Background: an optimization exercise with open tools, aiming at small area. Do not read the settings as production practice.
Where RTL was checked, it was by simulation tests only, not by an equivalence proof against the original.
The series may have gaps, and a smaller design here may also do less where the tests do not look.
The RTL of runs 9 and 10 was laid out without a check of its function.
No driver is modelled on the clock port, so clocking that relies on it looks cheaper here than on a real chip.

`design/flow/design.v`:
```
module FIR_FILTER (clk, rst, data_valid, data, fir_valid, fir_d);
  input clk, rst;
  input data_valid;
  input signed [15:0] data;
  output fir_valid;
  output signed [15:0] fir_d;
  reg [15:0] x0, x1, x2, x3, x4, x5, x6, x7, x8, x9, x10, x11, x12, x13, x14, x15, x16, x17, x18, x19, x20, x21, x22, x23, x24, x25, x26, x27, x28, x29, x30, x31;
  always @(posedge clk) begin
    x31 <= {~data[15], data[14:0]};
    x0 <= x1;
    x1 <= x2;
    x2 <= x3;
    x3 <= x4;
    x4 <= x5;
    x5 <= x6;
    x6 <= x7;
    x7 <= x8;
    x8 <= x9;
    x9 <= x10;
    x10 <= x11;
    x11 <= x12;
    x12 <= x13;
    x13 <= x14;
    x14 <= x15;
    x15 <= x16;
    x16 <= x17;
    x17 <= x18;
    x18 <= x19;
    x19 <= x20;
    x20 <= x21;
    x21 <= x22;
    x22 <= x23;
    x23 <= x24;
    x24 <= x25;
    x25 <= x26;
    x26 <= x27;
    x27 <= x28;
    x28 <= x29;
    x29 <= x30;
    x30 <= x31;
  end
  reg [5:0] cnt;
  always @(posedge clk or posedge rst) begin
    if (rst) cnt <= 6'd0;
    else if (!data_valid) cnt <= 6'd0;
    else if (cnt != 6'd34) cnt <= cnt + 6'd1;
  end
  assign fir_valid = (cnt == 6'd34);
  wire n1, n2, n3, n4, n5, n6, n7, n8, n9, n10, n11, n12, n13, n14, n15, n16, n17, n18, n19, n20, n21, n22, n23, n24, n25, n26, n27, n28, n29, n30, n31, n32, n33, n34, n35, n36, n37, n38, n39, n40, n41, n42, n43, n44, n45, n46, n47, n48, n49, n50, n51, n52, n53, n54, n55, n56, n57, n58, n59, n60, n61, n62, n63, n64, n65, n66, n67, n68, n69, n70, n71, n72, n73, n74, n75, n76, n77, n78, n79, n80, n81, n82, n83, n84, n85, n86, n87, n88, n89, n90, n91, n92, n93, n94, n95, n96, n97, n98, n99, n100, n101, n102, n103, n104, n105, n106, n107, n108, n109, n110, n111, n112, n113, n114, n115, n116, n117, n118, n119, n120, n121, n122, n123, n124, n125, n126, n127, n128, n129, n130, n131, n132, n133, n134, n135, n136, n137, n138, n139, n140, n141, n142, n143, n144, n145, n146, n147, n148, n149, n150, n151, n152, n153, n154, n155, n156, n157, n158, n159, n160, n161, n162, n163, n164, n165, n166, n167, n168, n169, n170, n171, n172, n173, n174, n175, n176, n177, n178, n179, n180, n181, n182, n183, n184, n185, n186, n187, n188, n189, n190, n191, n192, n193, n194, n195, n196, n197, n198, n199, n200, n201, n202, n203, n204, n205, n206, n207, n208, n209, n210, n211, n212, n213, n214, n215, n216, n217, n218, n219, n220, n221, n222, n223, n224, n225, n226, n227, n228, n229, n230, n231, n232, n233, n234, n235, n236, n237, n238, n239, n240, n241, n242, n243, n244, n245, n246, n247, n248, n249, n250, n251, n252, n253, n254, n255, n256, n257, n258, n259, n260, n261, n262, n263, n264, n265, n266, n267, n268, n269, n270, n271, n272, n273, n274, n275, n276, n277, n278, n279, n280, n281, n282, n283, n284, n285, n286, n287, n288, n289, n290, n291, n292, n293, n294, n295, n296, n297, n298, n299, n300, n301, n302, n303, n304, n305, n306, n307, n308, n309, n310, n311, n312, n313, n314, n315, n316, n317, n318, n319, n320, n321, n322, n323, n324, n325, n326, n327, n328, n329, n330, n331, n332, n333, n334, n335, n336, n337, n338, n339, n340, n341, n342, n343, n344, n345, n346, n347, n348, n349, n350, n351, n352, n353, n354, n355, n356, n357, n358, n359, n360, n361, n362, n363, n364, n365, n366, n367, n368, n369, n370, n371, n372, n373, n374, n375, n376, n377, n378, n379, n380, n381, n382, n383, n384, n385, n386, n387, n388, n389, n390, n391, n392, n393, n394, n395, n396, n397, n398, n399, n400, n401, n402, n403, n404, n405, n406, n407, n408, n409, n410, n411, n412, n413, n414, n415, n416, n417, n418, n419, n420, n421, n422, n423, n424, n425, n426, n427, n428, n429, n430, n431, n432, n433, n434, n435, n436, n437, n438, n439, n440, n441, n442, n443, n444, n445, n446, n447, n448, n449, n450, n451, n452, n453, n454, n455, n456, n457, n458, n459, n460, n461, n462, n463, n464, n465, n466, n467, n468, n469, n470, n471, n472, n473, n474, n475, n476, n477, n478, n479, n480, n481, n482, n483, n484, n485, n486, n487, n488, n489, n490, n491, n492, n493, n494, n495, n496, n497, n498, n499, n500, n501, n502, n503, n504, n505, n506, n507, n508, n509, n510, n511, n512, n513, n514, n515, n516, n517, n518, n519, n520, n521, n522, n523, n524, n525, n526, n527, n528, n529, n530, n531, n532, n533, n534, n535, n536, n537, n538, n539, n540, n541, n542, n543, n544, n545, n546, n547, n548, n549, n550, n551, n552, n553, n554, n555, n556, n557, n558, n559, n560, n561, n562, n563, n564, n565, n566, n567, n568, n569, n570, n571, n572, n573, n574, n575, n576, n577, n578, n579, n580, n581, n582, n583, n584, n585, n586, n587, n588, n589, n590, n591, n592, n593, n594, n595, n596, n597, n598, n599, n600, n601, n602, n603, n604, n605, n606, n607, n608, n609, n610, n611, n612, n613, n614, n615, n616, n617, n618, n619, n620, n621, n622, n623, n624, n625, n626, n627, n628, n629, n630, n631, n632, n633, n634, n635, n636, n637, n638, n639, n640, n641, n642, n643, n644, n645, n646, n647, n648, n649, n650, n651, n652, n653, n654, n655, n656, n657, n658, n659, n660, n661, n662, n663, n664, n665, n666, n667, n668, n669, n670, n671, n672, n673, n674, n675, n676, n677, n678, n679, n680, n681, n682, n683, n684, n685, n686, n687, n688, n689, n690, n691, n692, n693, n694, n695, n696, n697, n698, n699, n700, n701, n702, n703, n704, n705, n706, n707, n708, n709, n710, n711, n712, n713, n714, n715, n716, n717, n718, n719, n720, n721, n722, n723, n724, n725, n726, n727, n728, n729, n730, n731, n732, n733, n734, n735, n736, n737, n738, n739, n740, n741, n742, n743, n744, n745, n746, n747, n748, n749, n750, n751, n752, n753, n754, n755, n756, n757, n758, n759, n760, n761, n762, n763, n764, n765, n766, n767, n768, n769, n770, n771, n772, n773, n774, n775, n776, n777, n778, n779, n780, n781, n782, n783, n784, n785, n786, n787, n788, n789, n790, n791, n792, n793, n794, n795, n796, n797, n798, n799, n800, n801, n802, n803, n804, n805, n806, n807, n808, n809, n810, n811, n812, n813, n814, n815, n816, n817, n818, n819, n820, n821, n822, n823, n824, n825, n826, n827, n828, n829, n830, n831, n832, n833, n834, n835, n836, n837, n838, n839, n840, n841, n842, n843, n844, n845, n846, n847, n848, n849, n850, n851, n852, n853, n854, n855, n856, n857, n858, n859, n860, n861, n862, n863, n864, n865, n866, n867, n868, n869, n870, n871, n872, n873, n874, n875, n876, n877, n878, n879, n880, n881, n882, n883, n884, n885, n886, n887, n888, n889, n890, n891, n892, n893, n894, n895, n896, n897, n898, n899, n900, n901, n902, n903, n904, n905, n906, n907, n908, n909, n910, n911, n912, n913, n914, n915, n916, n917, n918, n919, n920, n921, n922, n923, n924, n925, n926, n927, n928, n929, n930, n931, n932, n933, n934, n935, n936, n937, n938, n939, n940, n941, n942, n943, n944, n945, n946, n947, n948, n949, n950, n951, n952, n953, n954, n955, n956, n957, n958, n959, n960, n961, n962, n963, n964, n965, n966, n967, n968, n969, n970, n971, n972, n973, n974, n975, n976, n977, n978, n979, n980, n981, n982, n983, n984, n985, n986, n987, n988, n989, n990, n991, n992, n993, n994, n995, n996, n997, n998, n999, n1000, n1001, n1002, n1003, n1004, n1005, n1006, n1007, n1008, n1009, n1010, n1011, n1012, n1013, n1014, n1015, n1016, n1017, n1018, n1019, n1020, n1021, n1022, n1023, n1024, n1025, n1026, n1027, n1028, n1029, n1030, n1031, n1032, n1033, n1034, n1035, n1036, n1037, n1038, n1039, n1040, n1041, n1042, n1043, n1044, n1045, n1046, n1047, n1048, n1049, n1050, n1051, n1052, n1053, n1054, n1055, n1056, n1057, n1058, n1059, n1060, n1061, n1062, n1063, n1064, n1065, n1066, n1067, n1068, n1069, n1070, n1071, n1072, n1073, n1074, n1075, n1076, n1077, n1078, n1079, n1080, n1081, n1082, n1083, n1084, n1085, n1086, n1087, n1088, n1089, n1090, n1091, n1092, n1093, n1094, n1095, n1096, n1097, n1098, n1099, n1100, n1101, n1102, n1103, n1104, n1105, n1106, n1107, n1108, n1109, n1110, n1111, n1112, n1113, n1114, n1115, n1116, n1117, n1118, n1119, n1120, n1121, n1122, n1123, n1124, n1125, n1126, n1127, n1128, n1129, n1130, n1131, n1132, n1133, n1134, n1135, n1136, n1137, n1138, n1139, n1140, n1141, n1142, n1143, n1144, n1145, n1146, n1147, n1148, n1149, n1150, n1151, n1152, n1153, n1154, n1155, n1156, n1157, n1158, n1159, n1160, n1161, n1162, n1163, n1164, n1165, n1166, n1167, n1168, n1169, n1170, n1171, n1172, n1173, n1174, n1175, n1176, n1177, n1178, n1179, n1180, n1181, n1182, n1183, n1184, n1185, n1186, n1187, n1188, n1189, n1190, n1191, n1192, n1193, n1194, n1195, n1196, n1197, n1198, n1199, n1200, n1201, n1202, n1203, n1204, n1205, n1206, n1207, n1208, n1209, n1210, n1211, n1212, n1213, n1214, n1215, n1216, n1217, n1218, n1219, n1220, n1221, n1222, n1223, n1224, n1225, n1226, n1227, n1228, n1229, n1230, n1231, n1232, n1233, n1234, n1235, n1236, n1237, n1238, n1239, n1240, n1241, n1242, n1243, n1244, n1245, n1246, n1247, n1248, n1249, n1250, n1251, n1252, n1253, n1254, n1255, n1256, n1257, n1258, n1259, n1260, n1261, n1262, n1263, n1264, n1265, n1266, n1267, n1268, n1269, n1270, n1271, n1272, n1273, n1274, n1275, n1276, n1277, n1278, n1279, n1280, n1281, n1282, n1283, n1284, n1285, n1286, n1287, n1288, n1289, n1290, n1291, n1292, n1293, n1294, n1295, n1296, n1297, n1298, n1299, n1300, n1301, n1302, n1303, n1304, n1305, n1306, n1307, n1308, n1309, n1310, n1311, n1312, n1313, n1314, n1315, n1316, n1317, n1318, n1319, n1320, n1321, n1322, n1323, n1324, n1325, n1326, n1327, n1328, n1329, n1330, n1331, n1332, n1333, n1334, n1335, n1336, n1337, n1338, n1339, n1340, n1341, n1342, n1343, n1344, n1345, n1346, n1347, n1348, n1349, n1350, n1351, n1352, n1353, n1354, n1355, n1356, n1357, n1358, n1359, n1360, n1361, n1362, n1363, n1364, n1365, n1366, n1367, n1368, n1369, n1370, n1371, n1372, n1373, n1374, n1375, n1376, n1377, n1378, n1379, n1380, n1381, n1382, n1383, n1384, n1385, n1386, n1387, n1388, n1389, n1390, n1391, n1392, n1393, n1394, n1395, n1396, n1397, n1398, n1399, n1400, n1401, n1402, n1403, n1404, n1405, n1406, n1407, n1408, n1409, n1410, n1411, n1412, n1413, n1414, n1415, n1416, n1417, n1418, n1419, n1420, n1421, n1422, n1423, n1424, n1425, n1426, n1427, n1428, n1429, n1430, n1431, n1432, n1433, n1434, n1435, n1436, n1437, n1438, n1439, n1440, n1441, n1442, n1443, n1444, n1445, n1446, n1447, n1448, n1449, n1450, n1451, n1452, n1453, n1454, n1455, n1456, n1457, n1458, n1459, n1460, n1461, n1462, n1463, n1464, n1465, n1466, n1467, n1468, n1469, n1470, n1471, n1472, n1473, n1474, n1475, n1476, n1477, n1478, n1479, n1480, n1481, n1482, n1483, n1484, n1485, n1486, n1487, n1488, n1489, n1490, n1491, n1492, n1493, n1494, n1495, n1496, n1497, n1498, n1499, n1500, n1501, n1502, n1503, n1504, n1505, n1506, n1507, n1508, n1509, n1510, n1511, n1512, n1513, n1514, n1515, n1516, n1517, n1518, n1519, n1520, n1521, n1522, n1523, n1524, n1525, n1526, n1527, n1528, n1529, n1530, n1531, n1532, n1533, n1534, n1535, n1536, n1537, n1538, n1539, n1540, n1541, n1542, n1543, n1544, n1545, n1546, n1547, n1548, n1549, n1550, n1551, n1552, n1553, n1554, n1555, n1556, n1557, n1558, n1559, n1560, n1561, n1562, n1563, n1564, n1565, n1566, n1567, n1568, n1569, n1570, n1571, n1572, n1573, n1574, n1575, n1576, n1577, n1578, n1579, n1580, n1581, n1582, n1583, n1584, n1585, n1586, n1587, n1588, n1589, n1590, n1591, n1592, n1593, n1594, n1595, n1596, n1597, n1598, n1599, n1600, n1601, n1602, n1603, n1604, n1605, n1606, n1607, n1608, n1609, n1610, n1611, n1612, n1613, n1614, n1615, n1616, n1617, n1618, n1619, n1620, n1621, n1622, n1623, n1624, n1625, n1626, n1627, n1628, n1629, n1630, n1631, n1632, n1633, n1634, n1635, n1636, n1637, n1638, n1639, n1640, n1641, n1642, n1643, n1644, n1645, n1646, n1647, n1648, n1649, n1650, n1651, n1652, n1653, n1654, n1655, n1656, n1657, n1658, n1659, n1660, n1661, n1662, n1663, n1664, n1665, n1666, n1667, n1668, n1669, n1670, n1671, n1672, n1673, n1674, n1675, n1676, n1677, n1678, n1679, n1680, n1681, n1682, n1683, n1684, n1685, n1686, n1687, n1688, n1689, n1690, n1691, n1692, n1693, n1694, n1695, n1696, n1697, n1698, n1699, n1700, n1701, n1702, n1703, n1704, n1705, n1706, n1707, n1708, n1709, n1710, n1711, n1712, n1713, n1714, n1715, n1716, n1717, n1718, n1719, n1720, n1721, n1722, n1723, n1724, n1725, n1726, n1727, n1728, n1729, n1730, n1731, n1732, n1733, n1734, n1735, n1736, n1737, n1738, n1739, n1740, n1741, n1742, n1743, n1744, n1745, n1746, n1747, n1748, n1749, n1750, n1751, n1752, n1753, n1754, n1755, n1756, n1757, n1758, n1759, n1760, n1761, n1762, n1763, n1764, n1765, n1766, n1767, n1768, n1769, n1770, n1771, n1772, n1773, n1774, n1775, n1776, n1777, n1778, n1779, n1780, n1781, n1782, n1783, n1784, n1785, n1786, n1787, n1788, n1789, n1790, n1791, n1792, n1793, n1794, n1795, n1796, n1797, n1798, n1799, n1800, n1801, n1802, n1803, n1804, n1805, n1806, n1807, n1808, n1809, n1810, n1811, n1812, n1813, n1814, n1815, n1816, n1817, n1818, n1819, n1820, n1821, n1822, n1823, n1824, n1825, n1826, n1827, n1828, n1829, n1830, n1831, n1832, n1833, n1834, n1835, n1836, n1837, n1838, n1839, n1840, n1841, n1842, n1843, n1844, n1845, n1846, n1847, n1848, n1849, n1850, n1851, n1852, n1853, n1854, n1855, n1856, n1857, n1858, n1859, n1860, n1861, n1862, n1863, n1864, n1865, n1866, n1867, n1868, n1869, n1870, n1871, n1872, n1873, n1874, n1875, n1876, n1877, n1878, n1879, n1880, n1881, n1882, n1883, n1884, n1885, n1886, n1887, n1888, n1889, n1890, n1891, n1892, n1893, n1894, n1895, n1896, n1897, n1898, n1899, n1900, n1901, n1902, n1903, n1904, n1905, n1906, n1907, n1908, n1909, n1910, n1911, n1912, n1913, n1914, n1915, n1916, n1917, n1918, n1919, n1920, n1921, n1922, n1923, n1924, n1925, n1926, n1927, n1928, n1929, n1930, n1931, n1932, n1933, n1934, n1935, n1936, n1937, n1938, n1939, n1940, n1941, n1942, n1943, n1944, n1945, n1946, n1947, n1948, n1949, n1950, n1951, n1952, n1953, n1954, n1955, n1956, n1957, n1958, n1959, n1960, n1961, n1962, n1963, n1964, n1965, n1966, n1967, n1968, n1969, n1970, n1971, n1972, n1973, n1974, n1975, n1976, n1977, n1978, n1979, n1980, n1981, n1982, n1983, n1984, n1985, n1986, n1987, n1988, n1989, n1990, n1991, n1992, n1993, n1994, n1995, n1996, n1997, n1998, n1999, n2000, n2001, n2002, n2003, n2004, n2005, n2006, n2007, n2008, n2009, n2010, n2011, n2012, n2013, n2014, n2015, n2016, n2017, n2018, n2019, n2020, n2021, n2022, n2023, n2024, n2025, n2026, n2027, n2028, n2029, n2030, n2031, n2032, n2033, n2034, n2035, n2036, n2037, n2038, n2039, n2040, n2041, n2042, n2043, n2044, n2045, n2046, n2047, n2048, n2049, n2050, n2051, n2052, n2053, n2054, n2055, n2056, n2057, n2058, n2059, n2060, n2061, n2062, n2063, n2064, n2065, n2066, n2067, n2068, n2069, n2070, n2071, n2072, n2073, n2074, n2075, n2076, n2077, n2078, n2079, n2080, n2081, n2082, n2083, n2084, n2085, n2086, n2087, n2088, n2089, n2090, n2091, n2092, n2093, n2094, n2095, n2096, n2097, n2098, n2099, n2100, n2101, n2102, n2103, n2104, n2105, n2106, n2107, n2108, n2109, n2110, n2111, n2112, n2113, n2114, n2115, n2116, n2117, n2118, n2119, n2120, n2121, n2122, n2123, n2124, n2125, n2126, n2127, n2128, n2129, n2130, n2131, n2132, n2133, n2134, n2135, n2136, n2137, n2138, n2139, n2140, n2141, n2142, n2143, n2144, n2145, n2146, n2147, n2148, n2149, n2150, n2151, n2152, n2153, n2154, n2155, n2156, n2157, n2158, n2159, n2160, n2161, n2162, n2163, n2164, n2165, n2166, n2167, n2168, n2169, n2170, n2171, n2172, n2173, n2174, n2175, n2176, n2177, n2178, n2179, n2180, n2181, n2182, n2183, n2184, n2185, n2186, n2187, n2188, n2189, n2190, n2191, n2192, n2193, n2194, n2195, n2196, n2197, n2198, n2199, n2200, n2201, n2202, n2203, n2204, n2205, n2206, n2207, n2208, n2209, n2210, n2211, n2212, n2213, n2214, n2215, n2216, n2217, n2218, n2219, n2220, n2221, n2222, n2223, n2224, n2225, n2226, n2227, n2228, n2229, n2230, n2231, n2232, n2233, n2234, n2235, n2236, n2237, n2238, n2239, n2240, n2241, n2242, n2243, n2244, n2245, n2246, n2247, n2248, n2249, n2250, n2251, n2252, n2253, n2254, n2255, n2256, n2257, n2258, n2259, n2260, n2261, n2262, n2263, n2264, n2265, n2266, n2267, n2268, n2269, n2270, n2271, n2272, n2273, n2274, n2275, n2276, n2277, n2278, n2279, n2280, n2281, n2282, n2283, n2284, n2285, n2286, n2287, n2288, n2289, n2290, n2291, n2292, n2293, n2294, n2295, n2296, n2297, n2298, n2299, n2300, n2301, n2302, n2303, n2304, n2305, n2306, n2307, n2308;
  fir_ha hn1 (.a(x31[0]), .b(x0[0]), .s(n1), .co(n2));
  fir_fa fn3 (.a(x31[1]), .b(x0[1]), .c(n2), .s(n3), .co(n4));
  fir_fa fn5 (.a(x31[2]), .b(x0[2]), .c(n4), .s(n5), .co(n6));
  fir_fa fn7 (.a(x31[3]), .b(x0[3]), .c(n6), .s(n7), .co(n8));
  fir_fa fn9 (.a(x31[4]), .b(x0[4]), .c(n8), .s(n9), .co(n10));
  fir_fa fn11 (.a(x31[5]), .b(x0[5]), .c(n10), .s(n11), .co(n12));
  fir_fa fn13 (.a(x31[6]), .b(x0[6]), .c(n12), .s(n13), .co(n14));
  fir_fa fn15 (.a(x31[7]), .b(x0[7]), .c(n14), .s(n15), .co(n16));
  fir_fa fn17 (.a(x31[8]), .b(x0[8]), .c(n16), .s(n17), .co(n18));
  fir_fa fn19 (.a(x31[9]), .b(x0[9]), .c(n18), .s(n19), .co(n20));
  fir_fa fn21 (.a(x31[10]), .b(x0[10]), .c(n20), .s(n21), .co(n22));
  fir_fa fn23 (.a(x31[11]), .b(x0[11]), .c(n22), .s(n23), .co(n24));
  fir_fa fn25 (.a(x31[12]), .b(x0[12]), .c(n24), .s(n25), .co(n26));
  fir_fa fn27 (.a(x31[13]), .b(x0[13]), .c(n26), .s(n27), .co(n28));
  fir_fa fn29 (.a(x31[14]), .b(x0[14]), .c(n28), .s(n29), .co(n30));
  fir_fa fn31 (.a(x31[15]), .b(x0[15]), .c(n30), .s(n31), .co(n32));
  fir_ha hn33 (.a(x30[0]), .b(x1[0]), .s(n33), .co(n34));
  fir_fa fn35 (.a(x30[1]), .b(x1[1]), .c(n34), .s(n35), .co(n36));
  fir_fa fn37 (.a(x30[2]), .b(x1[2]), .c(n36), .s(n37), .co(n38));
  fir_fa fn39 (.a(x30[3]), .b(x1[3]), .c(n38), .s(n39), .co(n40));
  fir_fa fn41 (.a(x30[4]), .b(x1[4]), .c(n40), .s(n41), .co(n42));
  fir_fa fn43 (.a(x30[5]), .b(x1[5]), .c(n42), .s(n43), .co(n44));
  fir_fa fn45 (.a(x30[6]), .b(x1[6]), .c(n44), .s(n45), .co(n46));
  fir_fa fn47 (.a(x30[7]), .b(x1[7]), .c(n46), .s(n47), .co(n48));
  fir_fa fn49 (.a(x30[8]), .b(x1[8]), .c(n48), .s(n49), .co(n50));
  fir_fa fn51 (.a(x30[9]), .b(x1[9]), .c(n50), .s(n51), .co(n52));
  fir_fa fn53 (.a(x30[10]), .b(x1[10]), .c(n52), .s(n53), .co(n54));
  fir_fa fn55 (.a(x30[11]), .b(x1[11]), .c(n54), .s(n55), .co(n56));
  fir_fa fn57 (.a(x30[12]), .b(x1[12]), .c(n56), .s(n57), .co(n58));
  fir_fa fn59 (.a(x30[13]), .b(x1[13]), .c(n58), .s(n59), .co(n60));
  fir_fa fn61 (.a(x30[14]), .b(x1[14]), .c(n60), .s(n61), .co(n62));
  fir_fa fn63 (.a(x30[15]), .b(x1[15]), .c(n62), .s(n63), .co(n64));
  fir_ha hn65 (.a(x29[0]), .b(x2[0]), .s(n65), .co(n66));
  fir_fa fn67 (.a(x29[1]), .b(x2[1]), .c(n66), .s(n67), .co(n68));
  fir_fa fn69 (.a(x29[2]), .b(x2[2]), .c(n68), .s(n69), .co(n70));
  fir_fa fn71 (.a(x29[3]), .b(x2[3]), .c(n70), .s(n71), .co(n72));
  fir_fa fn73 (.a(x29[4]), .b(x2[4]), .c(n72), .s(n73), .co(n74));
  fir_fa fn75 (.a(x29[5]), .b(x2[5]), .c(n74), .s(n75), .co(n76));
  fir_fa fn77 (.a(x29[6]), .b(x2[6]), .c(n76), .s(n77), .co(n78));
  fir_fa fn79 (.a(x29[7]), .b(x2[7]), .c(n78), .s(n79), .co(n80));
  fir_fa fn81 (.a(x29[8]), .b(x2[8]), .c(n80), .s(n81), .co(n82));
  fir_fa fn83 (.a(x29[9]), .b(x2[9]), .c(n82), .s(n83), .co(n84));
  fir_fa fn85 (.a(x29[10]), .b(x2[10]), .c(n84), .s(n85), .co(n86));
  fir_fa fn87 (.a(x29[11]), .b(x2[11]), .c(n86), .s(n87), .co(n88));
  fir_fa fn89 (.a(x29[12]), .b(x2[12]), .c(n88), .s(n89), .co(n90));
  fir_fa fn91 (.a(x29[13]), .b(x2[13]), .c(n90), .s(n91), .co(n92));
  fir_fa fn93 (.a(x29[14]), .b(x2[14]), .c(n92), .s(n93), .co(n94));
  fir_fa fn95 (.a(x29[15]), .b(x2[15]), .c(n94), .s(n95), .co(n96));
  fir_ha hn97 (.a(x28[0]), .b(x3[0]), .s(n97), .co(n98));
  fir_fa fn99 (.a(x28[1]), .b(x3[1]), .c(n98), .s(n99), .co(n100));
  fir_fa fn101 (.a(x28[2]), .b(x3[2]), .c(n100), .s(n101), .co(n102));
  fir_fa fn103 (.a(x28[3]), .b(x3[3]), .c(n102), .s(n103), .co(n104));
  fir_fa fn105 (.a(x28[4]), .b(x3[4]), .c(n104), .s(n105), .co(n106));
  fir_fa fn107 (.a(x28[5]), .b(x3[5]), .c(n106), .s(n107), .co(n108));
  fir_fa fn109 (.a(x28[6]), .b(x3[6]), .c(n108), .s(n109), .co(n110));
  fir_fa fn111 (.a(x28[7]), .b(x3[7]), .c(n110), .s(n111), .co(n112));
  fir_fa fn113 (.a(x28[8]), .b(x3[8]), .c(n112), .s(n113), .co(n114));
  fir_fa fn115 (.a(x28[9]), .b(x3[9]), .c(n114), .s(n115), .co(n116));
  fir_fa fn117 (.a(x28[10]), .b(x3[10]), .c(n116), .s(n117), .co(n118));
  fir_fa fn119 (.a(x28[11]), .b(x3[11]), .c(n118), .s(n119), .co(n120));
  fir_fa fn121 (.a(x28[12]), .b(x3[12]), .c(n120), .s(n121), .co(n122));
  fir_fa fn123 (.a(x28[13]), .b(x3[13]), .c(n122), .s(n123), .co(n124));
  fir_fa fn125 (.a(x28[14]), .b(x3[14]), .c(n124), .s(n125), .co(n126));
  fir_fa fn127 (.a(x28[15]), .b(x3[15]), .c(n126), .s(n127), .co(n128));
  fir_ha hn129 (.a(x27[0]), .b(x4[0]), .s(n129), .co(n130));
  fir_fa fn131 (.a(x27[1]), .b(x4[1]), .c(n130), .s(n131), .co(n132));
  fir_fa fn133 (.a(x27[2]), .b(x4[2]), .c(n132), .s(n133), .co(n134));
  fir_fa fn135 (.a(x27[3]), .b(x4[3]), .c(n134), .s(n135), .co(n136));
  fir_fa fn137 (.a(x27[4]), .b(x4[4]), .c(n136), .s(n137), .co(n138));
  fir_fa fn139 (.a(x27[5]), .b(x4[5]), .c(n138), .s(n139), .co(n140));
  fir_fa fn141 (.a(x27[6]), .b(x4[6]), .c(n140), .s(n141), .co(n142));
  fir_fa fn143 (.a(x27[7]), .b(x4[7]), .c(n142), .s(n143), .co(n144));
  fir_fa fn145 (.a(x27[8]), .b(x4[8]), .c(n144), .s(n145), .co(n146));
  fir_fa fn147 (.a(x27[9]), .b(x4[9]), .c(n146), .s(n147), .co(n148));
  fir_fa fn149 (.a(x27[10]), .b(x4[10]), .c(n148), .s(n149), .co(n150));
  fir_fa fn151 (.a(x27[11]), .b(x4[11]), .c(n150), .s(n151), .co(n152));
  fir_fa fn153 (.a(x27[12]), .b(x4[12]), .c(n152), .s(n153), .co(n154));
  fir_fa fn155 (.a(x27[13]), .b(x4[13]), .c(n154), .s(n155), .co(n156));
  fir_fa fn157 (.a(x27[14]), .b(x4[14]), .c(n156), .s(n157), .co(n158));
  fir_fa fn159 (.a(x27[15]), .b(x4[15]), .c(n158), .s(n159), .co(n160));
  fir_ha hn161 (.a(x26[0]), .b(x5[0]), .s(n161), .co(n162));
  fir_fa fn163 (.a(x26[1]), .b(x5[1]), .c(n162), .s(n163), .co(n164));
  fir_fa fn165 (.a(x26[2]), .b(x5[2]), .c(n164), .s(n165), .co(n166));
  fir_fa fn167 (.a(x26[3]), .b(x5[3]), .c(n166), .s(n167), .co(n168));
  fir_fa fn169 (.a(x26[4]), .b(x5[4]), .c(n168), .s(n169), .co(n170));
  fir_fa fn171 (.a(x26[5]), .b(x5[5]), .c(n170), .s(n171), .co(n172));
  fir_fa fn173 (.a(x26[6]), .b(x5[6]), .c(n172), .s(n173), .co(n174));
  fir_fa fn175 (.a(x26[7]), .b(x5[7]), .c(n174), .s(n175), .co(n176));
  fir_fa fn177 (.a(x26[8]), .b(x5[8]), .c(n176), .s(n177), .co(n178));
  fir_fa fn179 (.a(x26[9]), .b(x5[9]), .c(n178), .s(n179), .co(n180));
  fir_fa fn181 (.a(x26[10]), .b(x5[10]), .c(n180), .s(n181), .co(n182));
  fir_fa fn183 (.a(x26[11]), .b(x5[11]), .c(n182), .s(n183), .co(n184));
  fir_fa fn185 (.a(x26[12]), .b(x5[12]), .c(n184), .s(n185), .co(n186));
  fir_fa fn187 (.a(x26[13]), .b(x5[13]), .c(n186), .s(n187), .co(n188));
  fir_fa fn189 (.a(x26[14]), .b(x5[14]), .c(n188), .s(n189), .co(n190));
  fir_fa fn191 (.a(x26[15]), .b(x5[15]), .c(n190), .s(n191), .co(n192));
  fir_ha hn193 (.a(x25[0]), .b(x6[0]), .s(n193), .co(n194));
  fir_fa fn195 (.a(x25[1]), .b(x6[1]), .c(n194), .s(n195), .co(n196));
  fir_fa fn197 (.a(x25[2]), .b(x6[2]), .c(n196), .s(n197), .co(n198));
  fir_fa fn199 (.a(x25[3]), .b(x6[3]), .c(n198), .s(n199), .co(n200));
  fir_fa fn201 (.a(x25[4]), .b(x6[4]), .c(n200), .s(n201), .co(n202));
  fir_fa fn203 (.a(x25[5]), .b(x6[5]), .c(n202), .s(n203), .co(n204));
  fir_fa fn205 (.a(x25[6]), .b(x6[6]), .c(n204), .s(n205), .co(n206));
  fir_fa fn207 (.a(x25[7]), .b(x6[7]), .c(n206), .s(n207), .co(n208));
  fir_fa fn209 (.a(x25[8]), .b(x6[8]), .c(n208), .s(n209), .co(n210));
  fir_fa fn211 (.a(x25[9]), .b(x6[9]), .c(n210), .s(n211), .co(n212));
  fir_fa fn213 (.a(x25[10]), .b(x6[10]), .c(n212), .s(n213), .co(n214));
  fir_fa fn215 (.a(x25[11]), .b(x6[11]), .c(n214), .s(n215), .co(n216));
  fir_fa fn217 (.a(x25[12]), .b(x6[12]), .c(n216), .s(n217), .co(n218));
  fir_fa fn219 (.a(x25[13]), .b(x6[13]), .c(n218), .s(n219), .co(n220));
  fir_fa fn221 (.a(x25[14]), .b(x6[14]), .c(n220), .s(n221), .co(n222));
  fir_fa fn223 (.a(x25[15]), .b(x6[15]), .c(n222), .s(n223), .co(n224));
  fir_ha hn225 (.a(x24[0]), .b(x7[0]), .s(n225), .co(n226));
  fir_fa fn227 (.a(x24[1]), .b(x7[1]), .c(n226), .s(n227), .co(n228));
  fir_fa fn229 (.a(x24[2]), .b(x7[2]), .c(n228), .s(n229), .co(n230));
  fir_fa fn231 (.a(x24[3]), .b(x7[3]), .c(n230), .s(n231), .co(n232));
  fir_fa fn233 (.a(x24[4]), .b(x7[4]), .c(n232), .s(n233), .co(n234));
  fir_fa fn235 (.a(x24[5]), .b(x7[5]), .c(n234), .s(n235), .co(n236));
  fir_fa fn237 (.a(x24[6]), .b(x7[6]), .c(n236), .s(n237), .co(n238));
  fir_fa fn239 (.a(x24[7]), .b(x7[7]), .c(n238), .s(n239), .co(n240));
  fir_fa fn241 (.a(x24[8]), .b(x7[8]), .c(n240), .s(n241), .co(n242));
  fir_fa fn243 (.a(x24[9]), .b(x7[9]), .c(n242), .s(n243), .co(n244));
  fir_fa fn245 (.a(x24[10]), .b(x7[10]), .c(n244), .s(n245), .co(n246));
  fir_fa fn247 (.a(x24[11]), .b(x7[11]), .c(n246), .s(n247), .co(n248));
  fir_fa fn249 (.a(x24[12]), .b(x7[12]), .c(n248), .s(n249), .co(n250));
  fir_fa fn251 (.a(x24[13]), .b(x7[13]), .c(n250), .s(n251), .co(n252));
  fir_fa fn253 (.a(x24[14]), .b(x7[14]), .c(n252), .s(n253), .co(n254));
  fir_fa fn255 (.a(x24[15]), .b(x7[15]), .c(n254), .s(n255), .co(n256));
  fir_ha hn257 (.a(x23[0]), .b(x8[0]), .s(n257), .co(n258));
  fir_fa fn259 (.a(x23[1]), .b(x8[1]), .c(n258), .s(n259), .co(n260));
  fir_fa fn261 (.a(x23[2]), .b(x8[2]), .c(n260), .s(n261), .co(n262));
  fir_fa fn263 (.a(x23[3]), .b(x8[3]), .c(n262), .s(n263), .co(n264));
  fir_fa fn265 (.a(x23[4]), .b(x8[4]), .c(n264), .s(n265), .co(n266));
  fir_fa fn267 (.a(x23[5]), .b(x8[5]), .c(n266), .s(n267), .co(n268));
  fir_fa fn269 (.a(x23[6]), .b(x8[6]), .c(n268), .s(n269), .co(n270));
  fir_fa fn271 (.a(x23[7]), .b(x8[7]), .c(n270), .s(n271), .co(n272));
  fir_fa fn273 (.a(x23[8]), .b(x8[8]), .c(n272), .s(n273), .co(n274));
  fir_fa fn275 (.a(x23[9]), .b(x8[9]), .c(n274), .s(n275), .co(n276));
  fir_fa fn277 (.a(x23[10]), .b(x8[10]), .c(n276), .s(n277), .co(n278));
  fir_fa fn279 (.a(x23[11]), .b(x8[11]), .c(n278), .s(n279), .co(n280));
  fir_fa fn281 (.a(x23[12]), .b(x8[12]), .c(n280), .s(n281), .co(n282));
  fir_fa fn283 (.a(x23[13]), .b(x8[13]), .c(n282), .s(n283), .co(n284));
  fir_fa fn285 (.a(x23[14]), .b(x8[14]), .c(n284), .s(n285), .co(n286));
  fir_fa fn287 (.a(x23[15]), .b(x8[15]), .c(n286), .s(n287), .co(n288));
  fir_ha hn289 (.a(x22[0]), .b(x9[0]), .s(n289), .co(n290));
  fir_fa fn291 (.a(x22[1]), .b(x9[1]), .c(n290), .s(n291), .co(n292));
  fir_fa fn293 (.a(x22[2]), .b(x9[2]), .c(n292), .s(n293), .co(n294));
  fir_fa fn295 (.a(x22[3]), .b(x9[3]), .c(n294), .s(n295), .co(n296));
  fir_fa fn297 (.a(x22[4]), .b(x9[4]), .c(n296), .s(n297), .co(n298));
  fir_fa fn299 (.a(x22[5]), .b(x9[5]), .c(n298), .s(n299), .co(n300));
  fir_fa fn301 (.a(x22[6]), .b(x9[6]), .c(n300), .s(n301), .co(n302));
  fir_fa fn303 (.a(x22[7]), .b(x9[7]), .c(n302), .s(n303), .co(n304));
  fir_fa fn305 (.a(x22[8]), .b(x9[8]), .c(n304), .s(n305), .co(n306));
  fir_fa fn307 (.a(x22[9]), .b(x9[9]), .c(n306), .s(n307), .co(n308));
  fir_fa fn309 (.a(x22[10]), .b(x9[10]), .c(n308), .s(n309), .co(n310));
  fir_fa fn311 (.a(x22[11]), .b(x9[11]), .c(n310), .s(n311), .co(n312));
  fir_fa fn313 (.a(x22[12]), .b(x9[12]), .c(n312), .s(n313), .co(n314));
  fir_fa fn315 (.a(x22[13]), .b(x9[13]), .c(n314), .s(n315), .co(n316));
  fir_fa fn317 (.a(x22[14]), .b(x9[14]), .c(n316), .s(n317), .co(n318));
  fir_fa fn319 (.a(x22[15]), .b(x9[15]), .c(n318), .s(n319), .co(n320));
  fir_ha hn321 (.a(x21[0]), .b(x10[0]), .s(n321), .co(n322));
  fir_fa fn323 (.a(x21[1]), .b(x10[1]), .c(n322), .s(n323), .co(n324));
  fir_fa fn325 (.a(x21[2]), .b(x10[2]), .c(n324), .s(n325), .co(n326));
  fir_fa fn327 (.a(x21[3]), .b(x10[3]), .c(n326), .s(n327), .co(n328));
  fir_fa fn329 (.a(x21[4]), .b(x10[4]), .c(n328), .s(n329), .co(n330));
  fir_fa fn331 (.a(x21[5]), .b(x10[5]), .c(n330), .s(n331), .co(n332));
  fir_fa fn333 (.a(x21[6]), .b(x10[6]), .c(n332), .s(n333), .co(n334));
  fir_fa fn335 (.a(x21[7]), .b(x10[7]), .c(n334), .s(n335), .co(n336));
  fir_fa fn337 (.a(x21[8]), .b(x10[8]), .c(n336), .s(n337), .co(n338));
  fir_fa fn339 (.a(x21[9]), .b(x10[9]), .c(n338), .s(n339), .co(n340));
  fir_fa fn341 (.a(x21[10]), .b(x10[10]), .c(n340), .s(n341), .co(n342));
  fir_fa fn343 (.a(x21[11]), .b(x10[11]), .c(n342), .s(n343), .co(n344));
  fir_fa fn345 (.a(x21[12]), .b(x10[12]), .c(n344), .s(n345), .co(n346));
  fir_fa fn347 (.a(x21[13]), .b(x10[13]), .c(n346), .s(n347), .co(n348));
  fir_fa fn349 (.a(x21[14]), .b(x10[14]), .c(n348), .s(n349), .co(n350));
  fir_fa fn351 (.a(x21[15]), .b(x10[15]), .c(n350), .s(n351), .co(n352));
  fir_ha hn353 (.a(x20[0]), .b(x11[0]), .s(n353), .co(n354));
  fir_fa fn355 (.a(x20[1]), .b(x11[1]), .c(n354), .s(n355), .co(n356));
  fir_fa fn357 (.a(x20[2]), .b(x11[2]), .c(n356), .s(n357), .co(n358));
  fir_fa fn359 (.a(x20[3]), .b(x11[3]), .c(n358), .s(n359), .co(n360));
  fir_fa fn361 (.a(x20[4]), .b(x11[4]), .c(n360), .s(n361), .co(n362));
  fir_fa fn363 (.a(x20[5]), .b(x11[5]), .c(n362), .s(n363), .co(n364));
  fir_fa fn365 (.a(x20[6]), .b(x11[6]), .c(n364), .s(n365), .co(n366));
  fir_fa fn367 (.a(x20[7]), .b(x11[7]), .c(n366), .s(n367), .co(n368));
  fir_fa fn369 (.a(x20[8]), .b(x11[8]), .c(n368), .s(n369), .co(n370));
  fir_fa fn371 (.a(x20[9]), .b(x11[9]), .c(n370), .s(n371), .co(n372));
  fir_fa fn373 (.a(x20[10]), .b(x11[10]), .c(n372), .s(n373), .co(n374));
  fir_fa fn375 (.a(x20[11]), .b(x11[11]), .c(n374), .s(n375), .co(n376));
  fir_fa fn377 (.a(x20[12]), .b(x11[12]), .c(n376), .s(n377), .co(n378));
  fir_fa fn379 (.a(x20[13]), .b(x11[13]), .c(n378), .s(n379), .co(n380));
  fir_fa fn381 (.a(x20[14]), .b(x11[14]), .c(n380), .s(n381), .co(n382));
  fir_fa fn383 (.a(x20[15]), .b(x11[15]), .c(n382), .s(n383), .co(n384));
  fir_ha hn385 (.a(x19[0]), .b(x12[0]), .s(n385), .co(n386));
  fir_fa fn387 (.a(x19[1]), .b(x12[1]), .c(n386), .s(n387), .co(n388));
  fir_fa fn389 (.a(x19[2]), .b(x12[2]), .c(n388), .s(n389), .co(n390));
  fir_fa fn391 (.a(x19[3]), .b(x12[3]), .c(n390), .s(n391), .co(n392));
  fir_fa fn393 (.a(x19[4]), .b(x12[4]), .c(n392), .s(n393), .co(n394));
  fir_fa fn395 (.a(x19[5]), .b(x12[5]), .c(n394), .s(n395), .co(n396));
  fir_fa fn397 (.a(x19[6]), .b(x12[6]), .c(n396), .s(n397), .co(n398));
  fir_fa fn399 (.a(x19[7]), .b(x12[7]), .c(n398), .s(n399), .co(n400));
  fir_fa fn401 (.a(x19[8]), .b(x12[8]), .c(n400), .s(n401), .co(n402));
  fir_fa fn403 (.a(x19[9]), .b(x12[9]), .c(n402), .s(n403), .co(n404));
  fir_fa fn405 (.a(x19[10]), .b(x12[10]), .c(n404), .s(n405), .co(n406));
  fir_fa fn407 (.a(x19[11]), .b(x12[11]), .c(n406), .s(n407), .co(n408));
  fir_fa fn409 (.a(x19[12]), .b(x12[12]), .c(n408), .s(n409), .co(n410));
  fir_fa fn411 (.a(x19[13]), .b(x12[13]), .c(n410), .s(n411), .co(n412));
  fir_fa fn413 (.a(x19[14]), .b(x12[14]), .c(n412), .s(n413), .co(n414));
  fir_fa fn415 (.a(x19[15]), .b(x12[15]), .c(n414), .s(n415), .co(n416));
  fir_ha hn417 (.a(x18[0]), .b(x13[0]), .s(n417), .co(n418));
  fir_fa fn419 (.a(x18[1]), .b(x13[1]), .c(n418), .s(n419), .co(n420));
  fir_fa fn421 (.a(x18[2]), .b(x13[2]), .c(n420), .s(n421), .co(n422));
  fir_fa fn423 (.a(x18[3]), .b(x13[3]), .c(n422), .s(n423), .co(n424));
  fir_fa fn425 (.a(x18[4]), .b(x13[4]), .c(n424), .s(n425), .co(n426));
  fir_fa fn427 (.a(x18[5]), .b(x13[5]), .c(n426), .s(n427), .co(n428));
  fir_fa fn429 (.a(x18[6]), .b(x13[6]), .c(n428), .s(n429), .co(n430));
  fir_fa fn431 (.a(x18[7]), .b(x13[7]), .c(n430), .s(n431), .co(n432));
  fir_fa fn433 (.a(x18[8]), .b(x13[8]), .c(n432), .s(n433), .co(n434));
  fir_fa fn435 (.a(x18[9]), .b(x13[9]), .c(n434), .s(n435), .co(n436));
  fir_fa fn437 (.a(x18[10]), .b(x13[10]), .c(n436), .s(n437), .co(n438));
  fir_fa fn439 (.a(x18[11]), .b(x13[11]), .c(n438), .s(n439), .co(n440));
  fir_fa fn441 (.a(x18[12]), .b(x13[12]), .c(n440), .s(n441), .co(n442));
  fir_fa fn443 (.a(x18[13]), .b(x13[13]), .c(n442), .s(n443), .co(n444));
  fir_fa fn445 (.a(x18[14]), .b(x13[14]), .c(n444), .s(n445), .co(n446));
  fir_fa fn447 (.a(x18[15]), .b(x13[15]), .c(n446), .s(n447), .co(n448));
  fir_ha hn449 (.a(x17[0]), .b(x14[0]), .s(n449), .co(n450));
  fir_fa fn451 (.a(x17[1]), .b(x14[1]), .c(n450), .s(n451), .co(n452));
  fir_fa fn453 (.a(x17[2]), .b(x14[2]), .c(n452), .s(n453), .co(n454));
  fir_fa fn455 (.a(x17[3]), .b(x14[3]), .c(n454), .s(n455), .co(n456));
  fir_fa fn457 (.a(x17[4]), .b(x14[4]), .c(n456), .s(n457), .co(n458));
  fir_fa fn459 (.a(x17[5]), .b(x14[5]), .c(n458), .s(n459), .co(n460));
  fir_fa fn461 (.a(x17[6]), .b(x14[6]), .c(n460), .s(n461), .co(n462));
  fir_fa fn463 (.a(x17[7]), .b(x14[7]), .c(n462), .s(n463), .co(n464));
  fir_fa fn465 (.a(x17[8]), .b(x14[8]), .c(n464), .s(n465), .co(n466));
  fir_fa fn467 (.a(x17[9]), .b(x14[9]), .c(n466), .s(n467), .co(n468));
  fir_fa fn469 (.a(x17[10]), .b(x14[10]), .c(n468), .s(n469), .co(n470));
  fir_fa fn471 (.a(x17[11]), .b(x14[11]), .c(n470), .s(n471), .co(n472));
  fir_fa fn473 (.a(x17[12]), .b(x14[12]), .c(n472), .s(n473), .co(n474));
  fir_fa fn475 (.a(x17[13]), .b(x14[13]), .c(n474), .s(n475), .co(n476));
  fir_fa fn477 (.a(x17[14]), .b(x14[14]), .c(n476), .s(n477), .co(n478));
  fir_fa fn479 (.a(x17[15]), .b(x14[15]), .c(n478), .s(n479), .co(n480));
  fir_ha hn481 (.a(x16[0]), .b(x15[0]), .s(n481), .co(n482));
  fir_fa fn483 (.a(x16[1]), .b(x15[1]), .c(n482), .s(n483), .co(n484));
  fir_fa fn485 (.a(x16[2]), .b(x15[2]), .c(n484), .s(n485), .co(n486));
  fir_fa fn487 (.a(x16[3]), .b(x15[3]), .c(n486), .s(n487), .co(n488));
  fir_fa fn489 (.a(x16[4]), .b(x15[4]), .c(n488), .s(n489), .co(n490));
  fir_fa fn491 (.a(x16[5]), .b(x15[5]), .c(n490), .s(n491), .co(n492));
  fir_fa fn493 (.a(x16[6]), .b(x15[6]), .c(n492), .s(n493), .co(n494));
  fir_fa fn495 (.a(x16[7]), .b(x15[7]), .c(n494), .s(n495), .co(n496));
  fir_fa fn497 (.a(x16[8]), .b(x15[8]), .c(n496), .s(n497), .co(n498));
  fir_fa fn499 (.a(x16[9]), .b(x15[9]), .c(n498), .s(n499), .co(n500));
  fir_fa fn501 (.a(x16[10]), .b(x15[10]), .c(n500), .s(n501), .co(n502));
  fir_fa fn503 (.a(x16[11]), .b(x15[11]), .c(n502), .s(n503), .co(n504));
  fir_fa fn505 (.a(x16[12]), .b(x15[12]), .c(n504), .s(n505), .co(n506));
  fir_fa fn507 (.a(x16[13]), .b(x15[13]), .c(n506), .s(n507), .co(n508));
  fir_fa fn509 (.a(x16[14]), .b(x15[14]), .c(n508), .s(n509), .co(n510));
  fir_fa fn511 (.a(x16[15]), .b(x15[15]), .c(n510), .s(n511), .co(n512));
  fir_ha hn513 (.a(n321), .b(n67), .s(n513), .co(n514));
  fir_fa fn515 (.a(n323), .b(n514), .c(n69), .s(n515), .co(n516));
  fir_fa fn517 (.a(n325), .b(n71), .c(n516), .s(n517), .co(n518));
  fir_fa fn519 (.a(n327), .b(n518), .c(n73), .s(n519), .co(n520));
  fir_fa fn521 (.a(n329), .b(n75), .c(n520), .s(n521), .co(n522));
  fir_fa fn523 (.a(n331), .b(n77), .c(n522), .s(n523), .co(n524));
  fir_fa fn525 (.a(n333), .b(n79), .c(n524), .s(n525), .co(n526));
  fir_fa fn527 (.a(n335), .b(n81), .c(n526), .s(n527), .co(n528));
  fir_fa fn529 (.a(n337), .b(n83), .c(n528), .s(n529), .co(n530));
  fir_fa fn531 (.a(n339), .b(n85), .c(n530), .s(n531), .co(n532));
  fir_fa fn533 (.a(n341), .b(n87), .c(n532), .s(n533), .co(n534));
  fir_fa fn535 (.a(n343), .b(n534), .c(n89), .s(n535), .co(n536));
  fir_fa fn537 (.a(n345), .b(n91), .c(n536), .s(n537), .co(n538));
  fir_fa fn539 (.a(n347), .b(n93), .c(n538), .s(n539), .co(n540));
  fir_fa fn541 (.a(n349), .b(n95), .c(n540), .s(n541), .co(n542));
  fir_fa fn543 (.a(n96), .b(n351), .c(n542), .s(n543), .co(n544));
  fir_ha hn545 (.a(n352), .b(n544), .s(n545), .co(n546));
  fir_ha hn547 (.a(n289), .b(n259), .s(n547), .co(n548));
  fir_fa fn549 (.a(n291), .b(n548), .c(n261), .s(n549), .co(n550));
  fir_fa fn551 (.a(n293), .b(n263), .c(n550), .s(n551), .co(n552));
  fir_fa fn553 (.a(n295), .b(n552), .c(n265), .s(n553), .co(n554));
  fir_fa fn555 (.a(n297), .b(n267), .c(n554), .s(n555), .co(n556));
  fir_fa fn557 (.a(n299), .b(n269), .c(n556), .s(n557), .co(n558));
  fir_fa fn559 (.a(n301), .b(n271), .c(n558), .s(n559), .co(n560));
  fir_fa fn561 (.a(n303), .b(n273), .c(n560), .s(n561), .co(n562));
  fir_fa fn563 (.a(n305), .b(n275), .c(n562), .s(n563), .co(n564));
  fir_fa fn565 (.a(n307), .b(n277), .c(n564), .s(n565), .co(n566));
  fir_fa fn567 (.a(n309), .b(n279), .c(n566), .s(n567), .co(n568));
  fir_fa fn569 (.a(n311), .b(n568), .c(n281), .s(n569), .co(n570));
  fir_fa fn571 (.a(n313), .b(n283), .c(n570), .s(n571), .co(n572));
  fir_fa fn573 (.a(n315), .b(n285), .c(n572), .s(n573), .co(n574));
  fir_fa fn575 (.a(n317), .b(n287), .c(n574), .s(n575), .co(n576));
  fir_fa fn577 (.a(n288), .b(n319), .c(n576), .s(n577), .co(n578));
  fir_ha hn579 (.a(n320), .b(n578), .s(n579), .co(n580));
  fir_ha hn581 (.a(n1), .b(n449), .s(n581), .co(n582));
  fir_fa fn583 (.a(n582), .b(n3), .c(n451), .s(n583), .co(n584));
  fir_fa fn585 (.a(n5), .b(n453), .c(n584), .s(n585), .co(n586));
  fir_fa fn587 (.a(n7), .b(n455), .c(n586), .s(n587), .co(n588));
  fir_fa fn589 (.a(n588), .b(n9), .c(n457), .s(n589), .co(n590));
  fir_fa fn591 (.a(n11), .b(n459), .c(n590), .s(n591), .co(n592));
  fir_fa fn593 (.a(n13), .b(n461), .c(n592), .s(n593), .co(n594));
  fir_fa fn595 (.a(n15), .b(n463), .c(n594), .s(n595), .co(n596));
  fir_fa fn597 (.a(n17), .b(n465), .c(n596), .s(n597), .co(n598));
  fir_fa fn599 (.a(n19), .b(n467), .c(n598), .s(n599), .co(n600));
  fir_fa fn601 (.a(n21), .b(n469), .c(n600), .s(n601), .co(n602));
  fir_fa fn603 (.a(n23), .b(n471), .c(n602), .s(n603), .co(n604));
  fir_fa fn605 (.a(n604), .b(n25), .c(n473), .s(n605), .co(n606));
  fir_fa fn607 (.a(n27), .b(n475), .c(n606), .s(n607), .co(n608));
  fir_fa fn609 (.a(n29), .b(n477), .c(n608), .s(n609), .co(n610));
  fir_fa fn611 (.a(n31), .b(n479), .c(n610), .s(n611), .co(n612));
  fir_fa fn613 (.a(n32), .b(n480), .c(n612), .s(n613), .co(n614));
  fir_ha hn615 (.a(n97), .b(n129), .s(n615), .co(n616));
  fir_fa fn617 (.a(n616), .b(n99), .c(n131), .s(n617), .co(n618));
  fir_fa fn619 (.a(n101), .b(n133), .c(n618), .s(n619), .co(n620));
  fir_fa fn621 (.a(n103), .b(n135), .c(n620), .s(n621), .co(n622));
  fir_fa fn623 (.a(n622), .b(n105), .c(n137), .s(n623), .co(n624));
  fir_fa fn625 (.a(n107), .b(n139), .c(n624), .s(n625), .co(n626));
  fir_fa fn627 (.a(n109), .b(n141), .c(n626), .s(n627), .co(n628));
  fir_fa fn629 (.a(n111), .b(n143), .c(n628), .s(n629), .co(n630));
  fir_fa fn631 (.a(n113), .b(n145), .c(n630), .s(n631), .co(n632));
  fir_fa fn633 (.a(n115), .b(n147), .c(n632), .s(n633), .co(n634));
  fir_fa fn635 (.a(n117), .b(n149), .c(n634), .s(n635), .co(n636));
  fir_fa fn637 (.a(n119), .b(n151), .c(n636), .s(n637), .co(n638));
  fir_fa fn639 (.a(n638), .b(n121), .c(n153), .s(n639), .co(n640));
  fir_fa fn641 (.a(n123), .b(n155), .c(n640), .s(n641), .co(n642));
  fir_fa fn643 (.a(n125), .b(n157), .c(n642), .s(n643), .co(n644));
  fir_fa fn645 (.a(n127), .b(n159), .c(n644), .s(n645), .co(n646));
  fir_fa fn647 (.a(n128), .b(n160), .c(n646), .s(n647), .co(n648));
  fir_ha hn649 (.a(n353), .b(n387), .s(n649), .co(n650));
  fir_fa fn651 (.a(n355), .b(n650), .c(n389), .s(n651), .co(n652));
  fir_fa fn653 (.a(n357), .b(n391), .c(n652), .s(n653), .co(n654));
  fir_fa fn655 (.a(n359), .b(n654), .c(n393), .s(n655), .co(n656));
  fir_fa fn657 (.a(n361), .b(n395), .c(n656), .s(n657), .co(n658));
  fir_fa fn659 (.a(n363), .b(n397), .c(n658), .s(n659), .co(n660));
  fir_fa fn661 (.a(n365), .b(n399), .c(n660), .s(n661), .co(n662));
  fir_fa fn663 (.a(n367), .b(n401), .c(n662), .s(n663), .co(n664));
  fir_fa fn665 (.a(n369), .b(n403), .c(n664), .s(n665), .co(n666));
  fir_fa fn667 (.a(n371), .b(n405), .c(n666), .s(n667), .co(n668));
  fir_fa fn669 (.a(n373), .b(n407), .c(n668), .s(n669), .co(n670));
  fir_fa fn671 (.a(n375), .b(n670), .c(n409), .s(n671), .co(n672));
  fir_fa fn673 (.a(n377), .b(n411), .c(n672), .s(n673), .co(n674));
  fir_fa fn675 (.a(n379), .b(n413), .c(n674), .s(n675), .co(n676));
  fir_fa fn677 (.a(n381), .b(n415), .c(n676), .s(n677), .co(n678));
  fir_fa fn679 (.a(n416), .b(n383), .c(n678), .s(n679), .co(n680));
  fir_ha hn681 (.a(n384), .b(n680), .s(n681), .co(n682));
  fir_ha hn683 (.a(~n417), .b(n167), .s(n683), .co(n684));
  fir_fa fn685 (.a(~n419), .b(n684), .c(n169), .s(n685), .co(n686));
  fir_fa fn687 (.a(~n421), .b(n171), .c(n686), .s(n687), .co(n688));
  fir_fa fn689 (.a(~n423), .b(n173), .c(n688), .s(n689), .co(n690));
  fir_fa fn691 (.a(~n425), .b(n175), .c(n690), .s(n691), .co(n692));
  fir_fa fn693 (.a(~n427), .b(n177), .c(n692), .s(n693), .co(n694));
  fir_fa fn695 (.a(~n429), .b(n179), .c(n694), .s(n695), .co(n696));
  fir_fa fn697 (.a(~n431), .b(n181), .c(n696), .s(n697), .co(n698));
  fir_fa fn699 (.a(~n433), .b(n183), .c(n698), .s(n699), .co(n700));
  fir_fa fn701 (.a(~n435), .b(n700), .c(n185), .s(n701), .co(n702));
  fir_fa fn703 (.a(~n437), .b(n187), .c(n702), .s(n703), .co(n704));
  fir_fa fn705 (.a(~n439), .b(n189), .c(n704), .s(n705), .co(n706));
  fir_fa fn707 (.a(~n441), .b(n191), .c(n706), .s(n707), .co(n708));
  fir_fa fn709 (.a(~n443), .b(n192), .c(n708), .s(n709), .co(n710));
  fir_ha hn711 (.a(~n445), .b(n710), .s(n711), .co(n712));
  fir_ha hn713 (.a(~n447), .b(n712), .s(n713), .co(n714));
  fir_ha hn715 (.a(~n448), .b(n714), .s(n715), .co(n716));
  fir_ha hn717 (.a(n257), .b(~n615), .s(n717), .co(n718));
  fir_fa fn719 (.a(n718), .b(n547), .c(~n617), .s(n719), .co(n720));
  fir_fa fn721 (.a(n549), .b(~n619), .c(n720), .s(n721), .co(n722));
  fir_fa fn723 (.a(n551), .b(~n621), .c(n722), .s(n723), .co(n724));
  fir_fa fn725 (.a(n553), .b(~n623), .c(n724), .s(n725), .co(n726));
  fir_fa fn727 (.a(n555), .b(~n625), .c(n726), .s(n727), .co(n728));
  fir_fa fn729 (.a(n557), .b(~n627), .c(n728), .s(n729), .co(n730));
  fir_fa fn731 (.a(n559), .b(~n629), .c(n730), .s(n731), .co(n732));
  fir_fa fn733 (.a(n561), .b(~n631), .c(n732), .s(n733), .co(n734));
  fir_fa fn735 (.a(n563), .b(~n633), .c(n734), .s(n735), .co(n736));
  fir_fa fn737 (.a(n565), .b(~n635), .c(n736), .s(n737), .co(n738));
  fir_fa fn739 (.a(n567), .b(~n637), .c(n738), .s(n739), .co(n740));
  fir_fa fn741 (.a(n569), .b(~n639), .c(n740), .s(n741), .co(n742));
  fir_fa fn743 (.a(n571), .b(~n641), .c(n742), .s(n743), .co(n744));
  fir_fa fn745 (.a(n573), .b(~n643), .c(n744), .s(n745), .co(n746));
  fir_fa fn747 (.a(n575), .b(~n645), .c(n746), .s(n747), .co(n748));
  fir_fa fn749 (.a(n577), .b(~n647), .c(n748), .s(n749), .co(n750));
  fir_fa fn751 (.a(~n648), .b(n579), .c(n750), .s(n751), .co(n752));
  fir_ha hn753 (.a(n580), .b(n752), .s(n753), .co(n754));
  fir_ha hn755 (.a(n481), .b(n193), .s(n755), .co(n756));
  fir_fa fn757 (.a(n756), .b(n483), .c(n195), .s(n757), .co(n758));
  fir_fa fn759 (.a(n485), .b(n197), .c(n758), .s(n759), .co(n760));
  fir_fa fn761 (.a(n487), .b(n199), .c(n760), .s(n761), .co(n762));
  fir_fa fn763 (.a(n762), .b(n489), .c(n201), .s(n763), .co(n764));
  fir_fa fn765 (.a(n491), .b(n203), .c(n764), .s(n765), .co(n766));
  fir_fa fn767 (.a(n493), .b(n205), .c(n766), .s(n767), .co(n768));
  fir_fa fn769 (.a(n495), .b(n207), .c(n768), .s(n769), .co(n770));
  fir_fa fn771 (.a(n497), .b(n209), .c(n770), .s(n771), .co(n772));
  fir_fa fn773 (.a(n499), .b(n211), .c(n772), .s(n773), .co(n774));
  fir_fa fn775 (.a(n501), .b(n213), .c(n774), .s(n775), .co(n776));
  fir_fa fn777 (.a(n503), .b(n215), .c(n776), .s(n777), .co(n778));
  fir_fa fn779 (.a(n778), .b(n505), .c(n217), .s(n779), .co(n780));
  fir_fa fn781 (.a(n507), .b(n219), .c(n780), .s(n781), .co(n782));
  fir_fa fn783 (.a(n509), .b(n221), .c(n782), .s(n783), .co(n784));
  fir_fa fn785 (.a(n511), .b(n223), .c(n784), .s(n785), .co(n786));
  fir_fa fn787 (.a(n512), .b(n224), .c(n786), .s(n787), .co(n788));
  fir_ha hn789 (.a(n33), .b(n581), .s(n789), .co(n790));
  fir_fa fn791 (.a(n35), .b(n790), .c(n583), .s(n791), .co(n792));
  fir_fa fn793 (.a(n37), .b(n585), .c(n792), .s(n793), .co(n794));
  fir_fa fn795 (.a(n39), .b(n587), .c(n794), .s(n795), .co(n796));
  fir_fa fn797 (.a(n41), .b(n796), .c(n589), .s(n797), .co(n798));
  fir_fa fn799 (.a(n43), .b(n591), .c(n798), .s(n799), .co(n800));
  fir_fa fn801 (.a(n45), .b(n593), .c(n800), .s(n801), .co(n802));
  fir_fa fn803 (.a(n47), .b(n595), .c(n802), .s(n803), .co(n804));
  fir_fa fn805 (.a(n49), .b(n597), .c(n804), .s(n805), .co(n806));
  fir_fa fn807 (.a(n51), .b(n599), .c(n806), .s(n807), .co(n808));
  fir_fa fn809 (.a(n53), .b(n601), .c(n808), .s(n809), .co(n810));
  fir_fa fn811 (.a(n55), .b(n603), .c(n810), .s(n811), .co(n812));
  fir_fa fn813 (.a(n57), .b(n812), .c(n605), .s(n813), .co(n814));
  fir_fa fn815 (.a(n59), .b(n607), .c(n814), .s(n815), .co(n816));
  fir_fa fn817 (.a(n61), .b(n609), .c(n816), .s(n817), .co(n818));
  fir_fa fn819 (.a(n63), .b(n611), .c(n818), .s(n819), .co(n820));
  fir_fa fn821 (.a(n64), .b(n613), .c(n820), .s(n821), .co(n822));
  fir_ha hn823 (.a(n614), .b(n822), .s(n823), .co(n824));
  fir_ha hn825 (.a(n755), .b(n485), .s(n825), .co(n826));
  fir_fa fn827 (.a(n757), .b(n826), .c(n487), .s(n827), .co(n828));
  fir_fa fn829 (.a(n759), .b(n828), .c(n489), .s(n829), .co(n830));
  fir_fa fn831 (.a(n761), .b(n491), .c(n830), .s(n831), .co(n832));
  fir_fa fn833 (.a(n763), .b(n493), .c(n832), .s(n833), .co(n834));
  fir_fa fn835 (.a(n765), .b(n495), .c(n834), .s(n835), .co(n836));
  fir_fa fn837 (.a(n767), .b(n497), .c(n836), .s(n837), .co(n838));
  fir_fa fn839 (.a(n769), .b(n499), .c(n838), .s(n839), .co(n840));
  fir_fa fn841 (.a(n771), .b(n501), .c(n840), .s(n841), .co(n842));
  fir_fa fn843 (.a(n773), .b(n503), .c(n842), .s(n843), .co(n844));
  fir_fa fn845 (.a(n775), .b(n844), .c(n505), .s(n845), .co(n846));
  fir_fa fn847 (.a(n777), .b(n507), .c(n846), .s(n847), .co(n848));
  fir_fa fn849 (.a(n779), .b(n509), .c(n848), .s(n849), .co(n850));
  fir_fa fn851 (.a(n781), .b(n511), .c(n850), .s(n851), .co(n852));
  fir_fa fn853 (.a(n512), .b(n783), .c(n852), .s(n853), .co(n854));
  fir_ha hn855 (.a(n785), .b(n854), .s(n855), .co(n856));
  fir_ha hn857 (.a(n787), .b(n856), .s(n857), .co(n858));
  fir_ha hn859 (.a(n788), .b(n858), .s(n859), .co(n860));
  fir_ha hn861 (.a(n449), .b(n389), .s(n861), .co(n862));
  fir_fa fn863 (.a(n451), .b(n862), .c(n391), .s(n863), .co(n864));
  fir_fa fn865 (.a(n453), .b(n864), .c(n393), .s(n865), .co(n866));
  fir_fa fn867 (.a(n455), .b(n395), .c(n866), .s(n867), .co(n868));
  fir_fa fn869 (.a(n457), .b(n397), .c(n868), .s(n869), .co(n870));
  fir_fa fn871 (.a(n459), .b(n399), .c(n870), .s(n871), .co(n872));
  fir_fa fn873 (.a(n461), .b(n401), .c(n872), .s(n873), .co(n874));
  fir_fa fn875 (.a(n463), .b(n403), .c(n874), .s(n875), .co(n876));
  fir_fa fn877 (.a(n465), .b(n405), .c(n876), .s(n877), .co(n878));
  fir_fa fn879 (.a(n467), .b(n407), .c(n878), .s(n879), .co(n880));
  fir_fa fn881 (.a(n469), .b(n880), .c(n409), .s(n881), .co(n882));
  fir_fa fn883 (.a(n471), .b(n411), .c(n882), .s(n883), .co(n884));
  fir_fa fn885 (.a(n473), .b(n413), .c(n884), .s(n885), .co(n886));
  fir_fa fn887 (.a(n475), .b(n415), .c(n886), .s(n887), .co(n888));
  fir_fa fn889 (.a(n477), .b(n416), .c(n888), .s(n889), .co(n890));
  fir_ha hn891 (.a(n479), .b(n890), .s(n891), .co(n892));
  fir_ha hn893 (.a(n480), .b(n892), .s(n893), .co(n894));
  fir_ha hn895 (.a(~n225), .b(n515), .s(n895), .co(n896));
  fir_fa fn897 (.a(~n227), .b(n896), .c(n517), .s(n897), .co(n898));
  fir_fa fn899 (.a(~n229), .b(n519), .c(n898), .s(n899), .co(n900));
  fir_fa fn901 (.a(~n231), .b(n900), .c(n521), .s(n901), .co(n902));
  fir_fa fn903 (.a(~n233), .b(n523), .c(n902), .s(n903), .co(n904));
  fir_fa fn905 (.a(~n235), .b(n525), .c(n904), .s(n905), .co(n906));
  fir_fa fn907 (.a(~n237), .b(n527), .c(n906), .s(n907), .co(n908));
  fir_fa fn909 (.a(~n239), .b(n529), .c(n908), .s(n909), .co(n910));
  fir_fa fn911 (.a(~n241), .b(n531), .c(n910), .s(n911), .co(n912));
  fir_fa fn913 (.a(~n243), .b(n533), .c(n912), .s(n913), .co(n914));
  fir_fa fn915 (.a(~n245), .b(n535), .c(n914), .s(n915), .co(n916));
  fir_fa fn917 (.a(~n247), .b(n537), .c(n916), .s(n917), .co(n918));
  fir_fa fn919 (.a(~n249), .b(n918), .c(n539), .s(n919), .co(n920));
  fir_fa fn921 (.a(~n251), .b(n541), .c(n920), .s(n921), .co(n922));
  fir_fa fn923 (.a(~n253), .b(n543), .c(n922), .s(n923), .co(n924));
  fir_fa fn925 (.a(~n255), .b(n545), .c(n924), .s(n925), .co(n926));
  fir_fa fn927 (.a(~n256), .b(n546), .c(n926), .s(n927), .co(n928));
  assign n930 = (n481 & ~n65) | (n717 & (n481 | ~n65));
  fir_fa fn931 (.a(n193), .b(n385), .c(n161), .s(n931), .co(n932));
  fir_fa fn933 (.a(n483), .b(n931), .c(n930), .s(n933), .co(n934));
  fir_fa fn935 (.a(n789), .b(n513), .c(~n719), .s(n935), .co(n936));
  fir_fa fn937 (.a(n417), .b(n791), .c(n895), .s(n937), .co(n938));
  fir_fa fn939 (.a(n195), .b(n163), .c(n932), .s(n939), .co(n940));
  fir_fa fn941 (.a(n717), .b(n649), .c(n485), .s(n941), .co(n942));
  fir_fa fn943 (.a(n939), .b(n941), .c(n934), .s(n943), .co(n944));
  fir_fa fn945 (.a(n721), .b(~n936), .c(n943), .s(n945), .co(n946));
  fir_fa fn947 (.a(n33), .b(n161), .c(n481), .s(n947), .co(n948));
  fir_fa fn949 (.a(n385), .b(n419), .c(n793), .s(n949), .co(n950));
  fir_fa fn951 (.a(n65), .b(n947), .c(n197), .s(n951), .co(n952));
  fir_fa fn953 (.a(n165), .b(n940), .c(n487), .s(n953), .co(n954));
  fir_fa fn955 (.a(n942), .b(n651), .c(n951), .s(n955), .co(n956));
  fir_fa fn957 (.a(n719), .b(n953), .c(n955), .s(n957), .co(n958));
  fir_fa fn959 (.a(n944), .b(n957), .c(n723), .s(n959), .co(n960));
  fir_fa fn961 (.a(n938), .b(n897), .c(n949), .s(n961), .co(n962));
  fir_fa fn963 (.a(n946), .b(n959), .c(~n961), .s(n963), .co(n964));
  fir_fa fn965 (.a(n129), .b(n35), .c(n163), .s(n965), .co(n966));
  fir_fa fn967 (.a(n483), .b(n948), .c(n513), .s(n967), .co(n968));
  fir_fa fn969 (.a(n649), .b(n421), .c(n950), .s(n969), .co(n970));
  fir_fa fn971 (.a(n965), .b(n199), .c(n952), .s(n971), .co(n972));
  fir_fa fn973 (.a(n967), .b(n683), .c(n954), .s(n973), .co(n974));
  fir_fa fn975 (.a(n489), .b(n956), .c(n653), .s(n975), .co(n976));
  fir_fa fn977 (.a(n971), .b(n721), .c(n973), .s(n977), .co(n978));
  fir_fa fn979 (.a(n958), .b(n975), .c(n977), .s(n979), .co(n980));
  fir_fa fn981 (.a(n795), .b(n899), .c(n962), .s(n981), .co(n982));
  fir_fa fn983 (.a(n960), .b(n725), .c(n979), .s(n983), .co(n984));
  fir_fa fn985 (.a(n969), .b(n981), .c(~n964), .s(n985), .co(n986));
  fir_fa fn987 (.a(n385), .b(n65), .c(n581), .s(n987), .co(n988));
  fir_fa fn989 (.a(n131), .b(n37), .c(n165), .s(n989), .co(n990));
  fir_fa fn991 (.a(n966), .b(n987), .c(n825), .s(n991), .co(n992));
  fir_fa fn993 (.a(n968), .b(n989), .c(n972), .s(n993), .co(n994));
  fir_fa fn995 (.a(n423), .b(n651), .c(n970), .s(n995), .co(n996));
  fir_fa fn997 (.a(n201), .b(n895), .c(n991), .s(n997), .co(n998));
  fir_fa fn999 (.a(n974), .b(n491), .c(n993), .s(n999), .co(n1000));
  fir_fa fn1001 (.a(n685), .b(n655), .c(n976), .s(n1001), .co(n1002));
  fir_fa fn1003 (.a(n997), .b(n723), .c(n978), .s(n1003), .co(n1004));
  fir_fa fn1005 (.a(n999), .b(n1001), .c(n980), .s(n1005), .co(n1006));
  fir_fa fn1007 (.a(n797), .b(n901), .c(n982), .s(n1007), .co(n1008));
  fir_fa fn1009 (.a(n1003), .b(n727), .c(n984), .s(n1009), .co(n1010));
  fir_fa fn1011 (.a(n995), .b(n1007), .c(n986), .s(n1011), .co(n1012));
  fir_fa fn1013 (.a(n1005), .b(n1009), .c(~n1011), .s(n1013), .co(n1014));
  fir_fa fn1015 (.a(n257), .b(n289), .c(n425), .s(n1015), .co(n1016));
  fir_fa fn1017 (.a(n161), .b(n615), .c(n387), .s(n1017), .co(n1018));
  fir_fa fn1019 (.a(n513), .b(n988), .c(n133), .s(n1019), .co(n1020));
  fir_fa fn1021 (.a(n1017), .b(n583), .c(n39), .s(n1021), .co(n1022));
  fir_fa fn1023 (.a(n990), .b(n1019), .c(n683), .s(n1023), .co(n1024));
  fir_fa fn1025 (.a(n992), .b(n827), .c(n1021), .s(n1025), .co(n1026));
  fir_fa fn1027 (.a(n653), .b(n1015), .c(n996), .s(n1027), .co(n1028));
  fir_fa fn1029 (.a(n994), .b(n203), .c(n998), .s(n1029), .co(n1030));
  fir_fa fn1031 (.a(n1023), .b(n897), .c(n1025), .s(n1031), .co(n1032));
  fir_fa fn1033 (.a(n493), .b(n1000), .c(n1002), .s(n1033), .co(n1034));
  fir_fa fn1035 (.a(n657), .b(n687), .c(n1029), .s(n1035), .co(n1036));
  fir_fa fn1037 (.a(n725), .b(n1031), .c(n1004), .s(n1037), .co(n1038));
  fir_fa fn1039 (.a(n1033), .b(n1035), .c(n1006), .s(n1039), .co(n1040));
  fir_fa fn1041 (.a(n799), .b(n903), .c(n1008), .s(n1041), .co(n1042));
  fir_fa fn1043 (.a(n1037), .b(n729), .c(n1010), .s(n1043), .co(n1044));
  fir_fa fn1045 (.a(n1027), .b(n1041), .c(n1012), .s(n1045), .co(n1046));
  fir_fa fn1047 (.a(n1039), .b(n1043), .c(n1014), .s(n1047), .co(n1048));
  fir_ha hn1049 (.a(n353), .b(n65), .s(n1049), .co(n1050));
  fir_fa fn1051 (.a(n481), .b(n163), .c(n389), .s(n1051), .co(n1052));
  fir_fa fn1053 (.a(n1049), .b(n259), .c(n291), .s(n1053), .co(n1054));
  fir_fa fn1055 (.a(n789), .b(n1053), .c(n427), .s(n1055), .co(n1056));
  fir_fa fn1057 (.a(n1018), .b(n617), .c(n135), .s(n1057), .co(n1058));
  fir_fa fn1059 (.a(n1020), .b(n515), .c(n1051), .s(n1059), .co(n1060));
  fir_fa fn1061 (.a(n585), .b(n1022), .c(n41), .s(n1061), .co(n1062));
  fir_fa fn1063 (.a(n1057), .b(n1059), .c(n1024), .s(n1063), .co(n1064));
  fir_fa fn1065 (.a(n1016), .b(n655), .c(n1055), .s(n1065), .co(n1066));
  fir_fa fn1067 (.a(n1026), .b(n685), .c(n829), .s(n1067), .co(n1068));
  fir_fa fn1069 (.a(n1061), .b(n205), .c(n1030), .s(n1069), .co(n1070));
  fir_fa fn1071 (.a(n1063), .b(n1032), .c(n1067), .s(n1071), .co(n1072));
  fir_fa fn1073 (.a(n899), .b(n495), .c(n1034), .s(n1073), .co(n1074));
  fir_fa fn1075 (.a(n659), .b(n689), .c(n1036), .s(n1075), .co(n1076));
  fir_fa fn1077 (.a(n1069), .b(n727), .c(n1071), .s(n1077), .co(n1078));
  fir_fa fn1079 (.a(n1065), .b(n1028), .c(n801), .s(n1079), .co(n1080));
  fir_fa fn1081 (.a(n1038), .b(n1073), .c(n1075), .s(n1081), .co(n1082));
  fir_fa fn1083 (.a(n1077), .b(n1040), .c(n731), .s(n1083), .co(n1084));
  fir_fa fn1085 (.a(n905), .b(n1042), .c(n1079), .s(n1085), .co(n1086));
  fir_fa fn1087 (.a(n1081), .b(n1044), .c(n1083), .s(n1087), .co(n1088));
  fir_fa fn1089 (.a(n1085), .b(n1046), .c(~n1087), .s(n1089), .co(n1090));
  fir_ha hn1091 (.a(n385), .b(n1050), .s(n1091), .co(n1092));
  fir_fa fn1093 (.a(n129), .b(n483), .c(n165), .s(n1093), .co(n1094));
  fir_fa fn1095 (.a(n355), .b(n1091), .c(n513), .s(n1095), .co(n1096));
  fir_fa fn1097 (.a(n261), .b(n293), .c(n1054), .s(n1097), .co(n1098));
  fir_fa fn1099 (.a(n391), .b(n1052), .c(n1093), .s(n1099), .co(n1100));
  fir_fa fn1101 (.a(n1095), .b(n1097), .c(n791), .s(n1101), .co(n1102));
  fir_fa fn1103 (.a(n619), .b(n1058), .c(n137), .s(n1103), .co(n1104));
  fir_fa fn1105 (.a(n1060), .b(n517), .c(n587), .s(n1105), .co(n1106));
  fir_fa fn1107 (.a(n1099), .b(n43), .c(n1062), .s(n1107), .co(n1108));
  fir_fa fn1109 (.a(n1101), .b(n429), .c(n1056), .s(n1109), .co(n1110));
  fir_fa fn1111 (.a(n1103), .b(n1105), .c(n1064), .s(n1111), .co(n1112));
  fir_fa fn1113 (.a(n1068), .b(n687), .c(n831), .s(n1113), .co(n1114));
  fir_fa fn1115 (.a(n657), .b(n1066), .c(n1109), .s(n1115), .co(n1116));
  fir_fa fn1117 (.a(n1107), .b(n207), .c(n1070), .s(n1117), .co(n1118));
  fir_fa fn1119 (.a(n1111), .b(n1072), .c(n901), .s(n1119), .co(n1120));
  fir_fa fn1121 (.a(n1113), .b(n497), .c(n1074), .s(n1121), .co(n1122));
  fir_fa fn1123 (.a(n661), .b(n691), .c(n1076), .s(n1123), .co(n1124));
  fir_fa fn1125 (.a(n1117), .b(n729), .c(n1078), .s(n1125), .co(n1126));
  fir_fa fn1127 (.a(n1115), .b(n803), .c(n1080), .s(n1127), .co(n1128));
  fir_fa fn1129 (.a(n1119), .b(n1121), .c(n1082), .s(n1129), .co(n1130));
  fir_fa fn1131 (.a(n1123), .b(n1125), .c(n733), .s(n1131), .co(n1132));
  fir_fa fn1133 (.a(n907), .b(n1086), .c(n1127), .s(n1133), .co(n1134));
  fir_fa fn1135 (.a(n1084), .b(n1129), .c(n1131), .s(n1135), .co(n1136));
  fir_fa fn1137 (.a(n1088), .b(~n1133), .c(n1135), .s(n1137), .co(n1138));
  fir_fa fn1139 (.a(n161), .b(n131), .c(n825), .s(n1139), .co(n1140));
  fir_fa fn1141 (.a(n1092), .b(n649), .c(n357), .s(n1141), .co(n1142));
  fir_fa fn1143 (.a(n1096), .b(n263), .c(n295), .s(n1143), .co(n1144));
  fir_fa fn1145 (.a(n1094), .b(n683), .c(n393), .s(n1145), .co(n1146));
  fir_fa fn1147 (.a(n1098), .b(n515), .c(n1141), .s(n1147), .co(n1148));
  fir_fa fn1149 (.a(n1139), .b(n1100), .c(n621), .s(n1149), .co(n1150));
  fir_fa fn1151 (.a(n1143), .b(n1102), .c(n1147), .s(n1151), .co(n1152));
  fir_fa fn1153 (.a(n793), .b(n1151), .c(n431), .s(n1153), .co(n1154));
  fir_fa fn1155 (.a(n139), .b(n1104), .c(n1145), .s(n1155), .co(n1156));
  fir_fa fn1157 (.a(n519), .b(n1106), .c(n589), .s(n1157), .co(n1158));
  fir_fa fn1159 (.a(n1149), .b(n45), .c(n1108), .s(n1159), .co(n1160));
  fir_fa fn1161 (.a(n1155), .b(n1157), .c(n1112), .s(n1161), .co(n1162));
  fir_fa fn1163 (.a(n1110), .b(n659), .c(n1153), .s(n1163), .co(n1164));
  fir_fa fn1165 (.a(n689), .b(n833), .c(n1114), .s(n1165), .co(n1166));
  fir_fa fn1167 (.a(n1159), .b(n209), .c(n1118), .s(n1167), .co(n1168));
  fir_fa fn1169 (.a(n1161), .b(n1120), .c(n903), .s(n1169), .co(n1170));
  fir_fa fn1171 (.a(n1116), .b(n1163), .c(n805), .s(n1171), .co(n1172));
  fir_fa fn1173 (.a(n1165), .b(n499), .c(n663), .s(n1173), .co(n1174));
  fir_fa fn1175 (.a(n693), .b(n1122), .c(n1167), .s(n1175), .co(n1176));
  fir_fa fn1177 (.a(n1124), .b(n731), .c(n1126), .s(n1177), .co(n1178));
  fir_fa fn1179 (.a(n1169), .b(n1173), .c(n1175), .s(n1179), .co(n1180));
  fir_fa fn1181 (.a(n1128), .b(n909), .c(n1171), .s(n1181), .co(n1182));
  fir_fa fn1183 (.a(n1130), .b(n1177), .c(n1132), .s(n1183), .co(n1184));
  fir_fa fn1185 (.a(n735), .b(n1179), .c(n1136), .s(n1185), .co(n1186));
  fir_fa fn1187 (.a(n1183), .b(n1185), .c(n1138), .s(n1187), .co(n1188));
  fir_fa fn1189 (.a(n1134), .b(n1181), .c(~n1187), .s(n1189), .co(n1190));
  fir_ha hn1191 (.a(n257), .b(n385), .s(n1191), .co(n1192));
  fir_fa fn1193 (.a(n1191), .b(n359), .c(n1142), .s(n1193), .co(n1194));
  fir_fa fn1195 (.a(n163), .b(n133), .c(n1140), .s(n1195), .co(n1196));
  fir_fa fn1197 (.a(n651), .b(n1144), .c(n265), .s(n1197), .co(n1198));
  fir_fa fn1199 (.a(n297), .b(n1148), .c(n517), .s(n1199), .co(n1200));
  fir_fa fn1201 (.a(n827), .b(n395), .c(n1146), .s(n1201), .co(n1202));
  fir_fa fn1203 (.a(n1193), .b(n1197), .c(n1152), .s(n1203), .co(n1204));
  fir_fa fn1205 (.a(n1195), .b(n685), .c(n1150), .s(n1205), .co(n1206));
  fir_fa fn1207 (.a(n623), .b(n141), .c(n1156), .s(n1207), .co(n1208));
  fir_fa fn1209 (.a(n1199), .b(n795), .c(n1203), .s(n1209), .co(n1210));
  fir_fa fn1211 (.a(n521), .b(n591), .c(n1158), .s(n1211), .co(n1212));
  fir_fa fn1213 (.a(n1201), .b(n1205), .c(n47), .s(n1213), .co(n1214));
  fir_fa fn1215 (.a(n1160), .b(n1207), .c(n1211), .s(n1215), .co(n1216));
  fir_fa fn1217 (.a(n1162), .b(n1213), .c(n691), .s(n1217), .co(n1218));
  fir_fa fn1219 (.a(n433), .b(n1154), .c(n1209), .s(n1219), .co(n1220));
  fir_fa fn1221 (.a(n661), .b(n1164), .c(n1219), .s(n1221), .co(n1222));
  fir_fa fn1223 (.a(n835), .b(n1166), .c(n1215), .s(n1223), .co(n1224));
  fir_fa fn1225 (.a(n211), .b(n1168), .c(n1217), .s(n1225), .co(n1226));
  fir_fa fn1227 (.a(n905), .b(n1170), .c(n501), .s(n1227), .co(n1228));
  fir_fa fn1229 (.a(n1223), .b(n1174), .c(n1176), .s(n1229), .co(n1230));
  fir_fa fn1231 (.a(n665), .b(n695), .c(n1225), .s(n1231), .co(n1232));
  fir_fa fn1233 (.a(n1221), .b(n1172), .c(n807), .s(n1233), .co(n1234));
  fir_fa fn1235 (.a(n733), .b(n1178), .c(n1227), .s(n1235), .co(n1236));
  fir_fa fn1237 (.a(n1180), .b(n1229), .c(n1231), .s(n1237), .co(n1238));
  fir_fa fn1239 (.a(n1235), .b(n737), .c(n1184), .s(n1239), .co(n1240));
  fir_fa fn1241 (.a(n911), .b(n1182), .c(n1233), .s(n1241), .co(n1242));
  fir_fa fn1243 (.a(n1237), .b(n1186), .c(n1239), .s(n1243), .co(n1244));
  fir_fa fn1245 (.a(~n1241), .b(n1188), .c(n1243), .s(n1245), .co(n1246));
  fir_ha hn1247 (.a(n321), .b(n481), .s(n1247), .co(n1248));
  fir_fa fn1249 (.a(n1192), .b(n1247), .c(n387), .s(n1249), .co(n1250));
  fir_fa fn1251 (.a(n547), .b(n1249), .c(n1194), .s(n1251), .co(n1252));
  fir_fa fn1253 (.a(n165), .b(n135), .c(n1196), .s(n1253), .co(n1254));
  fir_fa fn1255 (.a(n361), .b(n653), .c(n267), .s(n1255), .co(n1256));
  fir_fa fn1257 (.a(n299), .b(n1198), .c(n1251), .s(n1257), .co(n1258));
  fir_fa fn1259 (.a(n519), .b(n1200), .c(n1255), .s(n1259), .co(n1260));
  fir_fa fn1261 (.a(n829), .b(n397), .c(n1202), .s(n1261), .co(n1262));
  fir_fa fn1263 (.a(n1253), .b(n1206), .c(n625), .s(n1263), .co(n1264));
  fir_fa fn1265 (.a(n687), .b(n143), .c(n1208), .s(n1265), .co(n1266));
  fir_fa fn1267 (.a(n1257), .b(n1204), .c(n797), .s(n1267), .co(n1268));
  fir_fa fn1269 (.a(n523), .b(n593), .c(n1212), .s(n1269), .co(n1270));
  fir_fa fn1271 (.a(n1261), .b(n1263), .c(n49), .s(n1271), .co(n1272));
  fir_fa fn1273 (.a(n1259), .b(n1210), .c(n1267), .s(n1273), .co(n1274));
  fir_fa fn1275 (.a(n1214), .b(n1265), .c(n1216), .s(n1275), .co(n1276));
  fir_fa fn1277 (.a(n1269), .b(n1271), .c(n693), .s(n1277), .co(n1278));
  fir_fa fn1279 (.a(n435), .b(n1220), .c(n1273), .s(n1279), .co(n1280));
  fir_fa fn1281 (.a(n663), .b(n1222), .c(n1279), .s(n1281), .co(n1282));
  fir_fa fn1283 (.a(n837), .b(n1218), .c(n1224), .s(n1283), .co(n1284));
  fir_fa fn1285 (.a(n1275), .b(n213), .c(n1226), .s(n1285), .co(n1286));
  fir_fa fn1287 (.a(n1277), .b(n907), .c(n503), .s(n1287), .co(n1288));
  fir_fa fn1289 (.a(n1228), .b(n1283), .c(n667), .s(n1289), .co(n1290));
  fir_fa fn1291 (.a(n697), .b(n1230), .c(n1285), .s(n1291), .co(n1292));
  fir_fa fn1293 (.a(n1281), .b(n809), .c(n1234), .s(n1293), .co(n1294));
  fir_fa fn1295 (.a(n1232), .b(n735), .c(n1236), .s(n1295), .co(n1296));
  fir_fa fn1297 (.a(n1287), .b(n1289), .c(n1291), .s(n1297), .co(n1298));
  fir_fa fn1299 (.a(n1238), .b(n1295), .c(n1240), .s(n1299), .co(n1300));
  fir_fa fn1301 (.a(n913), .b(n1293), .c(n1242), .s(n1301), .co(n1302));
  fir_fa fn1303 (.a(n739), .b(n1297), .c(n1299), .s(n1303), .co(n1304));
  fir_fa fn1305 (.a(n1244), .b(n1303), .c(n1246), .s(n1305), .co(n1306));
  fir_ha hn1307 (.a(n1248), .b(n323), .s(n1307), .co(n1308));
  fir_fa fn1309 (.a(n385), .b(n167), .c(n137), .s(n1309), .co(n1310));
  fir_fa fn1311 (.a(n483), .b(n1307), .c(n1250), .s(n1311), .co(n1312));
  fir_fa fn1313 (.a(n861), .b(n549), .c(n1311), .s(n1313), .co(n1314));
  fir_fa fn1315 (.a(n1313), .b(n1252), .c(n363), .s(n1315), .co(n1316));
  fir_fa fn1317 (.a(n1309), .b(n1254), .c(n831), .s(n1317), .co(n1318));
  fir_fa fn1319 (.a(n655), .b(n269), .c(n301), .s(n1319), .co(n1320));
  fir_fa fn1321 (.a(n1256), .b(n1258), .c(n1315), .s(n1321), .co(n1322));
  fir_fa fn1323 (.a(n521), .b(n1260), .c(n1319), .s(n1323), .co(n1324));
  fir_fa fn1325 (.a(n399), .b(n1262), .c(n627), .s(n1325), .co(n1326));
  fir_fa fn1327 (.a(n689), .b(n1264), .c(n1317), .s(n1327), .co(n1328));
  fir_fa fn1329 (.a(n1321), .b(n1268), .c(n799), .s(n1329), .co(n1330));
  fir_fa fn1331 (.a(n145), .b(n1266), .c(n525), .s(n1331), .co(n1332));
  fir_fa fn1333 (.a(n595), .b(n1270), .c(n1325), .s(n1333), .co(n1334));
  fir_fa fn1335 (.a(n1323), .b(n1274), .c(n1329), .s(n1335), .co(n1336));
  fir_fa fn1337 (.a(n1327), .b(n51), .c(n1272), .s(n1337), .co(n1338));
  fir_fa fn1339 (.a(n1331), .b(n1276), .c(n1333), .s(n1339), .co(n1340));
  fir_fa fn1341 (.a(n437), .b(n1280), .c(n1335), .s(n1341), .co(n1342));
  fir_fa fn1343 (.a(n1278), .b(n695), .c(n839), .s(n1343), .co(n1344));
  fir_fa fn1345 (.a(n665), .b(n1282), .c(n1341), .s(n1345), .co(n1346));
  fir_fa fn1347 (.a(n1337), .b(n1284), .c(n215), .s(n1347), .co(n1348));
  fir_fa fn1349 (.a(n1339), .b(n1286), .c(n909), .s(n1349), .co(n1350));
  fir_fa fn1351 (.a(n1343), .b(n1288), .c(n505), .s(n1351), .co(n1352));
  fir_fa fn1353 (.a(n1347), .b(n1290), .c(n669), .s(n1353), .co(n1354));
  fir_fa fn1355 (.a(n699), .b(n1292), .c(n737), .s(n1355), .co(n1356));
  fir_fa fn1357 (.a(n1345), .b(n811), .c(n1294), .s(n1357), .co(n1358));
  fir_fa fn1359 (.a(n1349), .b(n1296), .c(n1351), .s(n1359), .co(n1360));
  fir_fa fn1361 (.a(n1353), .b(n1298), .c(n1355), .s(n1361), .co(n1362));
  fir_fa fn1363 (.a(n1359), .b(n1300), .c(n741), .s(n1363), .co(n1364));
  fir_fa fn1365 (.a(n915), .b(n1302), .c(n1357), .s(n1365), .co(n1366));
  fir_fa fn1367 (.a(n1361), .b(n1304), .c(n1363), .s(n1367), .co(n1368));
  fir_fa fn1369 (.a(~n1365), .b(n1306), .c(n1367), .s(n1369), .co(n1370));
  fir_fa fn1371 (.a(n417), .b(n387), .c(n169), .s(n1371), .co(n1372));
  fir_fa fn1373 (.a(n1308), .b(n325), .c(n485), .s(n1373), .co(n1374));
  fir_fa fn1375 (.a(n1312), .b(n1373), .c(n863), .s(n1375), .co(n1376));
  fir_fa fn1377 (.a(n1314), .b(n551), .c(n1375), .s(n1377), .co(n1378));
  fir_fa fn1379 (.a(n139), .b(n1310), .c(n1371), .s(n1379), .co(n1380));
  fir_fa fn1381 (.a(n365), .b(n1316), .c(n657), .s(n1381), .co(n1382));
  fir_fa fn1383 (.a(n1379), .b(n833), .c(n1318), .s(n1383), .co(n1384));
  fir_fa fn1385 (.a(n1377), .b(n271), .c(n303), .s(n1385), .co(n1386));
  fir_fa fn1387 (.a(n1320), .b(n1322), .c(n523), .s(n1387), .co(n1388));
  fir_fa fn1389 (.a(n1381), .b(n1324), .c(n1385), .s(n1389), .co(n1390));
  fir_fa fn1391 (.a(n401), .b(n629), .c(n691), .s(n1391), .co(n1392));
  fir_fa fn1393 (.a(n1326), .b(n1328), .c(n1383), .s(n1393), .co(n1394));
  fir_fa fn1395 (.a(n1387), .b(n801), .c(n1330), .s(n1395), .co(n1396));
  fir_fa fn1397 (.a(n147), .b(n527), .c(n597), .s(n1397), .co(n1398));
  fir_fa fn1399 (.a(n1332), .b(n1334), .c(n1391), .s(n1399), .co(n1400));
  fir_fa fn1401 (.a(n1389), .b(n1336), .c(n1395), .s(n1401), .co(n1402));
  fir_fa fn1403 (.a(n1393), .b(n53), .c(n1338), .s(n1403), .co(n1404));
  fir_fa fn1405 (.a(n1397), .b(n1340), .c(n1399), .s(n1405), .co(n1406));
  fir_fa fn1407 (.a(n439), .b(n1342), .c(n667), .s(n1407), .co(n1408));
  fir_fa fn1409 (.a(n697), .b(n841), .c(n1403), .s(n1409), .co(n1410));
  fir_fa fn1411 (.a(n1344), .b(n1348), .c(n217), .s(n1411), .co(n1412));
  fir_fa fn1413 (.a(n1401), .b(n1346), .c(n1407), .s(n1413), .co(n1414));
  fir_fa fn1415 (.a(n1405), .b(n911), .c(n1409), .s(n1415), .co(n1416));
  fir_fa fn1417 (.a(n1350), .b(n507), .c(n1352), .s(n1417), .co(n1418));
  fir_fa fn1419 (.a(n671), .b(n701), .c(n1411), .s(n1419), .co(n1420));
  fir_fa fn1421 (.a(n1354), .b(n1356), .c(n739), .s(n1421), .co(n1422));
  fir_fa fn1423 (.a(n1413), .b(n1358), .c(n813), .s(n1423), .co(n1424));
  fir_fa fn1425 (.a(n1415), .b(n1360), .c(n1417), .s(n1425), .co(n1426));
  fir_fa fn1427 (.a(n1419), .b(n1362), .c(n1421), .s(n1427), .co(n1428));
  fir_fa fn1429 (.a(n917), .b(n1366), .c(n1423), .s(n1429), .co(n1430));
  fir_fa fn1431 (.a(n1425), .b(n743), .c(n1364), .s(n1431), .co(n1432));
  fir_fa fn1433 (.a(n1427), .b(n1368), .c(n1431), .s(n1433), .co(n1434));
  fir_fa fn1435 (.a(~n1429), .b(n1370), .c(n1433), .s(n1435), .co(n1436));
  fir_fa fn1437 (.a(n481), .b(n419), .c(n861), .s(n1437), .co(n1438));
  fir_fa fn1439 (.a(n327), .b(n487), .c(n1374), .s(n1439), .co(n1440));
  fir_fa fn1441 (.a(n1437), .b(n171), .c(n1372), .s(n1441), .co(n1442));
  fir_fa fn1443 (.a(n1439), .b(n1376), .c(n553), .s(n1443), .co(n1444));
  fir_fa fn1445 (.a(n865), .b(n1378), .c(n1443), .s(n1445), .co(n1446));
  fir_fa fn1447 (.a(n141), .b(n1380), .c(n1441), .s(n1447), .co(n1448));
  fir_fa fn1449 (.a(n367), .b(n659), .c(n1382), .s(n1449), .co(n1450));
  fir_fa fn1451 (.a(n1447), .b(n835), .c(n1384), .s(n1451), .co(n1452));
  fir_fa fn1453 (.a(n1445), .b(n273), .c(n305), .s(n1453), .co(n1454));
  fir_fa fn1455 (.a(n1386), .b(n525), .c(n1388), .s(n1455), .co(n1456));
  fir_fa fn1457 (.a(n1449), .b(n1453), .c(n1390), .s(n1457), .co(n1458));
  fir_fa fn1459 (.a(n403), .b(n631), .c(n693), .s(n1459), .co(n1460));
  fir_fa fn1461 (.a(n1392), .b(n1394), .c(n1451), .s(n1461), .co(n1462));
  fir_fa fn1463 (.a(n803), .b(n1396), .c(n1455), .s(n1463), .co(n1464));
  fir_fa fn1465 (.a(n149), .b(n1398), .c(n529), .s(n1465), .co(n1466));
  fir_fa fn1467 (.a(n599), .b(n1459), .c(n1400), .s(n1467), .co(n1468));
  fir_fa fn1469 (.a(n1457), .b(n1463), .c(n1402), .s(n1469), .co(n1470));
  fir_fa fn1471 (.a(n55), .b(n1404), .c(n1461), .s(n1471), .co(n1472));
  fir_fa fn1473 (.a(n1465), .b(n1406), .c(n1467), .s(n1473), .co(n1474));
  fir_fa fn1475 (.a(n441), .b(n1408), .c(n669), .s(n1475), .co(n1476));
  fir_fa fn1477 (.a(n1410), .b(n699), .c(n843), .s(n1477), .co(n1478));
  fir_fa fn1479 (.a(n1471), .b(n219), .c(n1412), .s(n1479), .co(n1480));
  fir_fa fn1481 (.a(n1469), .b(n1414), .c(n1475), .s(n1481), .co(n1482));
  fir_fa fn1483 (.a(n1473), .b(n1416), .c(n913), .s(n1483), .co(n1484));
  fir_fa fn1485 (.a(n1477), .b(n509), .c(n1418), .s(n1485), .co(n1486));
  fir_fa fn1487 (.a(n1420), .b(n673), .c(n703), .s(n1487), .co(n1488));
  fir_fa fn1489 (.a(n1479), .b(n1422), .c(n741), .s(n1489), .co(n1490));
  fir_fa fn1491 (.a(n1481), .b(n815), .c(n1424), .s(n1491), .co(n1492));
  fir_fa fn1493 (.a(n1483), .b(n1426), .c(n1485), .s(n1493), .co(n1494));
  fir_fa fn1495 (.a(n1487), .b(n1428), .c(n1489), .s(n1495), .co(n1496));
  fir_fa fn1497 (.a(n919), .b(n1491), .c(n1430), .s(n1497), .co(n1498));
  fir_fa fn1499 (.a(n1493), .b(n745), .c(n1432), .s(n1499), .co(n1500));
  fir_fa fn1501 (.a(n1495), .b(n1434), .c(n1499), .s(n1501), .co(n1502));
  fir_fa fn1503 (.a(~n1497), .b(n1436), .c(n1501), .s(n1503), .co(n1504));
  fir_fa fn1505 (.a(n483), .b(n421), .c(n1438), .s(n1505), .co(n1506));
  fir_fa fn1507 (.a(n1440), .b(n329), .c(n489), .s(n1507), .co(n1508));
  fir_fa fn1509 (.a(n863), .b(n1505), .c(n173), .s(n1509), .co(n1510));
  fir_fa fn1511 (.a(n1507), .b(n1444), .c(n555), .s(n1511), .co(n1512));
  fir_fa fn1513 (.a(n1442), .b(n143), .c(n1509), .s(n1513), .co(n1514));
  fir_fa fn1515 (.a(n867), .b(n1446), .c(n1511), .s(n1515), .co(n1516));
  fir_fa fn1517 (.a(n1448), .b(n1513), .c(n837), .s(n1517), .co(n1518));
  fir_fa fn1519 (.a(n369), .b(n661), .c(n1450), .s(n1519), .co(n1520));
  fir_fa fn1521 (.a(n1515), .b(n275), .c(n307), .s(n1521), .co(n1522));
  fir_fa fn1523 (.a(n1454), .b(n527), .c(n1456), .s(n1523), .co(n1524));
  fir_fa fn1525 (.a(n1452), .b(n405), .c(n1460), .s(n1525), .co(n1526));
  fir_fa fn1527 (.a(n1519), .b(n1458), .c(n1521), .s(n1527), .co(n1528));
  fir_fa fn1529 (.a(n633), .b(n695), .c(n1517), .s(n1529), .co(n1530));
  fir_fa fn1531 (.a(n805), .b(n1523), .c(n1464), .s(n1531), .co(n1532));
  fir_fa fn1533 (.a(n1462), .b(n151), .c(n531), .s(n1533), .co(n1534));
  fir_fa fn1535 (.a(n601), .b(n1466), .c(n1525), .s(n1535), .co(n1536));
  fir_fa fn1537 (.a(n1468), .b(n1529), .c(n57), .s(n1537), .co(n1538));
  fir_fa fn1539 (.a(n1527), .b(n1531), .c(n1470), .s(n1539), .co(n1540));
  fir_fa fn1541 (.a(n1472), .b(n1533), .c(n1535), .s(n1541), .co(n1542));
  fir_fa fn1543 (.a(n443), .b(n671), .c(n1476), .s(n1543), .co(n1544));
  fir_fa fn1545 (.a(n1474), .b(n1537), .c(n701), .s(n1545), .co(n1546));
  fir_fa fn1547 (.a(n845), .b(n1478), .c(n221), .s(n1547), .co(n1548));
  fir_fa fn1549 (.a(n1539), .b(n1543), .c(n1482), .s(n1549), .co(n1550));
  fir_fa fn1551 (.a(n1480), .b(n1541), .c(n1545), .s(n1551), .co(n1552));
  fir_fa fn1553 (.a(n915), .b(n1484), .c(n511), .s(n1553), .co(n1554));
  fir_fa fn1555 (.a(n1486), .b(n1547), .c(n1488), .s(n1555), .co(n1556));
  fir_fa fn1557 (.a(n675), .b(n705), .c(n1551), .s(n1557), .co(n1558));
  fir_fa fn1559 (.a(n743), .b(n1490), .c(n1553), .s(n1559), .co(n1560));
  fir_fa fn1561 (.a(n1549), .b(n817), .c(n1492), .s(n1561), .co(n1562));
  fir_fa fn1563 (.a(n1494), .b(n1555), .c(n1557), .s(n1563), .co(n1564));
  fir_fa fn1565 (.a(n1496), .b(n1559), .c(n747), .s(n1565), .co(n1566));
  fir_fa fn1567 (.a(n921), .b(n1498), .c(n1561), .s(n1567), .co(n1568));
  fir_fa fn1569 (.a(n1500), .b(n1563), .c(n1565), .s(n1569), .co(n1570));
  fir_fa fn1571 (.a(n1502), .b(n1569), .c(n1504), .s(n1571), .co(n1572));
  fir_ha hn1573 (.a(n331), .b(n491), .s(n1573), .co(n1574));
  fir_fa fn1575 (.a(n485), .b(n423), .c(n1506), .s(n1575), .co(n1576));
  fir_fa fn1577 (.a(n1508), .b(n1573), .c(n557), .s(n1577), .co(n1578));
  fir_fa fn1579 (.a(n865), .b(n1575), .c(n175), .s(n1579), .co(n1580));
  fir_fa fn1581 (.a(n1510), .b(n145), .c(n1514), .s(n1581), .co(n1582));
  fir_fa fn1583 (.a(n869), .b(n1512), .c(n1577), .s(n1583), .co(n1584));
  fir_fa fn1585 (.a(n1579), .b(n1581), .c(n1518), .s(n1585), .co(n1586));
  fir_fa fn1587 (.a(n1516), .b(n371), .c(n663), .s(n1587), .co(n1588));
  fir_fa fn1589 (.a(n1520), .b(n1583), .c(n277), .s(n1589), .co(n1590));
  fir_fa fn1591 (.a(n309), .b(n1522), .c(n529), .s(n1591), .co(n1592));
  fir_fa fn1593 (.a(n839), .b(n407), .c(n635), .s(n1593), .co(n1594));
  fir_fa fn1595 (.a(n1524), .b(n1587), .c(n1589), .s(n1595), .co(n1596));
  fir_fa fn1597 (.a(n697), .b(n1526), .c(n1530), .s(n1597), .co(n1598));
  fir_fa fn1599 (.a(n1528), .b(n1591), .c(n807), .s(n1599), .co(n1600));
  fir_fa fn1601 (.a(n1585), .b(n153), .c(n1534), .s(n1601), .co(n1602));
  fir_fa fn1603 (.a(n1532), .b(n1595), .c(n1599), .s(n1603), .co(n1604));
  fir_fa fn1605 (.a(n533), .b(n603), .c(n1593), .s(n1605), .co(n1606));
  fir_fa fn1607 (.a(n1536), .b(n1597), .c(n59), .s(n1607), .co(n1608));
  fir_fa fn1609 (.a(n1538), .b(n1601), .c(n1605), .s(n1609), .co(n1610));
  fir_fa fn1611 (.a(n1540), .b(n445), .c(n1603), .s(n1611), .co(n1612));
  fir_fa fn1613 (.a(n1542), .b(n1607), .c(n1546), .s(n1613), .co(n1614));
  fir_fa fn1615 (.a(n673), .b(n1544), .c(n1611), .s(n1615), .co(n1616));
  fir_fa fn1617 (.a(n703), .b(n847), .c(n512), .s(n1617), .co(n1618));
  fir_fa fn1619 (.a(n223), .b(n1548), .c(n1609), .s(n1619), .co(n1620));
  fir_fa fn1621 (.a(n1613), .b(n1552), .c(n917), .s(n1621), .co(n1622));
  fir_fa fn1623 (.a(n1550), .b(n1615), .c(n819), .s(n1623), .co(n1624));
  fir_fa fn1625 (.a(n1554), .b(n1617), .c(n677), .s(n1625), .co(n1626));
  fir_fa fn1627 (.a(n707), .b(n1556), .c(n1619), .s(n1627), .co(n1628));
  fir_fa fn1629 (.a(n1558), .b(n745), .c(n1621), .s(n1629), .co(n1630));
  fir_fa fn1631 (.a(n1560), .b(n1625), .c(n1627), .s(n1631), .co(n1632));
  fir_fa fn1633 (.a(n1562), .b(n923), .c(n1623), .s(n1633), .co(n1634));
  fir_fa fn1635 (.a(n1564), .b(n1629), .c(n749), .s(n1635), .co(n1636));
  fir_fa fn1637 (.a(n1566), .b(n1631), .c(n1635), .s(n1637), .co(n1638));
  fir_fa fn1639 (.a(n1570), .b(n1637), .c(n1572), .s(n1639), .co(n1640));
  fir_fa fn1641 (.a(n1568), .b(n1633), .c(~n1639), .s(n1641), .co(n1642));
  fir_fa fn1643 (.a(n487), .b(n425), .c(n1576), .s(n1643), .co(n1644));
  fir_fa fn1645 (.a(n1574), .b(n333), .c(n493), .s(n1645), .co(n1646));
  fir_fa fn1647 (.a(n867), .b(n1643), .c(n177), .s(n1647), .co(n1648));
  fir_fa fn1649 (.a(n1645), .b(n559), .c(n871), .s(n1649), .co(n1650));
  fir_fa fn1651 (.a(n1580), .b(n147), .c(n1647), .s(n1651), .co(n1652));
  fir_fa fn1653 (.a(n1578), .b(n1584), .c(n1649), .s(n1653), .co(n1654));
  fir_fa fn1655 (.a(n1582), .b(n1651), .c(n841), .s(n1655), .co(n1656));
  fir_fa fn1657 (.a(n373), .b(n1588), .c(n665), .s(n1657), .co(n1658));
  fir_fa fn1659 (.a(n1653), .b(n279), .c(n311), .s(n1659), .co(n1660));
  fir_fa fn1661 (.a(n1590), .b(n531), .c(n1592), .s(n1661), .co(n1662));
  fir_fa fn1663 (.a(n1586), .b(n409), .c(n1594), .s(n1663), .co(n1664));
  fir_fa fn1665 (.a(n1657), .b(n1596), .c(n1659), .s(n1665), .co(n1666));
  fir_fa fn1667 (.a(n637), .b(n699), .c(n1598), .s(n1667), .co(n1668));
  fir_fa fn1669 (.a(n1655), .b(n155), .c(n535), .s(n1669), .co(n1670));
  fir_fa fn1671 (.a(n809), .b(n1661), .c(n1600), .s(n1671), .co(n1672));
  fir_fa fn1673 (.a(n1602), .b(n605), .c(n1606), .s(n1673), .co(n1674));
  fir_fa fn1675 (.a(n1663), .b(n1667), .c(n1608), .s(n1675), .co(n1676));
  fir_fa fn1677 (.a(n1665), .b(n1604), .c(n1671), .s(n1677), .co(n1678));
  fir_fa fn1679 (.a(n61), .b(n1669), .c(n224), .s(n1679), .co(n1680));
  fir_fa fn1681 (.a(n1673), .b(n1610), .c(n1675), .s(n1681), .co(n1682));
  fir_fa fn1683 (.a(n447), .b(n1612), .c(n1677), .s(n1683), .co(n1684));
  fir_fa fn1685 (.a(n1614), .b(n705), .c(n849), .s(n1685), .co(n1686));
  fir_fa fn1687 (.a(n675), .b(n1616), .c(n1683), .s(n1687), .co(n1688));
  fir_fa fn1689 (.a(n1618), .b(n1679), .c(n1620), .s(n1689), .co(n1690));
  fir_fa fn1691 (.a(n1681), .b(n1622), .c(n919), .s(n1691), .co(n1692));
  fir_fa fn1693 (.a(n1685), .b(n679), .c(n709), .s(n1693), .co(n1694));
  fir_fa fn1695 (.a(n1626), .b(n1628), .c(n1689), .s(n1695), .co(n1696));
  fir_fa fn1697 (.a(n1687), .b(n821), .c(n1624), .s(n1697), .co(n1698));
  fir_fa fn1699 (.a(n747), .b(n1630), .c(n1691), .s(n1699), .co(n1700));
  fir_fa fn1701 (.a(n1693), .b(n1632), .c(n1695), .s(n1701), .co(n1702));
  fir_fa fn1703 (.a(n1699), .b(n751), .c(n1636), .s(n1703), .co(n1704));
  fir_fa fn1705 (.a(n925), .b(n1634), .c(n1697), .s(n1705), .co(n1706));
  fir_fa fn1707 (.a(n1701), .b(n1638), .c(n1703), .s(n1707), .co(n1708));
  fir_fa fn1709 (.a(~n1705), .b(n1707), .c(n1640), .s(n1709), .co(n1710));
  fir_ha hn1711 (.a(n335), .b(n495), .s(n1711), .co(n1712));
  fir_fa fn1713 (.a(n489), .b(n427), .c(n1644), .s(n1713), .co(n1714));
  fir_fa fn1715 (.a(n1646), .b(n561), .c(n873), .s(n1715), .co(n1716));
  fir_fa fn1717 (.a(n869), .b(n1713), .c(n179), .s(n1717), .co(n1718));
  fir_fa fn1719 (.a(n1711), .b(n1650), .c(n1715), .s(n1719), .co(n1720));
  fir_fa fn1721 (.a(n1648), .b(n149), .c(n1652), .s(n1721), .co(n1722));
  fir_fa fn1723 (.a(n1654), .b(n375), .c(n667), .s(n1723), .co(n1724));
  fir_fa fn1725 (.a(n1658), .b(n1660), .c(n281), .s(n1725), .co(n1726));
  fir_fa fn1727 (.a(n313), .b(n533), .c(n1662), .s(n1727), .co(n1728));
  fir_fa fn1729 (.a(n1656), .b(n843), .c(n411), .s(n1729), .co(n1730));
  fir_fa fn1731 (.a(n701), .b(n1664), .c(n639), .s(n1731), .co(n1732));
  fir_fa fn1733 (.a(n1666), .b(n811), .c(n1672), .s(n1733), .co(n1734));
  fir_fa fn1735 (.a(n1668), .b(n157), .c(n1670), .s(n1735), .co(n1736));
  fir_ha hn1737 (.a(n537), .b(n607), .s(n1737), .co(n1738));
  fir_ha hn1739 (.a(n1712), .b(n337), .s(n1739), .co(n1740));
  fir_fa fn1741 (.a(n491), .b(n429), .c(n1714), .s(n1741), .co(n1742));
  fir_fa fn1743 (.a(n497), .b(n1716), .c(n563), .s(n1743), .co(n1744));
  fir_fa fn1745 (.a(n1717), .b(n1721), .c(n1729), .s(n1745), .co(n1746));
  fir_fa fn1747 (.a(n1719), .b(n1723), .c(n1725), .s(n1747), .co(n1748));
  fir_fa fn1749 (.a(n1727), .b(n448), .c(n1678), .s(n1749), .co(n1750));
  fir_fa fn1751 (.a(n1674), .b(n1731), .c(n63), .s(n1751), .co(n1752));
  fir_fa fn1753 (.a(n1676), .b(n1737), .c(n1735), .s(n1753), .co(n1754));
  fir_fa fn1755 (.a(n1733), .b(n1684), .c(n677), .s(n1755), .co(n1756));
  fir_fa fn1757 (.a(n1680), .b(n1682), .c(n707), .s(n1757), .co(n1758));
  fir_fa fn1759 (.a(n871), .b(n1741), .c(n181), .s(n1759), .co(n1760));
  fir_fa fn1761 (.a(n1739), .b(n875), .c(n1720), .s(n1761), .co(n1762));
  fir_fa fn1763 (.a(n1718), .b(n151), .c(n1722), .s(n1763), .co(n1764));
  fir_fa fn1765 (.a(n1743), .b(n377), .c(n1724), .s(n1765), .co(n1766));
  fir_fa fn1767 (.a(n669), .b(n283), .c(n315), .s(n1767), .co(n1768));
  fir_fa fn1769 (.a(n1726), .b(n535), .c(n1728), .s(n1769), .co(n1770));
  fir_fa fn1771 (.a(n845), .b(n1730), .c(n413), .s(n1771), .co(n1772));
  fir_fa fn1773 (.a(n641), .b(n703), .c(n1732), .s(n1773), .co(n1774));
  fir_fa fn1775 (.a(n1734), .b(n813), .c(n679), .s(n1775), .co(n1776));
  fir_fa fn1777 (.a(n64), .b(n1738), .c(n159), .s(n1777), .co(n1778));
  fir_ha hn1779 (.a(n1736), .b(n539), .s(n1779), .co(n1780));
  fir_fa fn1781 (.a(n493), .b(n431), .c(n1742), .s(n1781), .co(n1782));
  fir_fa fn1783 (.a(n1740), .b(n339), .c(n499), .s(n1783), .co(n1784));
  fir_fa fn1785 (.a(n873), .b(n183), .c(n153), .s(n1785), .co(n1786));
  fir_fa fn1787 (.a(n565), .b(n877), .c(n1744), .s(n1787), .co(n1788));
  fir_fa fn1789 (.a(n379), .b(n671), .c(n285), .s(n1789), .co(n1790));
  fir_fa fn1791 (.a(n317), .b(n537), .c(n815), .s(n1791), .co(n1792));
  fir_fa fn1793 (.a(n847), .b(n160), .c(n415), .s(n1793), .co(n1794));
  fir_ha hn1795 (.a(n341), .b(n501), .s(n1795), .co(n1796));
  fir_fa fn1797 (.a(n495), .b(n433), .c(n875), .s(n1797), .co(n1798));
  fir_fa fn1799 (.a(n185), .b(n155), .c(n416), .s(n1799), .co(n1800));
  assign n1801 = 1'b1 ^ n567 ^ n879;
  assign n1802 = (1'b1 & n567) | (n879 & (1'b1 | n567));
  fir_fa fn1803 (.a(n1747), .b(n1749), .c(n1688), .s(n1803), .co(n1804));
  fir_fa fn1805 (.a(n1745), .b(n1751), .c(n851), .s(n1805), .co(n1806));
  fir_fa fn1807 (.a(n1686), .b(n1753), .c(n1690), .s(n1807), .co(n1808));
  fir_fa fn1809 (.a(n1757), .b(n921), .c(n1692), .s(n1809), .co(n1810));
  fir_ha hn1811 (.a(~n1755), .b(n681), .s(n1811), .co(n1812));
  fir_fa fn1813 (.a(n1759), .b(n1763), .c(n1746), .s(n1813), .co(n1814));
  fir_fa fn1815 (.a(n1761), .b(n1765), .c(n1748), .s(n1815), .co(n1816));
  fir_fa fn1817 (.a(n1767), .b(n1769), .c(n1750), .s(n1817), .co(n1818));
  fir_fa fn1819 (.a(n1771), .b(n609), .c(n1773), .s(n1819), .co(n1820));
  fir_fa fn1821 (.a(n1752), .b(n1779), .c(n1777), .s(n1821), .co(n1822));
  fir_fa fn1823 (.a(n1754), .b(n709), .c(n853), .s(n1823), .co(n1824));
  fir_fa fn1825 (.a(n1756), .b(n1775), .c(n824), .s(n1825), .co(n1826));
  fir_fa fn1827 (.a(n1781), .b(n1760), .c(n1764), .s(n1827), .co(n1828));
  fir_fa fn1829 (.a(n1783), .b(n1787), .c(n1762), .s(n1829), .co(n1830));
  fir_fa fn1831 (.a(n1785), .b(n1772), .c(n643), .s(n1831), .co(n1832));
  fir_fa fn1833 (.a(n1766), .b(n1768), .c(n1770), .s(n1833), .co(n1834));
  fir_fa fn1835 (.a(n1789), .b(n1791), .c(n681), .s(n1835), .co(n1836));
  fir_fa fn1837 (.a(n705), .b(n1774), .c(n1780), .s(n1837), .co(n1838));
  fir_fa fn1839 (.a(n1778), .b(n1793), .c(n541), .s(n1839), .co(n1840));
  fir_fa fn1841 (.a(n611), .b(n711), .c(n855), .s(n1841), .co(n1842));
  fir_fa fn1843 (.a(n1782), .b(n1797), .c(n1786), .s(n1843), .co(n1844));
  fir_fa fn1845 (.a(n1784), .b(n1795), .c(n1788), .s(n1845), .co(n1846));
  fir_fa fn1847 (.a(n1801), .b(n381), .c(n673), .s(n1847), .co(n1848));
  fir_fa fn1849 (.a(n287), .b(n319), .c(n1790), .s(n1849), .co(n1850));
  fir_fa fn1851 (.a(n539), .b(n1792), .c(n817), .s(n1851), .co(n1852));
  fir_fa fn1853 (.a(n849), .b(n1794), .c(n1799), .s(n1853), .co(n1854));
  fir_fa fn1855 (.a(n645), .b(n707), .c(n543), .s(n1855), .co(n1856));
  fir_fa fn1857 (.a(n613), .b(n713), .c(n857), .s(n1857), .co(n1858));
  fir_ha hn1859 (.a(~n682), .b(n716), .s(n1859), .co(n1860));
  fir_fa fn1861 (.a(n497), .b(n435), .c(n877), .s(n1861), .co(n1862));
  fir_fa fn1863 (.a(n1796), .b(n343), .c(n503), .s(n1863), .co(n1864));
  fir_fa fn1865 (.a(n1798), .b(n187), .c(n157), .s(n1865), .co(n1866));
  fir_fa fn1867 (.a(n569), .b(n881), .c(n1802), .s(n1867), .co(n1868));
  fir_fa fn1869 (.a(n288), .b(n320), .c(n383), .s(n1869), .co(n1870));
  fir_fa fn1871 (.a(n675), .b(n541), .c(n819), .s(n1871), .co(n1872));
  fir_fa fn1873 (.a(n1800), .b(n851), .c(n614), .s(n1873), .co(n1874));
  fir_fa fn1875 (.a(n647), .b(n709), .c(n545), .s(n1875), .co(n1876));
  fir_ha hn1877 (.a(n715), .b(n859), .s(n1877), .co(n1878));
  fir_ha hn1879 (.a(n345), .b(n505), .s(n1879), .co(n1880));
  fir_fa fn1881 (.a(n499), .b(n437), .c(n879), .s(n1881), .co(n1882));
  fir_fa fn1883 (.a(n189), .b(n159), .c(n648), .s(n1883), .co(n1884));
  fir_fa fn1885 (.a(n571), .b(n883), .c(n384), .s(n1885), .co(n1886));
  fir_fa fn1887 (.a(n677), .b(n543), .c(n821), .s(n1887), .co(n1888));
  fir_fa fn1889 (.a(n1805), .b(n711), .c(n1694), .s(n1889), .co(n1890));
  fir_fa fn1891 (.a(n1807), .b(n1696), .c(n1811), .s(n1891), .co(n1892));
  fir_fa fn1893 (.a(n749), .b(n1809), .c(n1700), .s(n1893), .co(n1894));
  fir_fa fn1895 (.a(n1815), .b(n1817), .c(n1804), .s(n1895), .co(n1896));
  fir_fa fn1897 (.a(n1813), .b(n1819), .c(n1758), .s(n1897), .co(n1898));
  fir_fa fn1899 (.a(n1806), .b(n682), .c(n1821), .s(n1899), .co(n1900));
  fir_fa fn1901 (.a(n1808), .b(n713), .c(n1812), .s(n1901), .co(n1902));
  fir_ha hn1903 (.a(n923), .b(n1823), .s(n1903), .co(n1904));
  fir_fa fn1905 (.a(n1827), .b(n1814), .c(n1831), .s(n1905), .co(n1906));
  fir_fa fn1907 (.a(n1829), .b(n1816), .c(n1833), .s(n1907), .co(n1908));
  fir_fa fn1909 (.a(n1820), .b(n1837), .c(n1822), .s(n1909), .co(n1910));
  fir_fa fn1911 (.a(n1818), .b(n1776), .c(n1835), .s(n1911), .co(n1912));
  fir_fa fn1913 (.a(n1839), .b(n1824), .c(n715), .s(n1913), .co(n1914));
  fir_ha hn1915 (.a(n1841), .b(n925), .s(n1915), .co(n1916));
  fir_fa fn1917 (.a(n1828), .b(n1843), .c(n1832), .s(n1917), .co(n1918));
  fir_fa fn1919 (.a(n1845), .b(n1830), .c(n1834), .s(n1919), .co(n1920));
  fir_fa fn1921 (.a(n1847), .b(n1849), .c(n1851), .s(n1921), .co(n1922));
  fir_fa fn1923 (.a(n1838), .b(n1853), .c(n1840), .s(n1923), .co(n1924));
  fir_fa fn1925 (.a(n1855), .b(n1842), .c(n1859), .s(n1925), .co(n1926));
  fir_fa fn1927 (.a(n1857), .b(n754), .c(n927), .s(n1927), .co(n1928));
  fir_fa fn1929 (.a(n1863), .b(n1846), .c(n1867), .s(n1929), .co(n1930));
  fir_fa fn1931 (.a(n1861), .b(n1844), .c(n1865), .s(n1931), .co(n1932));
  fir_fa fn1933 (.a(n1848), .b(n1850), .c(n1869), .s(n1933), .co(n1934));
  fir_fa fn1935 (.a(n1854), .b(n1873), .c(n1856), .s(n1935), .co(n1936));
  fir_fa fn1937 (.a(n1860), .b(n1875), .c(n1858), .s(n1937), .co(n1938));
  fir_fa fn1939 (.a(n1852), .b(n1871), .c(~n1877), .s(n1939), .co(n1940));
  fir_fa fn1941 (.a(n1864), .b(n1879), .c(n1868), .s(n1941), .co(n1942));
  fir_fa fn1943 (.a(n1862), .b(n1881), .c(n1866), .s(n1943), .co(n1944));
  fir_fa fn1945 (.a(n1870), .b(n1885), .c(n1872), .s(n1945), .co(n1946));
  fir_fa fn1947 (.a(n853), .b(n546), .c(n711), .s(n1947), .co(n1948));
  fir_fa fn1949 (.a(n1874), .b(n1883), .c(n716), .s(n1949), .co(n1950));
  fir_fa fn1951 (.a(n860), .b(n1876), .c(n1878), .s(n1951), .co(n1952));
  fir_fa fn1953 (.a(n501), .b(n439), .c(n881), .s(n1953), .co(n1954));
  fir_fa fn1955 (.a(n1880), .b(n347), .c(n507), .s(n1955), .co(n1956));
  fir_fa fn1957 (.a(n1882), .b(n160), .c(n191), .s(n1957), .co(n1958));
  fir_fa fn1959 (.a(n573), .b(n885), .c(n1886), .s(n1959), .co(n1960));
  fir_fa fn1961 (.a(n679), .b(n545), .c(n823), .s(n1961), .co(n1962));
  fir_fa fn1963 (.a(n855), .b(n1884), .c(n713), .s(n1963), .co(n1964));
  fir_fa fn1965 (.a(n503), .b(n441), .c(n883), .s(n1965), .co(n1966));
  fir_fa fn1967 (.a(n349), .b(n509), .c(n575), .s(n1967), .co(n1968));
  fir_fa fn1969 (.a(n192), .b(n857), .c(n715), .s(n1969), .co(n1970));
  fir_fa fn1971 (.a(n1803), .b(n823), .c(n1698), .s(n1971), .co(n1972));
  fir_fa fn1973 (.a(n1889), .b(n1702), .c(n1891), .s(n1973), .co(n1974));
  fir_fa fn1975 (.a(n1897), .b(n1810), .c(n1899), .s(n1975), .co(n1976));
  fir_fa fn1977 (.a(n1890), .b(n1903), .c(n1892), .s(n1977), .co(n1978));
  fir_fa fn1979 (.a(n1901), .b(n751), .c(n754), .s(n1979), .co(n1980));
  fir_fa fn1981 (.a(n1907), .b(n1896), .c(n1826), .s(n1981), .co(n1982));
  fir_fa fn1983 (.a(n1905), .b(n1898), .c(n1909), .s(n1983), .co(n1984));
  fir_fa fn1985 (.a(n1900), .b(n1904), .c(n1902), .s(n1985), .co(n1986));
  fir_ha hn1987 (.a(n1913), .b(~n1911), .s(n1987), .co(n1988));
  fir_fa fn1989 (.a(n1908), .b(n1919), .c(n1836), .s(n1989), .co(n1990));
  fir_fa fn1991 (.a(n1906), .b(n1917), .c(n1910), .s(n1991), .co(n1992));
  fir_fa fn1993 (.a(n1923), .b(n1914), .c(n1916), .s(n1993), .co(n1994));
  fir_fa fn1995 (.a(n1921), .b(n1912), .c(~n1925), .s(n1995), .co(n1996));
  fir_fa fn1997 (.a(n1929), .b(n1920), .c(n1933), .s(n1997), .co(n1998));
  fir_fa fn1999 (.a(n1931), .b(n1918), .c(n1924), .s(n1999), .co(n2000));
  fir_fa fn2001 (.a(n1935), .b(n1926), .c(n928), .s(n2001), .co(n2002));
  fir_fa fn2003 (.a(n1922), .b(~n1937), .c(n1939), .s(n2003), .co(n2004));
  fir_fa fn2005 (.a(n1941), .b(n1930), .c(n1934), .s(n2005), .co(n2006));
  fir_fa fn2007 (.a(n1943), .b(n1932), .c(n1947), .s(n2007), .co(n2008));
  fir_fa fn2009 (.a(n1936), .b(n1949), .c(n1938), .s(n2009), .co(n2010));
  fir_fa fn2011 (.a(n1887), .b(n1945), .c(n1940), .s(n2011), .co(n2012));
  fir_fa fn2013 (.a(n1955), .b(n1942), .c(n1959), .s(n2013), .co(n2014));
  fir_fa fn2015 (.a(n1953), .b(n1944), .c(n1957), .s(n2015), .co(n2016));
  fir_fa fn2017 (.a(n1948), .b(n1950), .c(n1963), .s(n2017), .co(n2018));
  fir_fa fn2019 (.a(n1888), .b(n1946), .c(n1961), .s(n2019), .co(n2020));
  fir_fa fn2021 (.a(n1956), .b(n887), .c(n1960), .s(n2021), .co(n2022));
  fir_fa fn2023 (.a(n1954), .b(n1965), .c(n1958), .s(n2023), .co(n2024));
  fir_fa fn2025 (.a(n546), .b(n1967), .c(n681), .s(n2025), .co(n2026));
  fir_fa fn2027 (.a(~n824), .b(n1964), .c(n1969), .s(n2027), .co(n2028));
  fir_fa fn2029 (.a(n505), .b(n443), .c(n1966), .s(n2029), .co(n2030));
  fir_fa fn2031 (.a(n351), .b(n511), .c(n577), .s(n2031), .co(n2032));
  fir_fa fn2033 (.a(n885), .b(n716), .c(n859), .s(n2033), .co(n2034));
  fir_fa fn2035 (.a(n889), .b(n1968), .c(n682), .s(n2035), .co(n2036));
  fir_ha hn2037 (.a(n352), .b(n512), .s(n2037), .co(n2038));
  fir_fa fn2039 (.a(n507), .b(n445), .c(n887), .s(n2039), .co(n2040));
  fir_fa fn2041 (.a(n753), .b(n1893), .c(n1704), .s(n2041), .co(n2042));
  assign n2043 = 1'b1 ^ n927 ^ n1971;
  assign n2044 = (1'b1 & n927) | (n1971 & (1'b1 | n927));
  fir_fa fn2045 (.a(n1895), .b(n1825), .c(n928), .s(n2045), .co(n2046));
  fir_fa fn2047 (.a(n1894), .b(n1975), .c(n1977), .s(n2047), .co(n2048));
  fir_ha hn2049 (.a(~n1972), .b(n1974), .s(n2049), .co(n2050));
  fir_fa fn2051 (.a(n1983), .b(n1976), .c(n753), .s(n2051), .co(n2052));
  fir_fa fn2053 (.a(n1915), .b(n1985), .c(n1978), .s(n2053), .co(n2054));
  fir_fa fn2055 (.a(n1980), .b(~n1981), .c(n1987), .s(n2055), .co(n2056));
  fir_fa fn2057 (.a(n1991), .b(n1984), .c(n1986), .s(n2057), .co(n2058));
  fir_fa fn2059 (.a(n1989), .b(n1982), .c(n1995), .s(n2059), .co(n2060));
  fir_fa fn2061 (.a(n1988), .b(n1993), .c(n1927), .s(n2061), .co(n2062));
  fir_fa fn2063 (.a(n1997), .b(n1990), .c(n1996), .s(n2063), .co(n2064));
  fir_fa fn2065 (.a(n1992), .b(n1999), .c(n1994), .s(n2065), .co(n2066));
  fir_fa fn2067 (.a(n1928), .b(n2001), .c(~n2003), .s(n2067), .co(n2068));
  fir_fa fn2069 (.a(n2005), .b(n1998), .c(n2011), .s(n2069), .co(n2070));
  fir_fa fn2071 (.a(n2000), .b(n2007), .c(n1951), .s(n2071), .co(n2072));
  fir_fa fn2073 (.a(n2002), .b(n2009), .c(~n2004), .s(n2073), .co(n2074));
  fir_fa fn2075 (.a(n2015), .b(n2008), .c(n1952), .s(n2075), .co(n2076));
  fir_fa fn2077 (.a(n2013), .b(n2006), .c(n2019), .s(n2077), .co(n2078));
  fir_fa fn2079 (.a(n2017), .b(n2010), .c(~n2012), .s(n2079), .co(n2080));
  fir_fa fn2081 (.a(n2023), .b(n2016), .c(n2018), .s(n2081), .co(n2082));
  fir_fa fn2083 (.a(n2014), .b(n2021), .c(n2025), .s(n2083), .co(n2084));
  fir_fa fn2085 (.a(n1962), .b(~n2027), .c(n2020), .s(n2085), .co(n2086));
  fir_fa fn2087 (.a(n2029), .b(n2024), .c(n1970), .s(n2087), .co(n2088));
  fir_fa fn2089 (.a(n2022), .b(n2031), .c(n2035), .s(n2089), .co(n2090));
  fir_fa fn2091 (.a(~n2026), .b(n2033), .c(n2028), .s(n2091), .co(n2092));
  fir_fa fn2093 (.a(n2037), .b(n579), .c(n891), .s(n2093), .co(n2094));
  fir_fa fn2095 (.a(n2030), .b(n2039), .c(n860), .s(n2095), .co(n2096));
  fir_fa fn2097 (.a(n2032), .b(n2036), .c(~n2034), .s(n2097), .co(n2098));
  fir_fa fn2099 (.a(n509), .b(n447), .c(n889), .s(n2099), .co(n2100));
  fir_fa fn2101 (.a(n2038), .b(n580), .c(n893), .s(n2101), .co(n2102));
  assign n2103 = 1'b1 ^ n448;
  assign n2104 = 1'b1 & n448;
  fir_fa fn2105 (.a(n1973), .b(n2041), .c(n1708), .s(n2105), .co(n2106));
  fir_fa fn2107 (.a(n1979), .b(n2049), .c(n2042), .s(n2107), .co(n2108));
  assign n2109 = 1'b1 ^ n2045 ^ n2044;
  assign n2110 = (1'b1 & n2045) | (n2044 & (1'b1 | n2045));
  fir_fa fn2111 (.a(n2050), .b(n2051), .c(n2048), .s(n2111), .co(n2112));
  fir_fa fn2113 (.a(~n2046), .b(n2053), .c(n2055), .s(n2113), .co(n2114));
  fir_fa fn2115 (.a(n2052), .b(n2057), .c(n2054), .s(n2115), .co(n2116));
  fir_fa fn2117 (.a(n2056), .b(n2061), .c(~n2059), .s(n2117), .co(n2118));
  fir_fa fn2119 (.a(n2058), .b(n2065), .c(n2062), .s(n2119), .co(n2120));
  fir_fa fn2121 (.a(n2063), .b(n2060), .c(~n2067), .s(n2121), .co(n2122));
  fir_fa fn2123 (.a(n2071), .b(n2066), .c(n2073), .s(n2123), .co(n2124));
  fir_fa fn2125 (.a(n2064), .b(n2069), .c(~n2068), .s(n2125), .co(n2126));
  fir_fa fn2127 (.a(n2075), .b(n2072), .c(n2079), .s(n2127), .co(n2128));
  fir_fa fn2129 (.a(n2077), .b(n2070), .c(~n2074), .s(n2129), .co(n2130));
  fir_fa fn2131 (.a(n2083), .b(n2078), .c(n2085), .s(n2131), .co(n2132));
  fir_fa fn2133 (.a(n2076), .b(n2081), .c(n2080), .s(n2133), .co(n2134));
  fir_fa fn2135 (.a(n2089), .b(n2084), .c(n2086), .s(n2135), .co(n2136));
  fir_fa fn2137 (.a(n2087), .b(n2082), .c(n2091), .s(n2137), .co(n2138));
  fir_fa fn2139 (.a(n2093), .b(n2090), .c(n2097), .s(n2139), .co(n2140));
  fir_fa fn2141 (.a(n2095), .b(n2088), .c(n2092), .s(n2141), .co(n2142));
  fir_fa fn2143 (.a(n2040), .b(n2099), .c(n2096), .s(n2143), .co(n2144));
  fir_fa fn2145 (.a(n2094), .b(n2101), .c(n2098), .s(n2145), .co(n2146));
  fir_fa fn2147 (.a(n511), .b(n2103), .c(n891), .s(n2147), .co(n2148));
  fir_fa fn2149 (.a(n894), .b(~n2100), .c(n2102), .s(n2149), .co(n2150));
  fir_fa fn2151 (.a(n512), .b(n2104), .c(n893), .s(n2151), .co(n2152));
  assign n2153 = 1'b1 ^ n1706 ^ n2043;
  assign n2154 = (1'b1 & n1706) | (n2043 & (1'b1 | n1706));
  fir_fa fn2155 (.a(n2047), .b(n2107), .c(n2106), .s(n2155), .co(n2156));
  fir_fa fn2157 (.a(n2108), .b(n2111), .c(n2113), .s(n2157), .co(n2158));
  fir_fa fn2159 (.a(n2112), .b(n2115), .c(n2114), .s(n2159), .co(n2160));
  fir_fa fn2161 (.a(n2116), .b(n2119), .c(n2118), .s(n2161), .co(n2162));
  fir_fa fn2163 (.a(n2120), .b(n2123), .c(~n2125), .s(n2163), .co(n2164));
  fir_fa fn2165 (.a(n2127), .b(n2124), .c(~n2129), .s(n2165), .co(n2166));
  fir_fa fn2167 (.a(~n2131), .b(n2133), .c(n2128), .s(n2167), .co(n2168));
  fir_fa fn2169 (.a(~n2137), .b(n2135), .c(n2132), .s(n2169), .co(n2170));
  fir_fa fn2171 (.a(~n2139), .b(n2141), .c(n2138), .s(n2171), .co(n2172));
  fir_fa fn2173 (.a(~n2143), .b(n2145), .c(n2140), .s(n2173), .co(n2174));
  fir_fa fn2175 (.a(n2147), .b(n2144), .c(~n2149), .s(n2175), .co(n2176));
  assign n2177 = 1'b1 ^ n2148 ^ n2151;
  assign n2178 = (1'b1 & n2148) | (n2151 & (1'b1 | n2148));
  assign n2179 = 1'b1 ^ n894;
  assign n2180 = 1'b1 & n894;
  fir_ha hn2181 (.a(n2105), .b(~n2153), .s(n2181), .co(n2182));
  fir_fa fn2183 (.a(n2109), .b(n2154), .c(~n2155), .s(n2183), .co(n2184));
  fir_fa fn2185 (.a(~n2110), .b(n2156), .c(n2157), .s(n2185), .co(n2186));
  fir_fa fn2187 (.a(n2117), .b(n2159), .c(n2158), .s(n2187), .co(n2188));
  fir_fa fn2189 (.a(n2160), .b(~n2121), .c(n2161), .s(n2189), .co(n2190));
  fir_fa fn2191 (.a(~n2122), .b(n2162), .c(n2163), .s(n2191), .co(n2192));
  fir_fa fn2193 (.a(~n2126), .b(n2165), .c(n2164), .s(n2193), .co(n2194));
  fir_fa fn2195 (.a(~n2130), .b(n2167), .c(n2166), .s(n2195), .co(n2196));
  fir_fa fn2197 (.a(n2134), .b(~n2169), .c(n2168), .s(n2197), .co(n2198));
  fir_fa fn2199 (.a(n2136), .b(~n2171), .c(n2170), .s(n2199), .co(n2200));
  fir_fa fn2201 (.a(n2142), .b(~n2173), .c(n2172), .s(n2201), .co(n2202));
  fir_fa fn2203 (.a(~n2175), .b(n2146), .c(n2174), .s(n2203), .co(n2204));
  fir_fa fn2205 (.a(~n2150), .b(n2177), .c(n2176), .s(n2205), .co(n2206));
  fir_fa fn2207 (.a(n2179), .b(n2152), .c(n2178), .s(n2207), .co(n2208));
  assign n2210 = n933 & ~n935;
  assign n2212 = (~n937 & n2210) | (n945 & (~n937 | n2210));
  assign n2214 = n2212 & n963;
  assign n2216 = (n983 & n2214) | (~n985 & (n983 | n2214));
  assign n2218 = n2216 & n1013;
  assign n2220 = (~n1045 & n2218) | (n1047 & (~n1045 | n2218));
  assign n2222 = (n1048 & ~n1089) | (n2220 & (n1048 | ~n1089));
  assign n2224 = (~n1090 & n1137) | (n2222 & (~n1090 | n1137));
  assign n2226 = n2224 & ~n1189;
  assign n2228 = (n1245 & ~n1190) | (n2226 & (n1245 | ~n1190));
  assign n2230 = (~n1301 & n1305) | (n2228 & (~n1301 | n1305));
  assign n2232 = n1369 & n2230;
  assign n2234 = n1435 & n2232;
  assign n2236 = n2234 & n1503;
  assign n2238 = (~n1567 & n2236) | (n1571 & (~n1567 | n2236));
  fir_ha hn2239 (.a(n2238), .b(~n1641), .s(n2239), .co(n2240));
  fir_fa fn2241 (.a(n1709), .b(~n1642), .c(n2240), .s(n2241), .co(n2242));
  fir_fa fn2243 (.a(n1710), .b(n2181), .c(n2242), .s(n2243), .co(n2244));
  fir_fa fn2245 (.a(n2182), .b(~n2183), .c(n2244), .s(n2245), .co(n2246));
  fir_fa fn2247 (.a(~n2184), .b(n2185), .c(n2246), .s(n2247), .co(n2248));
  fir_fa fn2249 (.a(n2186), .b(n2187), .c(n2248), .s(n2249), .co(n2250));
  fir_ha hn2251 (.a(n2188), .b(n2189), .s(n2251), .co(n2252));
  fir_fa fn2253 (.a(n2190), .b(n2252), .c(n2191), .s(n2253), .co(n2254));
  fir_fa fn2255 (.a(n2192), .b(n2193), .c(n2254), .s(n2255), .co(n2256));
  fir_fa fn2257 (.a(n2194), .b(n2195), .c(n2256), .s(n2257), .co(n2258));
  fir_fa fn2259 (.a(n2197), .b(n2196), .c(n2258), .s(n2259), .co(n2260));
  assign n2261 = 1'b1 ^ n2188 ^ n2189;
  assign n2262 = (1'b1 & n2188) | (n2189 & (1'b1 | n2188));
  fir_fa fn2263 (.a(n2190), .b(n2191), .c(n2262), .s(n2263), .co(n2264));
  fir_fa fn2265 (.a(n2192), .b(n2193), .c(n2264), .s(n2265), .co(n2266));
  fir_fa fn2267 (.a(n2194), .b(n2195), .c(n2266), .s(n2267), .co(n2268));
  fir_fa fn2269 (.a(n2197), .b(n2196), .c(n2268), .s(n2269), .co(n2270));
  assign n2271 = n2250 ? n2261 : n2251;
  assign n2272 = n2250 ? n2263 : n2253;
  assign n2273 = n2250 ? n2265 : n2255;
  assign n2274 = n2250 ? n2267 : n2257;
  assign n2275 = n2250 ? n2269 : n2259;
  assign n2276 = n2250 ? n2270 : n2260;
  fir_ha hn2277 (.a(~n2199), .b(n2198), .s(n2277), .co(n2278));
  fir_fa fn2279 (.a(n2201), .b(~n2200), .c(n2278), .s(n2279), .co(n2280));
  fir_fa fn2281 (.a(~n2203), .b(n2202), .c(n2280), .s(n2281), .co(n2282));
  fir_fa fn2283 (.a(n2205), .b(~n2204), .c(n2282), .s(n2283), .co(n2284));
  fir_ha hn2285 (.a(n2199), .b(~n2198), .s(n2285), .co(n2286));
  fir_fa fn2287 (.a(~n2201), .b(n2200), .c(n2286), .s(n2287), .co(n2288));
  fir_fa fn2289 (.a(n2203), .b(~n2202), .c(n2288), .s(n2289), .co(n2290));
  fir_fa fn2291 (.a(~n2205), .b(n2204), .c(n2290), .s(n2291), .co(n2292));
  assign n2293 = n2276 ? ~n2285 : n2277;
  assign n2294 = n2276 ? ~n2287 : n2279;
  assign n2295 = n2276 ? ~n2289 : n2281;
  assign n2296 = n2276 ? ~n2291 : n2283;
  assign n2297 = n2276 ? ~n2292 : n2284;
  fir_ha hn2298 (.a(n2207), .b(n2206), .s(n2298), .co(n2299));
  fir_fa fn2300 (.a(n2180), .b(n2208), .c(n2299), .s(n2300), .co(n2301));
  assign n2302 = 1'b1 ^ n2207 ^ n2206;
  assign n2303 = (1'b1 & n2207) | (n2206 & (1'b1 | n2207));
  fir_fa fn2304 (.a(n2180), .b(n2208), .c(n2303), .s(n2304), .co(n2305));
  assign n2306 = n2297 ? n2302 : n2298;
  assign n2307 = n2297 ? n2304 : n2300;
  assign n2308 = n2297 ? n2305 : n2301;
  wire [15:0] sres;
  assign sres[0] = n2239;
  assign sres[1] = n2241;
  assign sres[2] = n2243;
  assign sres[3] = n2245;
  assign sres[4] = n2247;
  assign sres[5] = n2249;
  assign sres[6] = n2271;
  assign sres[7] = n2272;
  assign sres[8] = n2273;
  assign sres[9] = n2274;
  assign sres[10] = n2275;
  assign sres[11] = n2293;
  assign sres[12] = n2294;
  assign sres[13] = n2295;
  assign sres[14] = n2296;
  assign sres[15] = n2307;
  reg [15:0] r;
  always @(posedge clk) r <= sres;
  assign fir_d = r + {15'd0, r[15]};
endmodule
module fir_fa (a, b, c, s, co);
  input a, b, c;
  output s, co;
  assign s = a ^ b ^ c;
  assign co = (a & b) | (c & (a ^ b));
endmodule
module fir_ha (a, b, s, co);
  input a, b;
  output s, co;
  assign s = a ^ b;
  assign co = a & b;
endmodule
```
`design/flow/flow/run.sh`:
```
#!/bin/bash
set -euo pipefail
export CTS_ARGS="-sink_clustering_enable -repair_clock_nets -buf_list sky130_fd_sc_hd__clkbuf_4 -dont_use_dummy_load"
bash standard.sh > standard.log 2>&1
```
`design/flow/standard.sh`:
```
#!/bin/bash
# synth_recipe.tcl (not shown) runs the flow's synth.tcl, then flattens the netlist and writes it again
# the make line also repeats each setting of config.mk as NAME=value (left out here)
make -C /OpenROAD-flow-scripts/flow DESIGN_CONFIG=/design/flow/config.mk WORK_HOME=/design/flow/orfs CLKGATE_MAP_FILE= SYNTH_SCRIPT=/design/flow/synth_recipe.tcl "${@:-finish}"
```
`design/flow/config.mk`:
```
export PLATFORM = sky130hd
export DESIGN_NAME = FIR_FILTER
export DESIGN_NICKNAME = FIR_FILTER
export VERILOG_FILES = /design/flow/design.v
export SDC_FILE = /design/flow/constraint.sdc
export NUM_CORES = 4
export LEC_CHECK = 0
export CAP_MARGIN = 20
export CORE_MARGIN = 2
export CORE_UTILIZATION = 65
export CTS_BUF_LIST = sky130_fd_sc_hd__clkbuf_4
export GPL_TIMING_DRIVEN = 0
export SLEW_MARGIN = 20
export SYNTH_HIERARCHICAL = 1
```
`design/flow/constraint.sdc`:
```
create_clock -name core_clock -period 15.0 [get_ports {clk}]
set_input_delay 3.0000 -clock core_clock [delete_from_list [all_inputs] [get_ports {clk}]]
set_output_delay 3.0000 -clock core_clock [all_outputs]
set_load 0.01 [all_outputs]
```
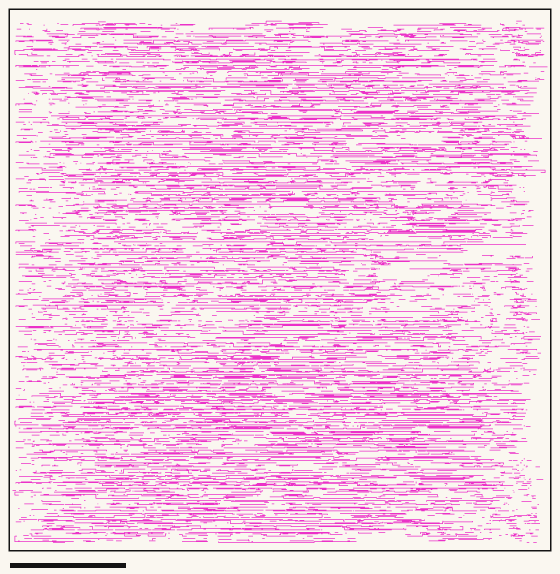
Run 1: the metal 1 layer
Scale bar: 50 microns.
nets with wire on the layer: 3063
main direction: horizontal
wire length on this layer: 36.4 mm
final wirelength: 91800 microns
met1 GRT Util: 0.515
Vias: 16285

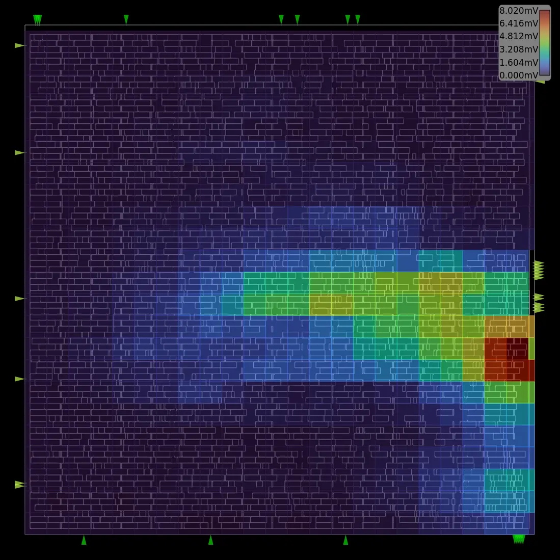
Run 1: supply voltage drop heat map

==> flow_summary.ini, run 1 <==
[min_path]
hold_path_class = reg -> reg
min-delay-start = x24[15]
min_to = x23[15]
min_path_cells = 0

[final_layout]
drive_above_1_share = 0.0821
final_nets = 3236

[drt]
wl_per_cell_microns = 33.2
ant_nets = 0
detail_route.iter0.violations = 1397
drc = 0
viasPerCell = 5.89

[floorplanning]
die_y_microns = 233
io_pins = 36
die_x_microns = 233
dieArea_sq_mm = 0.0542

[timing]
max_freq_mhz = 68.1
timing.final.crit_share = 0.979
finClkSkew_ps = 119
finalSetupViolCount = 0
min_period_ps = 14680
drv_slew = 0
hold_viol = 0
holdWs_ps = 287
maxSlewHeadroom = 0.552

[logic_synthesis]
yosysTopAreaCell = fa_1
synth_nets = 3060
synth_cells = 1909
syn-mean-instance-area_sq_um = 17.8
yosys-top-cells-area = fa_1 62%, dfxtp_1 31%, ha_1 2.8%, inv_1 1.6%, dfrtp_1 0.44%
synth_area_sq_mm = 0.0340
yosysWarningCount = 7

[run_status]
status = finished clean

[clock_network]
cts_tree = built
numCtsBuffers = 134
cts_sinks = 534
clk_pin_slew_ps = 70
clk_latency_ps = 950

[placement]
port_buffers = 35
routabilityCongestion = 0.998
post-dp-hpwl_microns = 82700
dpl_cell_area_sq_mm = 0.0352
dp_slack_ps = -35.0

[worst_setup_path]
path_delay_family = adder cells
crit_buf_inv = 3
critPathMaxStageDelay_ps = 550
crit_arrival_ps = 15530
start_kind = flop
end_kind = flop
rrSetupSlack_ps = 320
critPathKind = reg -> reg
worstPathRequired_ps = 15840
slowest_stage = fa_1
cpMostUsedCell = fa_1

[grt]
antenna_found_initial = 3
grt_pass1_vias = 19992
grt_max_degree = 17
grt_pass1_wl_microns = 134000
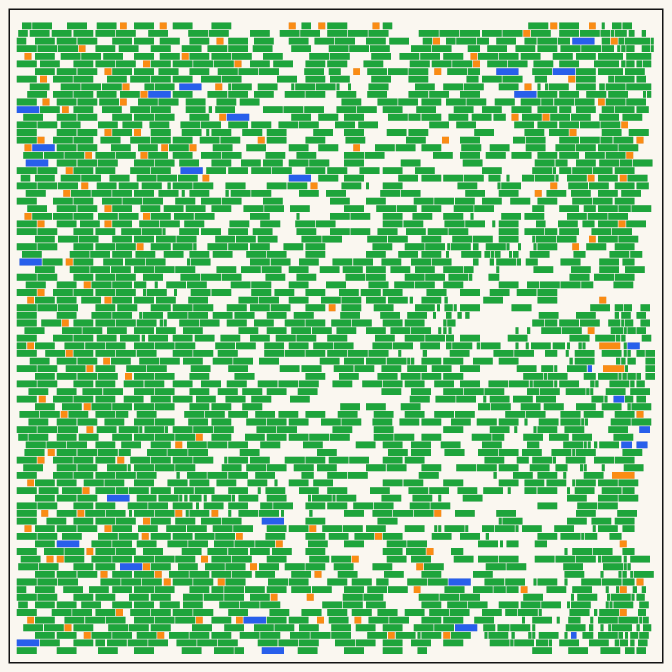
Run 1: sizing map
legend:
  orange:
    size: _3 and _4 cells
    cells: 142
    share: 6.8%
  blue:
    size: _2 cells
    cells: 29
    share: 1.4%
  green:
    size: _0 and _1 cells
    cells: 1912
    share: 92%
synthesis-to-layout area growth: 6.78%
Final WS setup: 317 ps
Finished Cell Area: 0.0363 sq mm

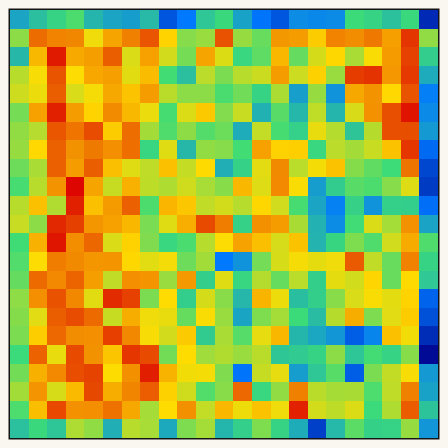
Run 1: local utilization
The die is cut into 23 by 23 equal tiles; dark blue is low, red is high, 0 to 100% covered.
tiles over 75% full: 36%
fullest tile: 99%
mean over tiles: 66%
Layout Utilization: 0.705
initial core utilization: 0.660

==> run 1: Yosys stat by module, one instance, submodules excluded <==
module	copies in the design	cell area (sq um)	flip-flops and latches	cells
fir_fa	1055	20.0	0	1
fir_ha	67	12.5	0	1
FIR_FILTER	1	12100	534	787
==> run 1: logic make-up (layout without fill, tap and decap cells) <==
family,Yosys count,in the layout,share of synthesized area
simple gates,52,52,0.00853
xor+xnor,19,19,0.00489
mux,6,6,0.00232
compound gates,15,15,0.00294
fa+ha+maj,1134,1134,0.650
flops,534,534,0.315
other cells,0,3,0
buf+inv,149,323,0.0165
==> run 1: per-layer routing <==
metal	track usage	part of all wire	vias up
li1	-	-	6133
met1	0.515	0.40	9085
met2	0.526	0.43	917
met3	0.193	0.14	148
met4	0.108	0.028	2
met5	0.0147	0.0011	-
==> run 1: how the worst max path moves through the flow <==
| stage | slack (ps) | endpoint | depth (start not counted) |
|---|---|---|---|
| 4_1_cts | 30 | r[15] | 37 |
| 2_1_floorplan | 1510 | r[15] | 35 |
| 3_3_place_gp | 70 | r[15] | 37 |
| 6_report | 320 | r[15] | 39 |
| 5_1_grt | -4 | r[15] | 37 |
| 3_5_place_dp | -30 | r[15] | 39 |
==> run 1: cell usage in the layout, fill, tap and decap left out, drive strengths merged, types with 2 or more instances in the layout <==
cell	n
ha	77
and2	3
a221oi	2
nor2b	3
xnor2	12
nand3	11
nor3	6
dfxtp	528
nor4	2
and3	2
mux2	5
fa	1055
diode	3
xor2	7
clkdlybuf4s50	35
o22ai	2
maj3	2
o21ai	5
buf	6
inv	148
nand2b	3
nand2	13
a21oi	3
clkbuf	134
nor2	7
dfrtp	6
==> run 1: Yosys cell counts, drive strengths merged <==
cell type  number
o21ai           5
a221oi          2
dfxtp         528
o221ai          1
dfrtp           6
nand3          11
xor2            7
maj3            2
o211a           1
or2             1
and2            3
inv           148
nor2            7
nor2b           3
fa           1055
nand4           1
a21oi           3
ha             77
nand2b          3
o22ai           2
nand2          13
xnor2          12
nor3            6
buf             1
o2111a          1
mux2            5
nor4            2
and3            2
mux2i           1
==> run 1: layout make-up <==
type / instances / area, sq um
flip-flops and latches: 534 / 10700
inverters: 148 / 556
multi-input cells: 1226 / 22800
repair buffers: 40 / 388
plain buffers: 1 / 5.00
diodes: 3 / 7.51
well taps: 680 / 851
clock buffers: 134 / 1010
fillers: 3255 / 15200
==> run 1: metrics by stage <==
| stage | setup TNS (ps) |
|---|---|
| 6_report | 0 |
| 5_1_grt | -4.25 |
| 4_1_cts | 0 |
| 3_5_place_dp | -35.0 |
| 3_3_place_gp | 0 |
| 2_1_floorplan | 0 |
==> run 1: timing repair <==
item,4_1_cts,5_1_grt
hold endpoints to repair,0,0
setup buffers,0,5
resized for setup,4,18
hold buffers,0,0
pin swaps,0,1
setup endpoints to repair,1,1
==> run 1: worst reg2reg max path, delay by kind of cell, from the launching register on <==
family	cells	cell delay [ps]
buffers and inverters	3	320
multiplexers	2	550
adder cells (fa/ha/maj)	33	13340
flip-flops	1	320
AO/OA/AOI/OAI	1	70
Run 1, routed clock nets over the placement:
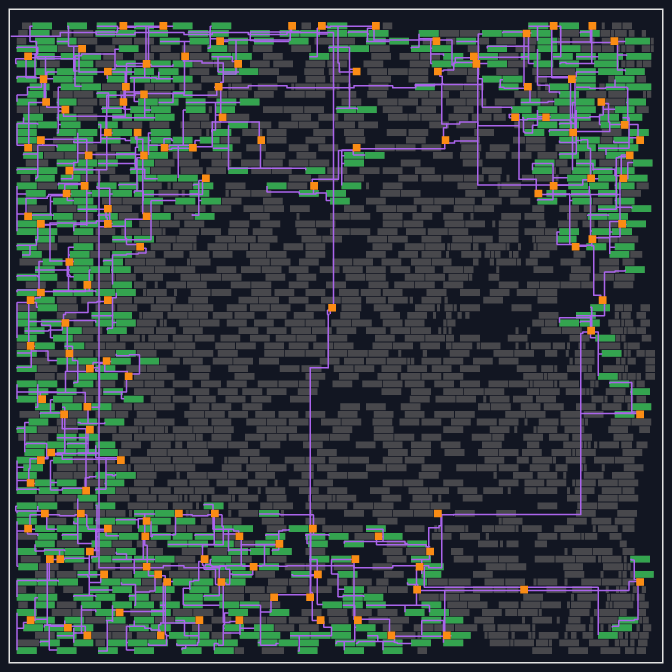

==> run 2, diff against run 1 <==
==> design/flow/run.sh (new file) <==
#!/bin/bash
# synth_recipe.tcl (not shown) runs the flow's synth.tcl, then flattens the netlist and writes it again
# the make line also repeats each setting of config.mk as NAME=value (left out here)
make -C /OpenROAD-flow-scripts/flow DESIGN_CONFIG=/design/flow/config.mk WORK_HOME=/design/flow/orfs CLKGATE_MAP_FILE= SYNTH_SCRIPT=/design/flow/synth_recipe.tcl finish
removed: design/flow/flow/run.sh
removed: design/flow/standard.sh
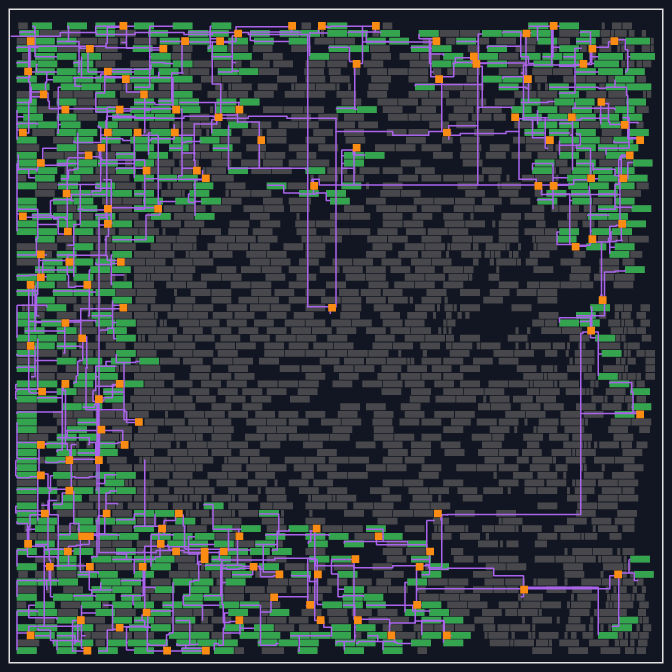
Run 2: routed clock nets over the placement
legend:
  orange:
    item: clock drivers
    count: 134
  green:
    item: flip-flops
    count: 534
  purple:
    item: clock wires
    length: 7300 microns
flops lie: all over the die
routed clock nets: 135
clk_skew: 84.1 ps
clock latency on the worst-skew pair: 970 ps

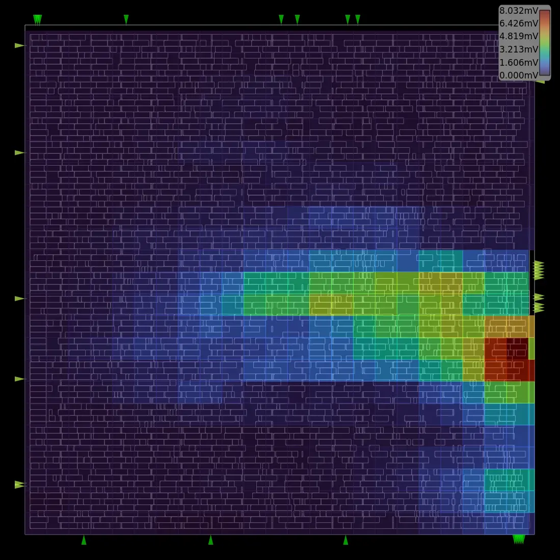
Run 2: supply voltage drop heat map

==> flow_summary.ini, run 2 <==
[worst_setup_path]
crit_arrival_ps = 15570
crit_buf_inv = 2
path_delay_family = adder cells
start_kind = flop
rrSetupSlack_ps = 300

[placement]
port_buffers = 35
routabilityCongestion = 0.998
post-dp-hpwl_microns = 82700

[clock_network]
cts_tree = built
clk_pin_slew_ps = 90
cts_sinks = 534

[grt]
use_met3 = 0.198

[drt]
ant_nets = 0
via_count = 16604
wl_per_cell_microns = 33.2
drc = 0

[final_layout]
num-fill-cells = 3140
multi_input_area_sq_mm = 0.0228
utilization = 0.717

[logic_synthesis]
synth_edf_count = 0
synth_cells = 1909
async_flop_share = 0.0112
synth_area_sq_mm = 0.0340
synth.most_common_cell = fa_1

[run_status]
status = finished clean

[timing]
max_freq_mhz = 68.0
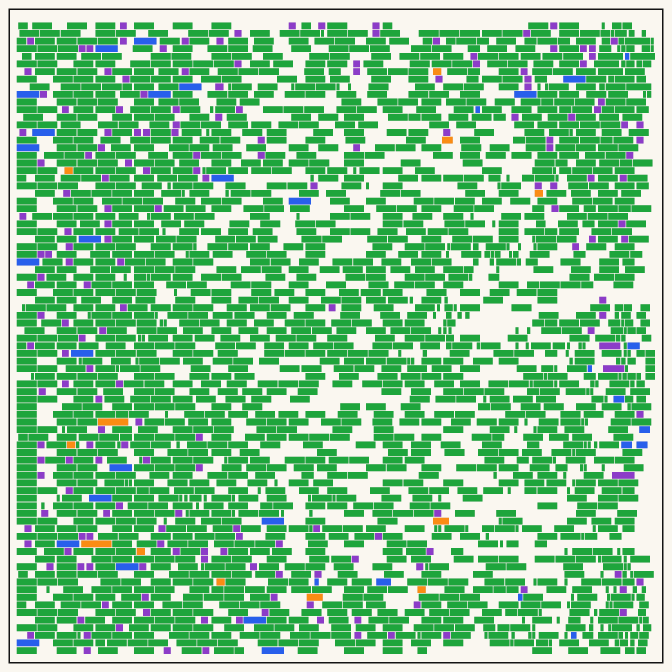
Run 2: sizing map
Finished Cell Area: 0.0369 sq mm
Final WS setup: 303 ps
synthesis-to-layout area growth: 8.59%
Non-clk bufs: 40

run 2: stage by stage:
step           hold WS, ps  std cells  instance area [sq um]  setup TNS, ps
3_3_place_gp           343       2624                  35200              0
4_1_cts                316       2844                  36900              0
3_5_place_dp           347       2624                  35200          -35.0
5_1_grt                318       2850                  36900          -6.56
6_report               314       2850                  36900              0
2_1_floorplan          334       1909                  34000              0
run 2: layer usage:
metal,vias to the layer above,share of wire,wire [microns]
li1,6217,-,-
met3,166,0.14,12900
met4,0,0.030,2810
met2,991,0.44,41300
met1,9230,0.40,37500
met5,-,0,0
run 2: layout make-up:
type                       instances  area share
multi-input combinational       1226       0.617
clock buffer                     176      0.0358
buffer                             1    0.000135
sequential                       534       0.290
antenna                            2    0.000135
clock inverter                    44     0.00830
timing repair buffer              39      0.0103
tap                              680      0.0230
inverter                         148      0.0150
run 2: per-module statistics from Yosys, one instance, submodules excluded:
module	cell area, sq um	cells
FIR_FILTER	12100	787
fir_fa	20.0	1
fir_ha	12.5	1
run 2: worst max-delay path by stage:
stage	startpoint	to	slack, ps	depth (start not counted)
6_report	x17[0]	r[15]	300	34
5_1_grt	x27[0]	r[15]	-7	38
4_1_cts	x16[0]	r[15]	20	37
3_5_place_dp	x16[0]	r[15]	-30	39
3_3_place_gp	x16[0]	r[15]	70	37
2_1_floorplan	x29[0]	r[15]	1510	35
run 2: kinds of logic after synthesis:
| group | after synthesis | synth area share |
|---|---|---|
| adders and majority gates | 1134 | 0.650 |
| and+or+nand+nor | 52 | 0.00853 |
| AOI/OAI and AO/OA | 15 | 0.00294 |
| DFF | 534 | 0.315 |
| muxes | 6 | 0.00232 |
| xor gates and xnor gates | 19 | 0.00489 |
| buffers and inverters | 149 | 0.0165 |
run 2: what timing repair did:
action / 4_1_cts / 5_1_grt
endpoints found under the setup margin: 1 / 3
buffers inserted: 0 / 4
pin swaps: 0 / 2
gates resized for setup: 3 / 20
==> run 3: too many edits to list; what changed since run 2 <==
design/flow/design.v: 1252 -> 1242 lines; modules unchanged: 2
  FIR_FILTER: edited, 1240 -> 1230 lines
==> design/flow/flow/run.sh (new file) <==
#!/bin/bash
set -euo pipefail
export CTS_ARGS="-sink_clustering_enable -repair_clock_nets -buf_list sky130_fd_sc_hd__clkbuf_8 -sink_clustering_size 14 -sink_clustering_max_diameter 80 -dont_use_dummy_load"
export BUFFER_PORTS_ARGS="-buffer_cell sky130_fd_sc_hd__buf_1"
bash standard.sh > standard.log 2>&1
==> design/flow/standard.sh (new file) <==
#!/bin/bash
# synth_recipe.tcl (not shown) runs the flow's synth.tcl, then flattens the netlist and writes it again
# the make line also repeats each setting of config.mk as NAME=value (left out here)
make -C /OpenROAD-flow-scripts/flow DESIGN_CONFIG=/design/flow/config.mk WORK_HOME=/design/flow/orfs CLKGATE_MAP_FILE= SYNTH_SCRIPT=/design/flow/synth_recipe.tcl "${@:-finish}"
--- a/design/flow/config.mk
+++ b/design/flow/config.mk
@@ -8,6 +8,5 @@
 export CAP_MARGIN = 20
 export CORE_MARGIN = 2
-export CORE_UTILIZATION = 65
-export CTS_BUF_LIST = sky130_fd_sc_hd__clkbuf_4
+export CORE_UTILIZATION = 60
 export GPL_TIMING_DRIVEN = 0
 export SLEW_MARGIN = 20
removed: design/flow/run.sh
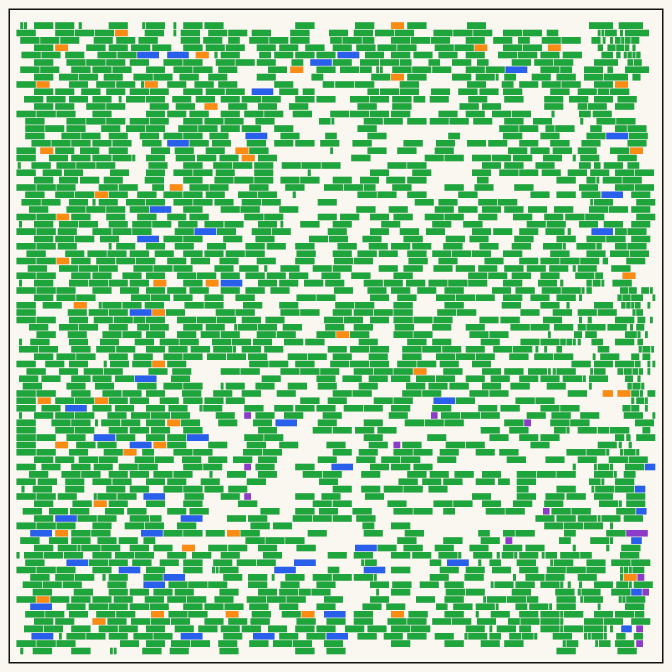
Run 3: sizing map
legend:
  purple:
    size: _3 and _4 cells
    cells: 13
    share: 0.67%
  orange:
    size: _6 and larger
    cells: 47
    share: 2.4%
  blue:
    size: _2 cells
    cells: 50
    share: 2.6%
  green:
    size: _0 and _1 cells
    cells: 1841
    share: 94%
synthesis-to-layout area growth: 5.64%
Non-clk bufs: 48

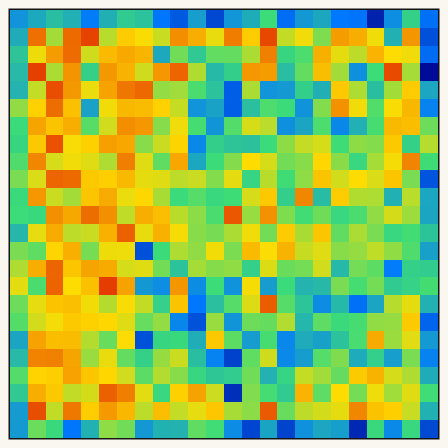
Run 3: local utilization
The die is cut into 24 by 24 equal tiles; dark blue is low, red is high, 0 to 100% covered.
fullest tile: 93%
tiles over 75% full: 26%
mean over tiles: 60%
core area: 0.0553 sq mm
Layout Utilization: 0.644
initial core utilization: 0.610

==> flow_summary.ini, run 3 <==
[min_path]
hold_path_class = reg -> reg

[drt]
via_count = 15138
ant_nets = 0
wl_per_cell_microns = 33.1
drc = 0
detail_route.iter0.violations = 1262

[timing]
maxSlewHeadroom = 0.606
max_freq_mhz = 68.3
finClkSkew_ps = 77.0

[logic_synthesis]
synth_adder_area_share = 0.651
synth_simple_gate_area_frac = 0.00686
synth_area_sq_mm = 0.0337
synth_top_family_by_area = adder cells
synth_compound_area_frac = 0.00200
synth.most_common_cell = fa_1
synth-xor-area-share = 0.00494
synth_edf_count = 0
async_flop_share = 0.0112
muxShareOfSynthArea = 0.00386

[placement]
routabilityCongestion = 0.983
port_buffers = 35
post-dp-hpwl_microns = 81700
dpl_cell_area_sq_mm = 0.0348

[final_layout]
fin_area_sq_mm = 0.0356

[worst_setup_path]
rrSetupSlack_ps = 360
start_kind = flop
crit_arrival_ps = 15170

[run_status]
status = finished clean

[clock_network]
cts_tree = built
cts_sinks = 534
clk_pin_slew_ps = 90
numCtsBuffers = 46

[job]
drv_cap = 0
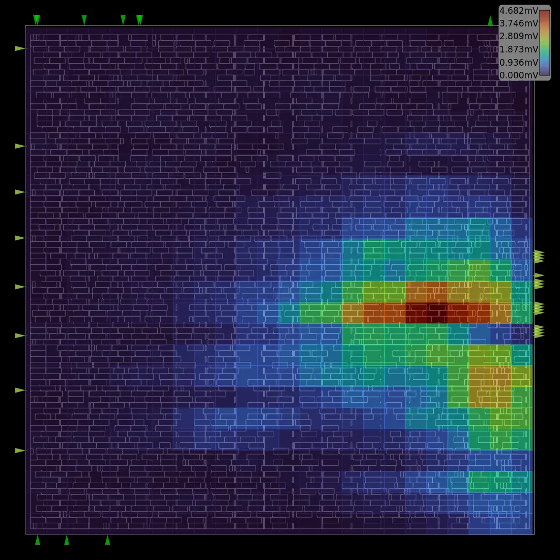
Run 3: supply voltage drop heat map

-- run 3: per-layer routing --
layer  global-route usage  routed length (microns)
met5                    0                        0
met4               0.0653                     1530
met3                0.174                    12400
met2                0.453                    37200
met1                0.490                    38300
-- run 3: final cells by class --
cell class                      instances  area (sq um)
Clock buffer                           46           633
Sequential cell                       534         10700
Tap cell                              748           936
Fill cell                            3921         19700
Multi-Input combinational cell       1209         22700
Inverter                              114           428
Buffer                                  1          11.3
Antenna cell                            1          2.50
Timing Repair Buffer                   47           221
-- run 3: metrics by stage --
step | cells | TNS [ps] | hold WS, ps | setup slack (ps)
6_report | 2700 | 0 | 308 | 359
5_1_grt | 2700 | -2.76 | 322 | -2.76
4_1_cts | 2687 | 0 | 321 | 15.6
3_5_place_dp | 2641 | -83.8 | 347 | -83.8
3_3_place_gp | 2641 | 0 | 346 | 9.41
2_1_floorplan | 1858 | 0 | 334 | 1370
-- run 3: worst paths after layout --
path,start,end,cells past startpoint
setup / recovery,x5[0],r[15],36
hold / removal,x1[9],x0[9],0
setup reg to reg,x5[0],r[15],36
hold reg to reg,x1[9],x0[9],0
max in group asynchronous,rst,cnt[0],2
min in group asynchronous,rst,cnt[5],2
-- run 3: kinds of logic after synthesis --
logic type,Yosys count
AO/OA/AOI/OAI,9
buffers and inverters,115
XOR/XNOR,19
flip-flops,534
multiplexers,11
adder cells (fa/ha/maj),1129
AND/OR/NAND/NOR,41
-- run 3: timing repair --
action | in CTS | in global routing
buffers inserted | 0 | 12
pin swaps | 0 | 7
resized for setup | 3 | 42
setup endpoints to repair | 1 | 2
-- run 3: Yosys stat by module (local to each module, per instance) --
module	cells inside	area [sq um]	copies in the design	flops+latches
FIR_FILTER	740	11900	1	534
fir_fa	1	20.0	1045	0
fir_ha	1	12.5	73	0
-- run 3: worst max-delay path: cells and delay by family (launching register included) --
kind                       cells  cell delay (ps)
muxes                          3              870
adders and majority gates     31            13200
buffers and inverters          2              130
DFF                            1              330
==> run 4, diff against run 3 <==
==> design/flow/flow/run.sh (replaced) <==
#!/bin/bash
set -euo pipefail
export CTS_ARGS="-sink_clustering_enable -repair_clock_nets -buf_list sky130_fd_sc_hd__clkbuf_4 -sink_clustering_size 10 -sink_clustering_max_diameter 60 -dont_use_dummy_load"
export BUFFER_PORTS_ARGS="-buffer_cell sky130_fd_sc_hd__buf_1"
bash standard.sh > standard.log 2>&1
==> flow_summary.ini, run 4 <==
[timing]
finalSetupViolCount = 0
setup_tns_ps = 0
max_freq_mhz = 68.0
fin_ws_ps = 287
maxSlewHeadroom = 0.604

[worst_setup_path]
crit_arrival_ps = 15350
r2r-start = x5[0]
worst_r2r_path_depth = 36
rrSetupSlack_ps = 290
r2r_end = r[15]
critPathMaxStageDelay_ps = 750

[drt]
detail_route.iter0.violations = 1202
wl_per_cell_microns = 33.0
ant_nets = 0
drc = 0

[logic_synthesis]
synth.most_common_cell = fa_1
synth_edf_count = 0
synth_area_sq_mm = 0.0337
async_flop_share = 0.0112

[clock_network]
clk_pin_slew_ps = 100
cts_sinks = 534
cts_tree = built
numCtsBuffers = 66
cts_root_buf = clkbuf_4

[grt]
globalRoute.totalOverflow = 0

[placement]
port_buffers = 35
dp_slack_ps = -83.8
dp_cells = 2641
post-dp-hpwl_microns = 81700

[run_status]
status = finished clean

[final_layout]
fin_cells = 2721
drive_above_1_share = 0.0690
num-fill-cells = 3944

[job]
drv_cap = 0

[min_path]
min_to = x25[2]
hold_path_class = reg -> reg
min-delay-start = x26[2]
min_path_cells = 0

[floorplanning]
coreArea_sq_mm = 0.0553
start_util = 0.610
dieArea_sq_mm = 0.0581
[run 4: routing by layer]
metal | up-vias | track usage | wire [microns]
met5 | - | 0 | 106
met1 | 8722 | 0.493 | 37700
met4 | 4 | 0.0767 | 1940
met3 | 115 | 0.173 | 12900
li1 | 5882 | - | -
met2 | 707 | 0.451 | 37100
[run 4: final cells by class]
| cell class | instances | area (sq um) | area share |
|---|---|---|---|
| Tap cell | 748 | 936 | 0.0264 |
| Buffer | 1 | 11.3 | 0.000317 |
| Multi-Input combinational cell | 1209 | 22700 | 0.639 |
| Antenna cell | 2 | 5.00 | 0.000141 |
| Sequential cell | 534 | 10700 | 0.302 |
| Inverter | 114 | 428 | 0.0121 |
| Timing Repair Buffer | 47 | 221 | 0.00624 |
| Clock buffer | 66 | 495 | 0.0140 |
[run 4: worst max path at each step]
stage / depth (start not counted) / to / slack [ps] / start
after floorplan: 37 / r[15] / 1370 / x27[0]
after global placement: 36 / r[15] / 9 / x29[0]
after detailed placement: 37 / r[15] / -80 / x27[0]
after CTS: 37 / r[15] / 2 / x4[0]
after global routing: 36 / r[15] / -4 / x5[0]
final: 36 / r[15] / 290 / x5[0]
[run 4: critical path: cells and delay by family (launching register included)]
| kind | cells | cell delay [ps] |
|---|---|---|
| adders and majority gates | 31 | 13180 |
| muxes | 3 | 860 |
| DFF | 1 | 340 |
| buffers and inverters | 2 | 130 |
[run 4: repair_timing]
action,in CTS,in global routing
hold endpoints to repair,0,0
pin swaps,0,7
buffers inserted,0,12
setup endpoints to repair,1,2
gates resized for setup,3,48
[run 4: modules after synthesis, one instance, submodules excluded]
module,flops+latches,cells
fir_fa,0,1
FIR_FILTER,534,740
fir_ha,0,1
[run 4: cell families (layout without fill, tap and decap cells)]
logic type                 count (synthesis)  after routing  synth area share
adders and majority gates               1129           1129             0.651
DFF                                      534            534             0.318
muxes                                     11             11           0.00386
xor gates and xnor gates                  19             19           0.00494
and+or+nand+nor                           41             41           0.00687
buffers and inverters                    115            228            0.0130
AOI/OAI and AO/OA                          9              9           0.00200
other                                      0              2                 0
[run 4: metrics by stage]
stage	hold WS [ps]	utilization	cell area, sq um
detailed placement	347	0.629	34800
global route	318	0.642	35500
global placement	346	0.629	34800
CTS	276	0.638	35300
floorplan	334	-	33700
finish	273	0.642	35500
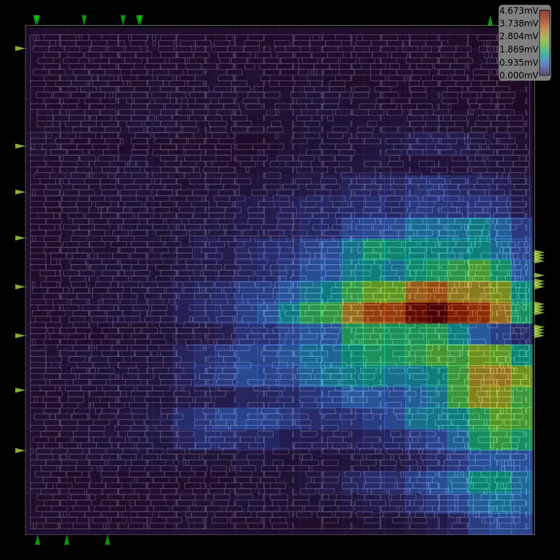
Run 4: supply voltage drop heat map

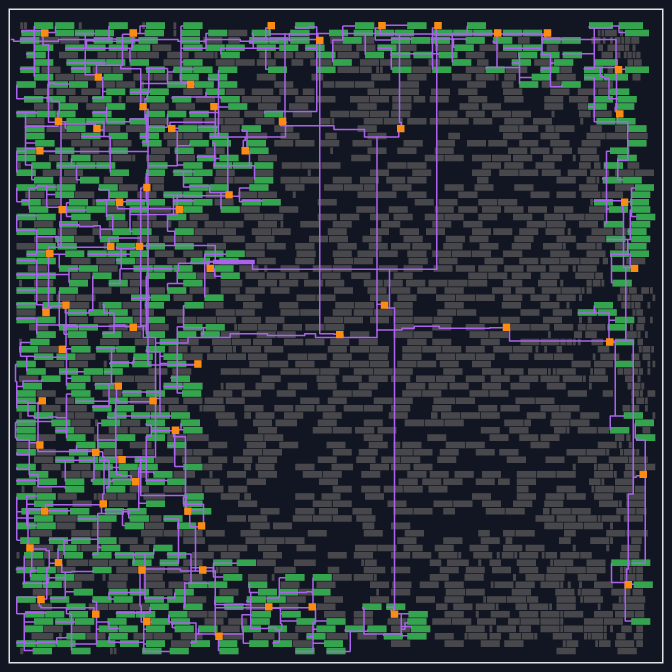
Run 4: routed clock nets over the placement
legend:
  orange:
    item: clock drivers
    count: 66
  green:
    item: flip-flops
    count: 534
  purple:
    item: clock wires
    length: 6120 microns
routed clock nets: 67
flops lie: all over the die
clk_skew: 137 ps

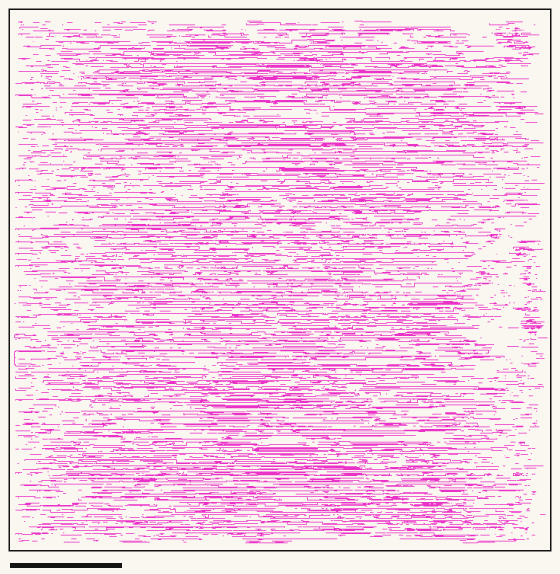
Run 4: the metal 1 layer
Scale bar: 50 microns.
met1 GRT Util: 0.493
final wirelength: 89700 microns
Vias: 15430

==> run 5, diff against run 4 <==
==> design/flow/flow/run.sh (replaced) <==
#!/bin/bash
# The standard layout, run stage by stage:
# - floorplan: pre-CTS setup repair only for paths worse than -3 ns (the clock skew
#   added after CTS gives the adder paths into the output register more time)
# - CTS: no dummy loads, sink clusters of up to 10 flops on clkbuf_4, then
#   flow/skew.tcl delays the output register's clock and repairs timing
# - port buffers: buf_1
set -euo pipefail
here=$(pwd)
export CTS_ARGS="-sink_clustering_enable -repair_clock_nets -buf_list sky130_fd_sc_hd__clkbuf_4 -sink_clustering_size 10 -sink_clustering_max_diameter 60 -dont_use_dummy_load"
export BUFFER_PORTS_ARGS="-buffer_cell sky130_fd_sc_hd__buf_1"
export SKEW_CELLS="dlygate4sd3_1 dlygate4sd3_1 dlygate4sd3_1 clkbuf_4"
SETUP_SLACK_MARGIN=-3 bash standard.sh floorplan > floorplan.log 2>&1
bash standard.sh place > place.log 2>&1
SKIP_CTS_REPAIR_TIMING=1 POST_CTS_TCL=$here/flow/skew.tcl bash standard.sh cts > cts.log 2>&1
bash standard.sh > finish.log 2>&1
==> design/flow/flow/skew.tcl (new file) <==
# Post-CTS hook: delay the clock of the output register r (its D inputs end the
# long adder paths; its Q outputs only feed the output ports through a short
# incrementer). Useful skew on the register-to-register paths into r.
set block [ord::get_db_block]
set db [ord::get_db]
set rinsts {}
foreach inst [$block getInsts] {
  if {[regexp {^r\[\d+\]\$_DFF_P_$} [$inst getName]]} { lappend rinsts $inst }
}
puts "skew: [llength $rinsts] output-register flops"
set srcnet [[[lindex $rinsts 0] findITerm CLK] getNet]
set sx 0; set sy 0
foreach r $rinsts { set loc [$r getLocation]; set sx [expr {$sx + [lindex $loc 0]}]; set sy [expr {$sy + [lindex $loc 1]}] }
set cx [expr {int($sx / [llength $rinsts])}]
set cy [expr {int($sy / [llength $rinsts])}]
set prev $srcnet
set i 0
foreach c $::env(SKEW_CELLS) {
  set m [$db findMaster sky130_fd_sc_hd__$c]
  set inst [odb::dbInst_create $block $m "skew_dly_$i"]
  set net [odb::dbNet_create $block "skew_net_$i"]
  $net setSigType CLOCK
  [$inst findITerm A] connect $prev
  [$inst findITerm X] connect $net
  $inst setLocation $cx $cy
  $inst setPlacementStatus PLACED
  set prev $net
  incr i
}
foreach r $rinsts {
  set it [$r findITerm CLK]
  $it disconnect
  $it connect $prev
}
global_connect
detailed_placement
estimate_parasitics -placement
report_clock_skew
repair_timing_helper
detailed_placement
check_placement -verbose
estimate_parasitics -placement
report_checks -path_delay max -format end
report_checks -path_delay min -format end
==> flow_summary.ini, run 5 <==
[floorplanning]
fp-row-count = 86
io_pins = 36
die_y_microns = 241
start_util = 0.610
die_x_microns = 241

[logic_synthesis]
synth.most_common_cell = fa_1
yosys-top-cells-area = fa_1 62%, dfxtp_1 31%, ha_1 3.0%, inv_1 1.3%, dfrtp_1 0.45%
synth_top_cell_area_share = 0.620
yosys-top-cells-count = 1045 x fa_1, 528 x dfxtp_1, 114 x inv_1
syn-mean-instance-area_sq_um = 18.1
async_flop_share = 0.0112
yosysWarningCount = 7
synth_cell_type_count = 34
synth_cells = 1858
synth_edf_count = 0
synth_area_sq_mm = 0.0337
yosys_most_used_dff = dfxtp_1
synth_nets = 3003
yosysTopAreaCell = fa_1
synth_seq_cells = 534
yosysSeqAreaShare = 0.318

[run_status]
stop_error = Error: cts.tcl, 90 Empty command name ""
status = did not finish
lastStage = clock tree synthesis (4_1_cts)

[placement]
dp_cells = 2641
dp_slack_ps = -83.8
routabilityCongestion = 0.983
post-dp-hpwl_microns = 81700
dpl_cell_area_sq_mm = 0.0348
port_buffers = 35

[clock_network]
cts_sinks = 534
## run 5: cell counts after synthesis
No cell type changed its count.
## run 5: per-module statistics from Yosys, one instance, submodules excluded
module | copies in the design | area (sq um) | cells inside
fir_ha | 73 | 12.5 | 1
FIR_FILTER | 1 | 11900 | 740
fir_fa | 1045 | 20.0 | 1
## run 5: through the flow
stage | utilization | hold WS [ps]
floorplan | - | 334
global placement | 0.629 | 346
detailed placement | 0.629 | 347
## run 5: how the worst max path moves through the flow
stage                     cells after the start    end  slack, ps   start
after floorplan                              37  r[15]       1370  x27[0]
after detailed placement                     37  r[15]        -80  x27[0]
after global placement                       36  r[15]          9  x29[0]
## run 5: logic make-up after synthesis
family | count (synthesis) | synth area share
AOI/OAI and AO/OA | 9 | 0.00200
xor gates and xnor gates | 19 | 0.00494
adders and majority gates | 1129 | 0.651
buffers and inverters | 115 | 0.0130
DFF | 534 | 0.318
muxes | 11 | 0.00386
and+or+nand+nor | 41 | 0.00687
==> run 6: too many edits to list; what changed since run 5 <==
design/flow/design.v: 1242 -> 1209 lines; modules unchanged: 2
  FIR_FILTER: edited, 1230 -> 1197 lines
--- a/design/flow/flow/run.sh
+++ b/design/flow/flow/run.sh
@@ -10,5 +10,5 @@
 export CTS_ARGS="-sink_clustering_enable -repair_clock_nets -buf_list sky130_fd_sc_hd__clkbuf_4 -sink_clustering_size 10 -sink_clustering_max_diameter 60 -dont_use_dummy_load"
 export BUFFER_PORTS_ARGS="-buffer_cell sky130_fd_sc_hd__buf_1"
-export SKEW_CELLS="dlygate4sd3_1 dlygate4sd3_1 dlygate4sd3_1 clkbuf_4"
+export SKEW_CELLS="dlygate4sd3_1 dlygate4sd3_1 dlygate4sd3_1 dlygate4sd3_1 clkbuf_8"
 SETUP_SLACK_MARGIN=-3 bash standard.sh floorplan > floorplan.log 2>&1
 bash standard.sh place > place.log 2>&1
--- a/design/flow/flow/skew.tcl
+++ b/design/flow/flow/skew.tcl
@@ -6,7 +6,8 @@
 set rinsts {}
 foreach inst [$block getInsts] {
-  if {[regexp {^r\[\d+\]\$_DFF_P_$} [$inst getName]]} { lappend rinsts $inst }
+  if {[regexp {^r\\?\[\d+\\?\]\$_DFF_P_$} [$inst getName]]} { lappend rinsts $inst }
 }
 puts "skew: [llength $rinsts] output-register flops"
+if {[llength $rinsts] != 16} { error "skew: expected 16 output-register flops" }
 set srcnet [[[lindex $rinsts 0] findITerm CLK] getNet]
 set sx 0; set sy 0
==> flow_summary.ini, run 6 <==
[logic_synthesis]
yosys_most_used_dff = dfxtp_1
synth_nets = 2963
synth_cell_type_count = 36
synth_area_sq_mm = 0.0333
yosys-top-cells-area = fa_1 62%, dfxtp_1 32%, ha_1 3.0%, inv_1 1.4%, dfrtp_1 0.45%
yosysWarningCount = 7
syn-mean-instance-area_sq_um = 18.1
async_flop_share = 0.0112
yosysTopAreaCell = fa_1
synth_seq_cells = 534
synth_cells = 1841
yosys-top-cells-count = 1024 x fa_1, 528 x dfxtp_1, 121 x inv_1
synth_top_cell_area_share = 0.616
synth_edf_count = 0
synth.most_common_cell = fa_1
yosysSeqAreaShare = 0.322

[grt]
globalRoute.totalOverflow = 0
grtUsageTotal = 0.327

[worst_setup_path]
rrSetupSlack_ps = 290
start_kind = flop
worst_r2r_path_depth = 39
end_kind = flop
critPathMaxStageDelay_ps = 640
r2r_end = r[15]

[clock_network]
cts_sinks = 534

[timing]
fin_ws_ps = 287
worstMarginPinSlew_ps = 770
min_period_ps = 14710
timing.final.crit_share = 0.981
setup_tns_ps = 0
drv_slew = 0

[placement]
port_buffers = 35
dp_slack_ps = -1130
post-dp-hpwl_microns = 78900
routabilityCongestion = 0.968
dp_cells = 2624

[floorplanning]
die_x_microns = 240
io_pins = 36
start_util = 0.605
fp-row-count = 86
dieArea_sq_mm = 0.0574
die_y_microns = 240

[min_path]
min_to = r[0]

[drt]
wirelength_microns = 86700
detail_route.iter0.violations = 1233
drc = 0

[run_status]
status = finished clean

[final_layout]
drive_above_1_share = 0.0447
mostFrequentLayoutCells = 1007 x fa_1, 528 x dfxtp_1, 121 x inv_1

[job]
drv_cap = 0
-- run 6: cell types whose count changed after synthesis, sizes merged, moves of 3 or more --
| cell | before | now |
|---|---|---|
| and4 | 4 | 0 |
| fa | 1045 | 1024 |
| and3 | 3 | 0 |
| nor2 | 2 | 8 |
| mux2 | 6 | 2 |
| inv | 114 | 121 |
| mux2i | 5 | 2 |
| nand2 | 8 | 13 |
-- run 6: cell families after synthesis --
group | count (synthesis) | share of synthesized area
adder cells (fa/ha/maj) | 1105 | 0.646
buffers and inverters | 121 | 0.0136
AND/OR/NAND/NOR | 46 | 0.00872
XOR/XNOR | 19 | 0.00500
AO/OA/AOI/OAI | 12 | 0.00297
flip-flops | 534 | 0.322
multiplexers | 4 | 0.00128
-- run 6: per-module statistics from Yosys, one instance, submodules excluded --
module / cell area (sq um) / copies in the design / cells
FIR_FILTER: 11900 / 1 / 746
fir_fa: 20.0 / 1024 / 1
fir_ha: 12.5 / 71 / 1
-- run 6: how the worst max path moves through the flow --
| stage | startpoint | end | slack, ps | cells after the start |
|---|---|---|---|---|
| after floorplan | x23[0] | r[13] | 260 | 38 |
| after global placement | x25[0] | r[13] | -1100 | 35 |
| after detailed placement | x25[0] | r[13] | -1130 | 35 |
| after global routing | x27[0] | r[15] | 30 | 38 |
| final | x19[0] | r[15] | 290 | 39 |
-- run 6: cell type report, clock buffers not listed --
cell class	count	area, sq um	area share
multi-input combinational	1186	22200	0.618
sequential	534	10700	0.299
timing repair buffer	127	1050	0.0294
tap	748	936	0.0261
inverter	121	454	0.0127
buffer	5	53.8	0.00150
antenna	2	5.00	0.000140
-- run 6: critical path: cells and delay by family (launching register included) --
| family | cells | cell delay (ps) |
|---|---|---|
| buffers and inverters | 7 | 3050 |
| DFF | 1 | 340 |
| muxes | 1 | 290 |
| adders and majority gates | 31 | 13240 |
-- run 6: per-layer routing --
metal	share of wire	vias up	track usage
met1	0.43	8675	0.486
li1	-	5965	-
met2	0.44	642	0.471
met3	0.11	104	0.123
met4	0.019	0	0.0663
met5	0	-	0
-- run 6: per-stage QoR --
stage / area (sq um) / hold WS (ps) / utilization
6_report: 35800 / 29.4 / 0.652
5_1_grt: 35800 / 113 / 0.652
3_5_place_dp: 34300 / 344 / 0.625
3_3_place_gp: 34300 / 336 / 0.625
2_1_floorplan: 33300 / 334 / -
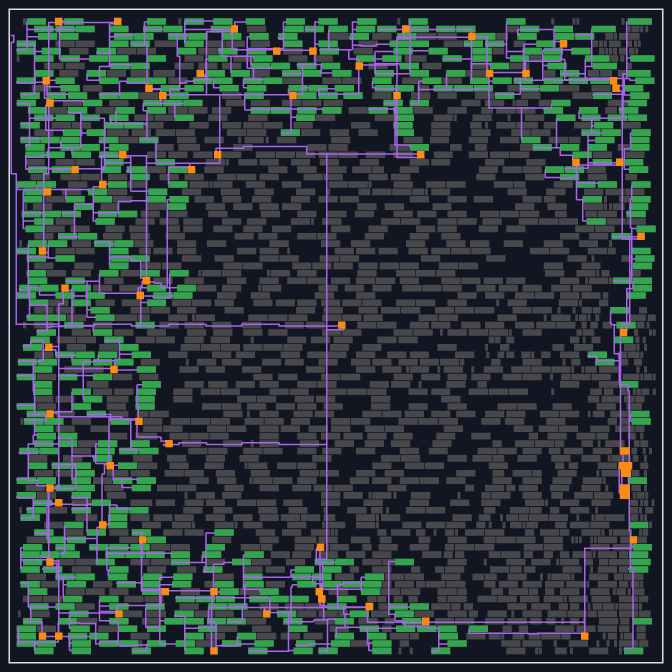
Run 6: routed clock nets over the placement
legend:
  purple:
    item: clock wires
    length: 5850 microns
  orange:
    item: clock drivers
    count: 66
  green:
    item: flip-flops
    count: 534
routed clock nets: 66
clock latency on the worst-skew pair: 3130 ps

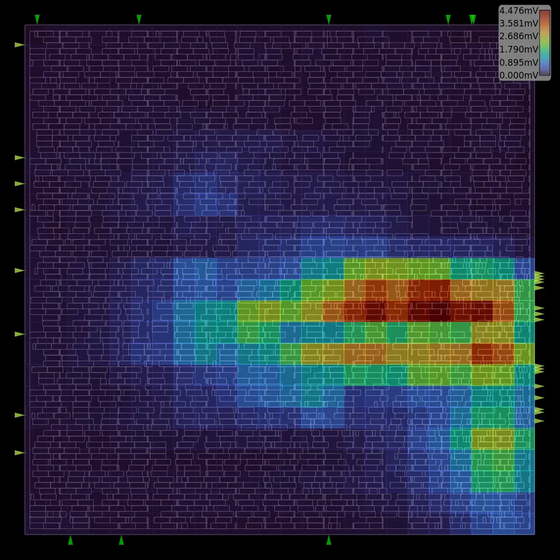
Run 6: supply voltage drop heat map

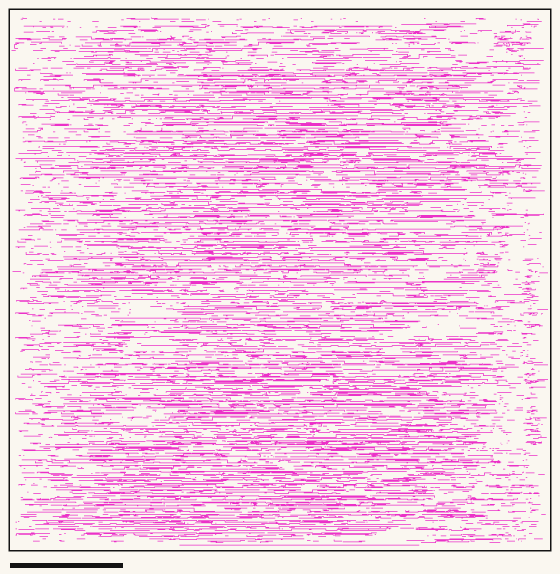
Run 6: the metal 1 layer
Scale bar: 50 microns.
main direction: horizontal
wire length on this layer: 37.6 mm
met1 GRT Util: 0.486
Vias: 15386

Run 6, sizing map:
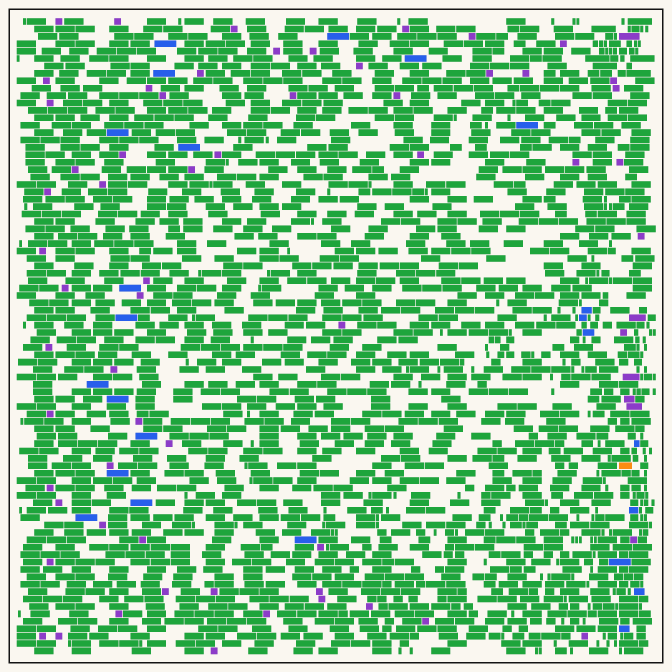

==> run 7, diff against run 6 <==
--- a/design/flow/flow/run.sh
+++ b/design/flow/flow/run.sh
@@ -11,3 +11,3 @@
 export BUFFER_PORTS_ARGS="-buffer_cell sky130_fd_sc_hd__buf_1"
-export SKEW_CELLS="dlygate4sd3_1 dlygate4sd3_1 dlygate4sd3_1 dlygate4sd3_1 clkbuf_8"
+export SKEW_CELLS="dlygate4sd3_1 dlygate4sd3_1 dlygate4sd3_1 clkbuf_8"
 SETUP_SLACK_MARGIN=-3 bash standard.sh floorplan > floorplan.log 2>&1
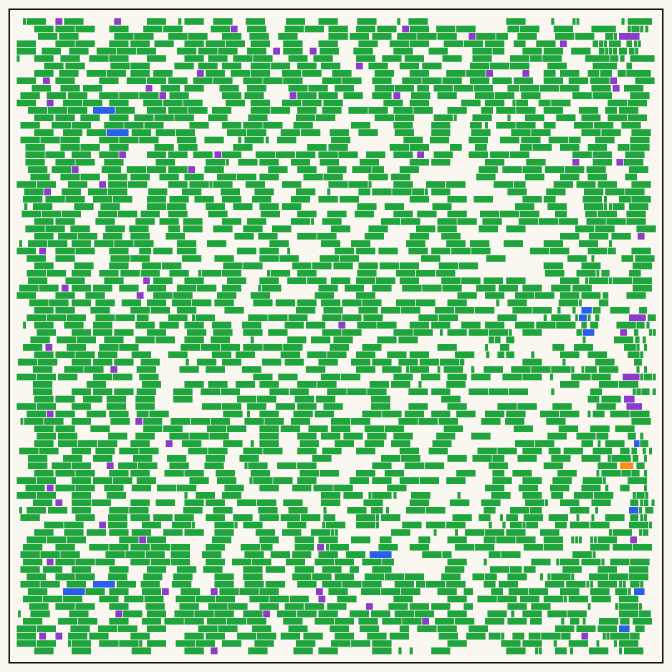
Run 7: sizing map
legend:
  orange:
    size: _6 and larger
    cells: 1
    share: 0.051%
  purple:
    size: _3 and _4 cells
    cells: 66
    share: 3.4%
  blue:
    size: _2 cells
    cells: 12
    share: 0.62%
  green:
    size: _0 and _1 cells
    cells: 1872
    share: 96%
synthesis-to-layout area growth: 5.07%
Final WS setup: 228 ps
Finished Cell Area: 0.0350 sq mm

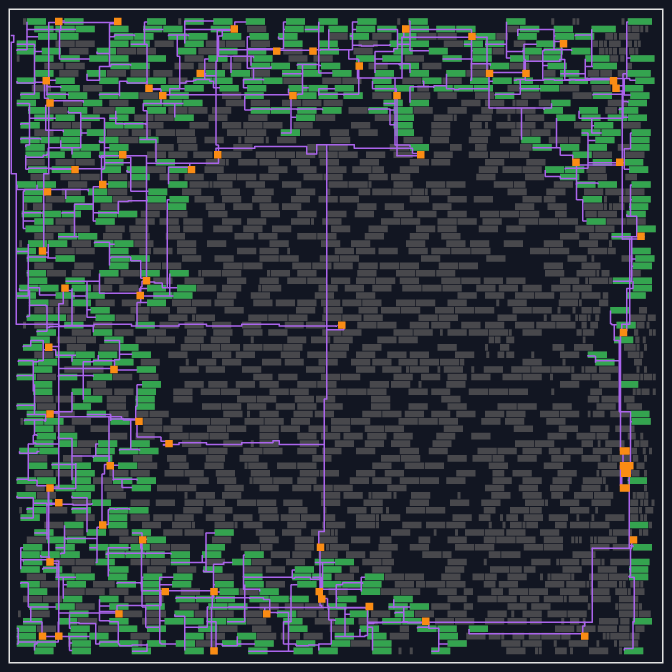
Run 7: routed clock nets over the placement
legend:
  green:
    item: flip-flops
    count: 534
  orange:
    item: clock drivers
    count: 65
  purple:
    item: clock wires
    length: 5820 microns
routed clock nets: 65
flops lie: all over the die
clock latency on the worst-skew pair: 2600 ps
clk_skew: 1850 ps

==> flow_summary.ini, run 7 <==
[run_status]
status = finished clean

[logic_synthesis]
yosysSeqAreaShare = 0.322
synth_top_cell_area_share = 0.616
synth_nets = 2963
synth_cells = 1841
synth_top_family_by_area = adder cells
muxShareOfSynthArea = 0.00128
synth_simple_gate_area_frac = 0.00872
yosys-top-cells-area = fa_1 62%, dfxtp_1 32%, ha_1 3.0%, inv_1 1.4%, dfrtp_1 0.45%
synth-xor-area-share = 0.00500
syn-mean-instance-area_sq_um = 18.1
synth_seq_cells = 534
synth_edf_count = 0

[floorplanning]
dieArea_sq_mm = 0.0574
start_util = 0.605
die_y_microns = 240
die_x_microns = 240
io_pins = 36

[grt]
grtUsageTotal = 0.324

[final_layout]
mostFrequentLayoutCells = 1019 x fa_1, 528 x dfxtp_1, 121 x inv_1
regArea_sq_mm = 0.0107

[drt]
wirelength_microns = 85900
drc = 0

[placement]
dpl_cell_area_sq_mm = 0.0343
dp_slack_ps = -1130
routabilityCongestion = 0.968

[timing]
drv_slew = 0
worstMarginPinSlew_ps = 768

[worst_setup_path]
end_kind = flop
start_kind = flop
critPathMaxStageDelay_ps = 640
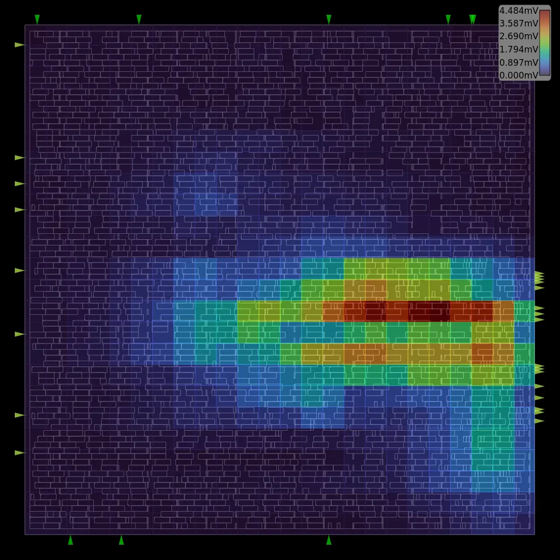
Run 7: supply voltage drop heat map

[run 7: cell counts after synthesis]
Identical to the previous run, type by type.
[run 7: worst paths after layout]
kind | startpoint | to | slack [ps] | depth (start not counted)
max | x6[0] | r[15] | 230 | 36
min | x3[0] | r[0] | 30 | 8
max reg2reg | x6[0] | r[15] | 230 | 36
min reg2reg | x3[0] | r[0] | 30 | 8
max in group asynchronous | rst | cnt[4] | 12750 | 2
min in group asynchronous | rst | cnt[1] | 2060 | 2
[run 7: final cells by class, clock buffers not listed]
| type | instances | area share |
|---|---|---|
| plain buffers | 4 | 0.00125 |
| diodes | 2 | 0.000143 |
| flip-flops and latches | 534 | 0.307 |
| inverters | 121 | 0.0130 |
| repair buffers | 45 | 0.00662 |
| well taps | 748 | 0.0268 |
| multi-input cells | 1186 | 0.633 |
[run 7: metrics by stage]
step,instances,hold slack (ps),setup TNS [ps],util
after global routing,2701,126,0,0.636
after detailed placement,2624,344,-5300,0.625
after global placement,2624,336,-5180,0.625
final,2701,27.6,0,0.636
after floorplan,1841,334,0,-
[run 7: critical path, delay by kind of cell, from the launching register on]
| family | cells | cell delay, ps |
|---|---|---|
| fa+ha+maj | 34 | 15280 |
| buf+inv | 1 | 550 |
| flops | 1 | 330 |
| mux | 1 | 310 |
[run 7: cell families after synthesis]
group,count (synthesis)
buffers and inverters,121
and+or+nand+nor,46
xor gates and xnor gates,19
adders and majority gates,1105
DFF,534
AOI/OAI and AO/OA,12
muxes,4
[run 7: metal layers]
layer	routed length, microns	track usage	share of wire	vias to the layer above
met3	9280	0.116	0.11	97
met1	37400	0.489	0.43	8578
met2	37700	0.463	0.44	651
met4	1580	0.0646	0.018	0
met5	0	0	0	-
li1	-	-	-	5799
[run 7: modules after synthesis (local to each module, per instance)]
module      cells  area, sq um  flops+latches
fir_fa          1         20.0              0
FIR_FILTER    746        11900            534
fir_ha          1         12.5              0
==> run 8, diff against run 7 <==
--- a/design/flow/flow/run.sh
+++ b/design/flow/flow/run.sh
@@ -9,3 +9,3 @@
 here=$(pwd)
-export CTS_ARGS="-sink_clustering_enable -repair_clock_nets -buf_list sky130_fd_sc_hd__clkbuf_4 -sink_clustering_size 10 -sink_clustering_max_diameter 60 -dont_use_dummy_load"
+export CTS_ARGS="-sink_clustering_enable -repair_clock_nets -buf_list sky130_fd_sc_hd__clkbuf_4 -sink_clustering_size 12 -sink_clustering_max_diameter 40 -dont_use_dummy_load"
 export BUFFER_PORTS_ARGS="-buffer_cell sky130_fd_sc_hd__buf_1"
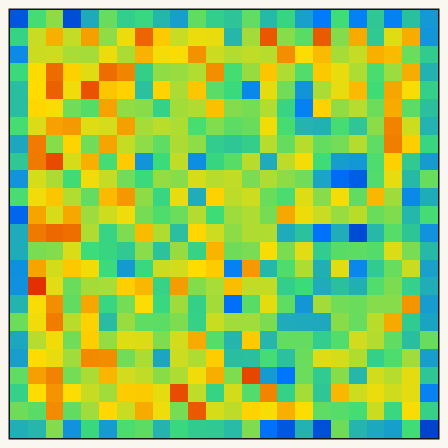
Run 8: local utilization
The die is cut into 24 by 24 equal tiles; dark blue is low, red is high, 0 to 100% covered.
fullest tile: 95%
tiles over 75% full: 18%
mean over tiles: 59%
initial core utilization: 0.605
Layout Utilization: 0.636

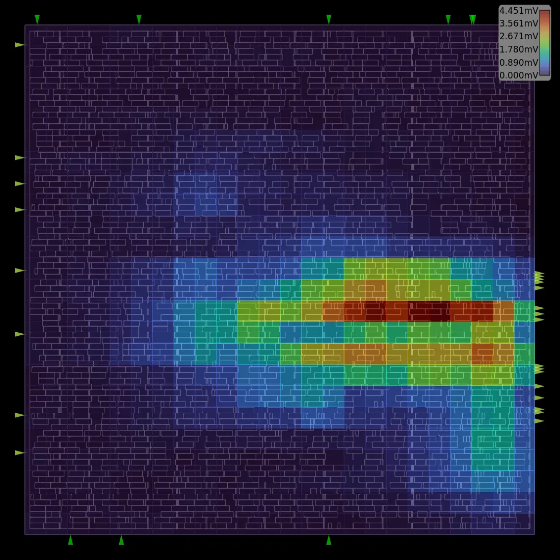
Run 8: supply voltage drop heat map

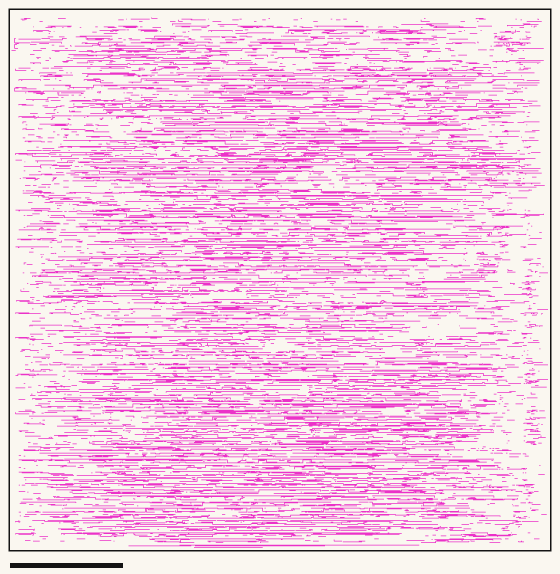
Run 8: the metal 1 layer
Scale bar: 50 microns.
main direction: horizontal
share of all routed wire: 44%
nets with wire on the layer: 2886
final wirelength: 86200 microns
Vias: 15184

==> flow_summary.ini, run 8 <==
[logic_synthesis]
synth_seq_cells = 534
synth_top_cell_area_share = 0.616
syn-mean-instance-area_sq_um = 18.1
yosysSeqAreaShare = 0.322
synth_nets = 2963
synth_edf_count = 0
synth_cells = 1841
yosys-top-cells-area = fa_1 62%, dfxtp_1 32%, ha_1 3.0%, inv_1 1.4%, dfrtp_1 0.45%
yosysTopAreaCell = fa_1

[timing]
drv_slew = 0
holdWs_ps = 32.1
worstMarginPinSlew_ps = 768
setup_tns_ps = 0
finalSetupViolCount = 0
fin_ws_ps = 585
finClkSkew_ps = 1810

[min_path]
min-delay-start = x5[2]
min_to = r[0]
min_path_cells = 7

[worst_setup_path]
critPathKind = reg -> reg
r2r-start = x25[0]
worst_r2r_path_depth = 35
rrSetupSlack_ps = 580
start_kind = flop
critPathMaxStageDelay_ps = 690
end_kind = flop
r2r_end = r[13]

[final_layout]
layout_commonest_cell = fa_1
mostFrequentLayoutCells = 1024 x fa_1, 528 x dfxtp_1, 121 x inv_1
syn_to_final_growth_pct = 5.01
fin_cells = 2702

[floorplanning]
dieArea_sq_mm = 0.0574
io_pins = 36
die_y_microns = 240
die_x_microns = 240

[drt]
ant_nets = 0
drc = 0
viasPerCell = 5.62

[clock_network]
clk_latency_ps = 2540

[placement]
dp_slack_ps = -1130
dp_cells = 2624

[grt]
antenna_found_initial = 2
grtUsageTotal = 0.327

[run_status]
status = finished clean
==> run 8: cell type report, clock buffers not listed <==
class | instances | area, sq um
diodes | 1 | 2.50
plain buffers | 4 | 43.8
fillers | 4032 | 20000
inverters | 121 | 454
multi-input cells | 1186 | 22100
flip-flops and latches | 534 | 10700
well taps | 748 | 936
repair buffers | 38 | 161
==> run 8: worst max path at each step <==
stage	end	slack, ps	cells past startpoint
6_report	r[13]	580	35
5_1_grt	r[13]	360	35
3_5_place_dp	r[13]	-1130	35
3_3_place_gp	r[13]	-1100	35
2_1_floorplan	r[13]	260	38
==> run 8: cells by family after synthesis <==
family | share of synthesized area
AO/OA/AOI/OAI | 0.00297
XOR/XNOR | 0.00500
adder cells (fa/ha/maj) | 0.646
buffers and inverters | 0.0136
flip-flops | 0.322
multiplexers | 0.00128
AND/OR/NAND/NOR | 0.00872
==> run 8: per-stage QoR <==
step	util	instance area [sq um]
3_3_place_gp	0.625	34300
2_1_floorplan	-	33300
6_report	0.636	35000
5_1_grt	0.636	35000
3_5_place_dp	0.625	34300
==> run 8: worst max-delay path: cells and delay by family, from the launching register on <==
| family | cells | cell delay, ps |
|---|---|---|
| flops | 1 | 320 |
| mux | 1 | 310 |
| fa+ha+maj | 34 | 15480 |
==> run 8: per-module statistics from Yosys, one instance, submodules excluded <==
module,flops+latches,copies in the design
FIR_FILTER,534,1
fir_fa,0,1024
fir_ha,0,71
==> run 8: layer usage <==
layer	wire length (microns)	track usage	part of all wire	vias to the layer above
li1	-	-	-	5799
met1	37700	0.488	0.44	8622
met2	37600	0.464	0.44	655
met3	9080	0.121	0.11	104
met4	1680	0.0750	0.019	4
met5	81	0.00952	0.00094	-
Run 8, routed clock nets over the placement:
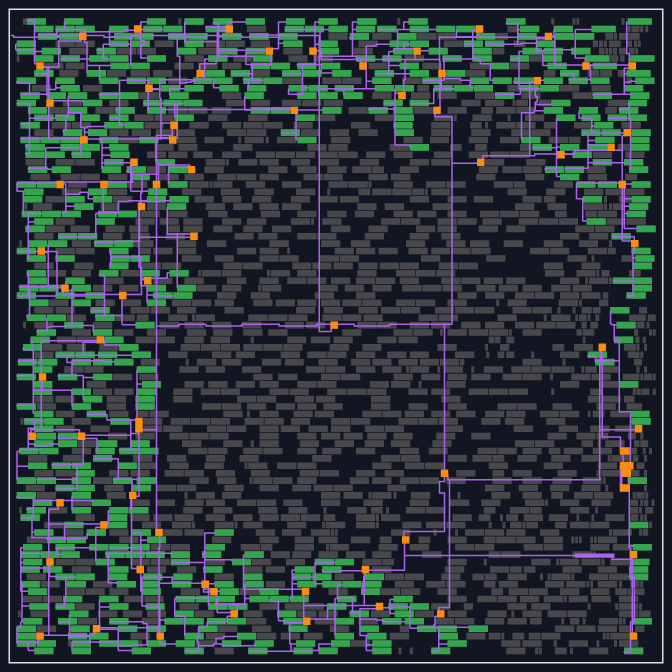

==> run 9: a larger rewrite; changed files in full <==
removed: design/flow/flow/run.sh
removed: design/flow/flow/skew.tcl
removed: design/flow/standard.sh
==> design/flow/design.v <==
module FIR_FILTER (clk, rst, data_valid, data, fir_valid, fir_d);
  input clk, rst;
  input data_valid;
  input signed [15:0] data;
  output fir_valid;
  output signed [15:0] fir_d;
  parameter signed [19:0] FIR_C00 = 20'hFFF9E ;   
  parameter signed [19:0] FIR_C01 = 20'hFFF86 ;   
  parameter signed [19:0] FIR_C02 = 20'hFFFA7 ;   
  parameter signed [19:0] FIR_C03 = 20'h0003B ;   
  parameter signed [19:0] FIR_C04 = 20'h0014B ;   
  parameter signed [19:0] FIR_C05 = 20'h0024A ;   
  parameter signed [19:0] FIR_C06 = 20'h00222 ;   
  parameter signed [19:0] FIR_C07 = 20'hFFFE4 ;   
  parameter signed [19:0] FIR_C08 = 20'hFFBC5 ;   
  parameter signed [19:0] FIR_C09 = 20'hFF7CA ;   
  parameter signed [19:0] FIR_C10 = 20'hFF74E ;   
  parameter signed [19:0] FIR_C11 = 20'hFFD74 ;   
  parameter signed [19:0] FIR_C12 = 20'h00B1A ;   
  parameter signed [19:0] FIR_C13 = 20'h01DAC ;   
  parameter signed [19:0] FIR_C14 = 20'h02F9E ;   
  parameter signed [19:0] FIR_C15 = 20'h03AA9 ;   
  parameter signed [19:0] FIR_C16 = 20'h03AA9 ;   
  parameter signed [19:0] FIR_C17 = 20'h02F9E ;   
  parameter signed [19:0] FIR_C18 = 20'h01DAC ;   
  parameter signed [19:0] FIR_C19 = 20'h00B1A ;   
  parameter signed [19:0] FIR_C20 = 20'hFFD74 ;   
  parameter signed [19:0] FIR_C21 = 20'hFF74E ;   
  parameter signed [19:0] FIR_C22 = 20'hFF7CA ;   
  parameter signed [19:0] FIR_C23 = 20'hFFBC5 ;   
  parameter signed [19:0] FIR_C24 = 20'hFFFE4 ;   
  parameter signed [19:0] FIR_C25 = 20'h00222 ;   
  parameter signed [19:0] FIR_C26 = 20'h0024A ;   
  parameter signed [19:0] FIR_C27 = 20'h0014B ;   
  parameter signed [19:0] FIR_C28 = 20'h0003B ;   
  parameter signed [19:0] FIR_C29 = 20'hFFFA7 ;   
  parameter signed [19:0] FIR_C30 = 20'hFFF86 ;   
  parameter signed [19:0] FIR_C31 = 20'hFFF9E ;   
  reg [5:0] fir_cnt_r, fir_cnt_w;
  reg signed [66:0] sum_r, sum_w;
  reg signed [15:0] x_00_r, x_01_r, x_02_r, x_03_r, x_04_r, x_05_r, x_06_r, x_07_r,
                    x_08_r, x_09_r, x_10_r, x_11_r, x_12_r, x_13_r, x_14_r, x_15_r,
                    x_16_r, x_17_r, x_18_r, x_19_r, x_20_r, x_21_r, x_22_r, x_23_r,
                    x_24_r, x_25_r, x_26_r, x_27_r, x_28_r, x_29_r, x_30_r, x_31_r;
  reg signed [15:0] x_00_w, x_01_w, x_02_w, x_03_w, x_04_w, x_05_w, x_06_w, x_07_w,
                    x_08_w, x_09_w, x_10_w, x_11_w, x_12_w, x_13_w, x_14_w, x_15_w,
                    x_16_w, x_17_w, x_18_w, x_19_w, x_20_w, x_21_w, x_22_w, x_23_w,
                    x_24_w, x_25_w, x_26_w, x_27_w, x_28_w, x_29_w, x_30_w, x_31_w;
  assign fir_valid = (fir_cnt_r > 33);
  assign fir_d = sum_r >= 0 ? {sum_r[66], sum_r[30:24], sum_r[23:16]} : {sum_r[66], sum_r[30:24], sum_r[23:16]} + 16'd1;
  always@ (*) begin
    x_00_w    = x_00_r; 
    x_01_w    = x_01_r; 
    x_02_w    = x_02_r; 
    x_03_w    = x_03_r; 
    x_04_w    = x_04_r;  
    x_05_w    = x_05_r;  
    x_06_w    = x_06_r;  
    x_07_w    = x_07_r;  
    x_08_w    = x_08_r;  
    x_09_w    = x_09_r;  
    x_10_w    = x_10_r;  
    x_11_w    = x_11_r;  
    x_12_w    = x_12_r;  
    x_13_w    = x_13_r;  
    x_14_w    = x_14_r;  
    x_15_w    = x_15_r;  
    x_16_w    = x_16_r;  
    x_17_w    = x_17_r;  
    x_18_w    = x_18_r;  
    x_19_w    = x_19_r;  
    x_20_w    = x_20_r;  
    x_21_w    = x_21_r;  
    x_22_w    = x_22_r;  
    x_23_w    = x_23_r;  
    x_24_w    = x_24_r;  
    x_25_w    = x_25_r;  
    x_26_w    = x_26_r;  
    x_27_w    = x_27_r;  
    x_28_w    = x_28_r;  
    x_29_w    = x_29_r;  
    x_30_w    = x_30_r;  
    x_31_w    = x_31_r;  
    sum_w     = sum_r;
    fir_cnt_w = fir_cnt_r;
    if (data_valid) begin
      if (fir_cnt_r <= 33) begin 
        fir_cnt_w = fir_cnt_r + 1;
      end
      x_31_w = data;
      x_30_w = x_31_r;
      x_29_w = x_30_r;
      x_28_w = x_29_r;
      x_27_w = x_28_r;
      x_26_w = x_27_r;
      x_25_w = x_26_r;
      x_24_w = x_25_r;
      x_23_w = x_24_r;
      x_22_w = x_23_r;
      x_21_w = x_22_r;
      x_20_w = x_21_r;
      x_19_w = x_20_r;
      x_18_w = x_19_r;
      x_17_w = x_18_r;
      x_16_w = x_17_r;
      x_15_w = x_16_r;
      x_14_w = x_15_r;
      x_13_w = x_14_r;
      x_12_w = x_13_r;
      x_11_w = x_12_r;
      x_10_w = x_11_r;
      x_09_w = x_10_r;
      x_08_w = x_09_r;
      x_07_w = x_08_r;
      x_06_w = x_07_r;
      x_05_w = x_06_r;
      x_04_w = x_05_r;
      x_03_w = x_04_r;
      x_02_w = x_03_r;
      x_01_w = x_02_r;
      x_00_w = x_01_r;
      sum_w = x_31_r * FIR_C00
            + x_30_r * FIR_C01
            + x_29_r * FIR_C02
            + x_28_r * FIR_C03
            + x_27_r * FIR_C04
            + x_26_r * FIR_C05
            + x_25_r * FIR_C06
            + x_24_r * FIR_C07
            + x_23_r * FIR_C08
            + x_22_r * FIR_C09
            + x_21_r * FIR_C10
            + x_20_r * FIR_C11
            + x_19_r * FIR_C12
            + x_18_r * FIR_C13
            + x_17_r * FIR_C14
            + x_16_r * FIR_C15
            + x_15_r * FIR_C16
            + x_14_r * FIR_C17
            + x_13_r * FIR_C18
            + x_12_r * FIR_C19
            + x_11_r * FIR_C20
            + x_10_r * FIR_C21
            + x_09_r * FIR_C22
            + x_08_r * FIR_C23
            + x_07_r * FIR_C24
            + x_06_r * FIR_C25
            + x_05_r * FIR_C26
            + x_04_r * FIR_C27
            + x_03_r * FIR_C28
            + x_02_r * FIR_C29
            + x_01_r * FIR_C30
            + x_00_r * FIR_C31;
    end else begin
      sum_w     = 0;
      fir_cnt_w = 0;
    end
  end
  always@ (posedge clk or posedge rst) begin 
    if (rst) begin
      x_00_r    <= 0;
      x_01_r    <= 0;
      x_02_r    <= 0;
      x_03_r    <= 0;
      x_04_r    <= 0;
      x_05_r    <= 0;
      x_06_r    <= 0;
      x_07_r    <= 0;
      x_08_r    <= 0;
      x_09_r    <= 0;
      x_10_r    <= 0;
      x_11_r    <= 0;
      x_12_r    <= 0;
      x_13_r    <= 0;
      x_14_r    <= 0;
      x_15_r    <= 0;
      x_16_r    <= 0;
      x_17_r    <= 0;
      x_18_r    <= 0;
      x_19_r    <= 0;
      x_20_r    <= 0;
      x_21_r    <= 0;
      x_22_r    <= 0;
      x_23_r    <= 0;
      x_24_r    <= 0;
      x_25_r    <= 0;
      x_26_r    <= 0;
      x_27_r    <= 0;
      x_28_r    <= 0;
      x_29_r    <= 0;
      x_30_r    <= 0;
      x_31_r    <= 0;
      sum_r     <= 0;
      fir_cnt_r <= 0;
    end else begin
      x_00_r    <= x_00_w;   
      x_01_r    <= x_01_w;   
      x_02_r    <= x_02_w;   
      x_03_r    <= x_03_w;   
      x_04_r    <= x_04_w;   
      x_05_r    <= x_05_w;   
      x_06_r    <= x_06_w;   
      x_07_r    <= x_07_w;   
      x_08_r    <= x_08_w;   
      x_09_r    <= x_09_w;   
      x_10_r    <= x_10_w;  
      x_11_r    <= x_11_w;  
      x_12_r    <= x_12_w;  
      x_13_r    <= x_13_w;  
      x_14_r    <= x_14_w;  
      x_15_r    <= x_15_w;  
      x_16_r    <= x_16_w;  
      x_17_r    <= x_17_w;  
      x_18_r    <= x_18_w;  
      x_19_r    <= x_19_w;  
      x_20_r    <= x_20_w;  
      x_21_r    <= x_21_w;  
      x_22_r    <= x_22_w;  
      x_23_r    <= x_23_w;  
      x_24_r    <= x_24_w;  
      x_25_r    <= x_25_w;  
      x_26_r    <= x_26_w;  
      x_27_r    <= x_27_w;  
      x_28_r    <= x_28_w;  
      x_29_r    <= x_29_w;  
      x_30_r    <= x_30_w;  
      x_31_r    <= x_31_w;  
      sum_r     <= sum_w;
      fir_cnt_r <= fir_cnt_w;
    end
  end
endmodule
==> design/flow/run.sh <==
#!/bin/bash
# synth_recipe.tcl (not shown) runs the flow's synth.tcl, then flattens the netlist and writes it again
# the make line also repeats each setting of config.mk as NAME=value (left out here)
make -C /OpenROAD-flow-scripts/flow DESIGN_CONFIG=/design/flow/config.mk WORK_HOME=/design/flow/orfs CLKGATE_MAP_FILE= SYNTH_SCRIPT=/design/flow/synth_recipe.tcl finish
==> design/flow/config.mk <==
export PLATFORM = sky130hd
export DESIGN_NAME = FIR_FILTER
export DESIGN_NICKNAME = FIR_FILTER
export VERILOG_FILES = /design/flow/design.v
export SDC_FILE = /design/flow/constraint.sdc
export NUM_CORES = 4
export LEC_CHECK = 0
export CAP_MARGIN = 20
export CORE_MARGIN = 2
export CORE_UTILIZATION = 40
export SLEW_MARGIN = 20
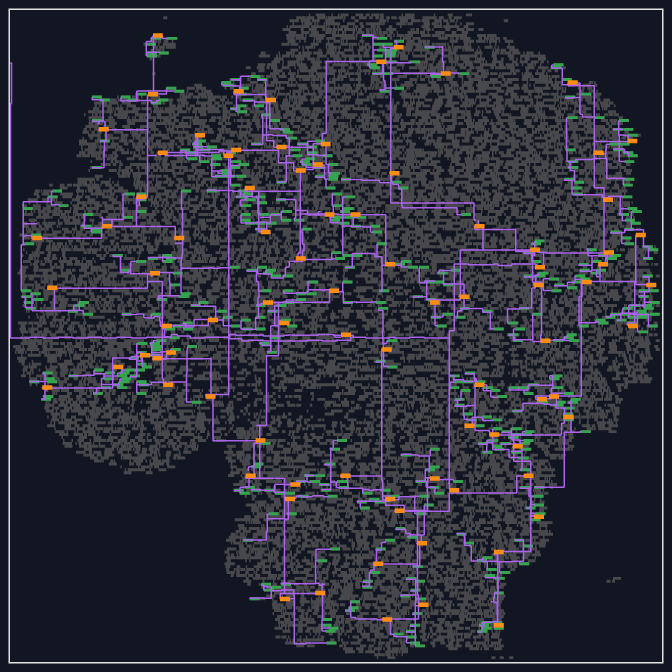
Run 9: routed clock nets over the placement
legend:
  purple:
    item: clock wires
    length: 13700 microns
  orange:
    item: clock drivers
    count: 86
  green:
    item: flip-flops
    count: 534
flops lie: all over the die
clock latency on the worst-skew pair: 860 ps

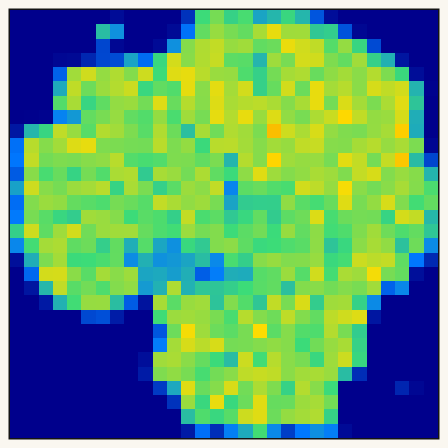
Run 9: local utilization
The die is cut into 30 by 30 equal tiles; dark blue is low, red is high, 0 to 100% covered.
mean over tiles: 40%
fullest tile: 79%
tiles over 75% full: 0.60%
Layout Utilization: 0.428
core area: 0.359 sq mm
initial core utilization: 0.402

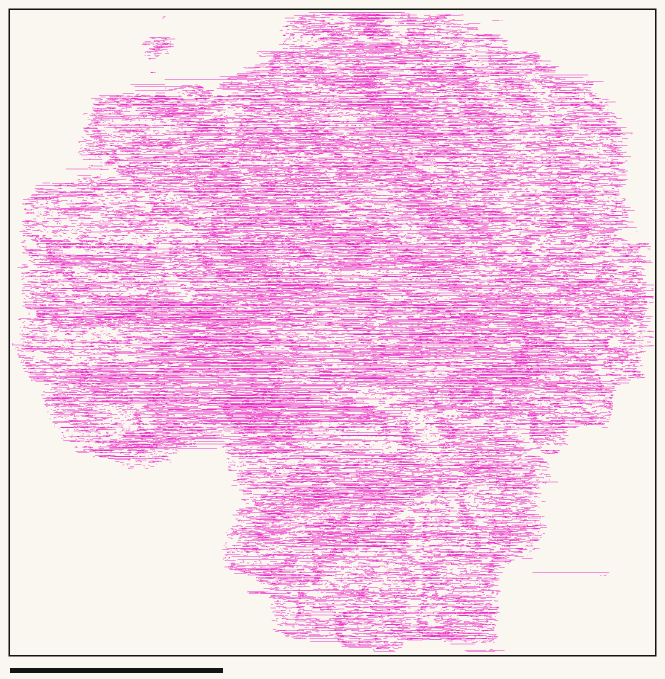
Run 9: the metal 1 layer
Scale bar: 200 microns.
share of all routed wire: 45%
main direction: horizontal
longest straight run: 159 microns
final wirelength: 425000 microns
Vias: 93762
met1 GRT Util: 0.337

==> flow_summary.ini, run 9 <==
[final_layout]
mostFrequentLayoutCells = 4558 x inv_1, 2970 x fa_1, 2558 x ha_1
regArea_sq_mm = 0.0134
syn_to_final_growth_pct = 6.47
num-fill-cells = 34932
fin_area_sq_mm = 0.153
layout_commonest_cell = inv_1
multi_input_area_sq_mm = 0.113

[drt]
viasPerCell = 4.91
ant_nets = 0

[worst_setup_path]
rrSetupSlack_ps = 1260
end_kind = flop
r2r-start = x_17_r[7]
r2r_end = sum_r[65]
critPathMaxStageDelay_ps = 840
critPathKind = reg -> reg

[placement]
dpl_cell_area_sq_mm = 0.150
dp_slack_ps = 1250

[logic_synthesis]
synth_top_cell_area_share = 0.412
yosysSeqAreaShare = 0.0927
yosys-top-cells-area = fa_1 41%, ha_1 22%, inv_1 12%, dfrtp_1 9.3%, xnor2_1 2.5%
syn-mean-instance-area_sq_um = 10.2
synth_seq_cells = 534

[min_path]
min-delay-start = x_16_r[13]
min_to = x_16_r[13]

[floorplanning]
dieArea_sq_mm = 0.365
io_pins = 36

[grt]
grtUsageTotal = 0.240
antenna_found_initial = 19

[timing]
finalSetupViolCount = 0
worstMarginPinSlew_ps = 1180

[run_status]
status = finished clean
-- run 9: changes by cell type in the layout (fill, tap and decap cells not counted), sizes merged, moves of 505 or more --
cell | before | now
fa | 1024 | 2970
nand2 | 13 | 518
ha | 79 | 2558
dfxtp | 528 | 0
o21ai | 2 | 521
inv | 121 | 4565
dfrtp | 6 | 534
-- run 9: worst max path at each step --
stage | endpoint | slack [ps] | cells past startpoint
final | sum_r[65] | 1260 | 47
after CTS | sum_r[65] | 1280 | 44
after detailed placement | sum_r[65] | 1250 | 44
after floorplan | sum_r[65] | 1740 | 47
after global placement | sum_r[65] | 1220 | 44
after global routing | sum_r[30] | 640 | 45
-- run 9: metal layers --
layer  global-route usage  wire [microns]  up-vias
met5                    0              43        -
met4               0.0910           19400        6
met3               0.0317           24900      404
met2                0.377          190000     2188
met1                0.337          191000    48188
li1                     -               -    42976
-- run 9: through the flow --
step / cells / util
after floorplan: 14177 / -
after global placement: 18911 / 0.419
after detailed placement: 18911 / 0.419
after CTS: 19062 / 0.427
after global routing: 19073 / 0.428
final: 19079 / 0.428
-- run 9: critical path, delay by kind of cell (launching register included) --
family,cells,cell delay [ps]
adder cells (fa/ha/maj),19,9080
AND/OR/NAND/NOR,4,440
flip-flops,1,640
XOR/XNOR,1,190
buffers and inverters,12,680
AO/OA/AOI/OAI,11,2670
-- run 9: kinds of logic (layout without fill, tap and decap cells) --
logic type               count (synthesis)  count (layout)  share of synthesized area
XOR/XNOR                               566             566                     0.0344
other                                    0              17                          0
buffers and inverters                 4689            4801                      0.122
AO/OA/AOI/OAI                         1407            1407                     0.0602
multiplexers                           214             214                     0.0166
flip-flops                             534             534                     0.0927
AND/OR/NAND/NOR                       1239            1239                     0.0395
adder cells (fa/ha/maj)               5528            5528                      0.635
-- run 9: final cells by class --
class / instances / share of cell area
clock buffer: 106 / 0.0153
inverter: 4559 / 0.112
timing repair buffer: 91 / 0.00546
sequential: 534 / 0.0871
multi-input combinational: 8954 / 0.738
tap: 4773 / 0.0389
antenna: 17 / 0.000277
clock inverter: 45 / 0.00386
==> run 10: too many edits to list; what changed since run 9 <==
design/flow/design.v: 232 -> 1205 lines; modules unchanged: 0
  FIR_FILTER: edited, 232 -> 1193 lines
  fir_fa: new, 6 lines
  fir_ha: new, 6 lines
==> module fir_ha as of run 10 <==
module fir_ha (a, b, s, co);
  input a, b;
  output s, co;
  assign s = a ^ b;
  assign co = a & b;
endmodule
==> module fir_fa as of run 10 <==
module fir_fa (a, b, c, s, co);
  input a, b, c;
  output s, co;
  assign s = a ^ b ^ c;
  assign co = (a & b) | (c & (a ^ b));
endmodule
==> design/flow/flow/run.sh (new file) <==
#!/bin/bash
# The standard layout, run stage by stage:
# - floorplan: pre-CTS setup repair only for paths worse than -3 ns (the clock skew
#   added after CTS gives the adder paths into the output register more time)
# - CTS: no dummy loads, sink clusters of up to 10 flops on clkbuf_4, then
#   flow/skew.tcl delays the output register's clock and repairs timing
# - port buffers: buf_1
set -euo pipefail
here=$(pwd)
export CTS_ARGS="-sink_clustering_enable -repair_clock_nets -buf_list sky130_fd_sc_hd__clkbuf_4 -sink_clustering_size 10 -sink_clustering_max_diameter 60 -dont_use_dummy_load"
export BUFFER_PORTS_ARGS="-buffer_cell sky130_fd_sc_hd__buf_1"
export SKEW_MIN_BIT=7
export SKEW_CELLS="dlygate4sd3_1 dlygate4sd3_1 dlygate4sd3_1 clkbuf_8"
SETUP_SLACK_MARGIN=-3 bash standard.sh floorplan > floorplan.log 2>&1
bash standard.sh place > place.log 2>&1
SKIP_CTS_REPAIR_TIMING=1 POST_CTS_TCL=$here/flow/skew.tcl bash standard.sh cts > cts.log 2>&1
bash standard.sh > finish.log 2>&1
==> design/flow/flow/skew.tcl (new file) <==
# Post-CTS hook: delay the clock of the output register r (its D inputs end the
# long adder paths; its Q outputs only feed the output ports through a short
# incrementer). Useful skew on the register-to-register paths into r.
set block [ord::get_db_block]
set db [ord::get_db]
set rinsts {}
set nr 0
set minbit [expr {[info exists ::env(SKEW_MIN_BIT)] ? $::env(SKEW_MIN_BIT) : 0}]
foreach inst [$block getInsts] {
  if {[regexp {^r\\?\[(\d+)\\?\]\$_DFF_P_$} [$inst getName] -> bit]} {
    incr nr
    if {$bit >= $minbit} { lappend rinsts $inst }
  }
}
puts "skew: delaying [llength $rinsts] of $nr output-register flops"
if {$nr != 16} { error "skew: expected 16 output-register flops" }
set srcnet [[[lindex $rinsts 0] findITerm CLK] getNet]
set sx 0; set sy 0
foreach r $rinsts { set loc [$r getLocation]; set sx [expr {$sx + [lindex $loc 0]}]; set sy [expr {$sy + [lindex $loc 1]}] }
set cx [expr {int($sx / [llength $rinsts])}]
set cy [expr {int($sy / [llength $rinsts])}]
set prev $srcnet
set i 0
foreach c $::env(SKEW_CELLS) {
  set m [$db findMaster sky130_fd_sc_hd__$c]
  set inst [odb::dbInst_create $block $m "skew_dly_$i"]
  set net [odb::dbNet_create $block "skew_net_$i"]
  $net setSigType CLOCK
  [$inst findITerm A] connect $prev
  [$inst findITerm X] connect $net
  $inst setLocation $cx $cy
  $inst setPlacementStatus PLACED
  set prev $net
  incr i
}
foreach r $rinsts {
  set it [$r findITerm CLK]
  $it disconnect
  $it connect $prev
}
global_connect
detailed_placement
estimate_parasitics -placement
report_clock_skew
repair_timing_helper
detailed_placement
check_placement -verbose
estimate_parasitics -placement
report_checks -path_delay max -format end
report_checks -path_delay min -format end
==> design/flow/standard.sh (new file) <==
#!/bin/bash
# synth_recipe.tcl (not shown) runs the flow's synth.tcl, then flattens the netlist and writes it again
# the make line also repeats each setting of config.mk as NAME=value (left out here)
make -C /OpenROAD-flow-scripts/flow DESIGN_CONFIG=/design/flow/config.mk WORK_HOME=/design/flow/orfs CLKGATE_MAP_FILE= SYNTH_SCRIPT=/design/flow/synth_recipe.tcl "${@:-finish}"
--- a/design/flow/config.mk
+++ b/design/flow/config.mk
@@ -8,4 +8,6 @@
 export CAP_MARGIN = 20
 export CORE_MARGIN = 2
-export CORE_UTILIZATION = 40
+export CORE_UTILIZATION = 60
+export GPL_TIMING_DRIVEN = 0
 export SLEW_MARGIN = 20
+export SYNTH_HIERARCHICAL = 1
removed: design/flow/run.sh
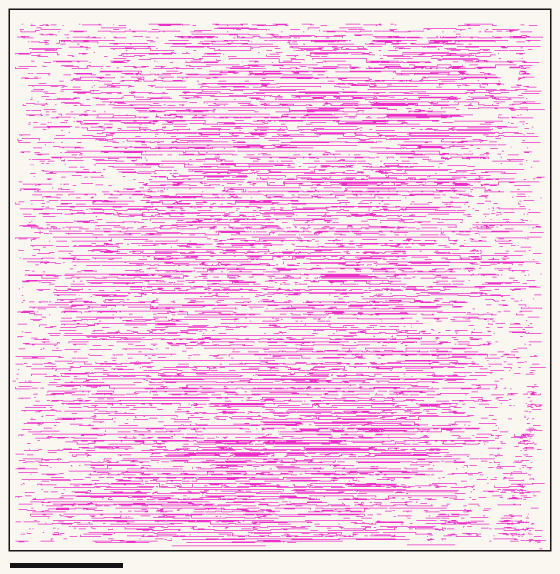
Run 10: the metal 1 layer
Scale bar: 50 microns.
final wirelength: 86500 microns
met1 GRT Util: 0.480

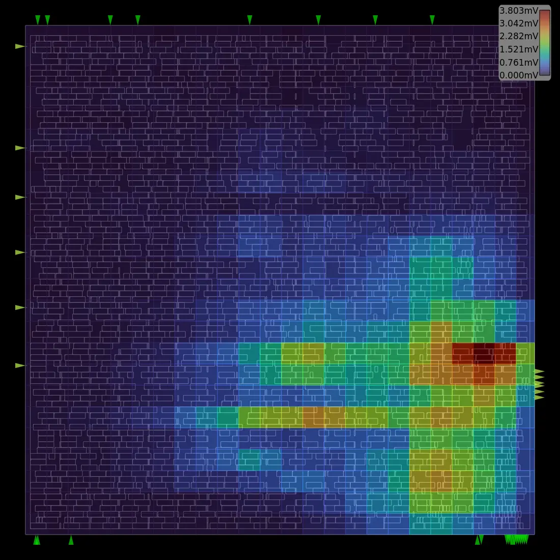
Run 10: supply voltage drop heat map

==> flow_summary.ini, run 10 <==
[run_status]
status = finished clean

[floorplanning]
coreArea_sq_mm = 0.0541
fp-row-count = 85
dieArea_sq_mm = 0.0569
start_util = 0.610
io_pins = 36

[worst_setup_path]
start_kind = flop
end_kind = flop
worstPathRequired_ps = 17460
r2r_end = r[15]
rrSetupSlack_ps = 1340
r2r-start = x17[0]
crit_arrival_ps = 16120
critPathMaxStageDelay_ps = 630
critPathKind = reg -> reg

[logic_synthesis]
synth_seq_cells = 534
yosysWarningCount = 7
synth_nets = 2931
yosys-top-cells-area = fa_1 61%, dfxtp_1 32%, ha_1 3.4%, inv_1 1.0%, dfrtp_1 0.45%
yosys-top-cells-count = 1011 x fa_1, 528 x dfxtp_1, 91 x ha_1
synth_cell_type_count = 32
yosysSeqAreaShare = 0.325
synth_top_cell_area_share = 0.613
yosys_most_used_dff = dfxtp_1
synth_area_sq_mm = 0.0330
syn-mean-instance-area_sq_um = 18.2
synth_cells = 1810

[drt]
detail_route.iter0.violations = 1284
ant_nets = 0
via_count = 14917
viasPerCell = 5.72
dr.pass1.iters = 5

[clock_network]
clk_latency_ps = 2570
cts_sinks = 534

[timing]
rsz0062_at_grt = no
drv_slew = 0
finalSetupViolCount = 0
max_freq_mhz = 73.2
min_period_ps = 13660
worstMarginPinSlew_ps = 724

[placement]
post-dp-hpwl_microns = 79400
port_buffers = 35

[min_path]
hold_path_class = reg -> reg
min_path_cells = 6
min-delay-start = x16[15]
min_to = r[14]

[final_layout]
final_nets = 3034
mostFrequentLayoutCells = 1011 x fa_1, 528 x dfxtp_1, 91 x ha_1
utilization = 0.638
layout_commonest_cell = fa_1

[grt]
antenna_found_initial = 3
grtUsageTotal = 0.329
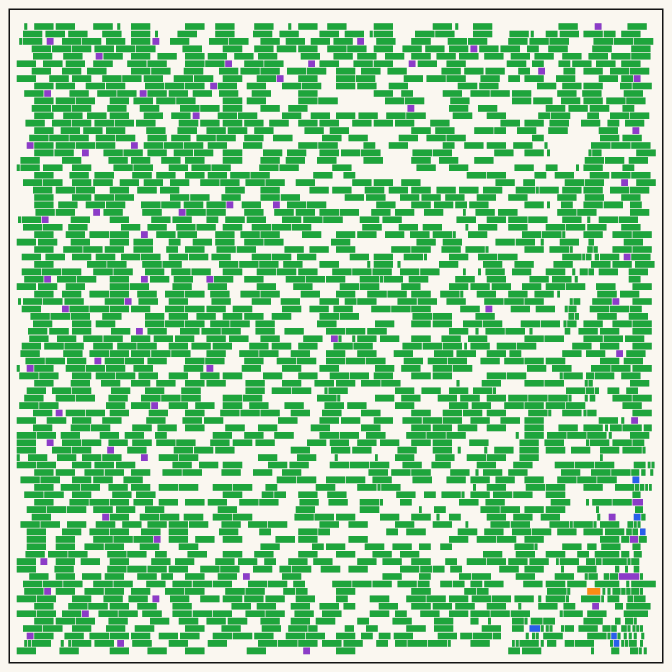
Run 10: sizing map
synthesis-to-layout area growth: 4.61%
Finished Cell Area: 0.0346 sq mm

[run 10: area by class of cell, clock buffers not listed]
type / instances / area [sq um]
Multi-Input combinational cell: 1186 / 22000
Fill cell: 3913 / 19600
Sequential cell: 534 / 10700
Tap cell: 696 / 871
Inverter: 90 / 338
Timing Repair Buffer: 37 / 151
Buffer: 4 / 43.8
Antenna cell: 3 / 7.51
[run 10: metrics by stage]
stage | area [sq um] | hold slack (ps) | setup slack, ps | std cells
after floorplan | 33000 | 334 | 709 | 1810
after global placement | 34000 | 338 | -356 | 2541
after detailed placement | 34000 | 343 | -430 | 2541
after global routing | 34600 | 149 | 1010 | 2610
final | 34600 | 40.4 | 1340 | 2610
[run 10: logic make-up (layout without fill, tap and decap cells)]
group	after synthesis	after routing	share of synthesized area
fa+ha+maj	1104	1104	0.648
flops	534	534	0.325
buf+inv	90	191	0.0102
simple gates	49	49	0.00875
xor+xnor	21	21	0.00557
compound gates	8	8	0.00174
mux	4	4	0.00125
other cells	0	3	0
[run 10: how the worst max path moves through the flow]
stage                 from     to  slack, ps
global route        x16[0]  r[15]       1010
finish              x17[0]  r[15]       1340
global placement    x23[0]  r[15]       -360
detailed placement  x23[0]  r[15]       -430
floorplan           x23[0]  r[15]        710
[run 10: Yosys stat by module, one instance, submodules excluded]
module	area, sq um	copies in the design
fir_fa	20.0	1011
fir_ha	12.5	87
FIR_FILTER	11700	1
[run 10: critical path, delay by kind of cell (launching register included)]
family / cells / cell delay, ps
adders and majority gates: 35 / 14700
DFF: 1 / 320
muxes: 1 / 270
[run 10: routing by layer]
metal	global-route usage	up-vias	wire, microns
met3	0.160	100	11500
li1	-	5750	-
met1	0.480	8372	36500
met5	0.0139	-	107
met4	0.0642	2	1550
met2	0.455	693	36800
==> run 11: too many edits to list; what changed since run 10 <==
design/flow/design.v: 1205 -> 1211 lines; modules unchanged: 2
  FIR_FILTER: edited, 1193 -> 1199 lines
--- a/design/flow/flow/run.sh
+++ b/design/flow/flow/run.sh
@@ -10,5 +10,4 @@
 export CTS_ARGS="-sink_clustering_enable -repair_clock_nets -buf_list sky130_fd_sc_hd__clkbuf_4 -sink_clustering_size 10 -sink_clustering_max_diameter 60 -dont_use_dummy_load"
 export BUFFER_PORTS_ARGS="-buffer_cell sky130_fd_sc_hd__buf_1"
-export SKEW_MIN_BIT=7
 export SKEW_CELLS="dlygate4sd3_1 dlygate4sd3_1 dlygate4sd3_1 clkbuf_8"
 SETUP_SLACK_MARGIN=-3 bash standard.sh floorplan > floorplan.log 2>&1
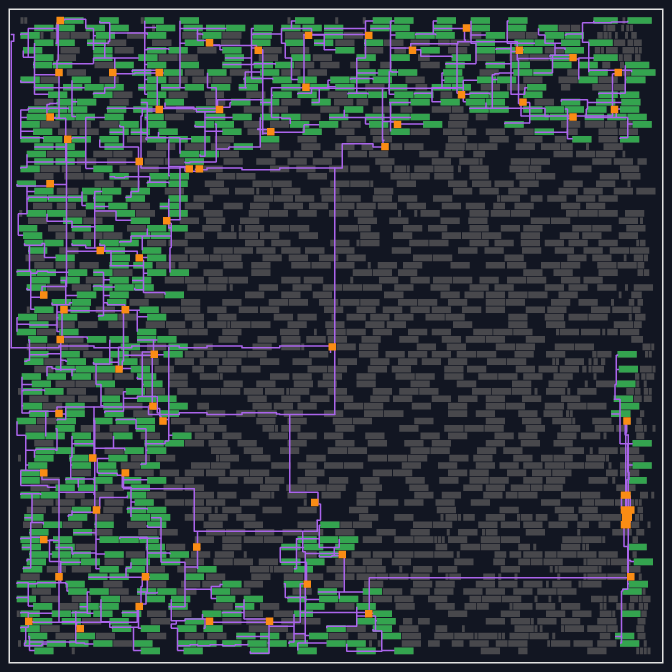
Run 11: routed clock nets over the placement
legend:
  purple:
    item: clock wires
    length: 5770 microns
  green:
    item: flip-flops
    count: 534
  orange:
    item: clock drivers
    count: 65
routed clock nets: 65
flops lie: all over the die
clk_skew: 1870 ps

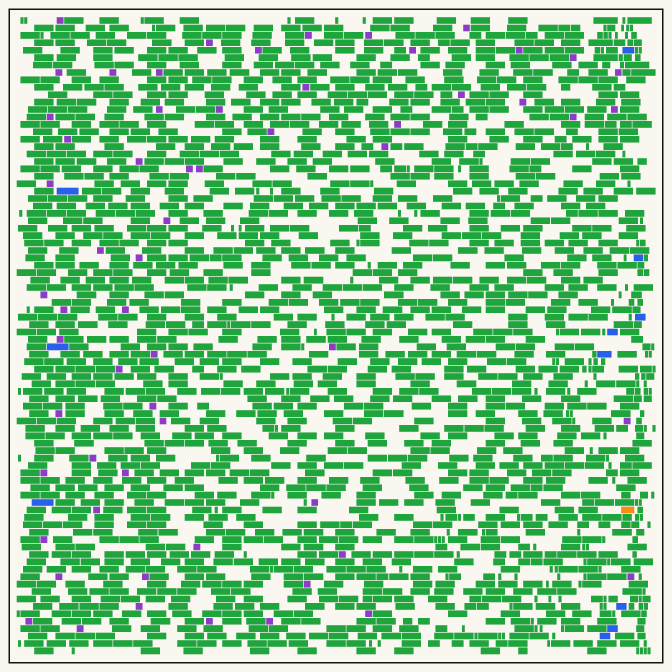
Run 11: sizing map
legend:
  green:
    size: _0 and _1 cells
    cells: 1852
    share: 96%
  purple:
    size: _3 and _4 cells
    cells: 61
    share: 3.2%
  blue:
    size: _2 cells
    cells: 11
    share: 0.57%
  orange:
    size: _6 and larger
    cells: 1
    share: 0.052%
synthesis-to-layout area growth: 4.76%
Finished Cell Area: 0.0348 sq mm

==> flow_summary.ini, run 11 <==
[floorplanning]
coreArea_sq_mm = 0.0549
dieArea_sq_mm = 0.0572
io_pins = 36
fp-row-count = 86

[min_path]
hold_path_class = reg -> reg
min-delay-start = x16[15]
min_to = r[15]

[run_status]
status = finished clean

[logic_synthesis]
yosysSeqAreaShare = 0.323
yosysWarningCount = 7
yosys-top-cells-count = 1026 x fa_1, 528 x dfxtp_1, 104 x inv_1
synth_top_cell_area_share = 0.619
synth_cells = 1820
syn-mean-instance-area_sq_um = 18.2

[worst_setup_path]
rrSetupSlack_ps = 440
worstPathRequired_ps = 17500
critPathKind = reg -> reg
critPathMaxStageDelay_ps = 660

[drt]
viasPerCell = 5.68
wirelength_microns = 84400
detail_route.iter0.violations = 1314

[grt]
grtUsageTotal = 0.321
antenna_found_initial = 4

[final_layout]
layout_commonest_cell = fa_1
num-fill-cells = 4014
multi_input_area_sq_mm = 0.0221
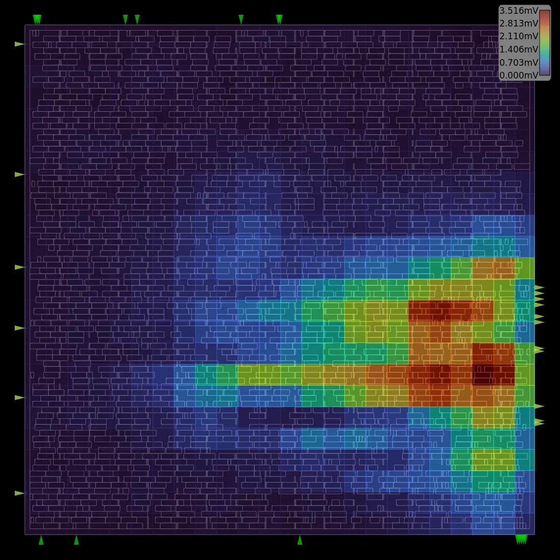
Run 11: supply voltage drop heat map

run 11: cell types whose count changed after synthesis, moves of 3 or more:
| cell | previous run | this run |
|---|---|---|
| nand3_1 | 8 | 11 |
| ha_1 | 91 | 78 |
| o221ai_1 | 3 | 0 |
| xnor2_1 | 17 | 13 |
| inv_1 | 90 | 104 |
| fa_1 | 1011 | 1026 |
run 11: cell families (layout without fill, tap and decap cells):
group / after synthesis / count (layout) / synth area share
AO/OA/AOI/OAI: 7 / 7 / 0.00166
flip-flops: 534 / 534 / 0.323
AND/OR/NAND/NOR: 46 / 46 / 0.00792
multiplexers: 4 / 4 / 0.00132
XOR/XNOR: 19 / 19 / 0.00502
other: 0 / 3 / 0
adder cells (fa/ha/maj): 1106 / 1106 / 0.649
buffers and inverters: 104 / 209 / 0.0118
run 11: per-stage QoR:
| step | utilization | hold slack (ps) | setup slack [ps] | cells |
|---|---|---|---|---|
| 6_report | 0.633 | 25.5 | 442 | 2632 |
| 5_1_grt | 0.633 | 128 | 27.4 | 2632 |
| 3_5_place_dp | 0.623 | 342 | -744 | 2559 |
| 3_3_place_gp | 0.623 | 343 | -719 | 2559 |
| 2_1_floorplan | - | 334 | 406 | 1820 |
run 11: layout make-up, clock buffers not listed:
class                   instances  area share
multi-input cells            1182       0.635
flip-flops and latches        534       0.308
well taps                     704      0.0253
inverters                     104      0.0112
repair buffers                 40     0.00522
plain buffers                   4     0.00126
diodes                          3    0.000216
run 11: layer usage:
metal	vias up	share of wire	track usage	wire, microns
met4	2	0.012	0.0528	996
li1	5742	-	-	-
met5	-	0.00015	0	13
met1	8581	0.46	0.507	38900
met3	72	0.11	0.120	8990
met2	555	0.42	0.437	35600
run 11: modules after synthesis, one instance, submodules excluded:
module	area, sq um	flops+latches	cells	times used
FIR_FILTER	11700	534	723	1
fir_fa	20.0	0	1	1026
fir_ha	12.5	0	1	71
run 11: how the worst max path moves through the flow:
stage           start     to  slack [ps]
6_report        x3[0]  r[15]         440
5_1_grt         x3[0]  r[15]          30
3_5_place_dp   x28[0]  r[15]        -740
3_3_place_gp    x4[0]  r[15]        -720
2_1_floorplan  x23[0]  r[13]         410
run 11: critical path, delay by kind of cell, from the launching register on:
kind       cells  cell delay [ps]
buf+inv        5             1300
fa+ha+maj     35            14350
mux            1              300
flops          1              320
Run 11, the metal 1 layer:
Scale bar: 50 microns.
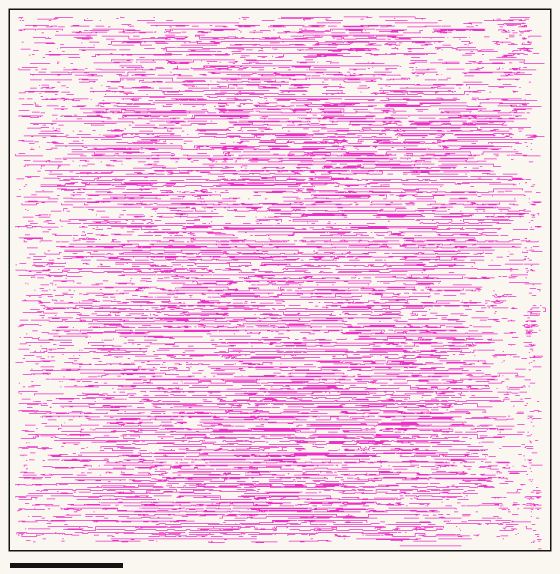

==> run 12, diff against run 11 <==
--- a/design/flow/flow/run.sh
+++ b/design/flow/flow/run.sh
@@ -11,2 +11,3 @@
 export BUFFER_PORTS_ARGS="-buffer_cell sky130_fd_sc_hd__buf_1"
+export SKEW_MIN_BIT=7
 export SKEW_CELLS="dlygate4sd3_1 dlygate4sd3_1 dlygate4sd3_1 clkbuf_8"
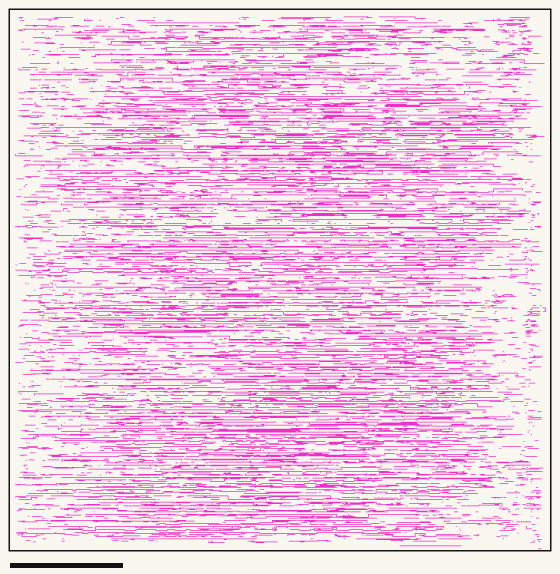
Run 12: the metal 1 layer
Scale bar: 50 microns.
longest straight run: 96.1 microns
wire length on this layer: 38.6 mm
nets with wire on the layer: 2849
share of all routed wire: 46%
main direction: horizontal
met1 GRT Util: 0.507
final wirelength: 84400 microns
Vias: 14974

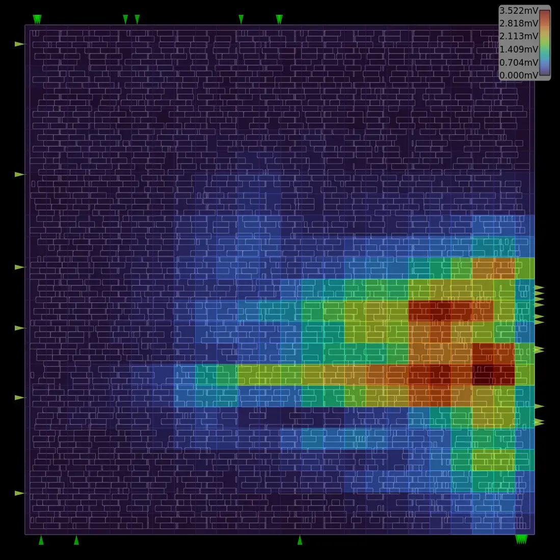
Run 12: supply voltage drop heat map

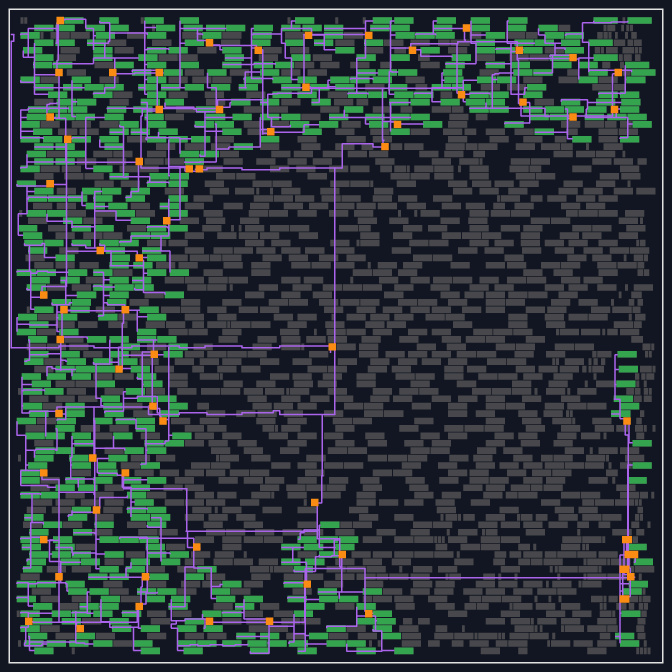
Run 12: routed clock nets over the placement
legend:
  purple:
    item: clock wires
    length: 5780 microns
  orange:
    item: clock drivers
    count: 65
  green:
    item: flip-flops
    count: 534
routed clock nets: 66
flops lie: all over the die
clock latency on the worst-skew pair: 2600 ps

==> flow_summary.ini, run 12 <==
[worst_setup_path]
critPathMaxStageDelay_ps = 650
cpMostUsedCell = fa_1
critPathKind = reg -> reg
rrSetupSlack_ps = 1050
worstPathRequired_ps = 17490
slowest_stage = fa_1
start_kind = flop

[placement]
dp_slack_ps = -744
port_buffers = 35
post-dp-hpwl_microns = 77800

[grt]
grt_max_degree = 19
grtUsageTotal = 0.321
grt_pass1_vias = 18009
antenna_found_initial = 4

[timing]
maxSlewHeadroom = 0.524
min_period_ps = 13950
holdWs_ps = 40.3
finClkSkew_ps = 1870
rsz0062_at_grt = no
fin_ws_ps = 1050
drv_slew = 0
worstMarginPinSlew_ps = 713
max_freq_mhz = 71.7

[run_status]
status = finished clean

[drt]
detail_route.iter0.violations = 1309
wl_per_cell_microns = 32.1
viasPerCell = 5.69
dr.pass1.iters = 5
ant_nets = 0

[logic_synthesis]
yosysWarningCount = 7
syn-mean-instance-area_sq_um = 18.2
synth_cells = 1820
yosysSeqAreaShare = 0.323
synth_top_cell_area_share = 0.619
async_flop_share = 0.0112
yosys-top-cells-count = 1026 x fa_1, 528 x dfxtp_1, 104 x inv_1
synth_seq_cells = 534
synth_edf_count = 0

[final_layout]
syn_to_final_growth_pct = 4.68
layout_commonest_cell = fa_1
drive_above_1_share = 0.0364
final_nets = 3048

[floorplanning]
coreArea_sq_mm = 0.0549
fp-row-count = 86
io_pins = 36
die_y_microns = 239
start_util = 0.605
dieArea_sq_mm = 0.0572

[min_path]
hold_path_class = reg -> reg

[clock_network]
clk_pin_slew_ps = 100
cts_tree = built
==> run 12: cell counts after synthesis <==
Identical to the previous run, type by type.
==> run 12: layer usage <==
metal	up-vias	share of wire	track usage	routed length [microns]
met3	79	0.11	0.120	9220
met2	559	0.42	0.437	35500
met5	-	0.00015	0	13
met4	2	0.012	0.0530	1000
met1	8595	0.46	0.507	38600
li1	5739	-	-	-
==> run 12: critical path, delay by kind of cell (launching register included) <==
kind       cells  cell delay, ps
fa+ha+maj     35           14910
buf+inv        2              90
flops          1             350
mux            1             300
==> run 12: metrics by stage <==
stage,cells,util,cell area [sq um]
2_1_floorplan,1820,-,33200
3_3_place_gp,2559,0.623,34200
3_5_place_dp,2559,0.623,34200
5_1_grt,2630,0.633,34700
6_report,2631,0.633,34700
==> run 12: cells by family after synthesis <==
kind of cell             after synthesis  synth area share
multiplexers                           4           0.00132
buffers and inverters                104            0.0118
AO/OA/AOI/OAI                          7           0.00166
adder cells (fa/ha/maj)             1106             0.649
XOR/XNOR                              19           0.00502
AND/OR/NAND/NOR                       46           0.00792
flip-flops                           534             0.323
==> run 12: final cells by class, clock buffers not listed <==
type / instances / area (sq um)
flip-flops and latches: 534 / 10700
plain buffers: 4 / 43.8
repair buffers: 38 / 161
diodes: 4 / 10.0
inverters: 104 / 390
multi-input cells: 1182 / 22100
well taps: 704 / 881
fillers: 4012 / 20100
==> run 12: modules after synthesis, one instance, submodules excluded <==
| module | flip-flops and latches | copies in the design |
|---|---|---|
| fir_ha | 0 | 71 |
| FIR_FILTER | 534 | 1 |
| fir_fa | 0 | 1026 |
==> run 12: path summary, 6_finish.rpt <==
check	start	depth (start not counted)	endpoint
worst max-delay path	x23[0]	38	r[15]
worst min-delay path	x16[15]	5	r[15]
worst max register to register	x23[0]	38	r[15]
worst min register to register	x16[15]	5	r[15]
max in group asynchronous	rst	2	cnt[2]
min in group asynchronous	rst	2	cnt[5]
Run 12, local utilization:
The die is cut into 24 by 24 equal tiles; dark blue is low, red is high, 0 to 100% covered.
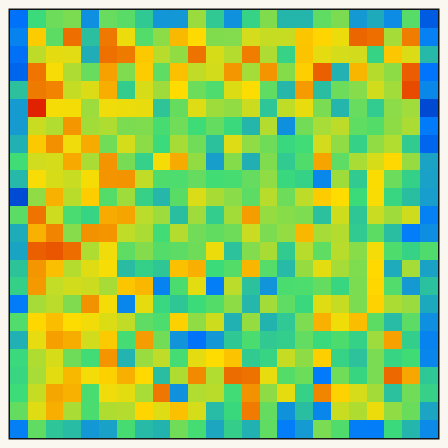

## Run 13: large edit since run 12, in outline
design/flow/design.v: 1211 -> 1196 lines; modules unchanged: 2
  FIR_FILTER: edited, 1199 -> 1184 lines
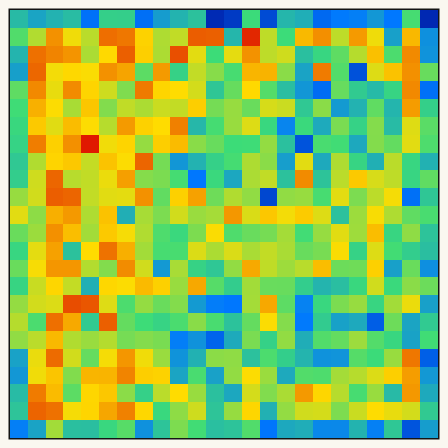
Run 13: local utilization
The die is cut into 24 by 24 equal tiles; dark blue is low, red is high, 0 to 100% covered.
mean over tiles: 59%
fullest tile: 97%
tiles over 75% full: 22%
core area: 0.0540 sq mm
initial core utilization: 0.609
Layout Utilization: 0.638

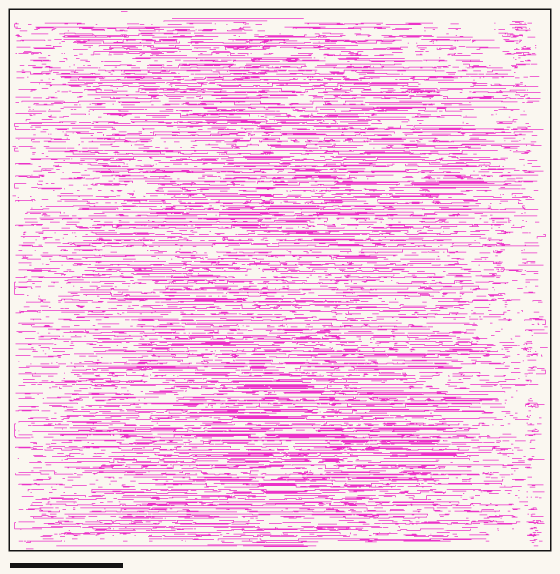
Run 13: the metal 1 layer
Scale bar: 50 microns.
longest straight run: 100 microns
wire length on this layer: 40.2 mm
share of all routed wire: 46%
final wirelength: 87000 microns
met1 GRT Util: 0.536
Vias: 15161

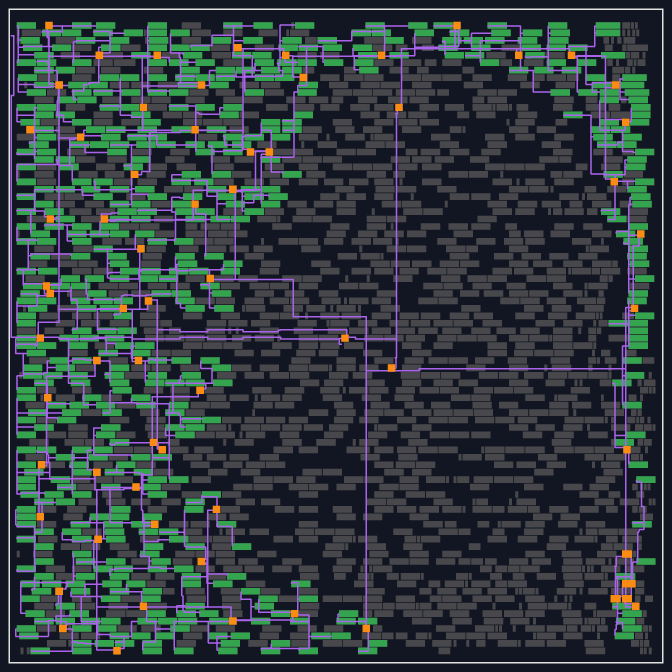
Run 13: routed clock nets over the placement
legend:
  purple:
    item: clock wires
    length: 5890 microns
  orange:
    item: clock drivers
    count: 65
  green:
    item: flip-flops
    count: 534
flops lie: all over the die
clk_skew: 1850 ps
clock latency on the worst-skew pair: 2630 ps

==> flow_summary.ini, run 13 <==
[grt]
antenna_found_initial = 1
grtUsageTotal = 0.330
grt_pass1_vias = 18041

[final_layout]
drive_above_1_share = 0.0395
fin_cells = 2624
layout_commonest_cell = fa_1

[logic_synthesis]
yosysWarningCount = 7
async_flop_share = 0.0112
yosys-top-cells-count = 1004 x fa_1, 528 x dfxtp_1, 123 x inv_1
synth_seq_cells = 534
synth_edf_count = 0
synth_top_cell_area_share = 0.611

[timing]
max_freq_mhz = 68.2
drv_slew = 0

[floorplanning]
io_pins = 36
dieArea_sq_mm = 0.0567

[run_status]
status = finished clean

[drt]
ant_nets = 0

[worst_setup_path]
crit_start = x23[0]
cpMostUsedCell = fa_1
crit_buf_inv = 2
path_delay_family = adder cells
critPathKind = reg -> reg

[placement]
post-dp-hpwl_microns = 79800
dpl_cell_area_sq_mm = 0.0339
run 13: cell count changes in the layout (fill, tap and decap cells not counted), moves of 2 or more:
cell | before | now
inv_1 | 104 | 123
ha_1 | 78 | 86
diode_2 | 4 | 2
nand2b_1 | 2 | 0
fa_1 | 1026 | 1000
nor2b_1 | 5 | 3
nand3_1 | 11 | 9
a221oi_1 | 0 | 2
fa_2 | 0 | 4
run 13: how the worst min path moves through the flow:
stage,from,endpoint,slack (ps),depth (start not counted)
global route,x16[15],r[15],80,5
finish,x15[15],r[15],4,5
detailed placement,x22[0],x21[0],350,0
global placement,x21[0],x20[0],340,0
floorplan,x1[0],x0[0],330,0
run 13: cells by family (layout without fill, tap and decap cells):
family          count (synthesis)  after routing  synth area share
compound gates                 12             12           0.00274
xor+xnor                       19             19           0.00506
fa+ha+maj                    1092           1092             0.644
buf+inv                       123            226            0.0140
flops                         534            534             0.326
mux                             3              3           0.00103
other cells                     0              2                 0
simple gates                   40             40           0.00741
run 13: per-stage QoR:
stage          hold slack, ps  utilization  setup TNS, ps  worst slack (ps)
5_1_grt                  78.6        0.638              0              22.5
2_1_floorplan             334            -           -780              -229
3_5_place_dp              346        0.628          -8440             -1540
6_report                 3.61        0.638              0               342
3_3_place_gp              344        0.628          -8010             -1490
run 13: final cells by class, clock buffers not listed:
class | instances | area share
Antenna cell | 2 | 0.000145
Sequential cell | 534 | 0.311
Buffer | 4 | 0.00127
Timing Repair Buffer | 38 | 0.00468
Multi-Input combinational cell | 1166 | 0.631
Tap cell | 696 | 0.0253
Inverter | 123 | 0.0134
run 13: layer usage:
metal	global-route usage	vias up	share of wire
li1	-	5742	-
met4	0.0555	0	0.015
met2	0.455	585	0.42
met3	0.0987	92	0.10
met1	0.536	8742	0.46
met5	0	-	0
run 13: per-module statistics from Yosys (local to each module, per instance):
module | cells inside | copies in the design | flops+latches | cell area [sq um]
fir_fa | 1 | 1004 | 0 | 20.0
FIR_FILTER | 741 | 1 | 534 | 11800
fir_ha | 1 | 78 | 0 | 12.5
run 13: tightest hold or removal path, cell delays in order (launching register included):
cell and delay, ps:
dfxtp_1 350, fa_1 460, fa_1 340, fa_1 290
fa_1 190, mux2_2 150

==> notes/layouts.md <==
Pictures saved along the way, in no particular order.

Local utilization.
image #1
The die is cut into 24 by 24 equal tiles; dark blue is low, red is high, 0 to 100% covered.
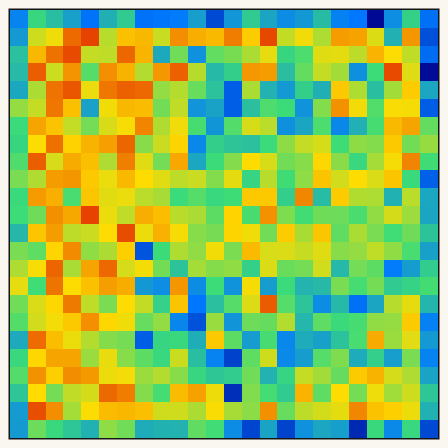
image #2
The die is cut into 23 by 23 equal tiles; dark blue is low, red is high, 0 to 100% covered.
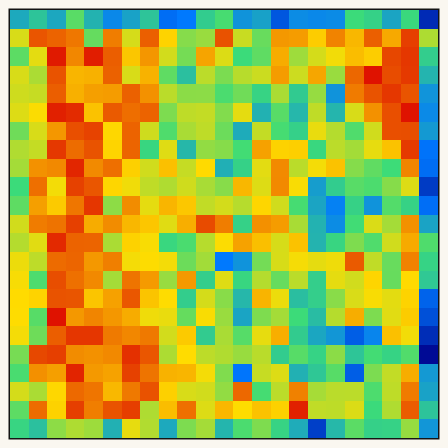
image #3
The die is cut into 24 by 24 equal tiles; dark blue is low, red is high, 0 to 100% covered.
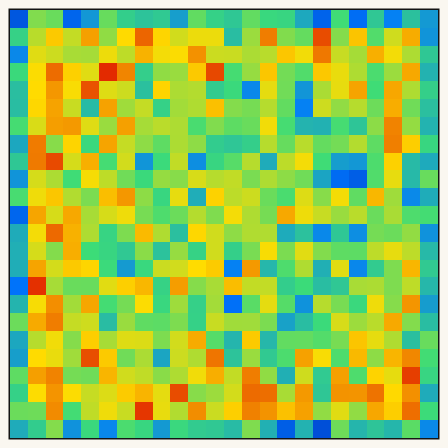
image #4
The die is cut into 24 by 24 equal tiles; dark blue is low, red is high, 0 to 100% covered.
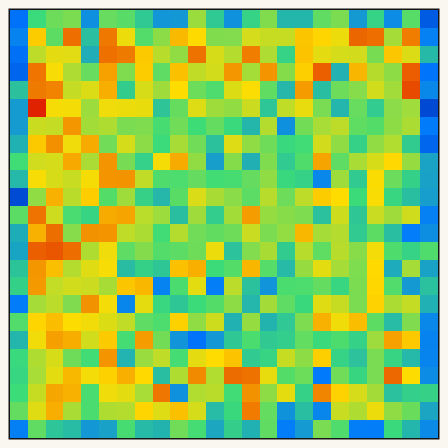
image #5
The die is cut into 24 by 24 equal tiles; dark blue is low, red is high, 0 to 100% covered.
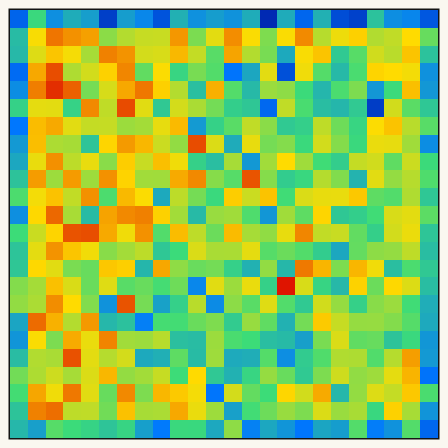
image #3: run 6
image #1: run 4
image #5: run 10
image #2: run 2
image #4: run 11

Key to image #1:
fullest tile: 93%
nearly empty tiles: 0.20%
mean over tiles: 60%
tiles over 75% full: 23%

what the ideal ports hide:
Ports are ideal in the flow. The routed layouts listed here were re-timed in OpenROAD.
Step 1 (the two cells are an assumption about what drives the block):
set clk [get_ports {clk}]
set_driving_cell -lib_cell sky130_fd_sc_hd__clkbuf_16 $clk
set_driving_cell -lib_cell sky130_fd_sc_hd__buf_2 [delete_from_list [all_inputs] $clk]
Step 2, shift: input delay + t, output delay - t, t = (earliest + latest rising clock arrival at the registers) / 2. This alone moves slack from input paths to output paths.
Three values: no drivers, after step 1, after step 2; two values: the first two.
| run | shift t [ns] | setup WS [ns] | clock arrival spread, ns | worst data-port slew with drivers (ns) |
|---|---|---|---|---|
| run 1 | 0.964 | 0.317 / 0.317 / 0.317 | 0.140 / 0.141 | 0.04 |
| run 2 | 0.989 | 0.303 / 0.303 / 0.303 | 0.085 / 0.084 | 0.05 |
| run 3 | 0.704 | 0.359 / 0.359 / 0.359 | 0.087 / 0.087 | 0.03 |
| run 4 | 0.851 | 0.287 / 0.287 / 0.287 | 0.137 / 0.137 | 0.03 |
| run 6 | 1.998 | 0.287 / 0.287 / 0.287 | 2.378 / 2.378 | 0.05 |
| run 7 | 1.726 | 0.228 / 0.228 / 0.228 | 1.854 / 1.855 | 0.05 |
| run 8 | 1.701 | 0.585 / 0.585 / 0.585 | 1.807 / 1.807 | 0.04 |
| run 9 | 0.934 | 1.260 / 1.260 / 1.260 | 0.081 / 0.080 | 0.06 |
| run 10 | 1.724 | 1.343 / 1.343 / 1.343 | 1.805 / 1.805 | 0.04 |
| run 11 | 1.722 | 0.442 / 0.442 / 0.442 | 1.872 / 1.871 | 0.03 |
| run 12 | 1.713 | 1.045 / 1.045 / 1.045 | 1.870 / 1.870 | 0.03 |
| run 13 | 1.759 | 0.342 / 0.342 / 0.342 | 1.855 / 1.855 | 0.04 |
In 7 of these runs the clock reaches the registers at very different times; t lies between them, and the last value is a rough guide only.
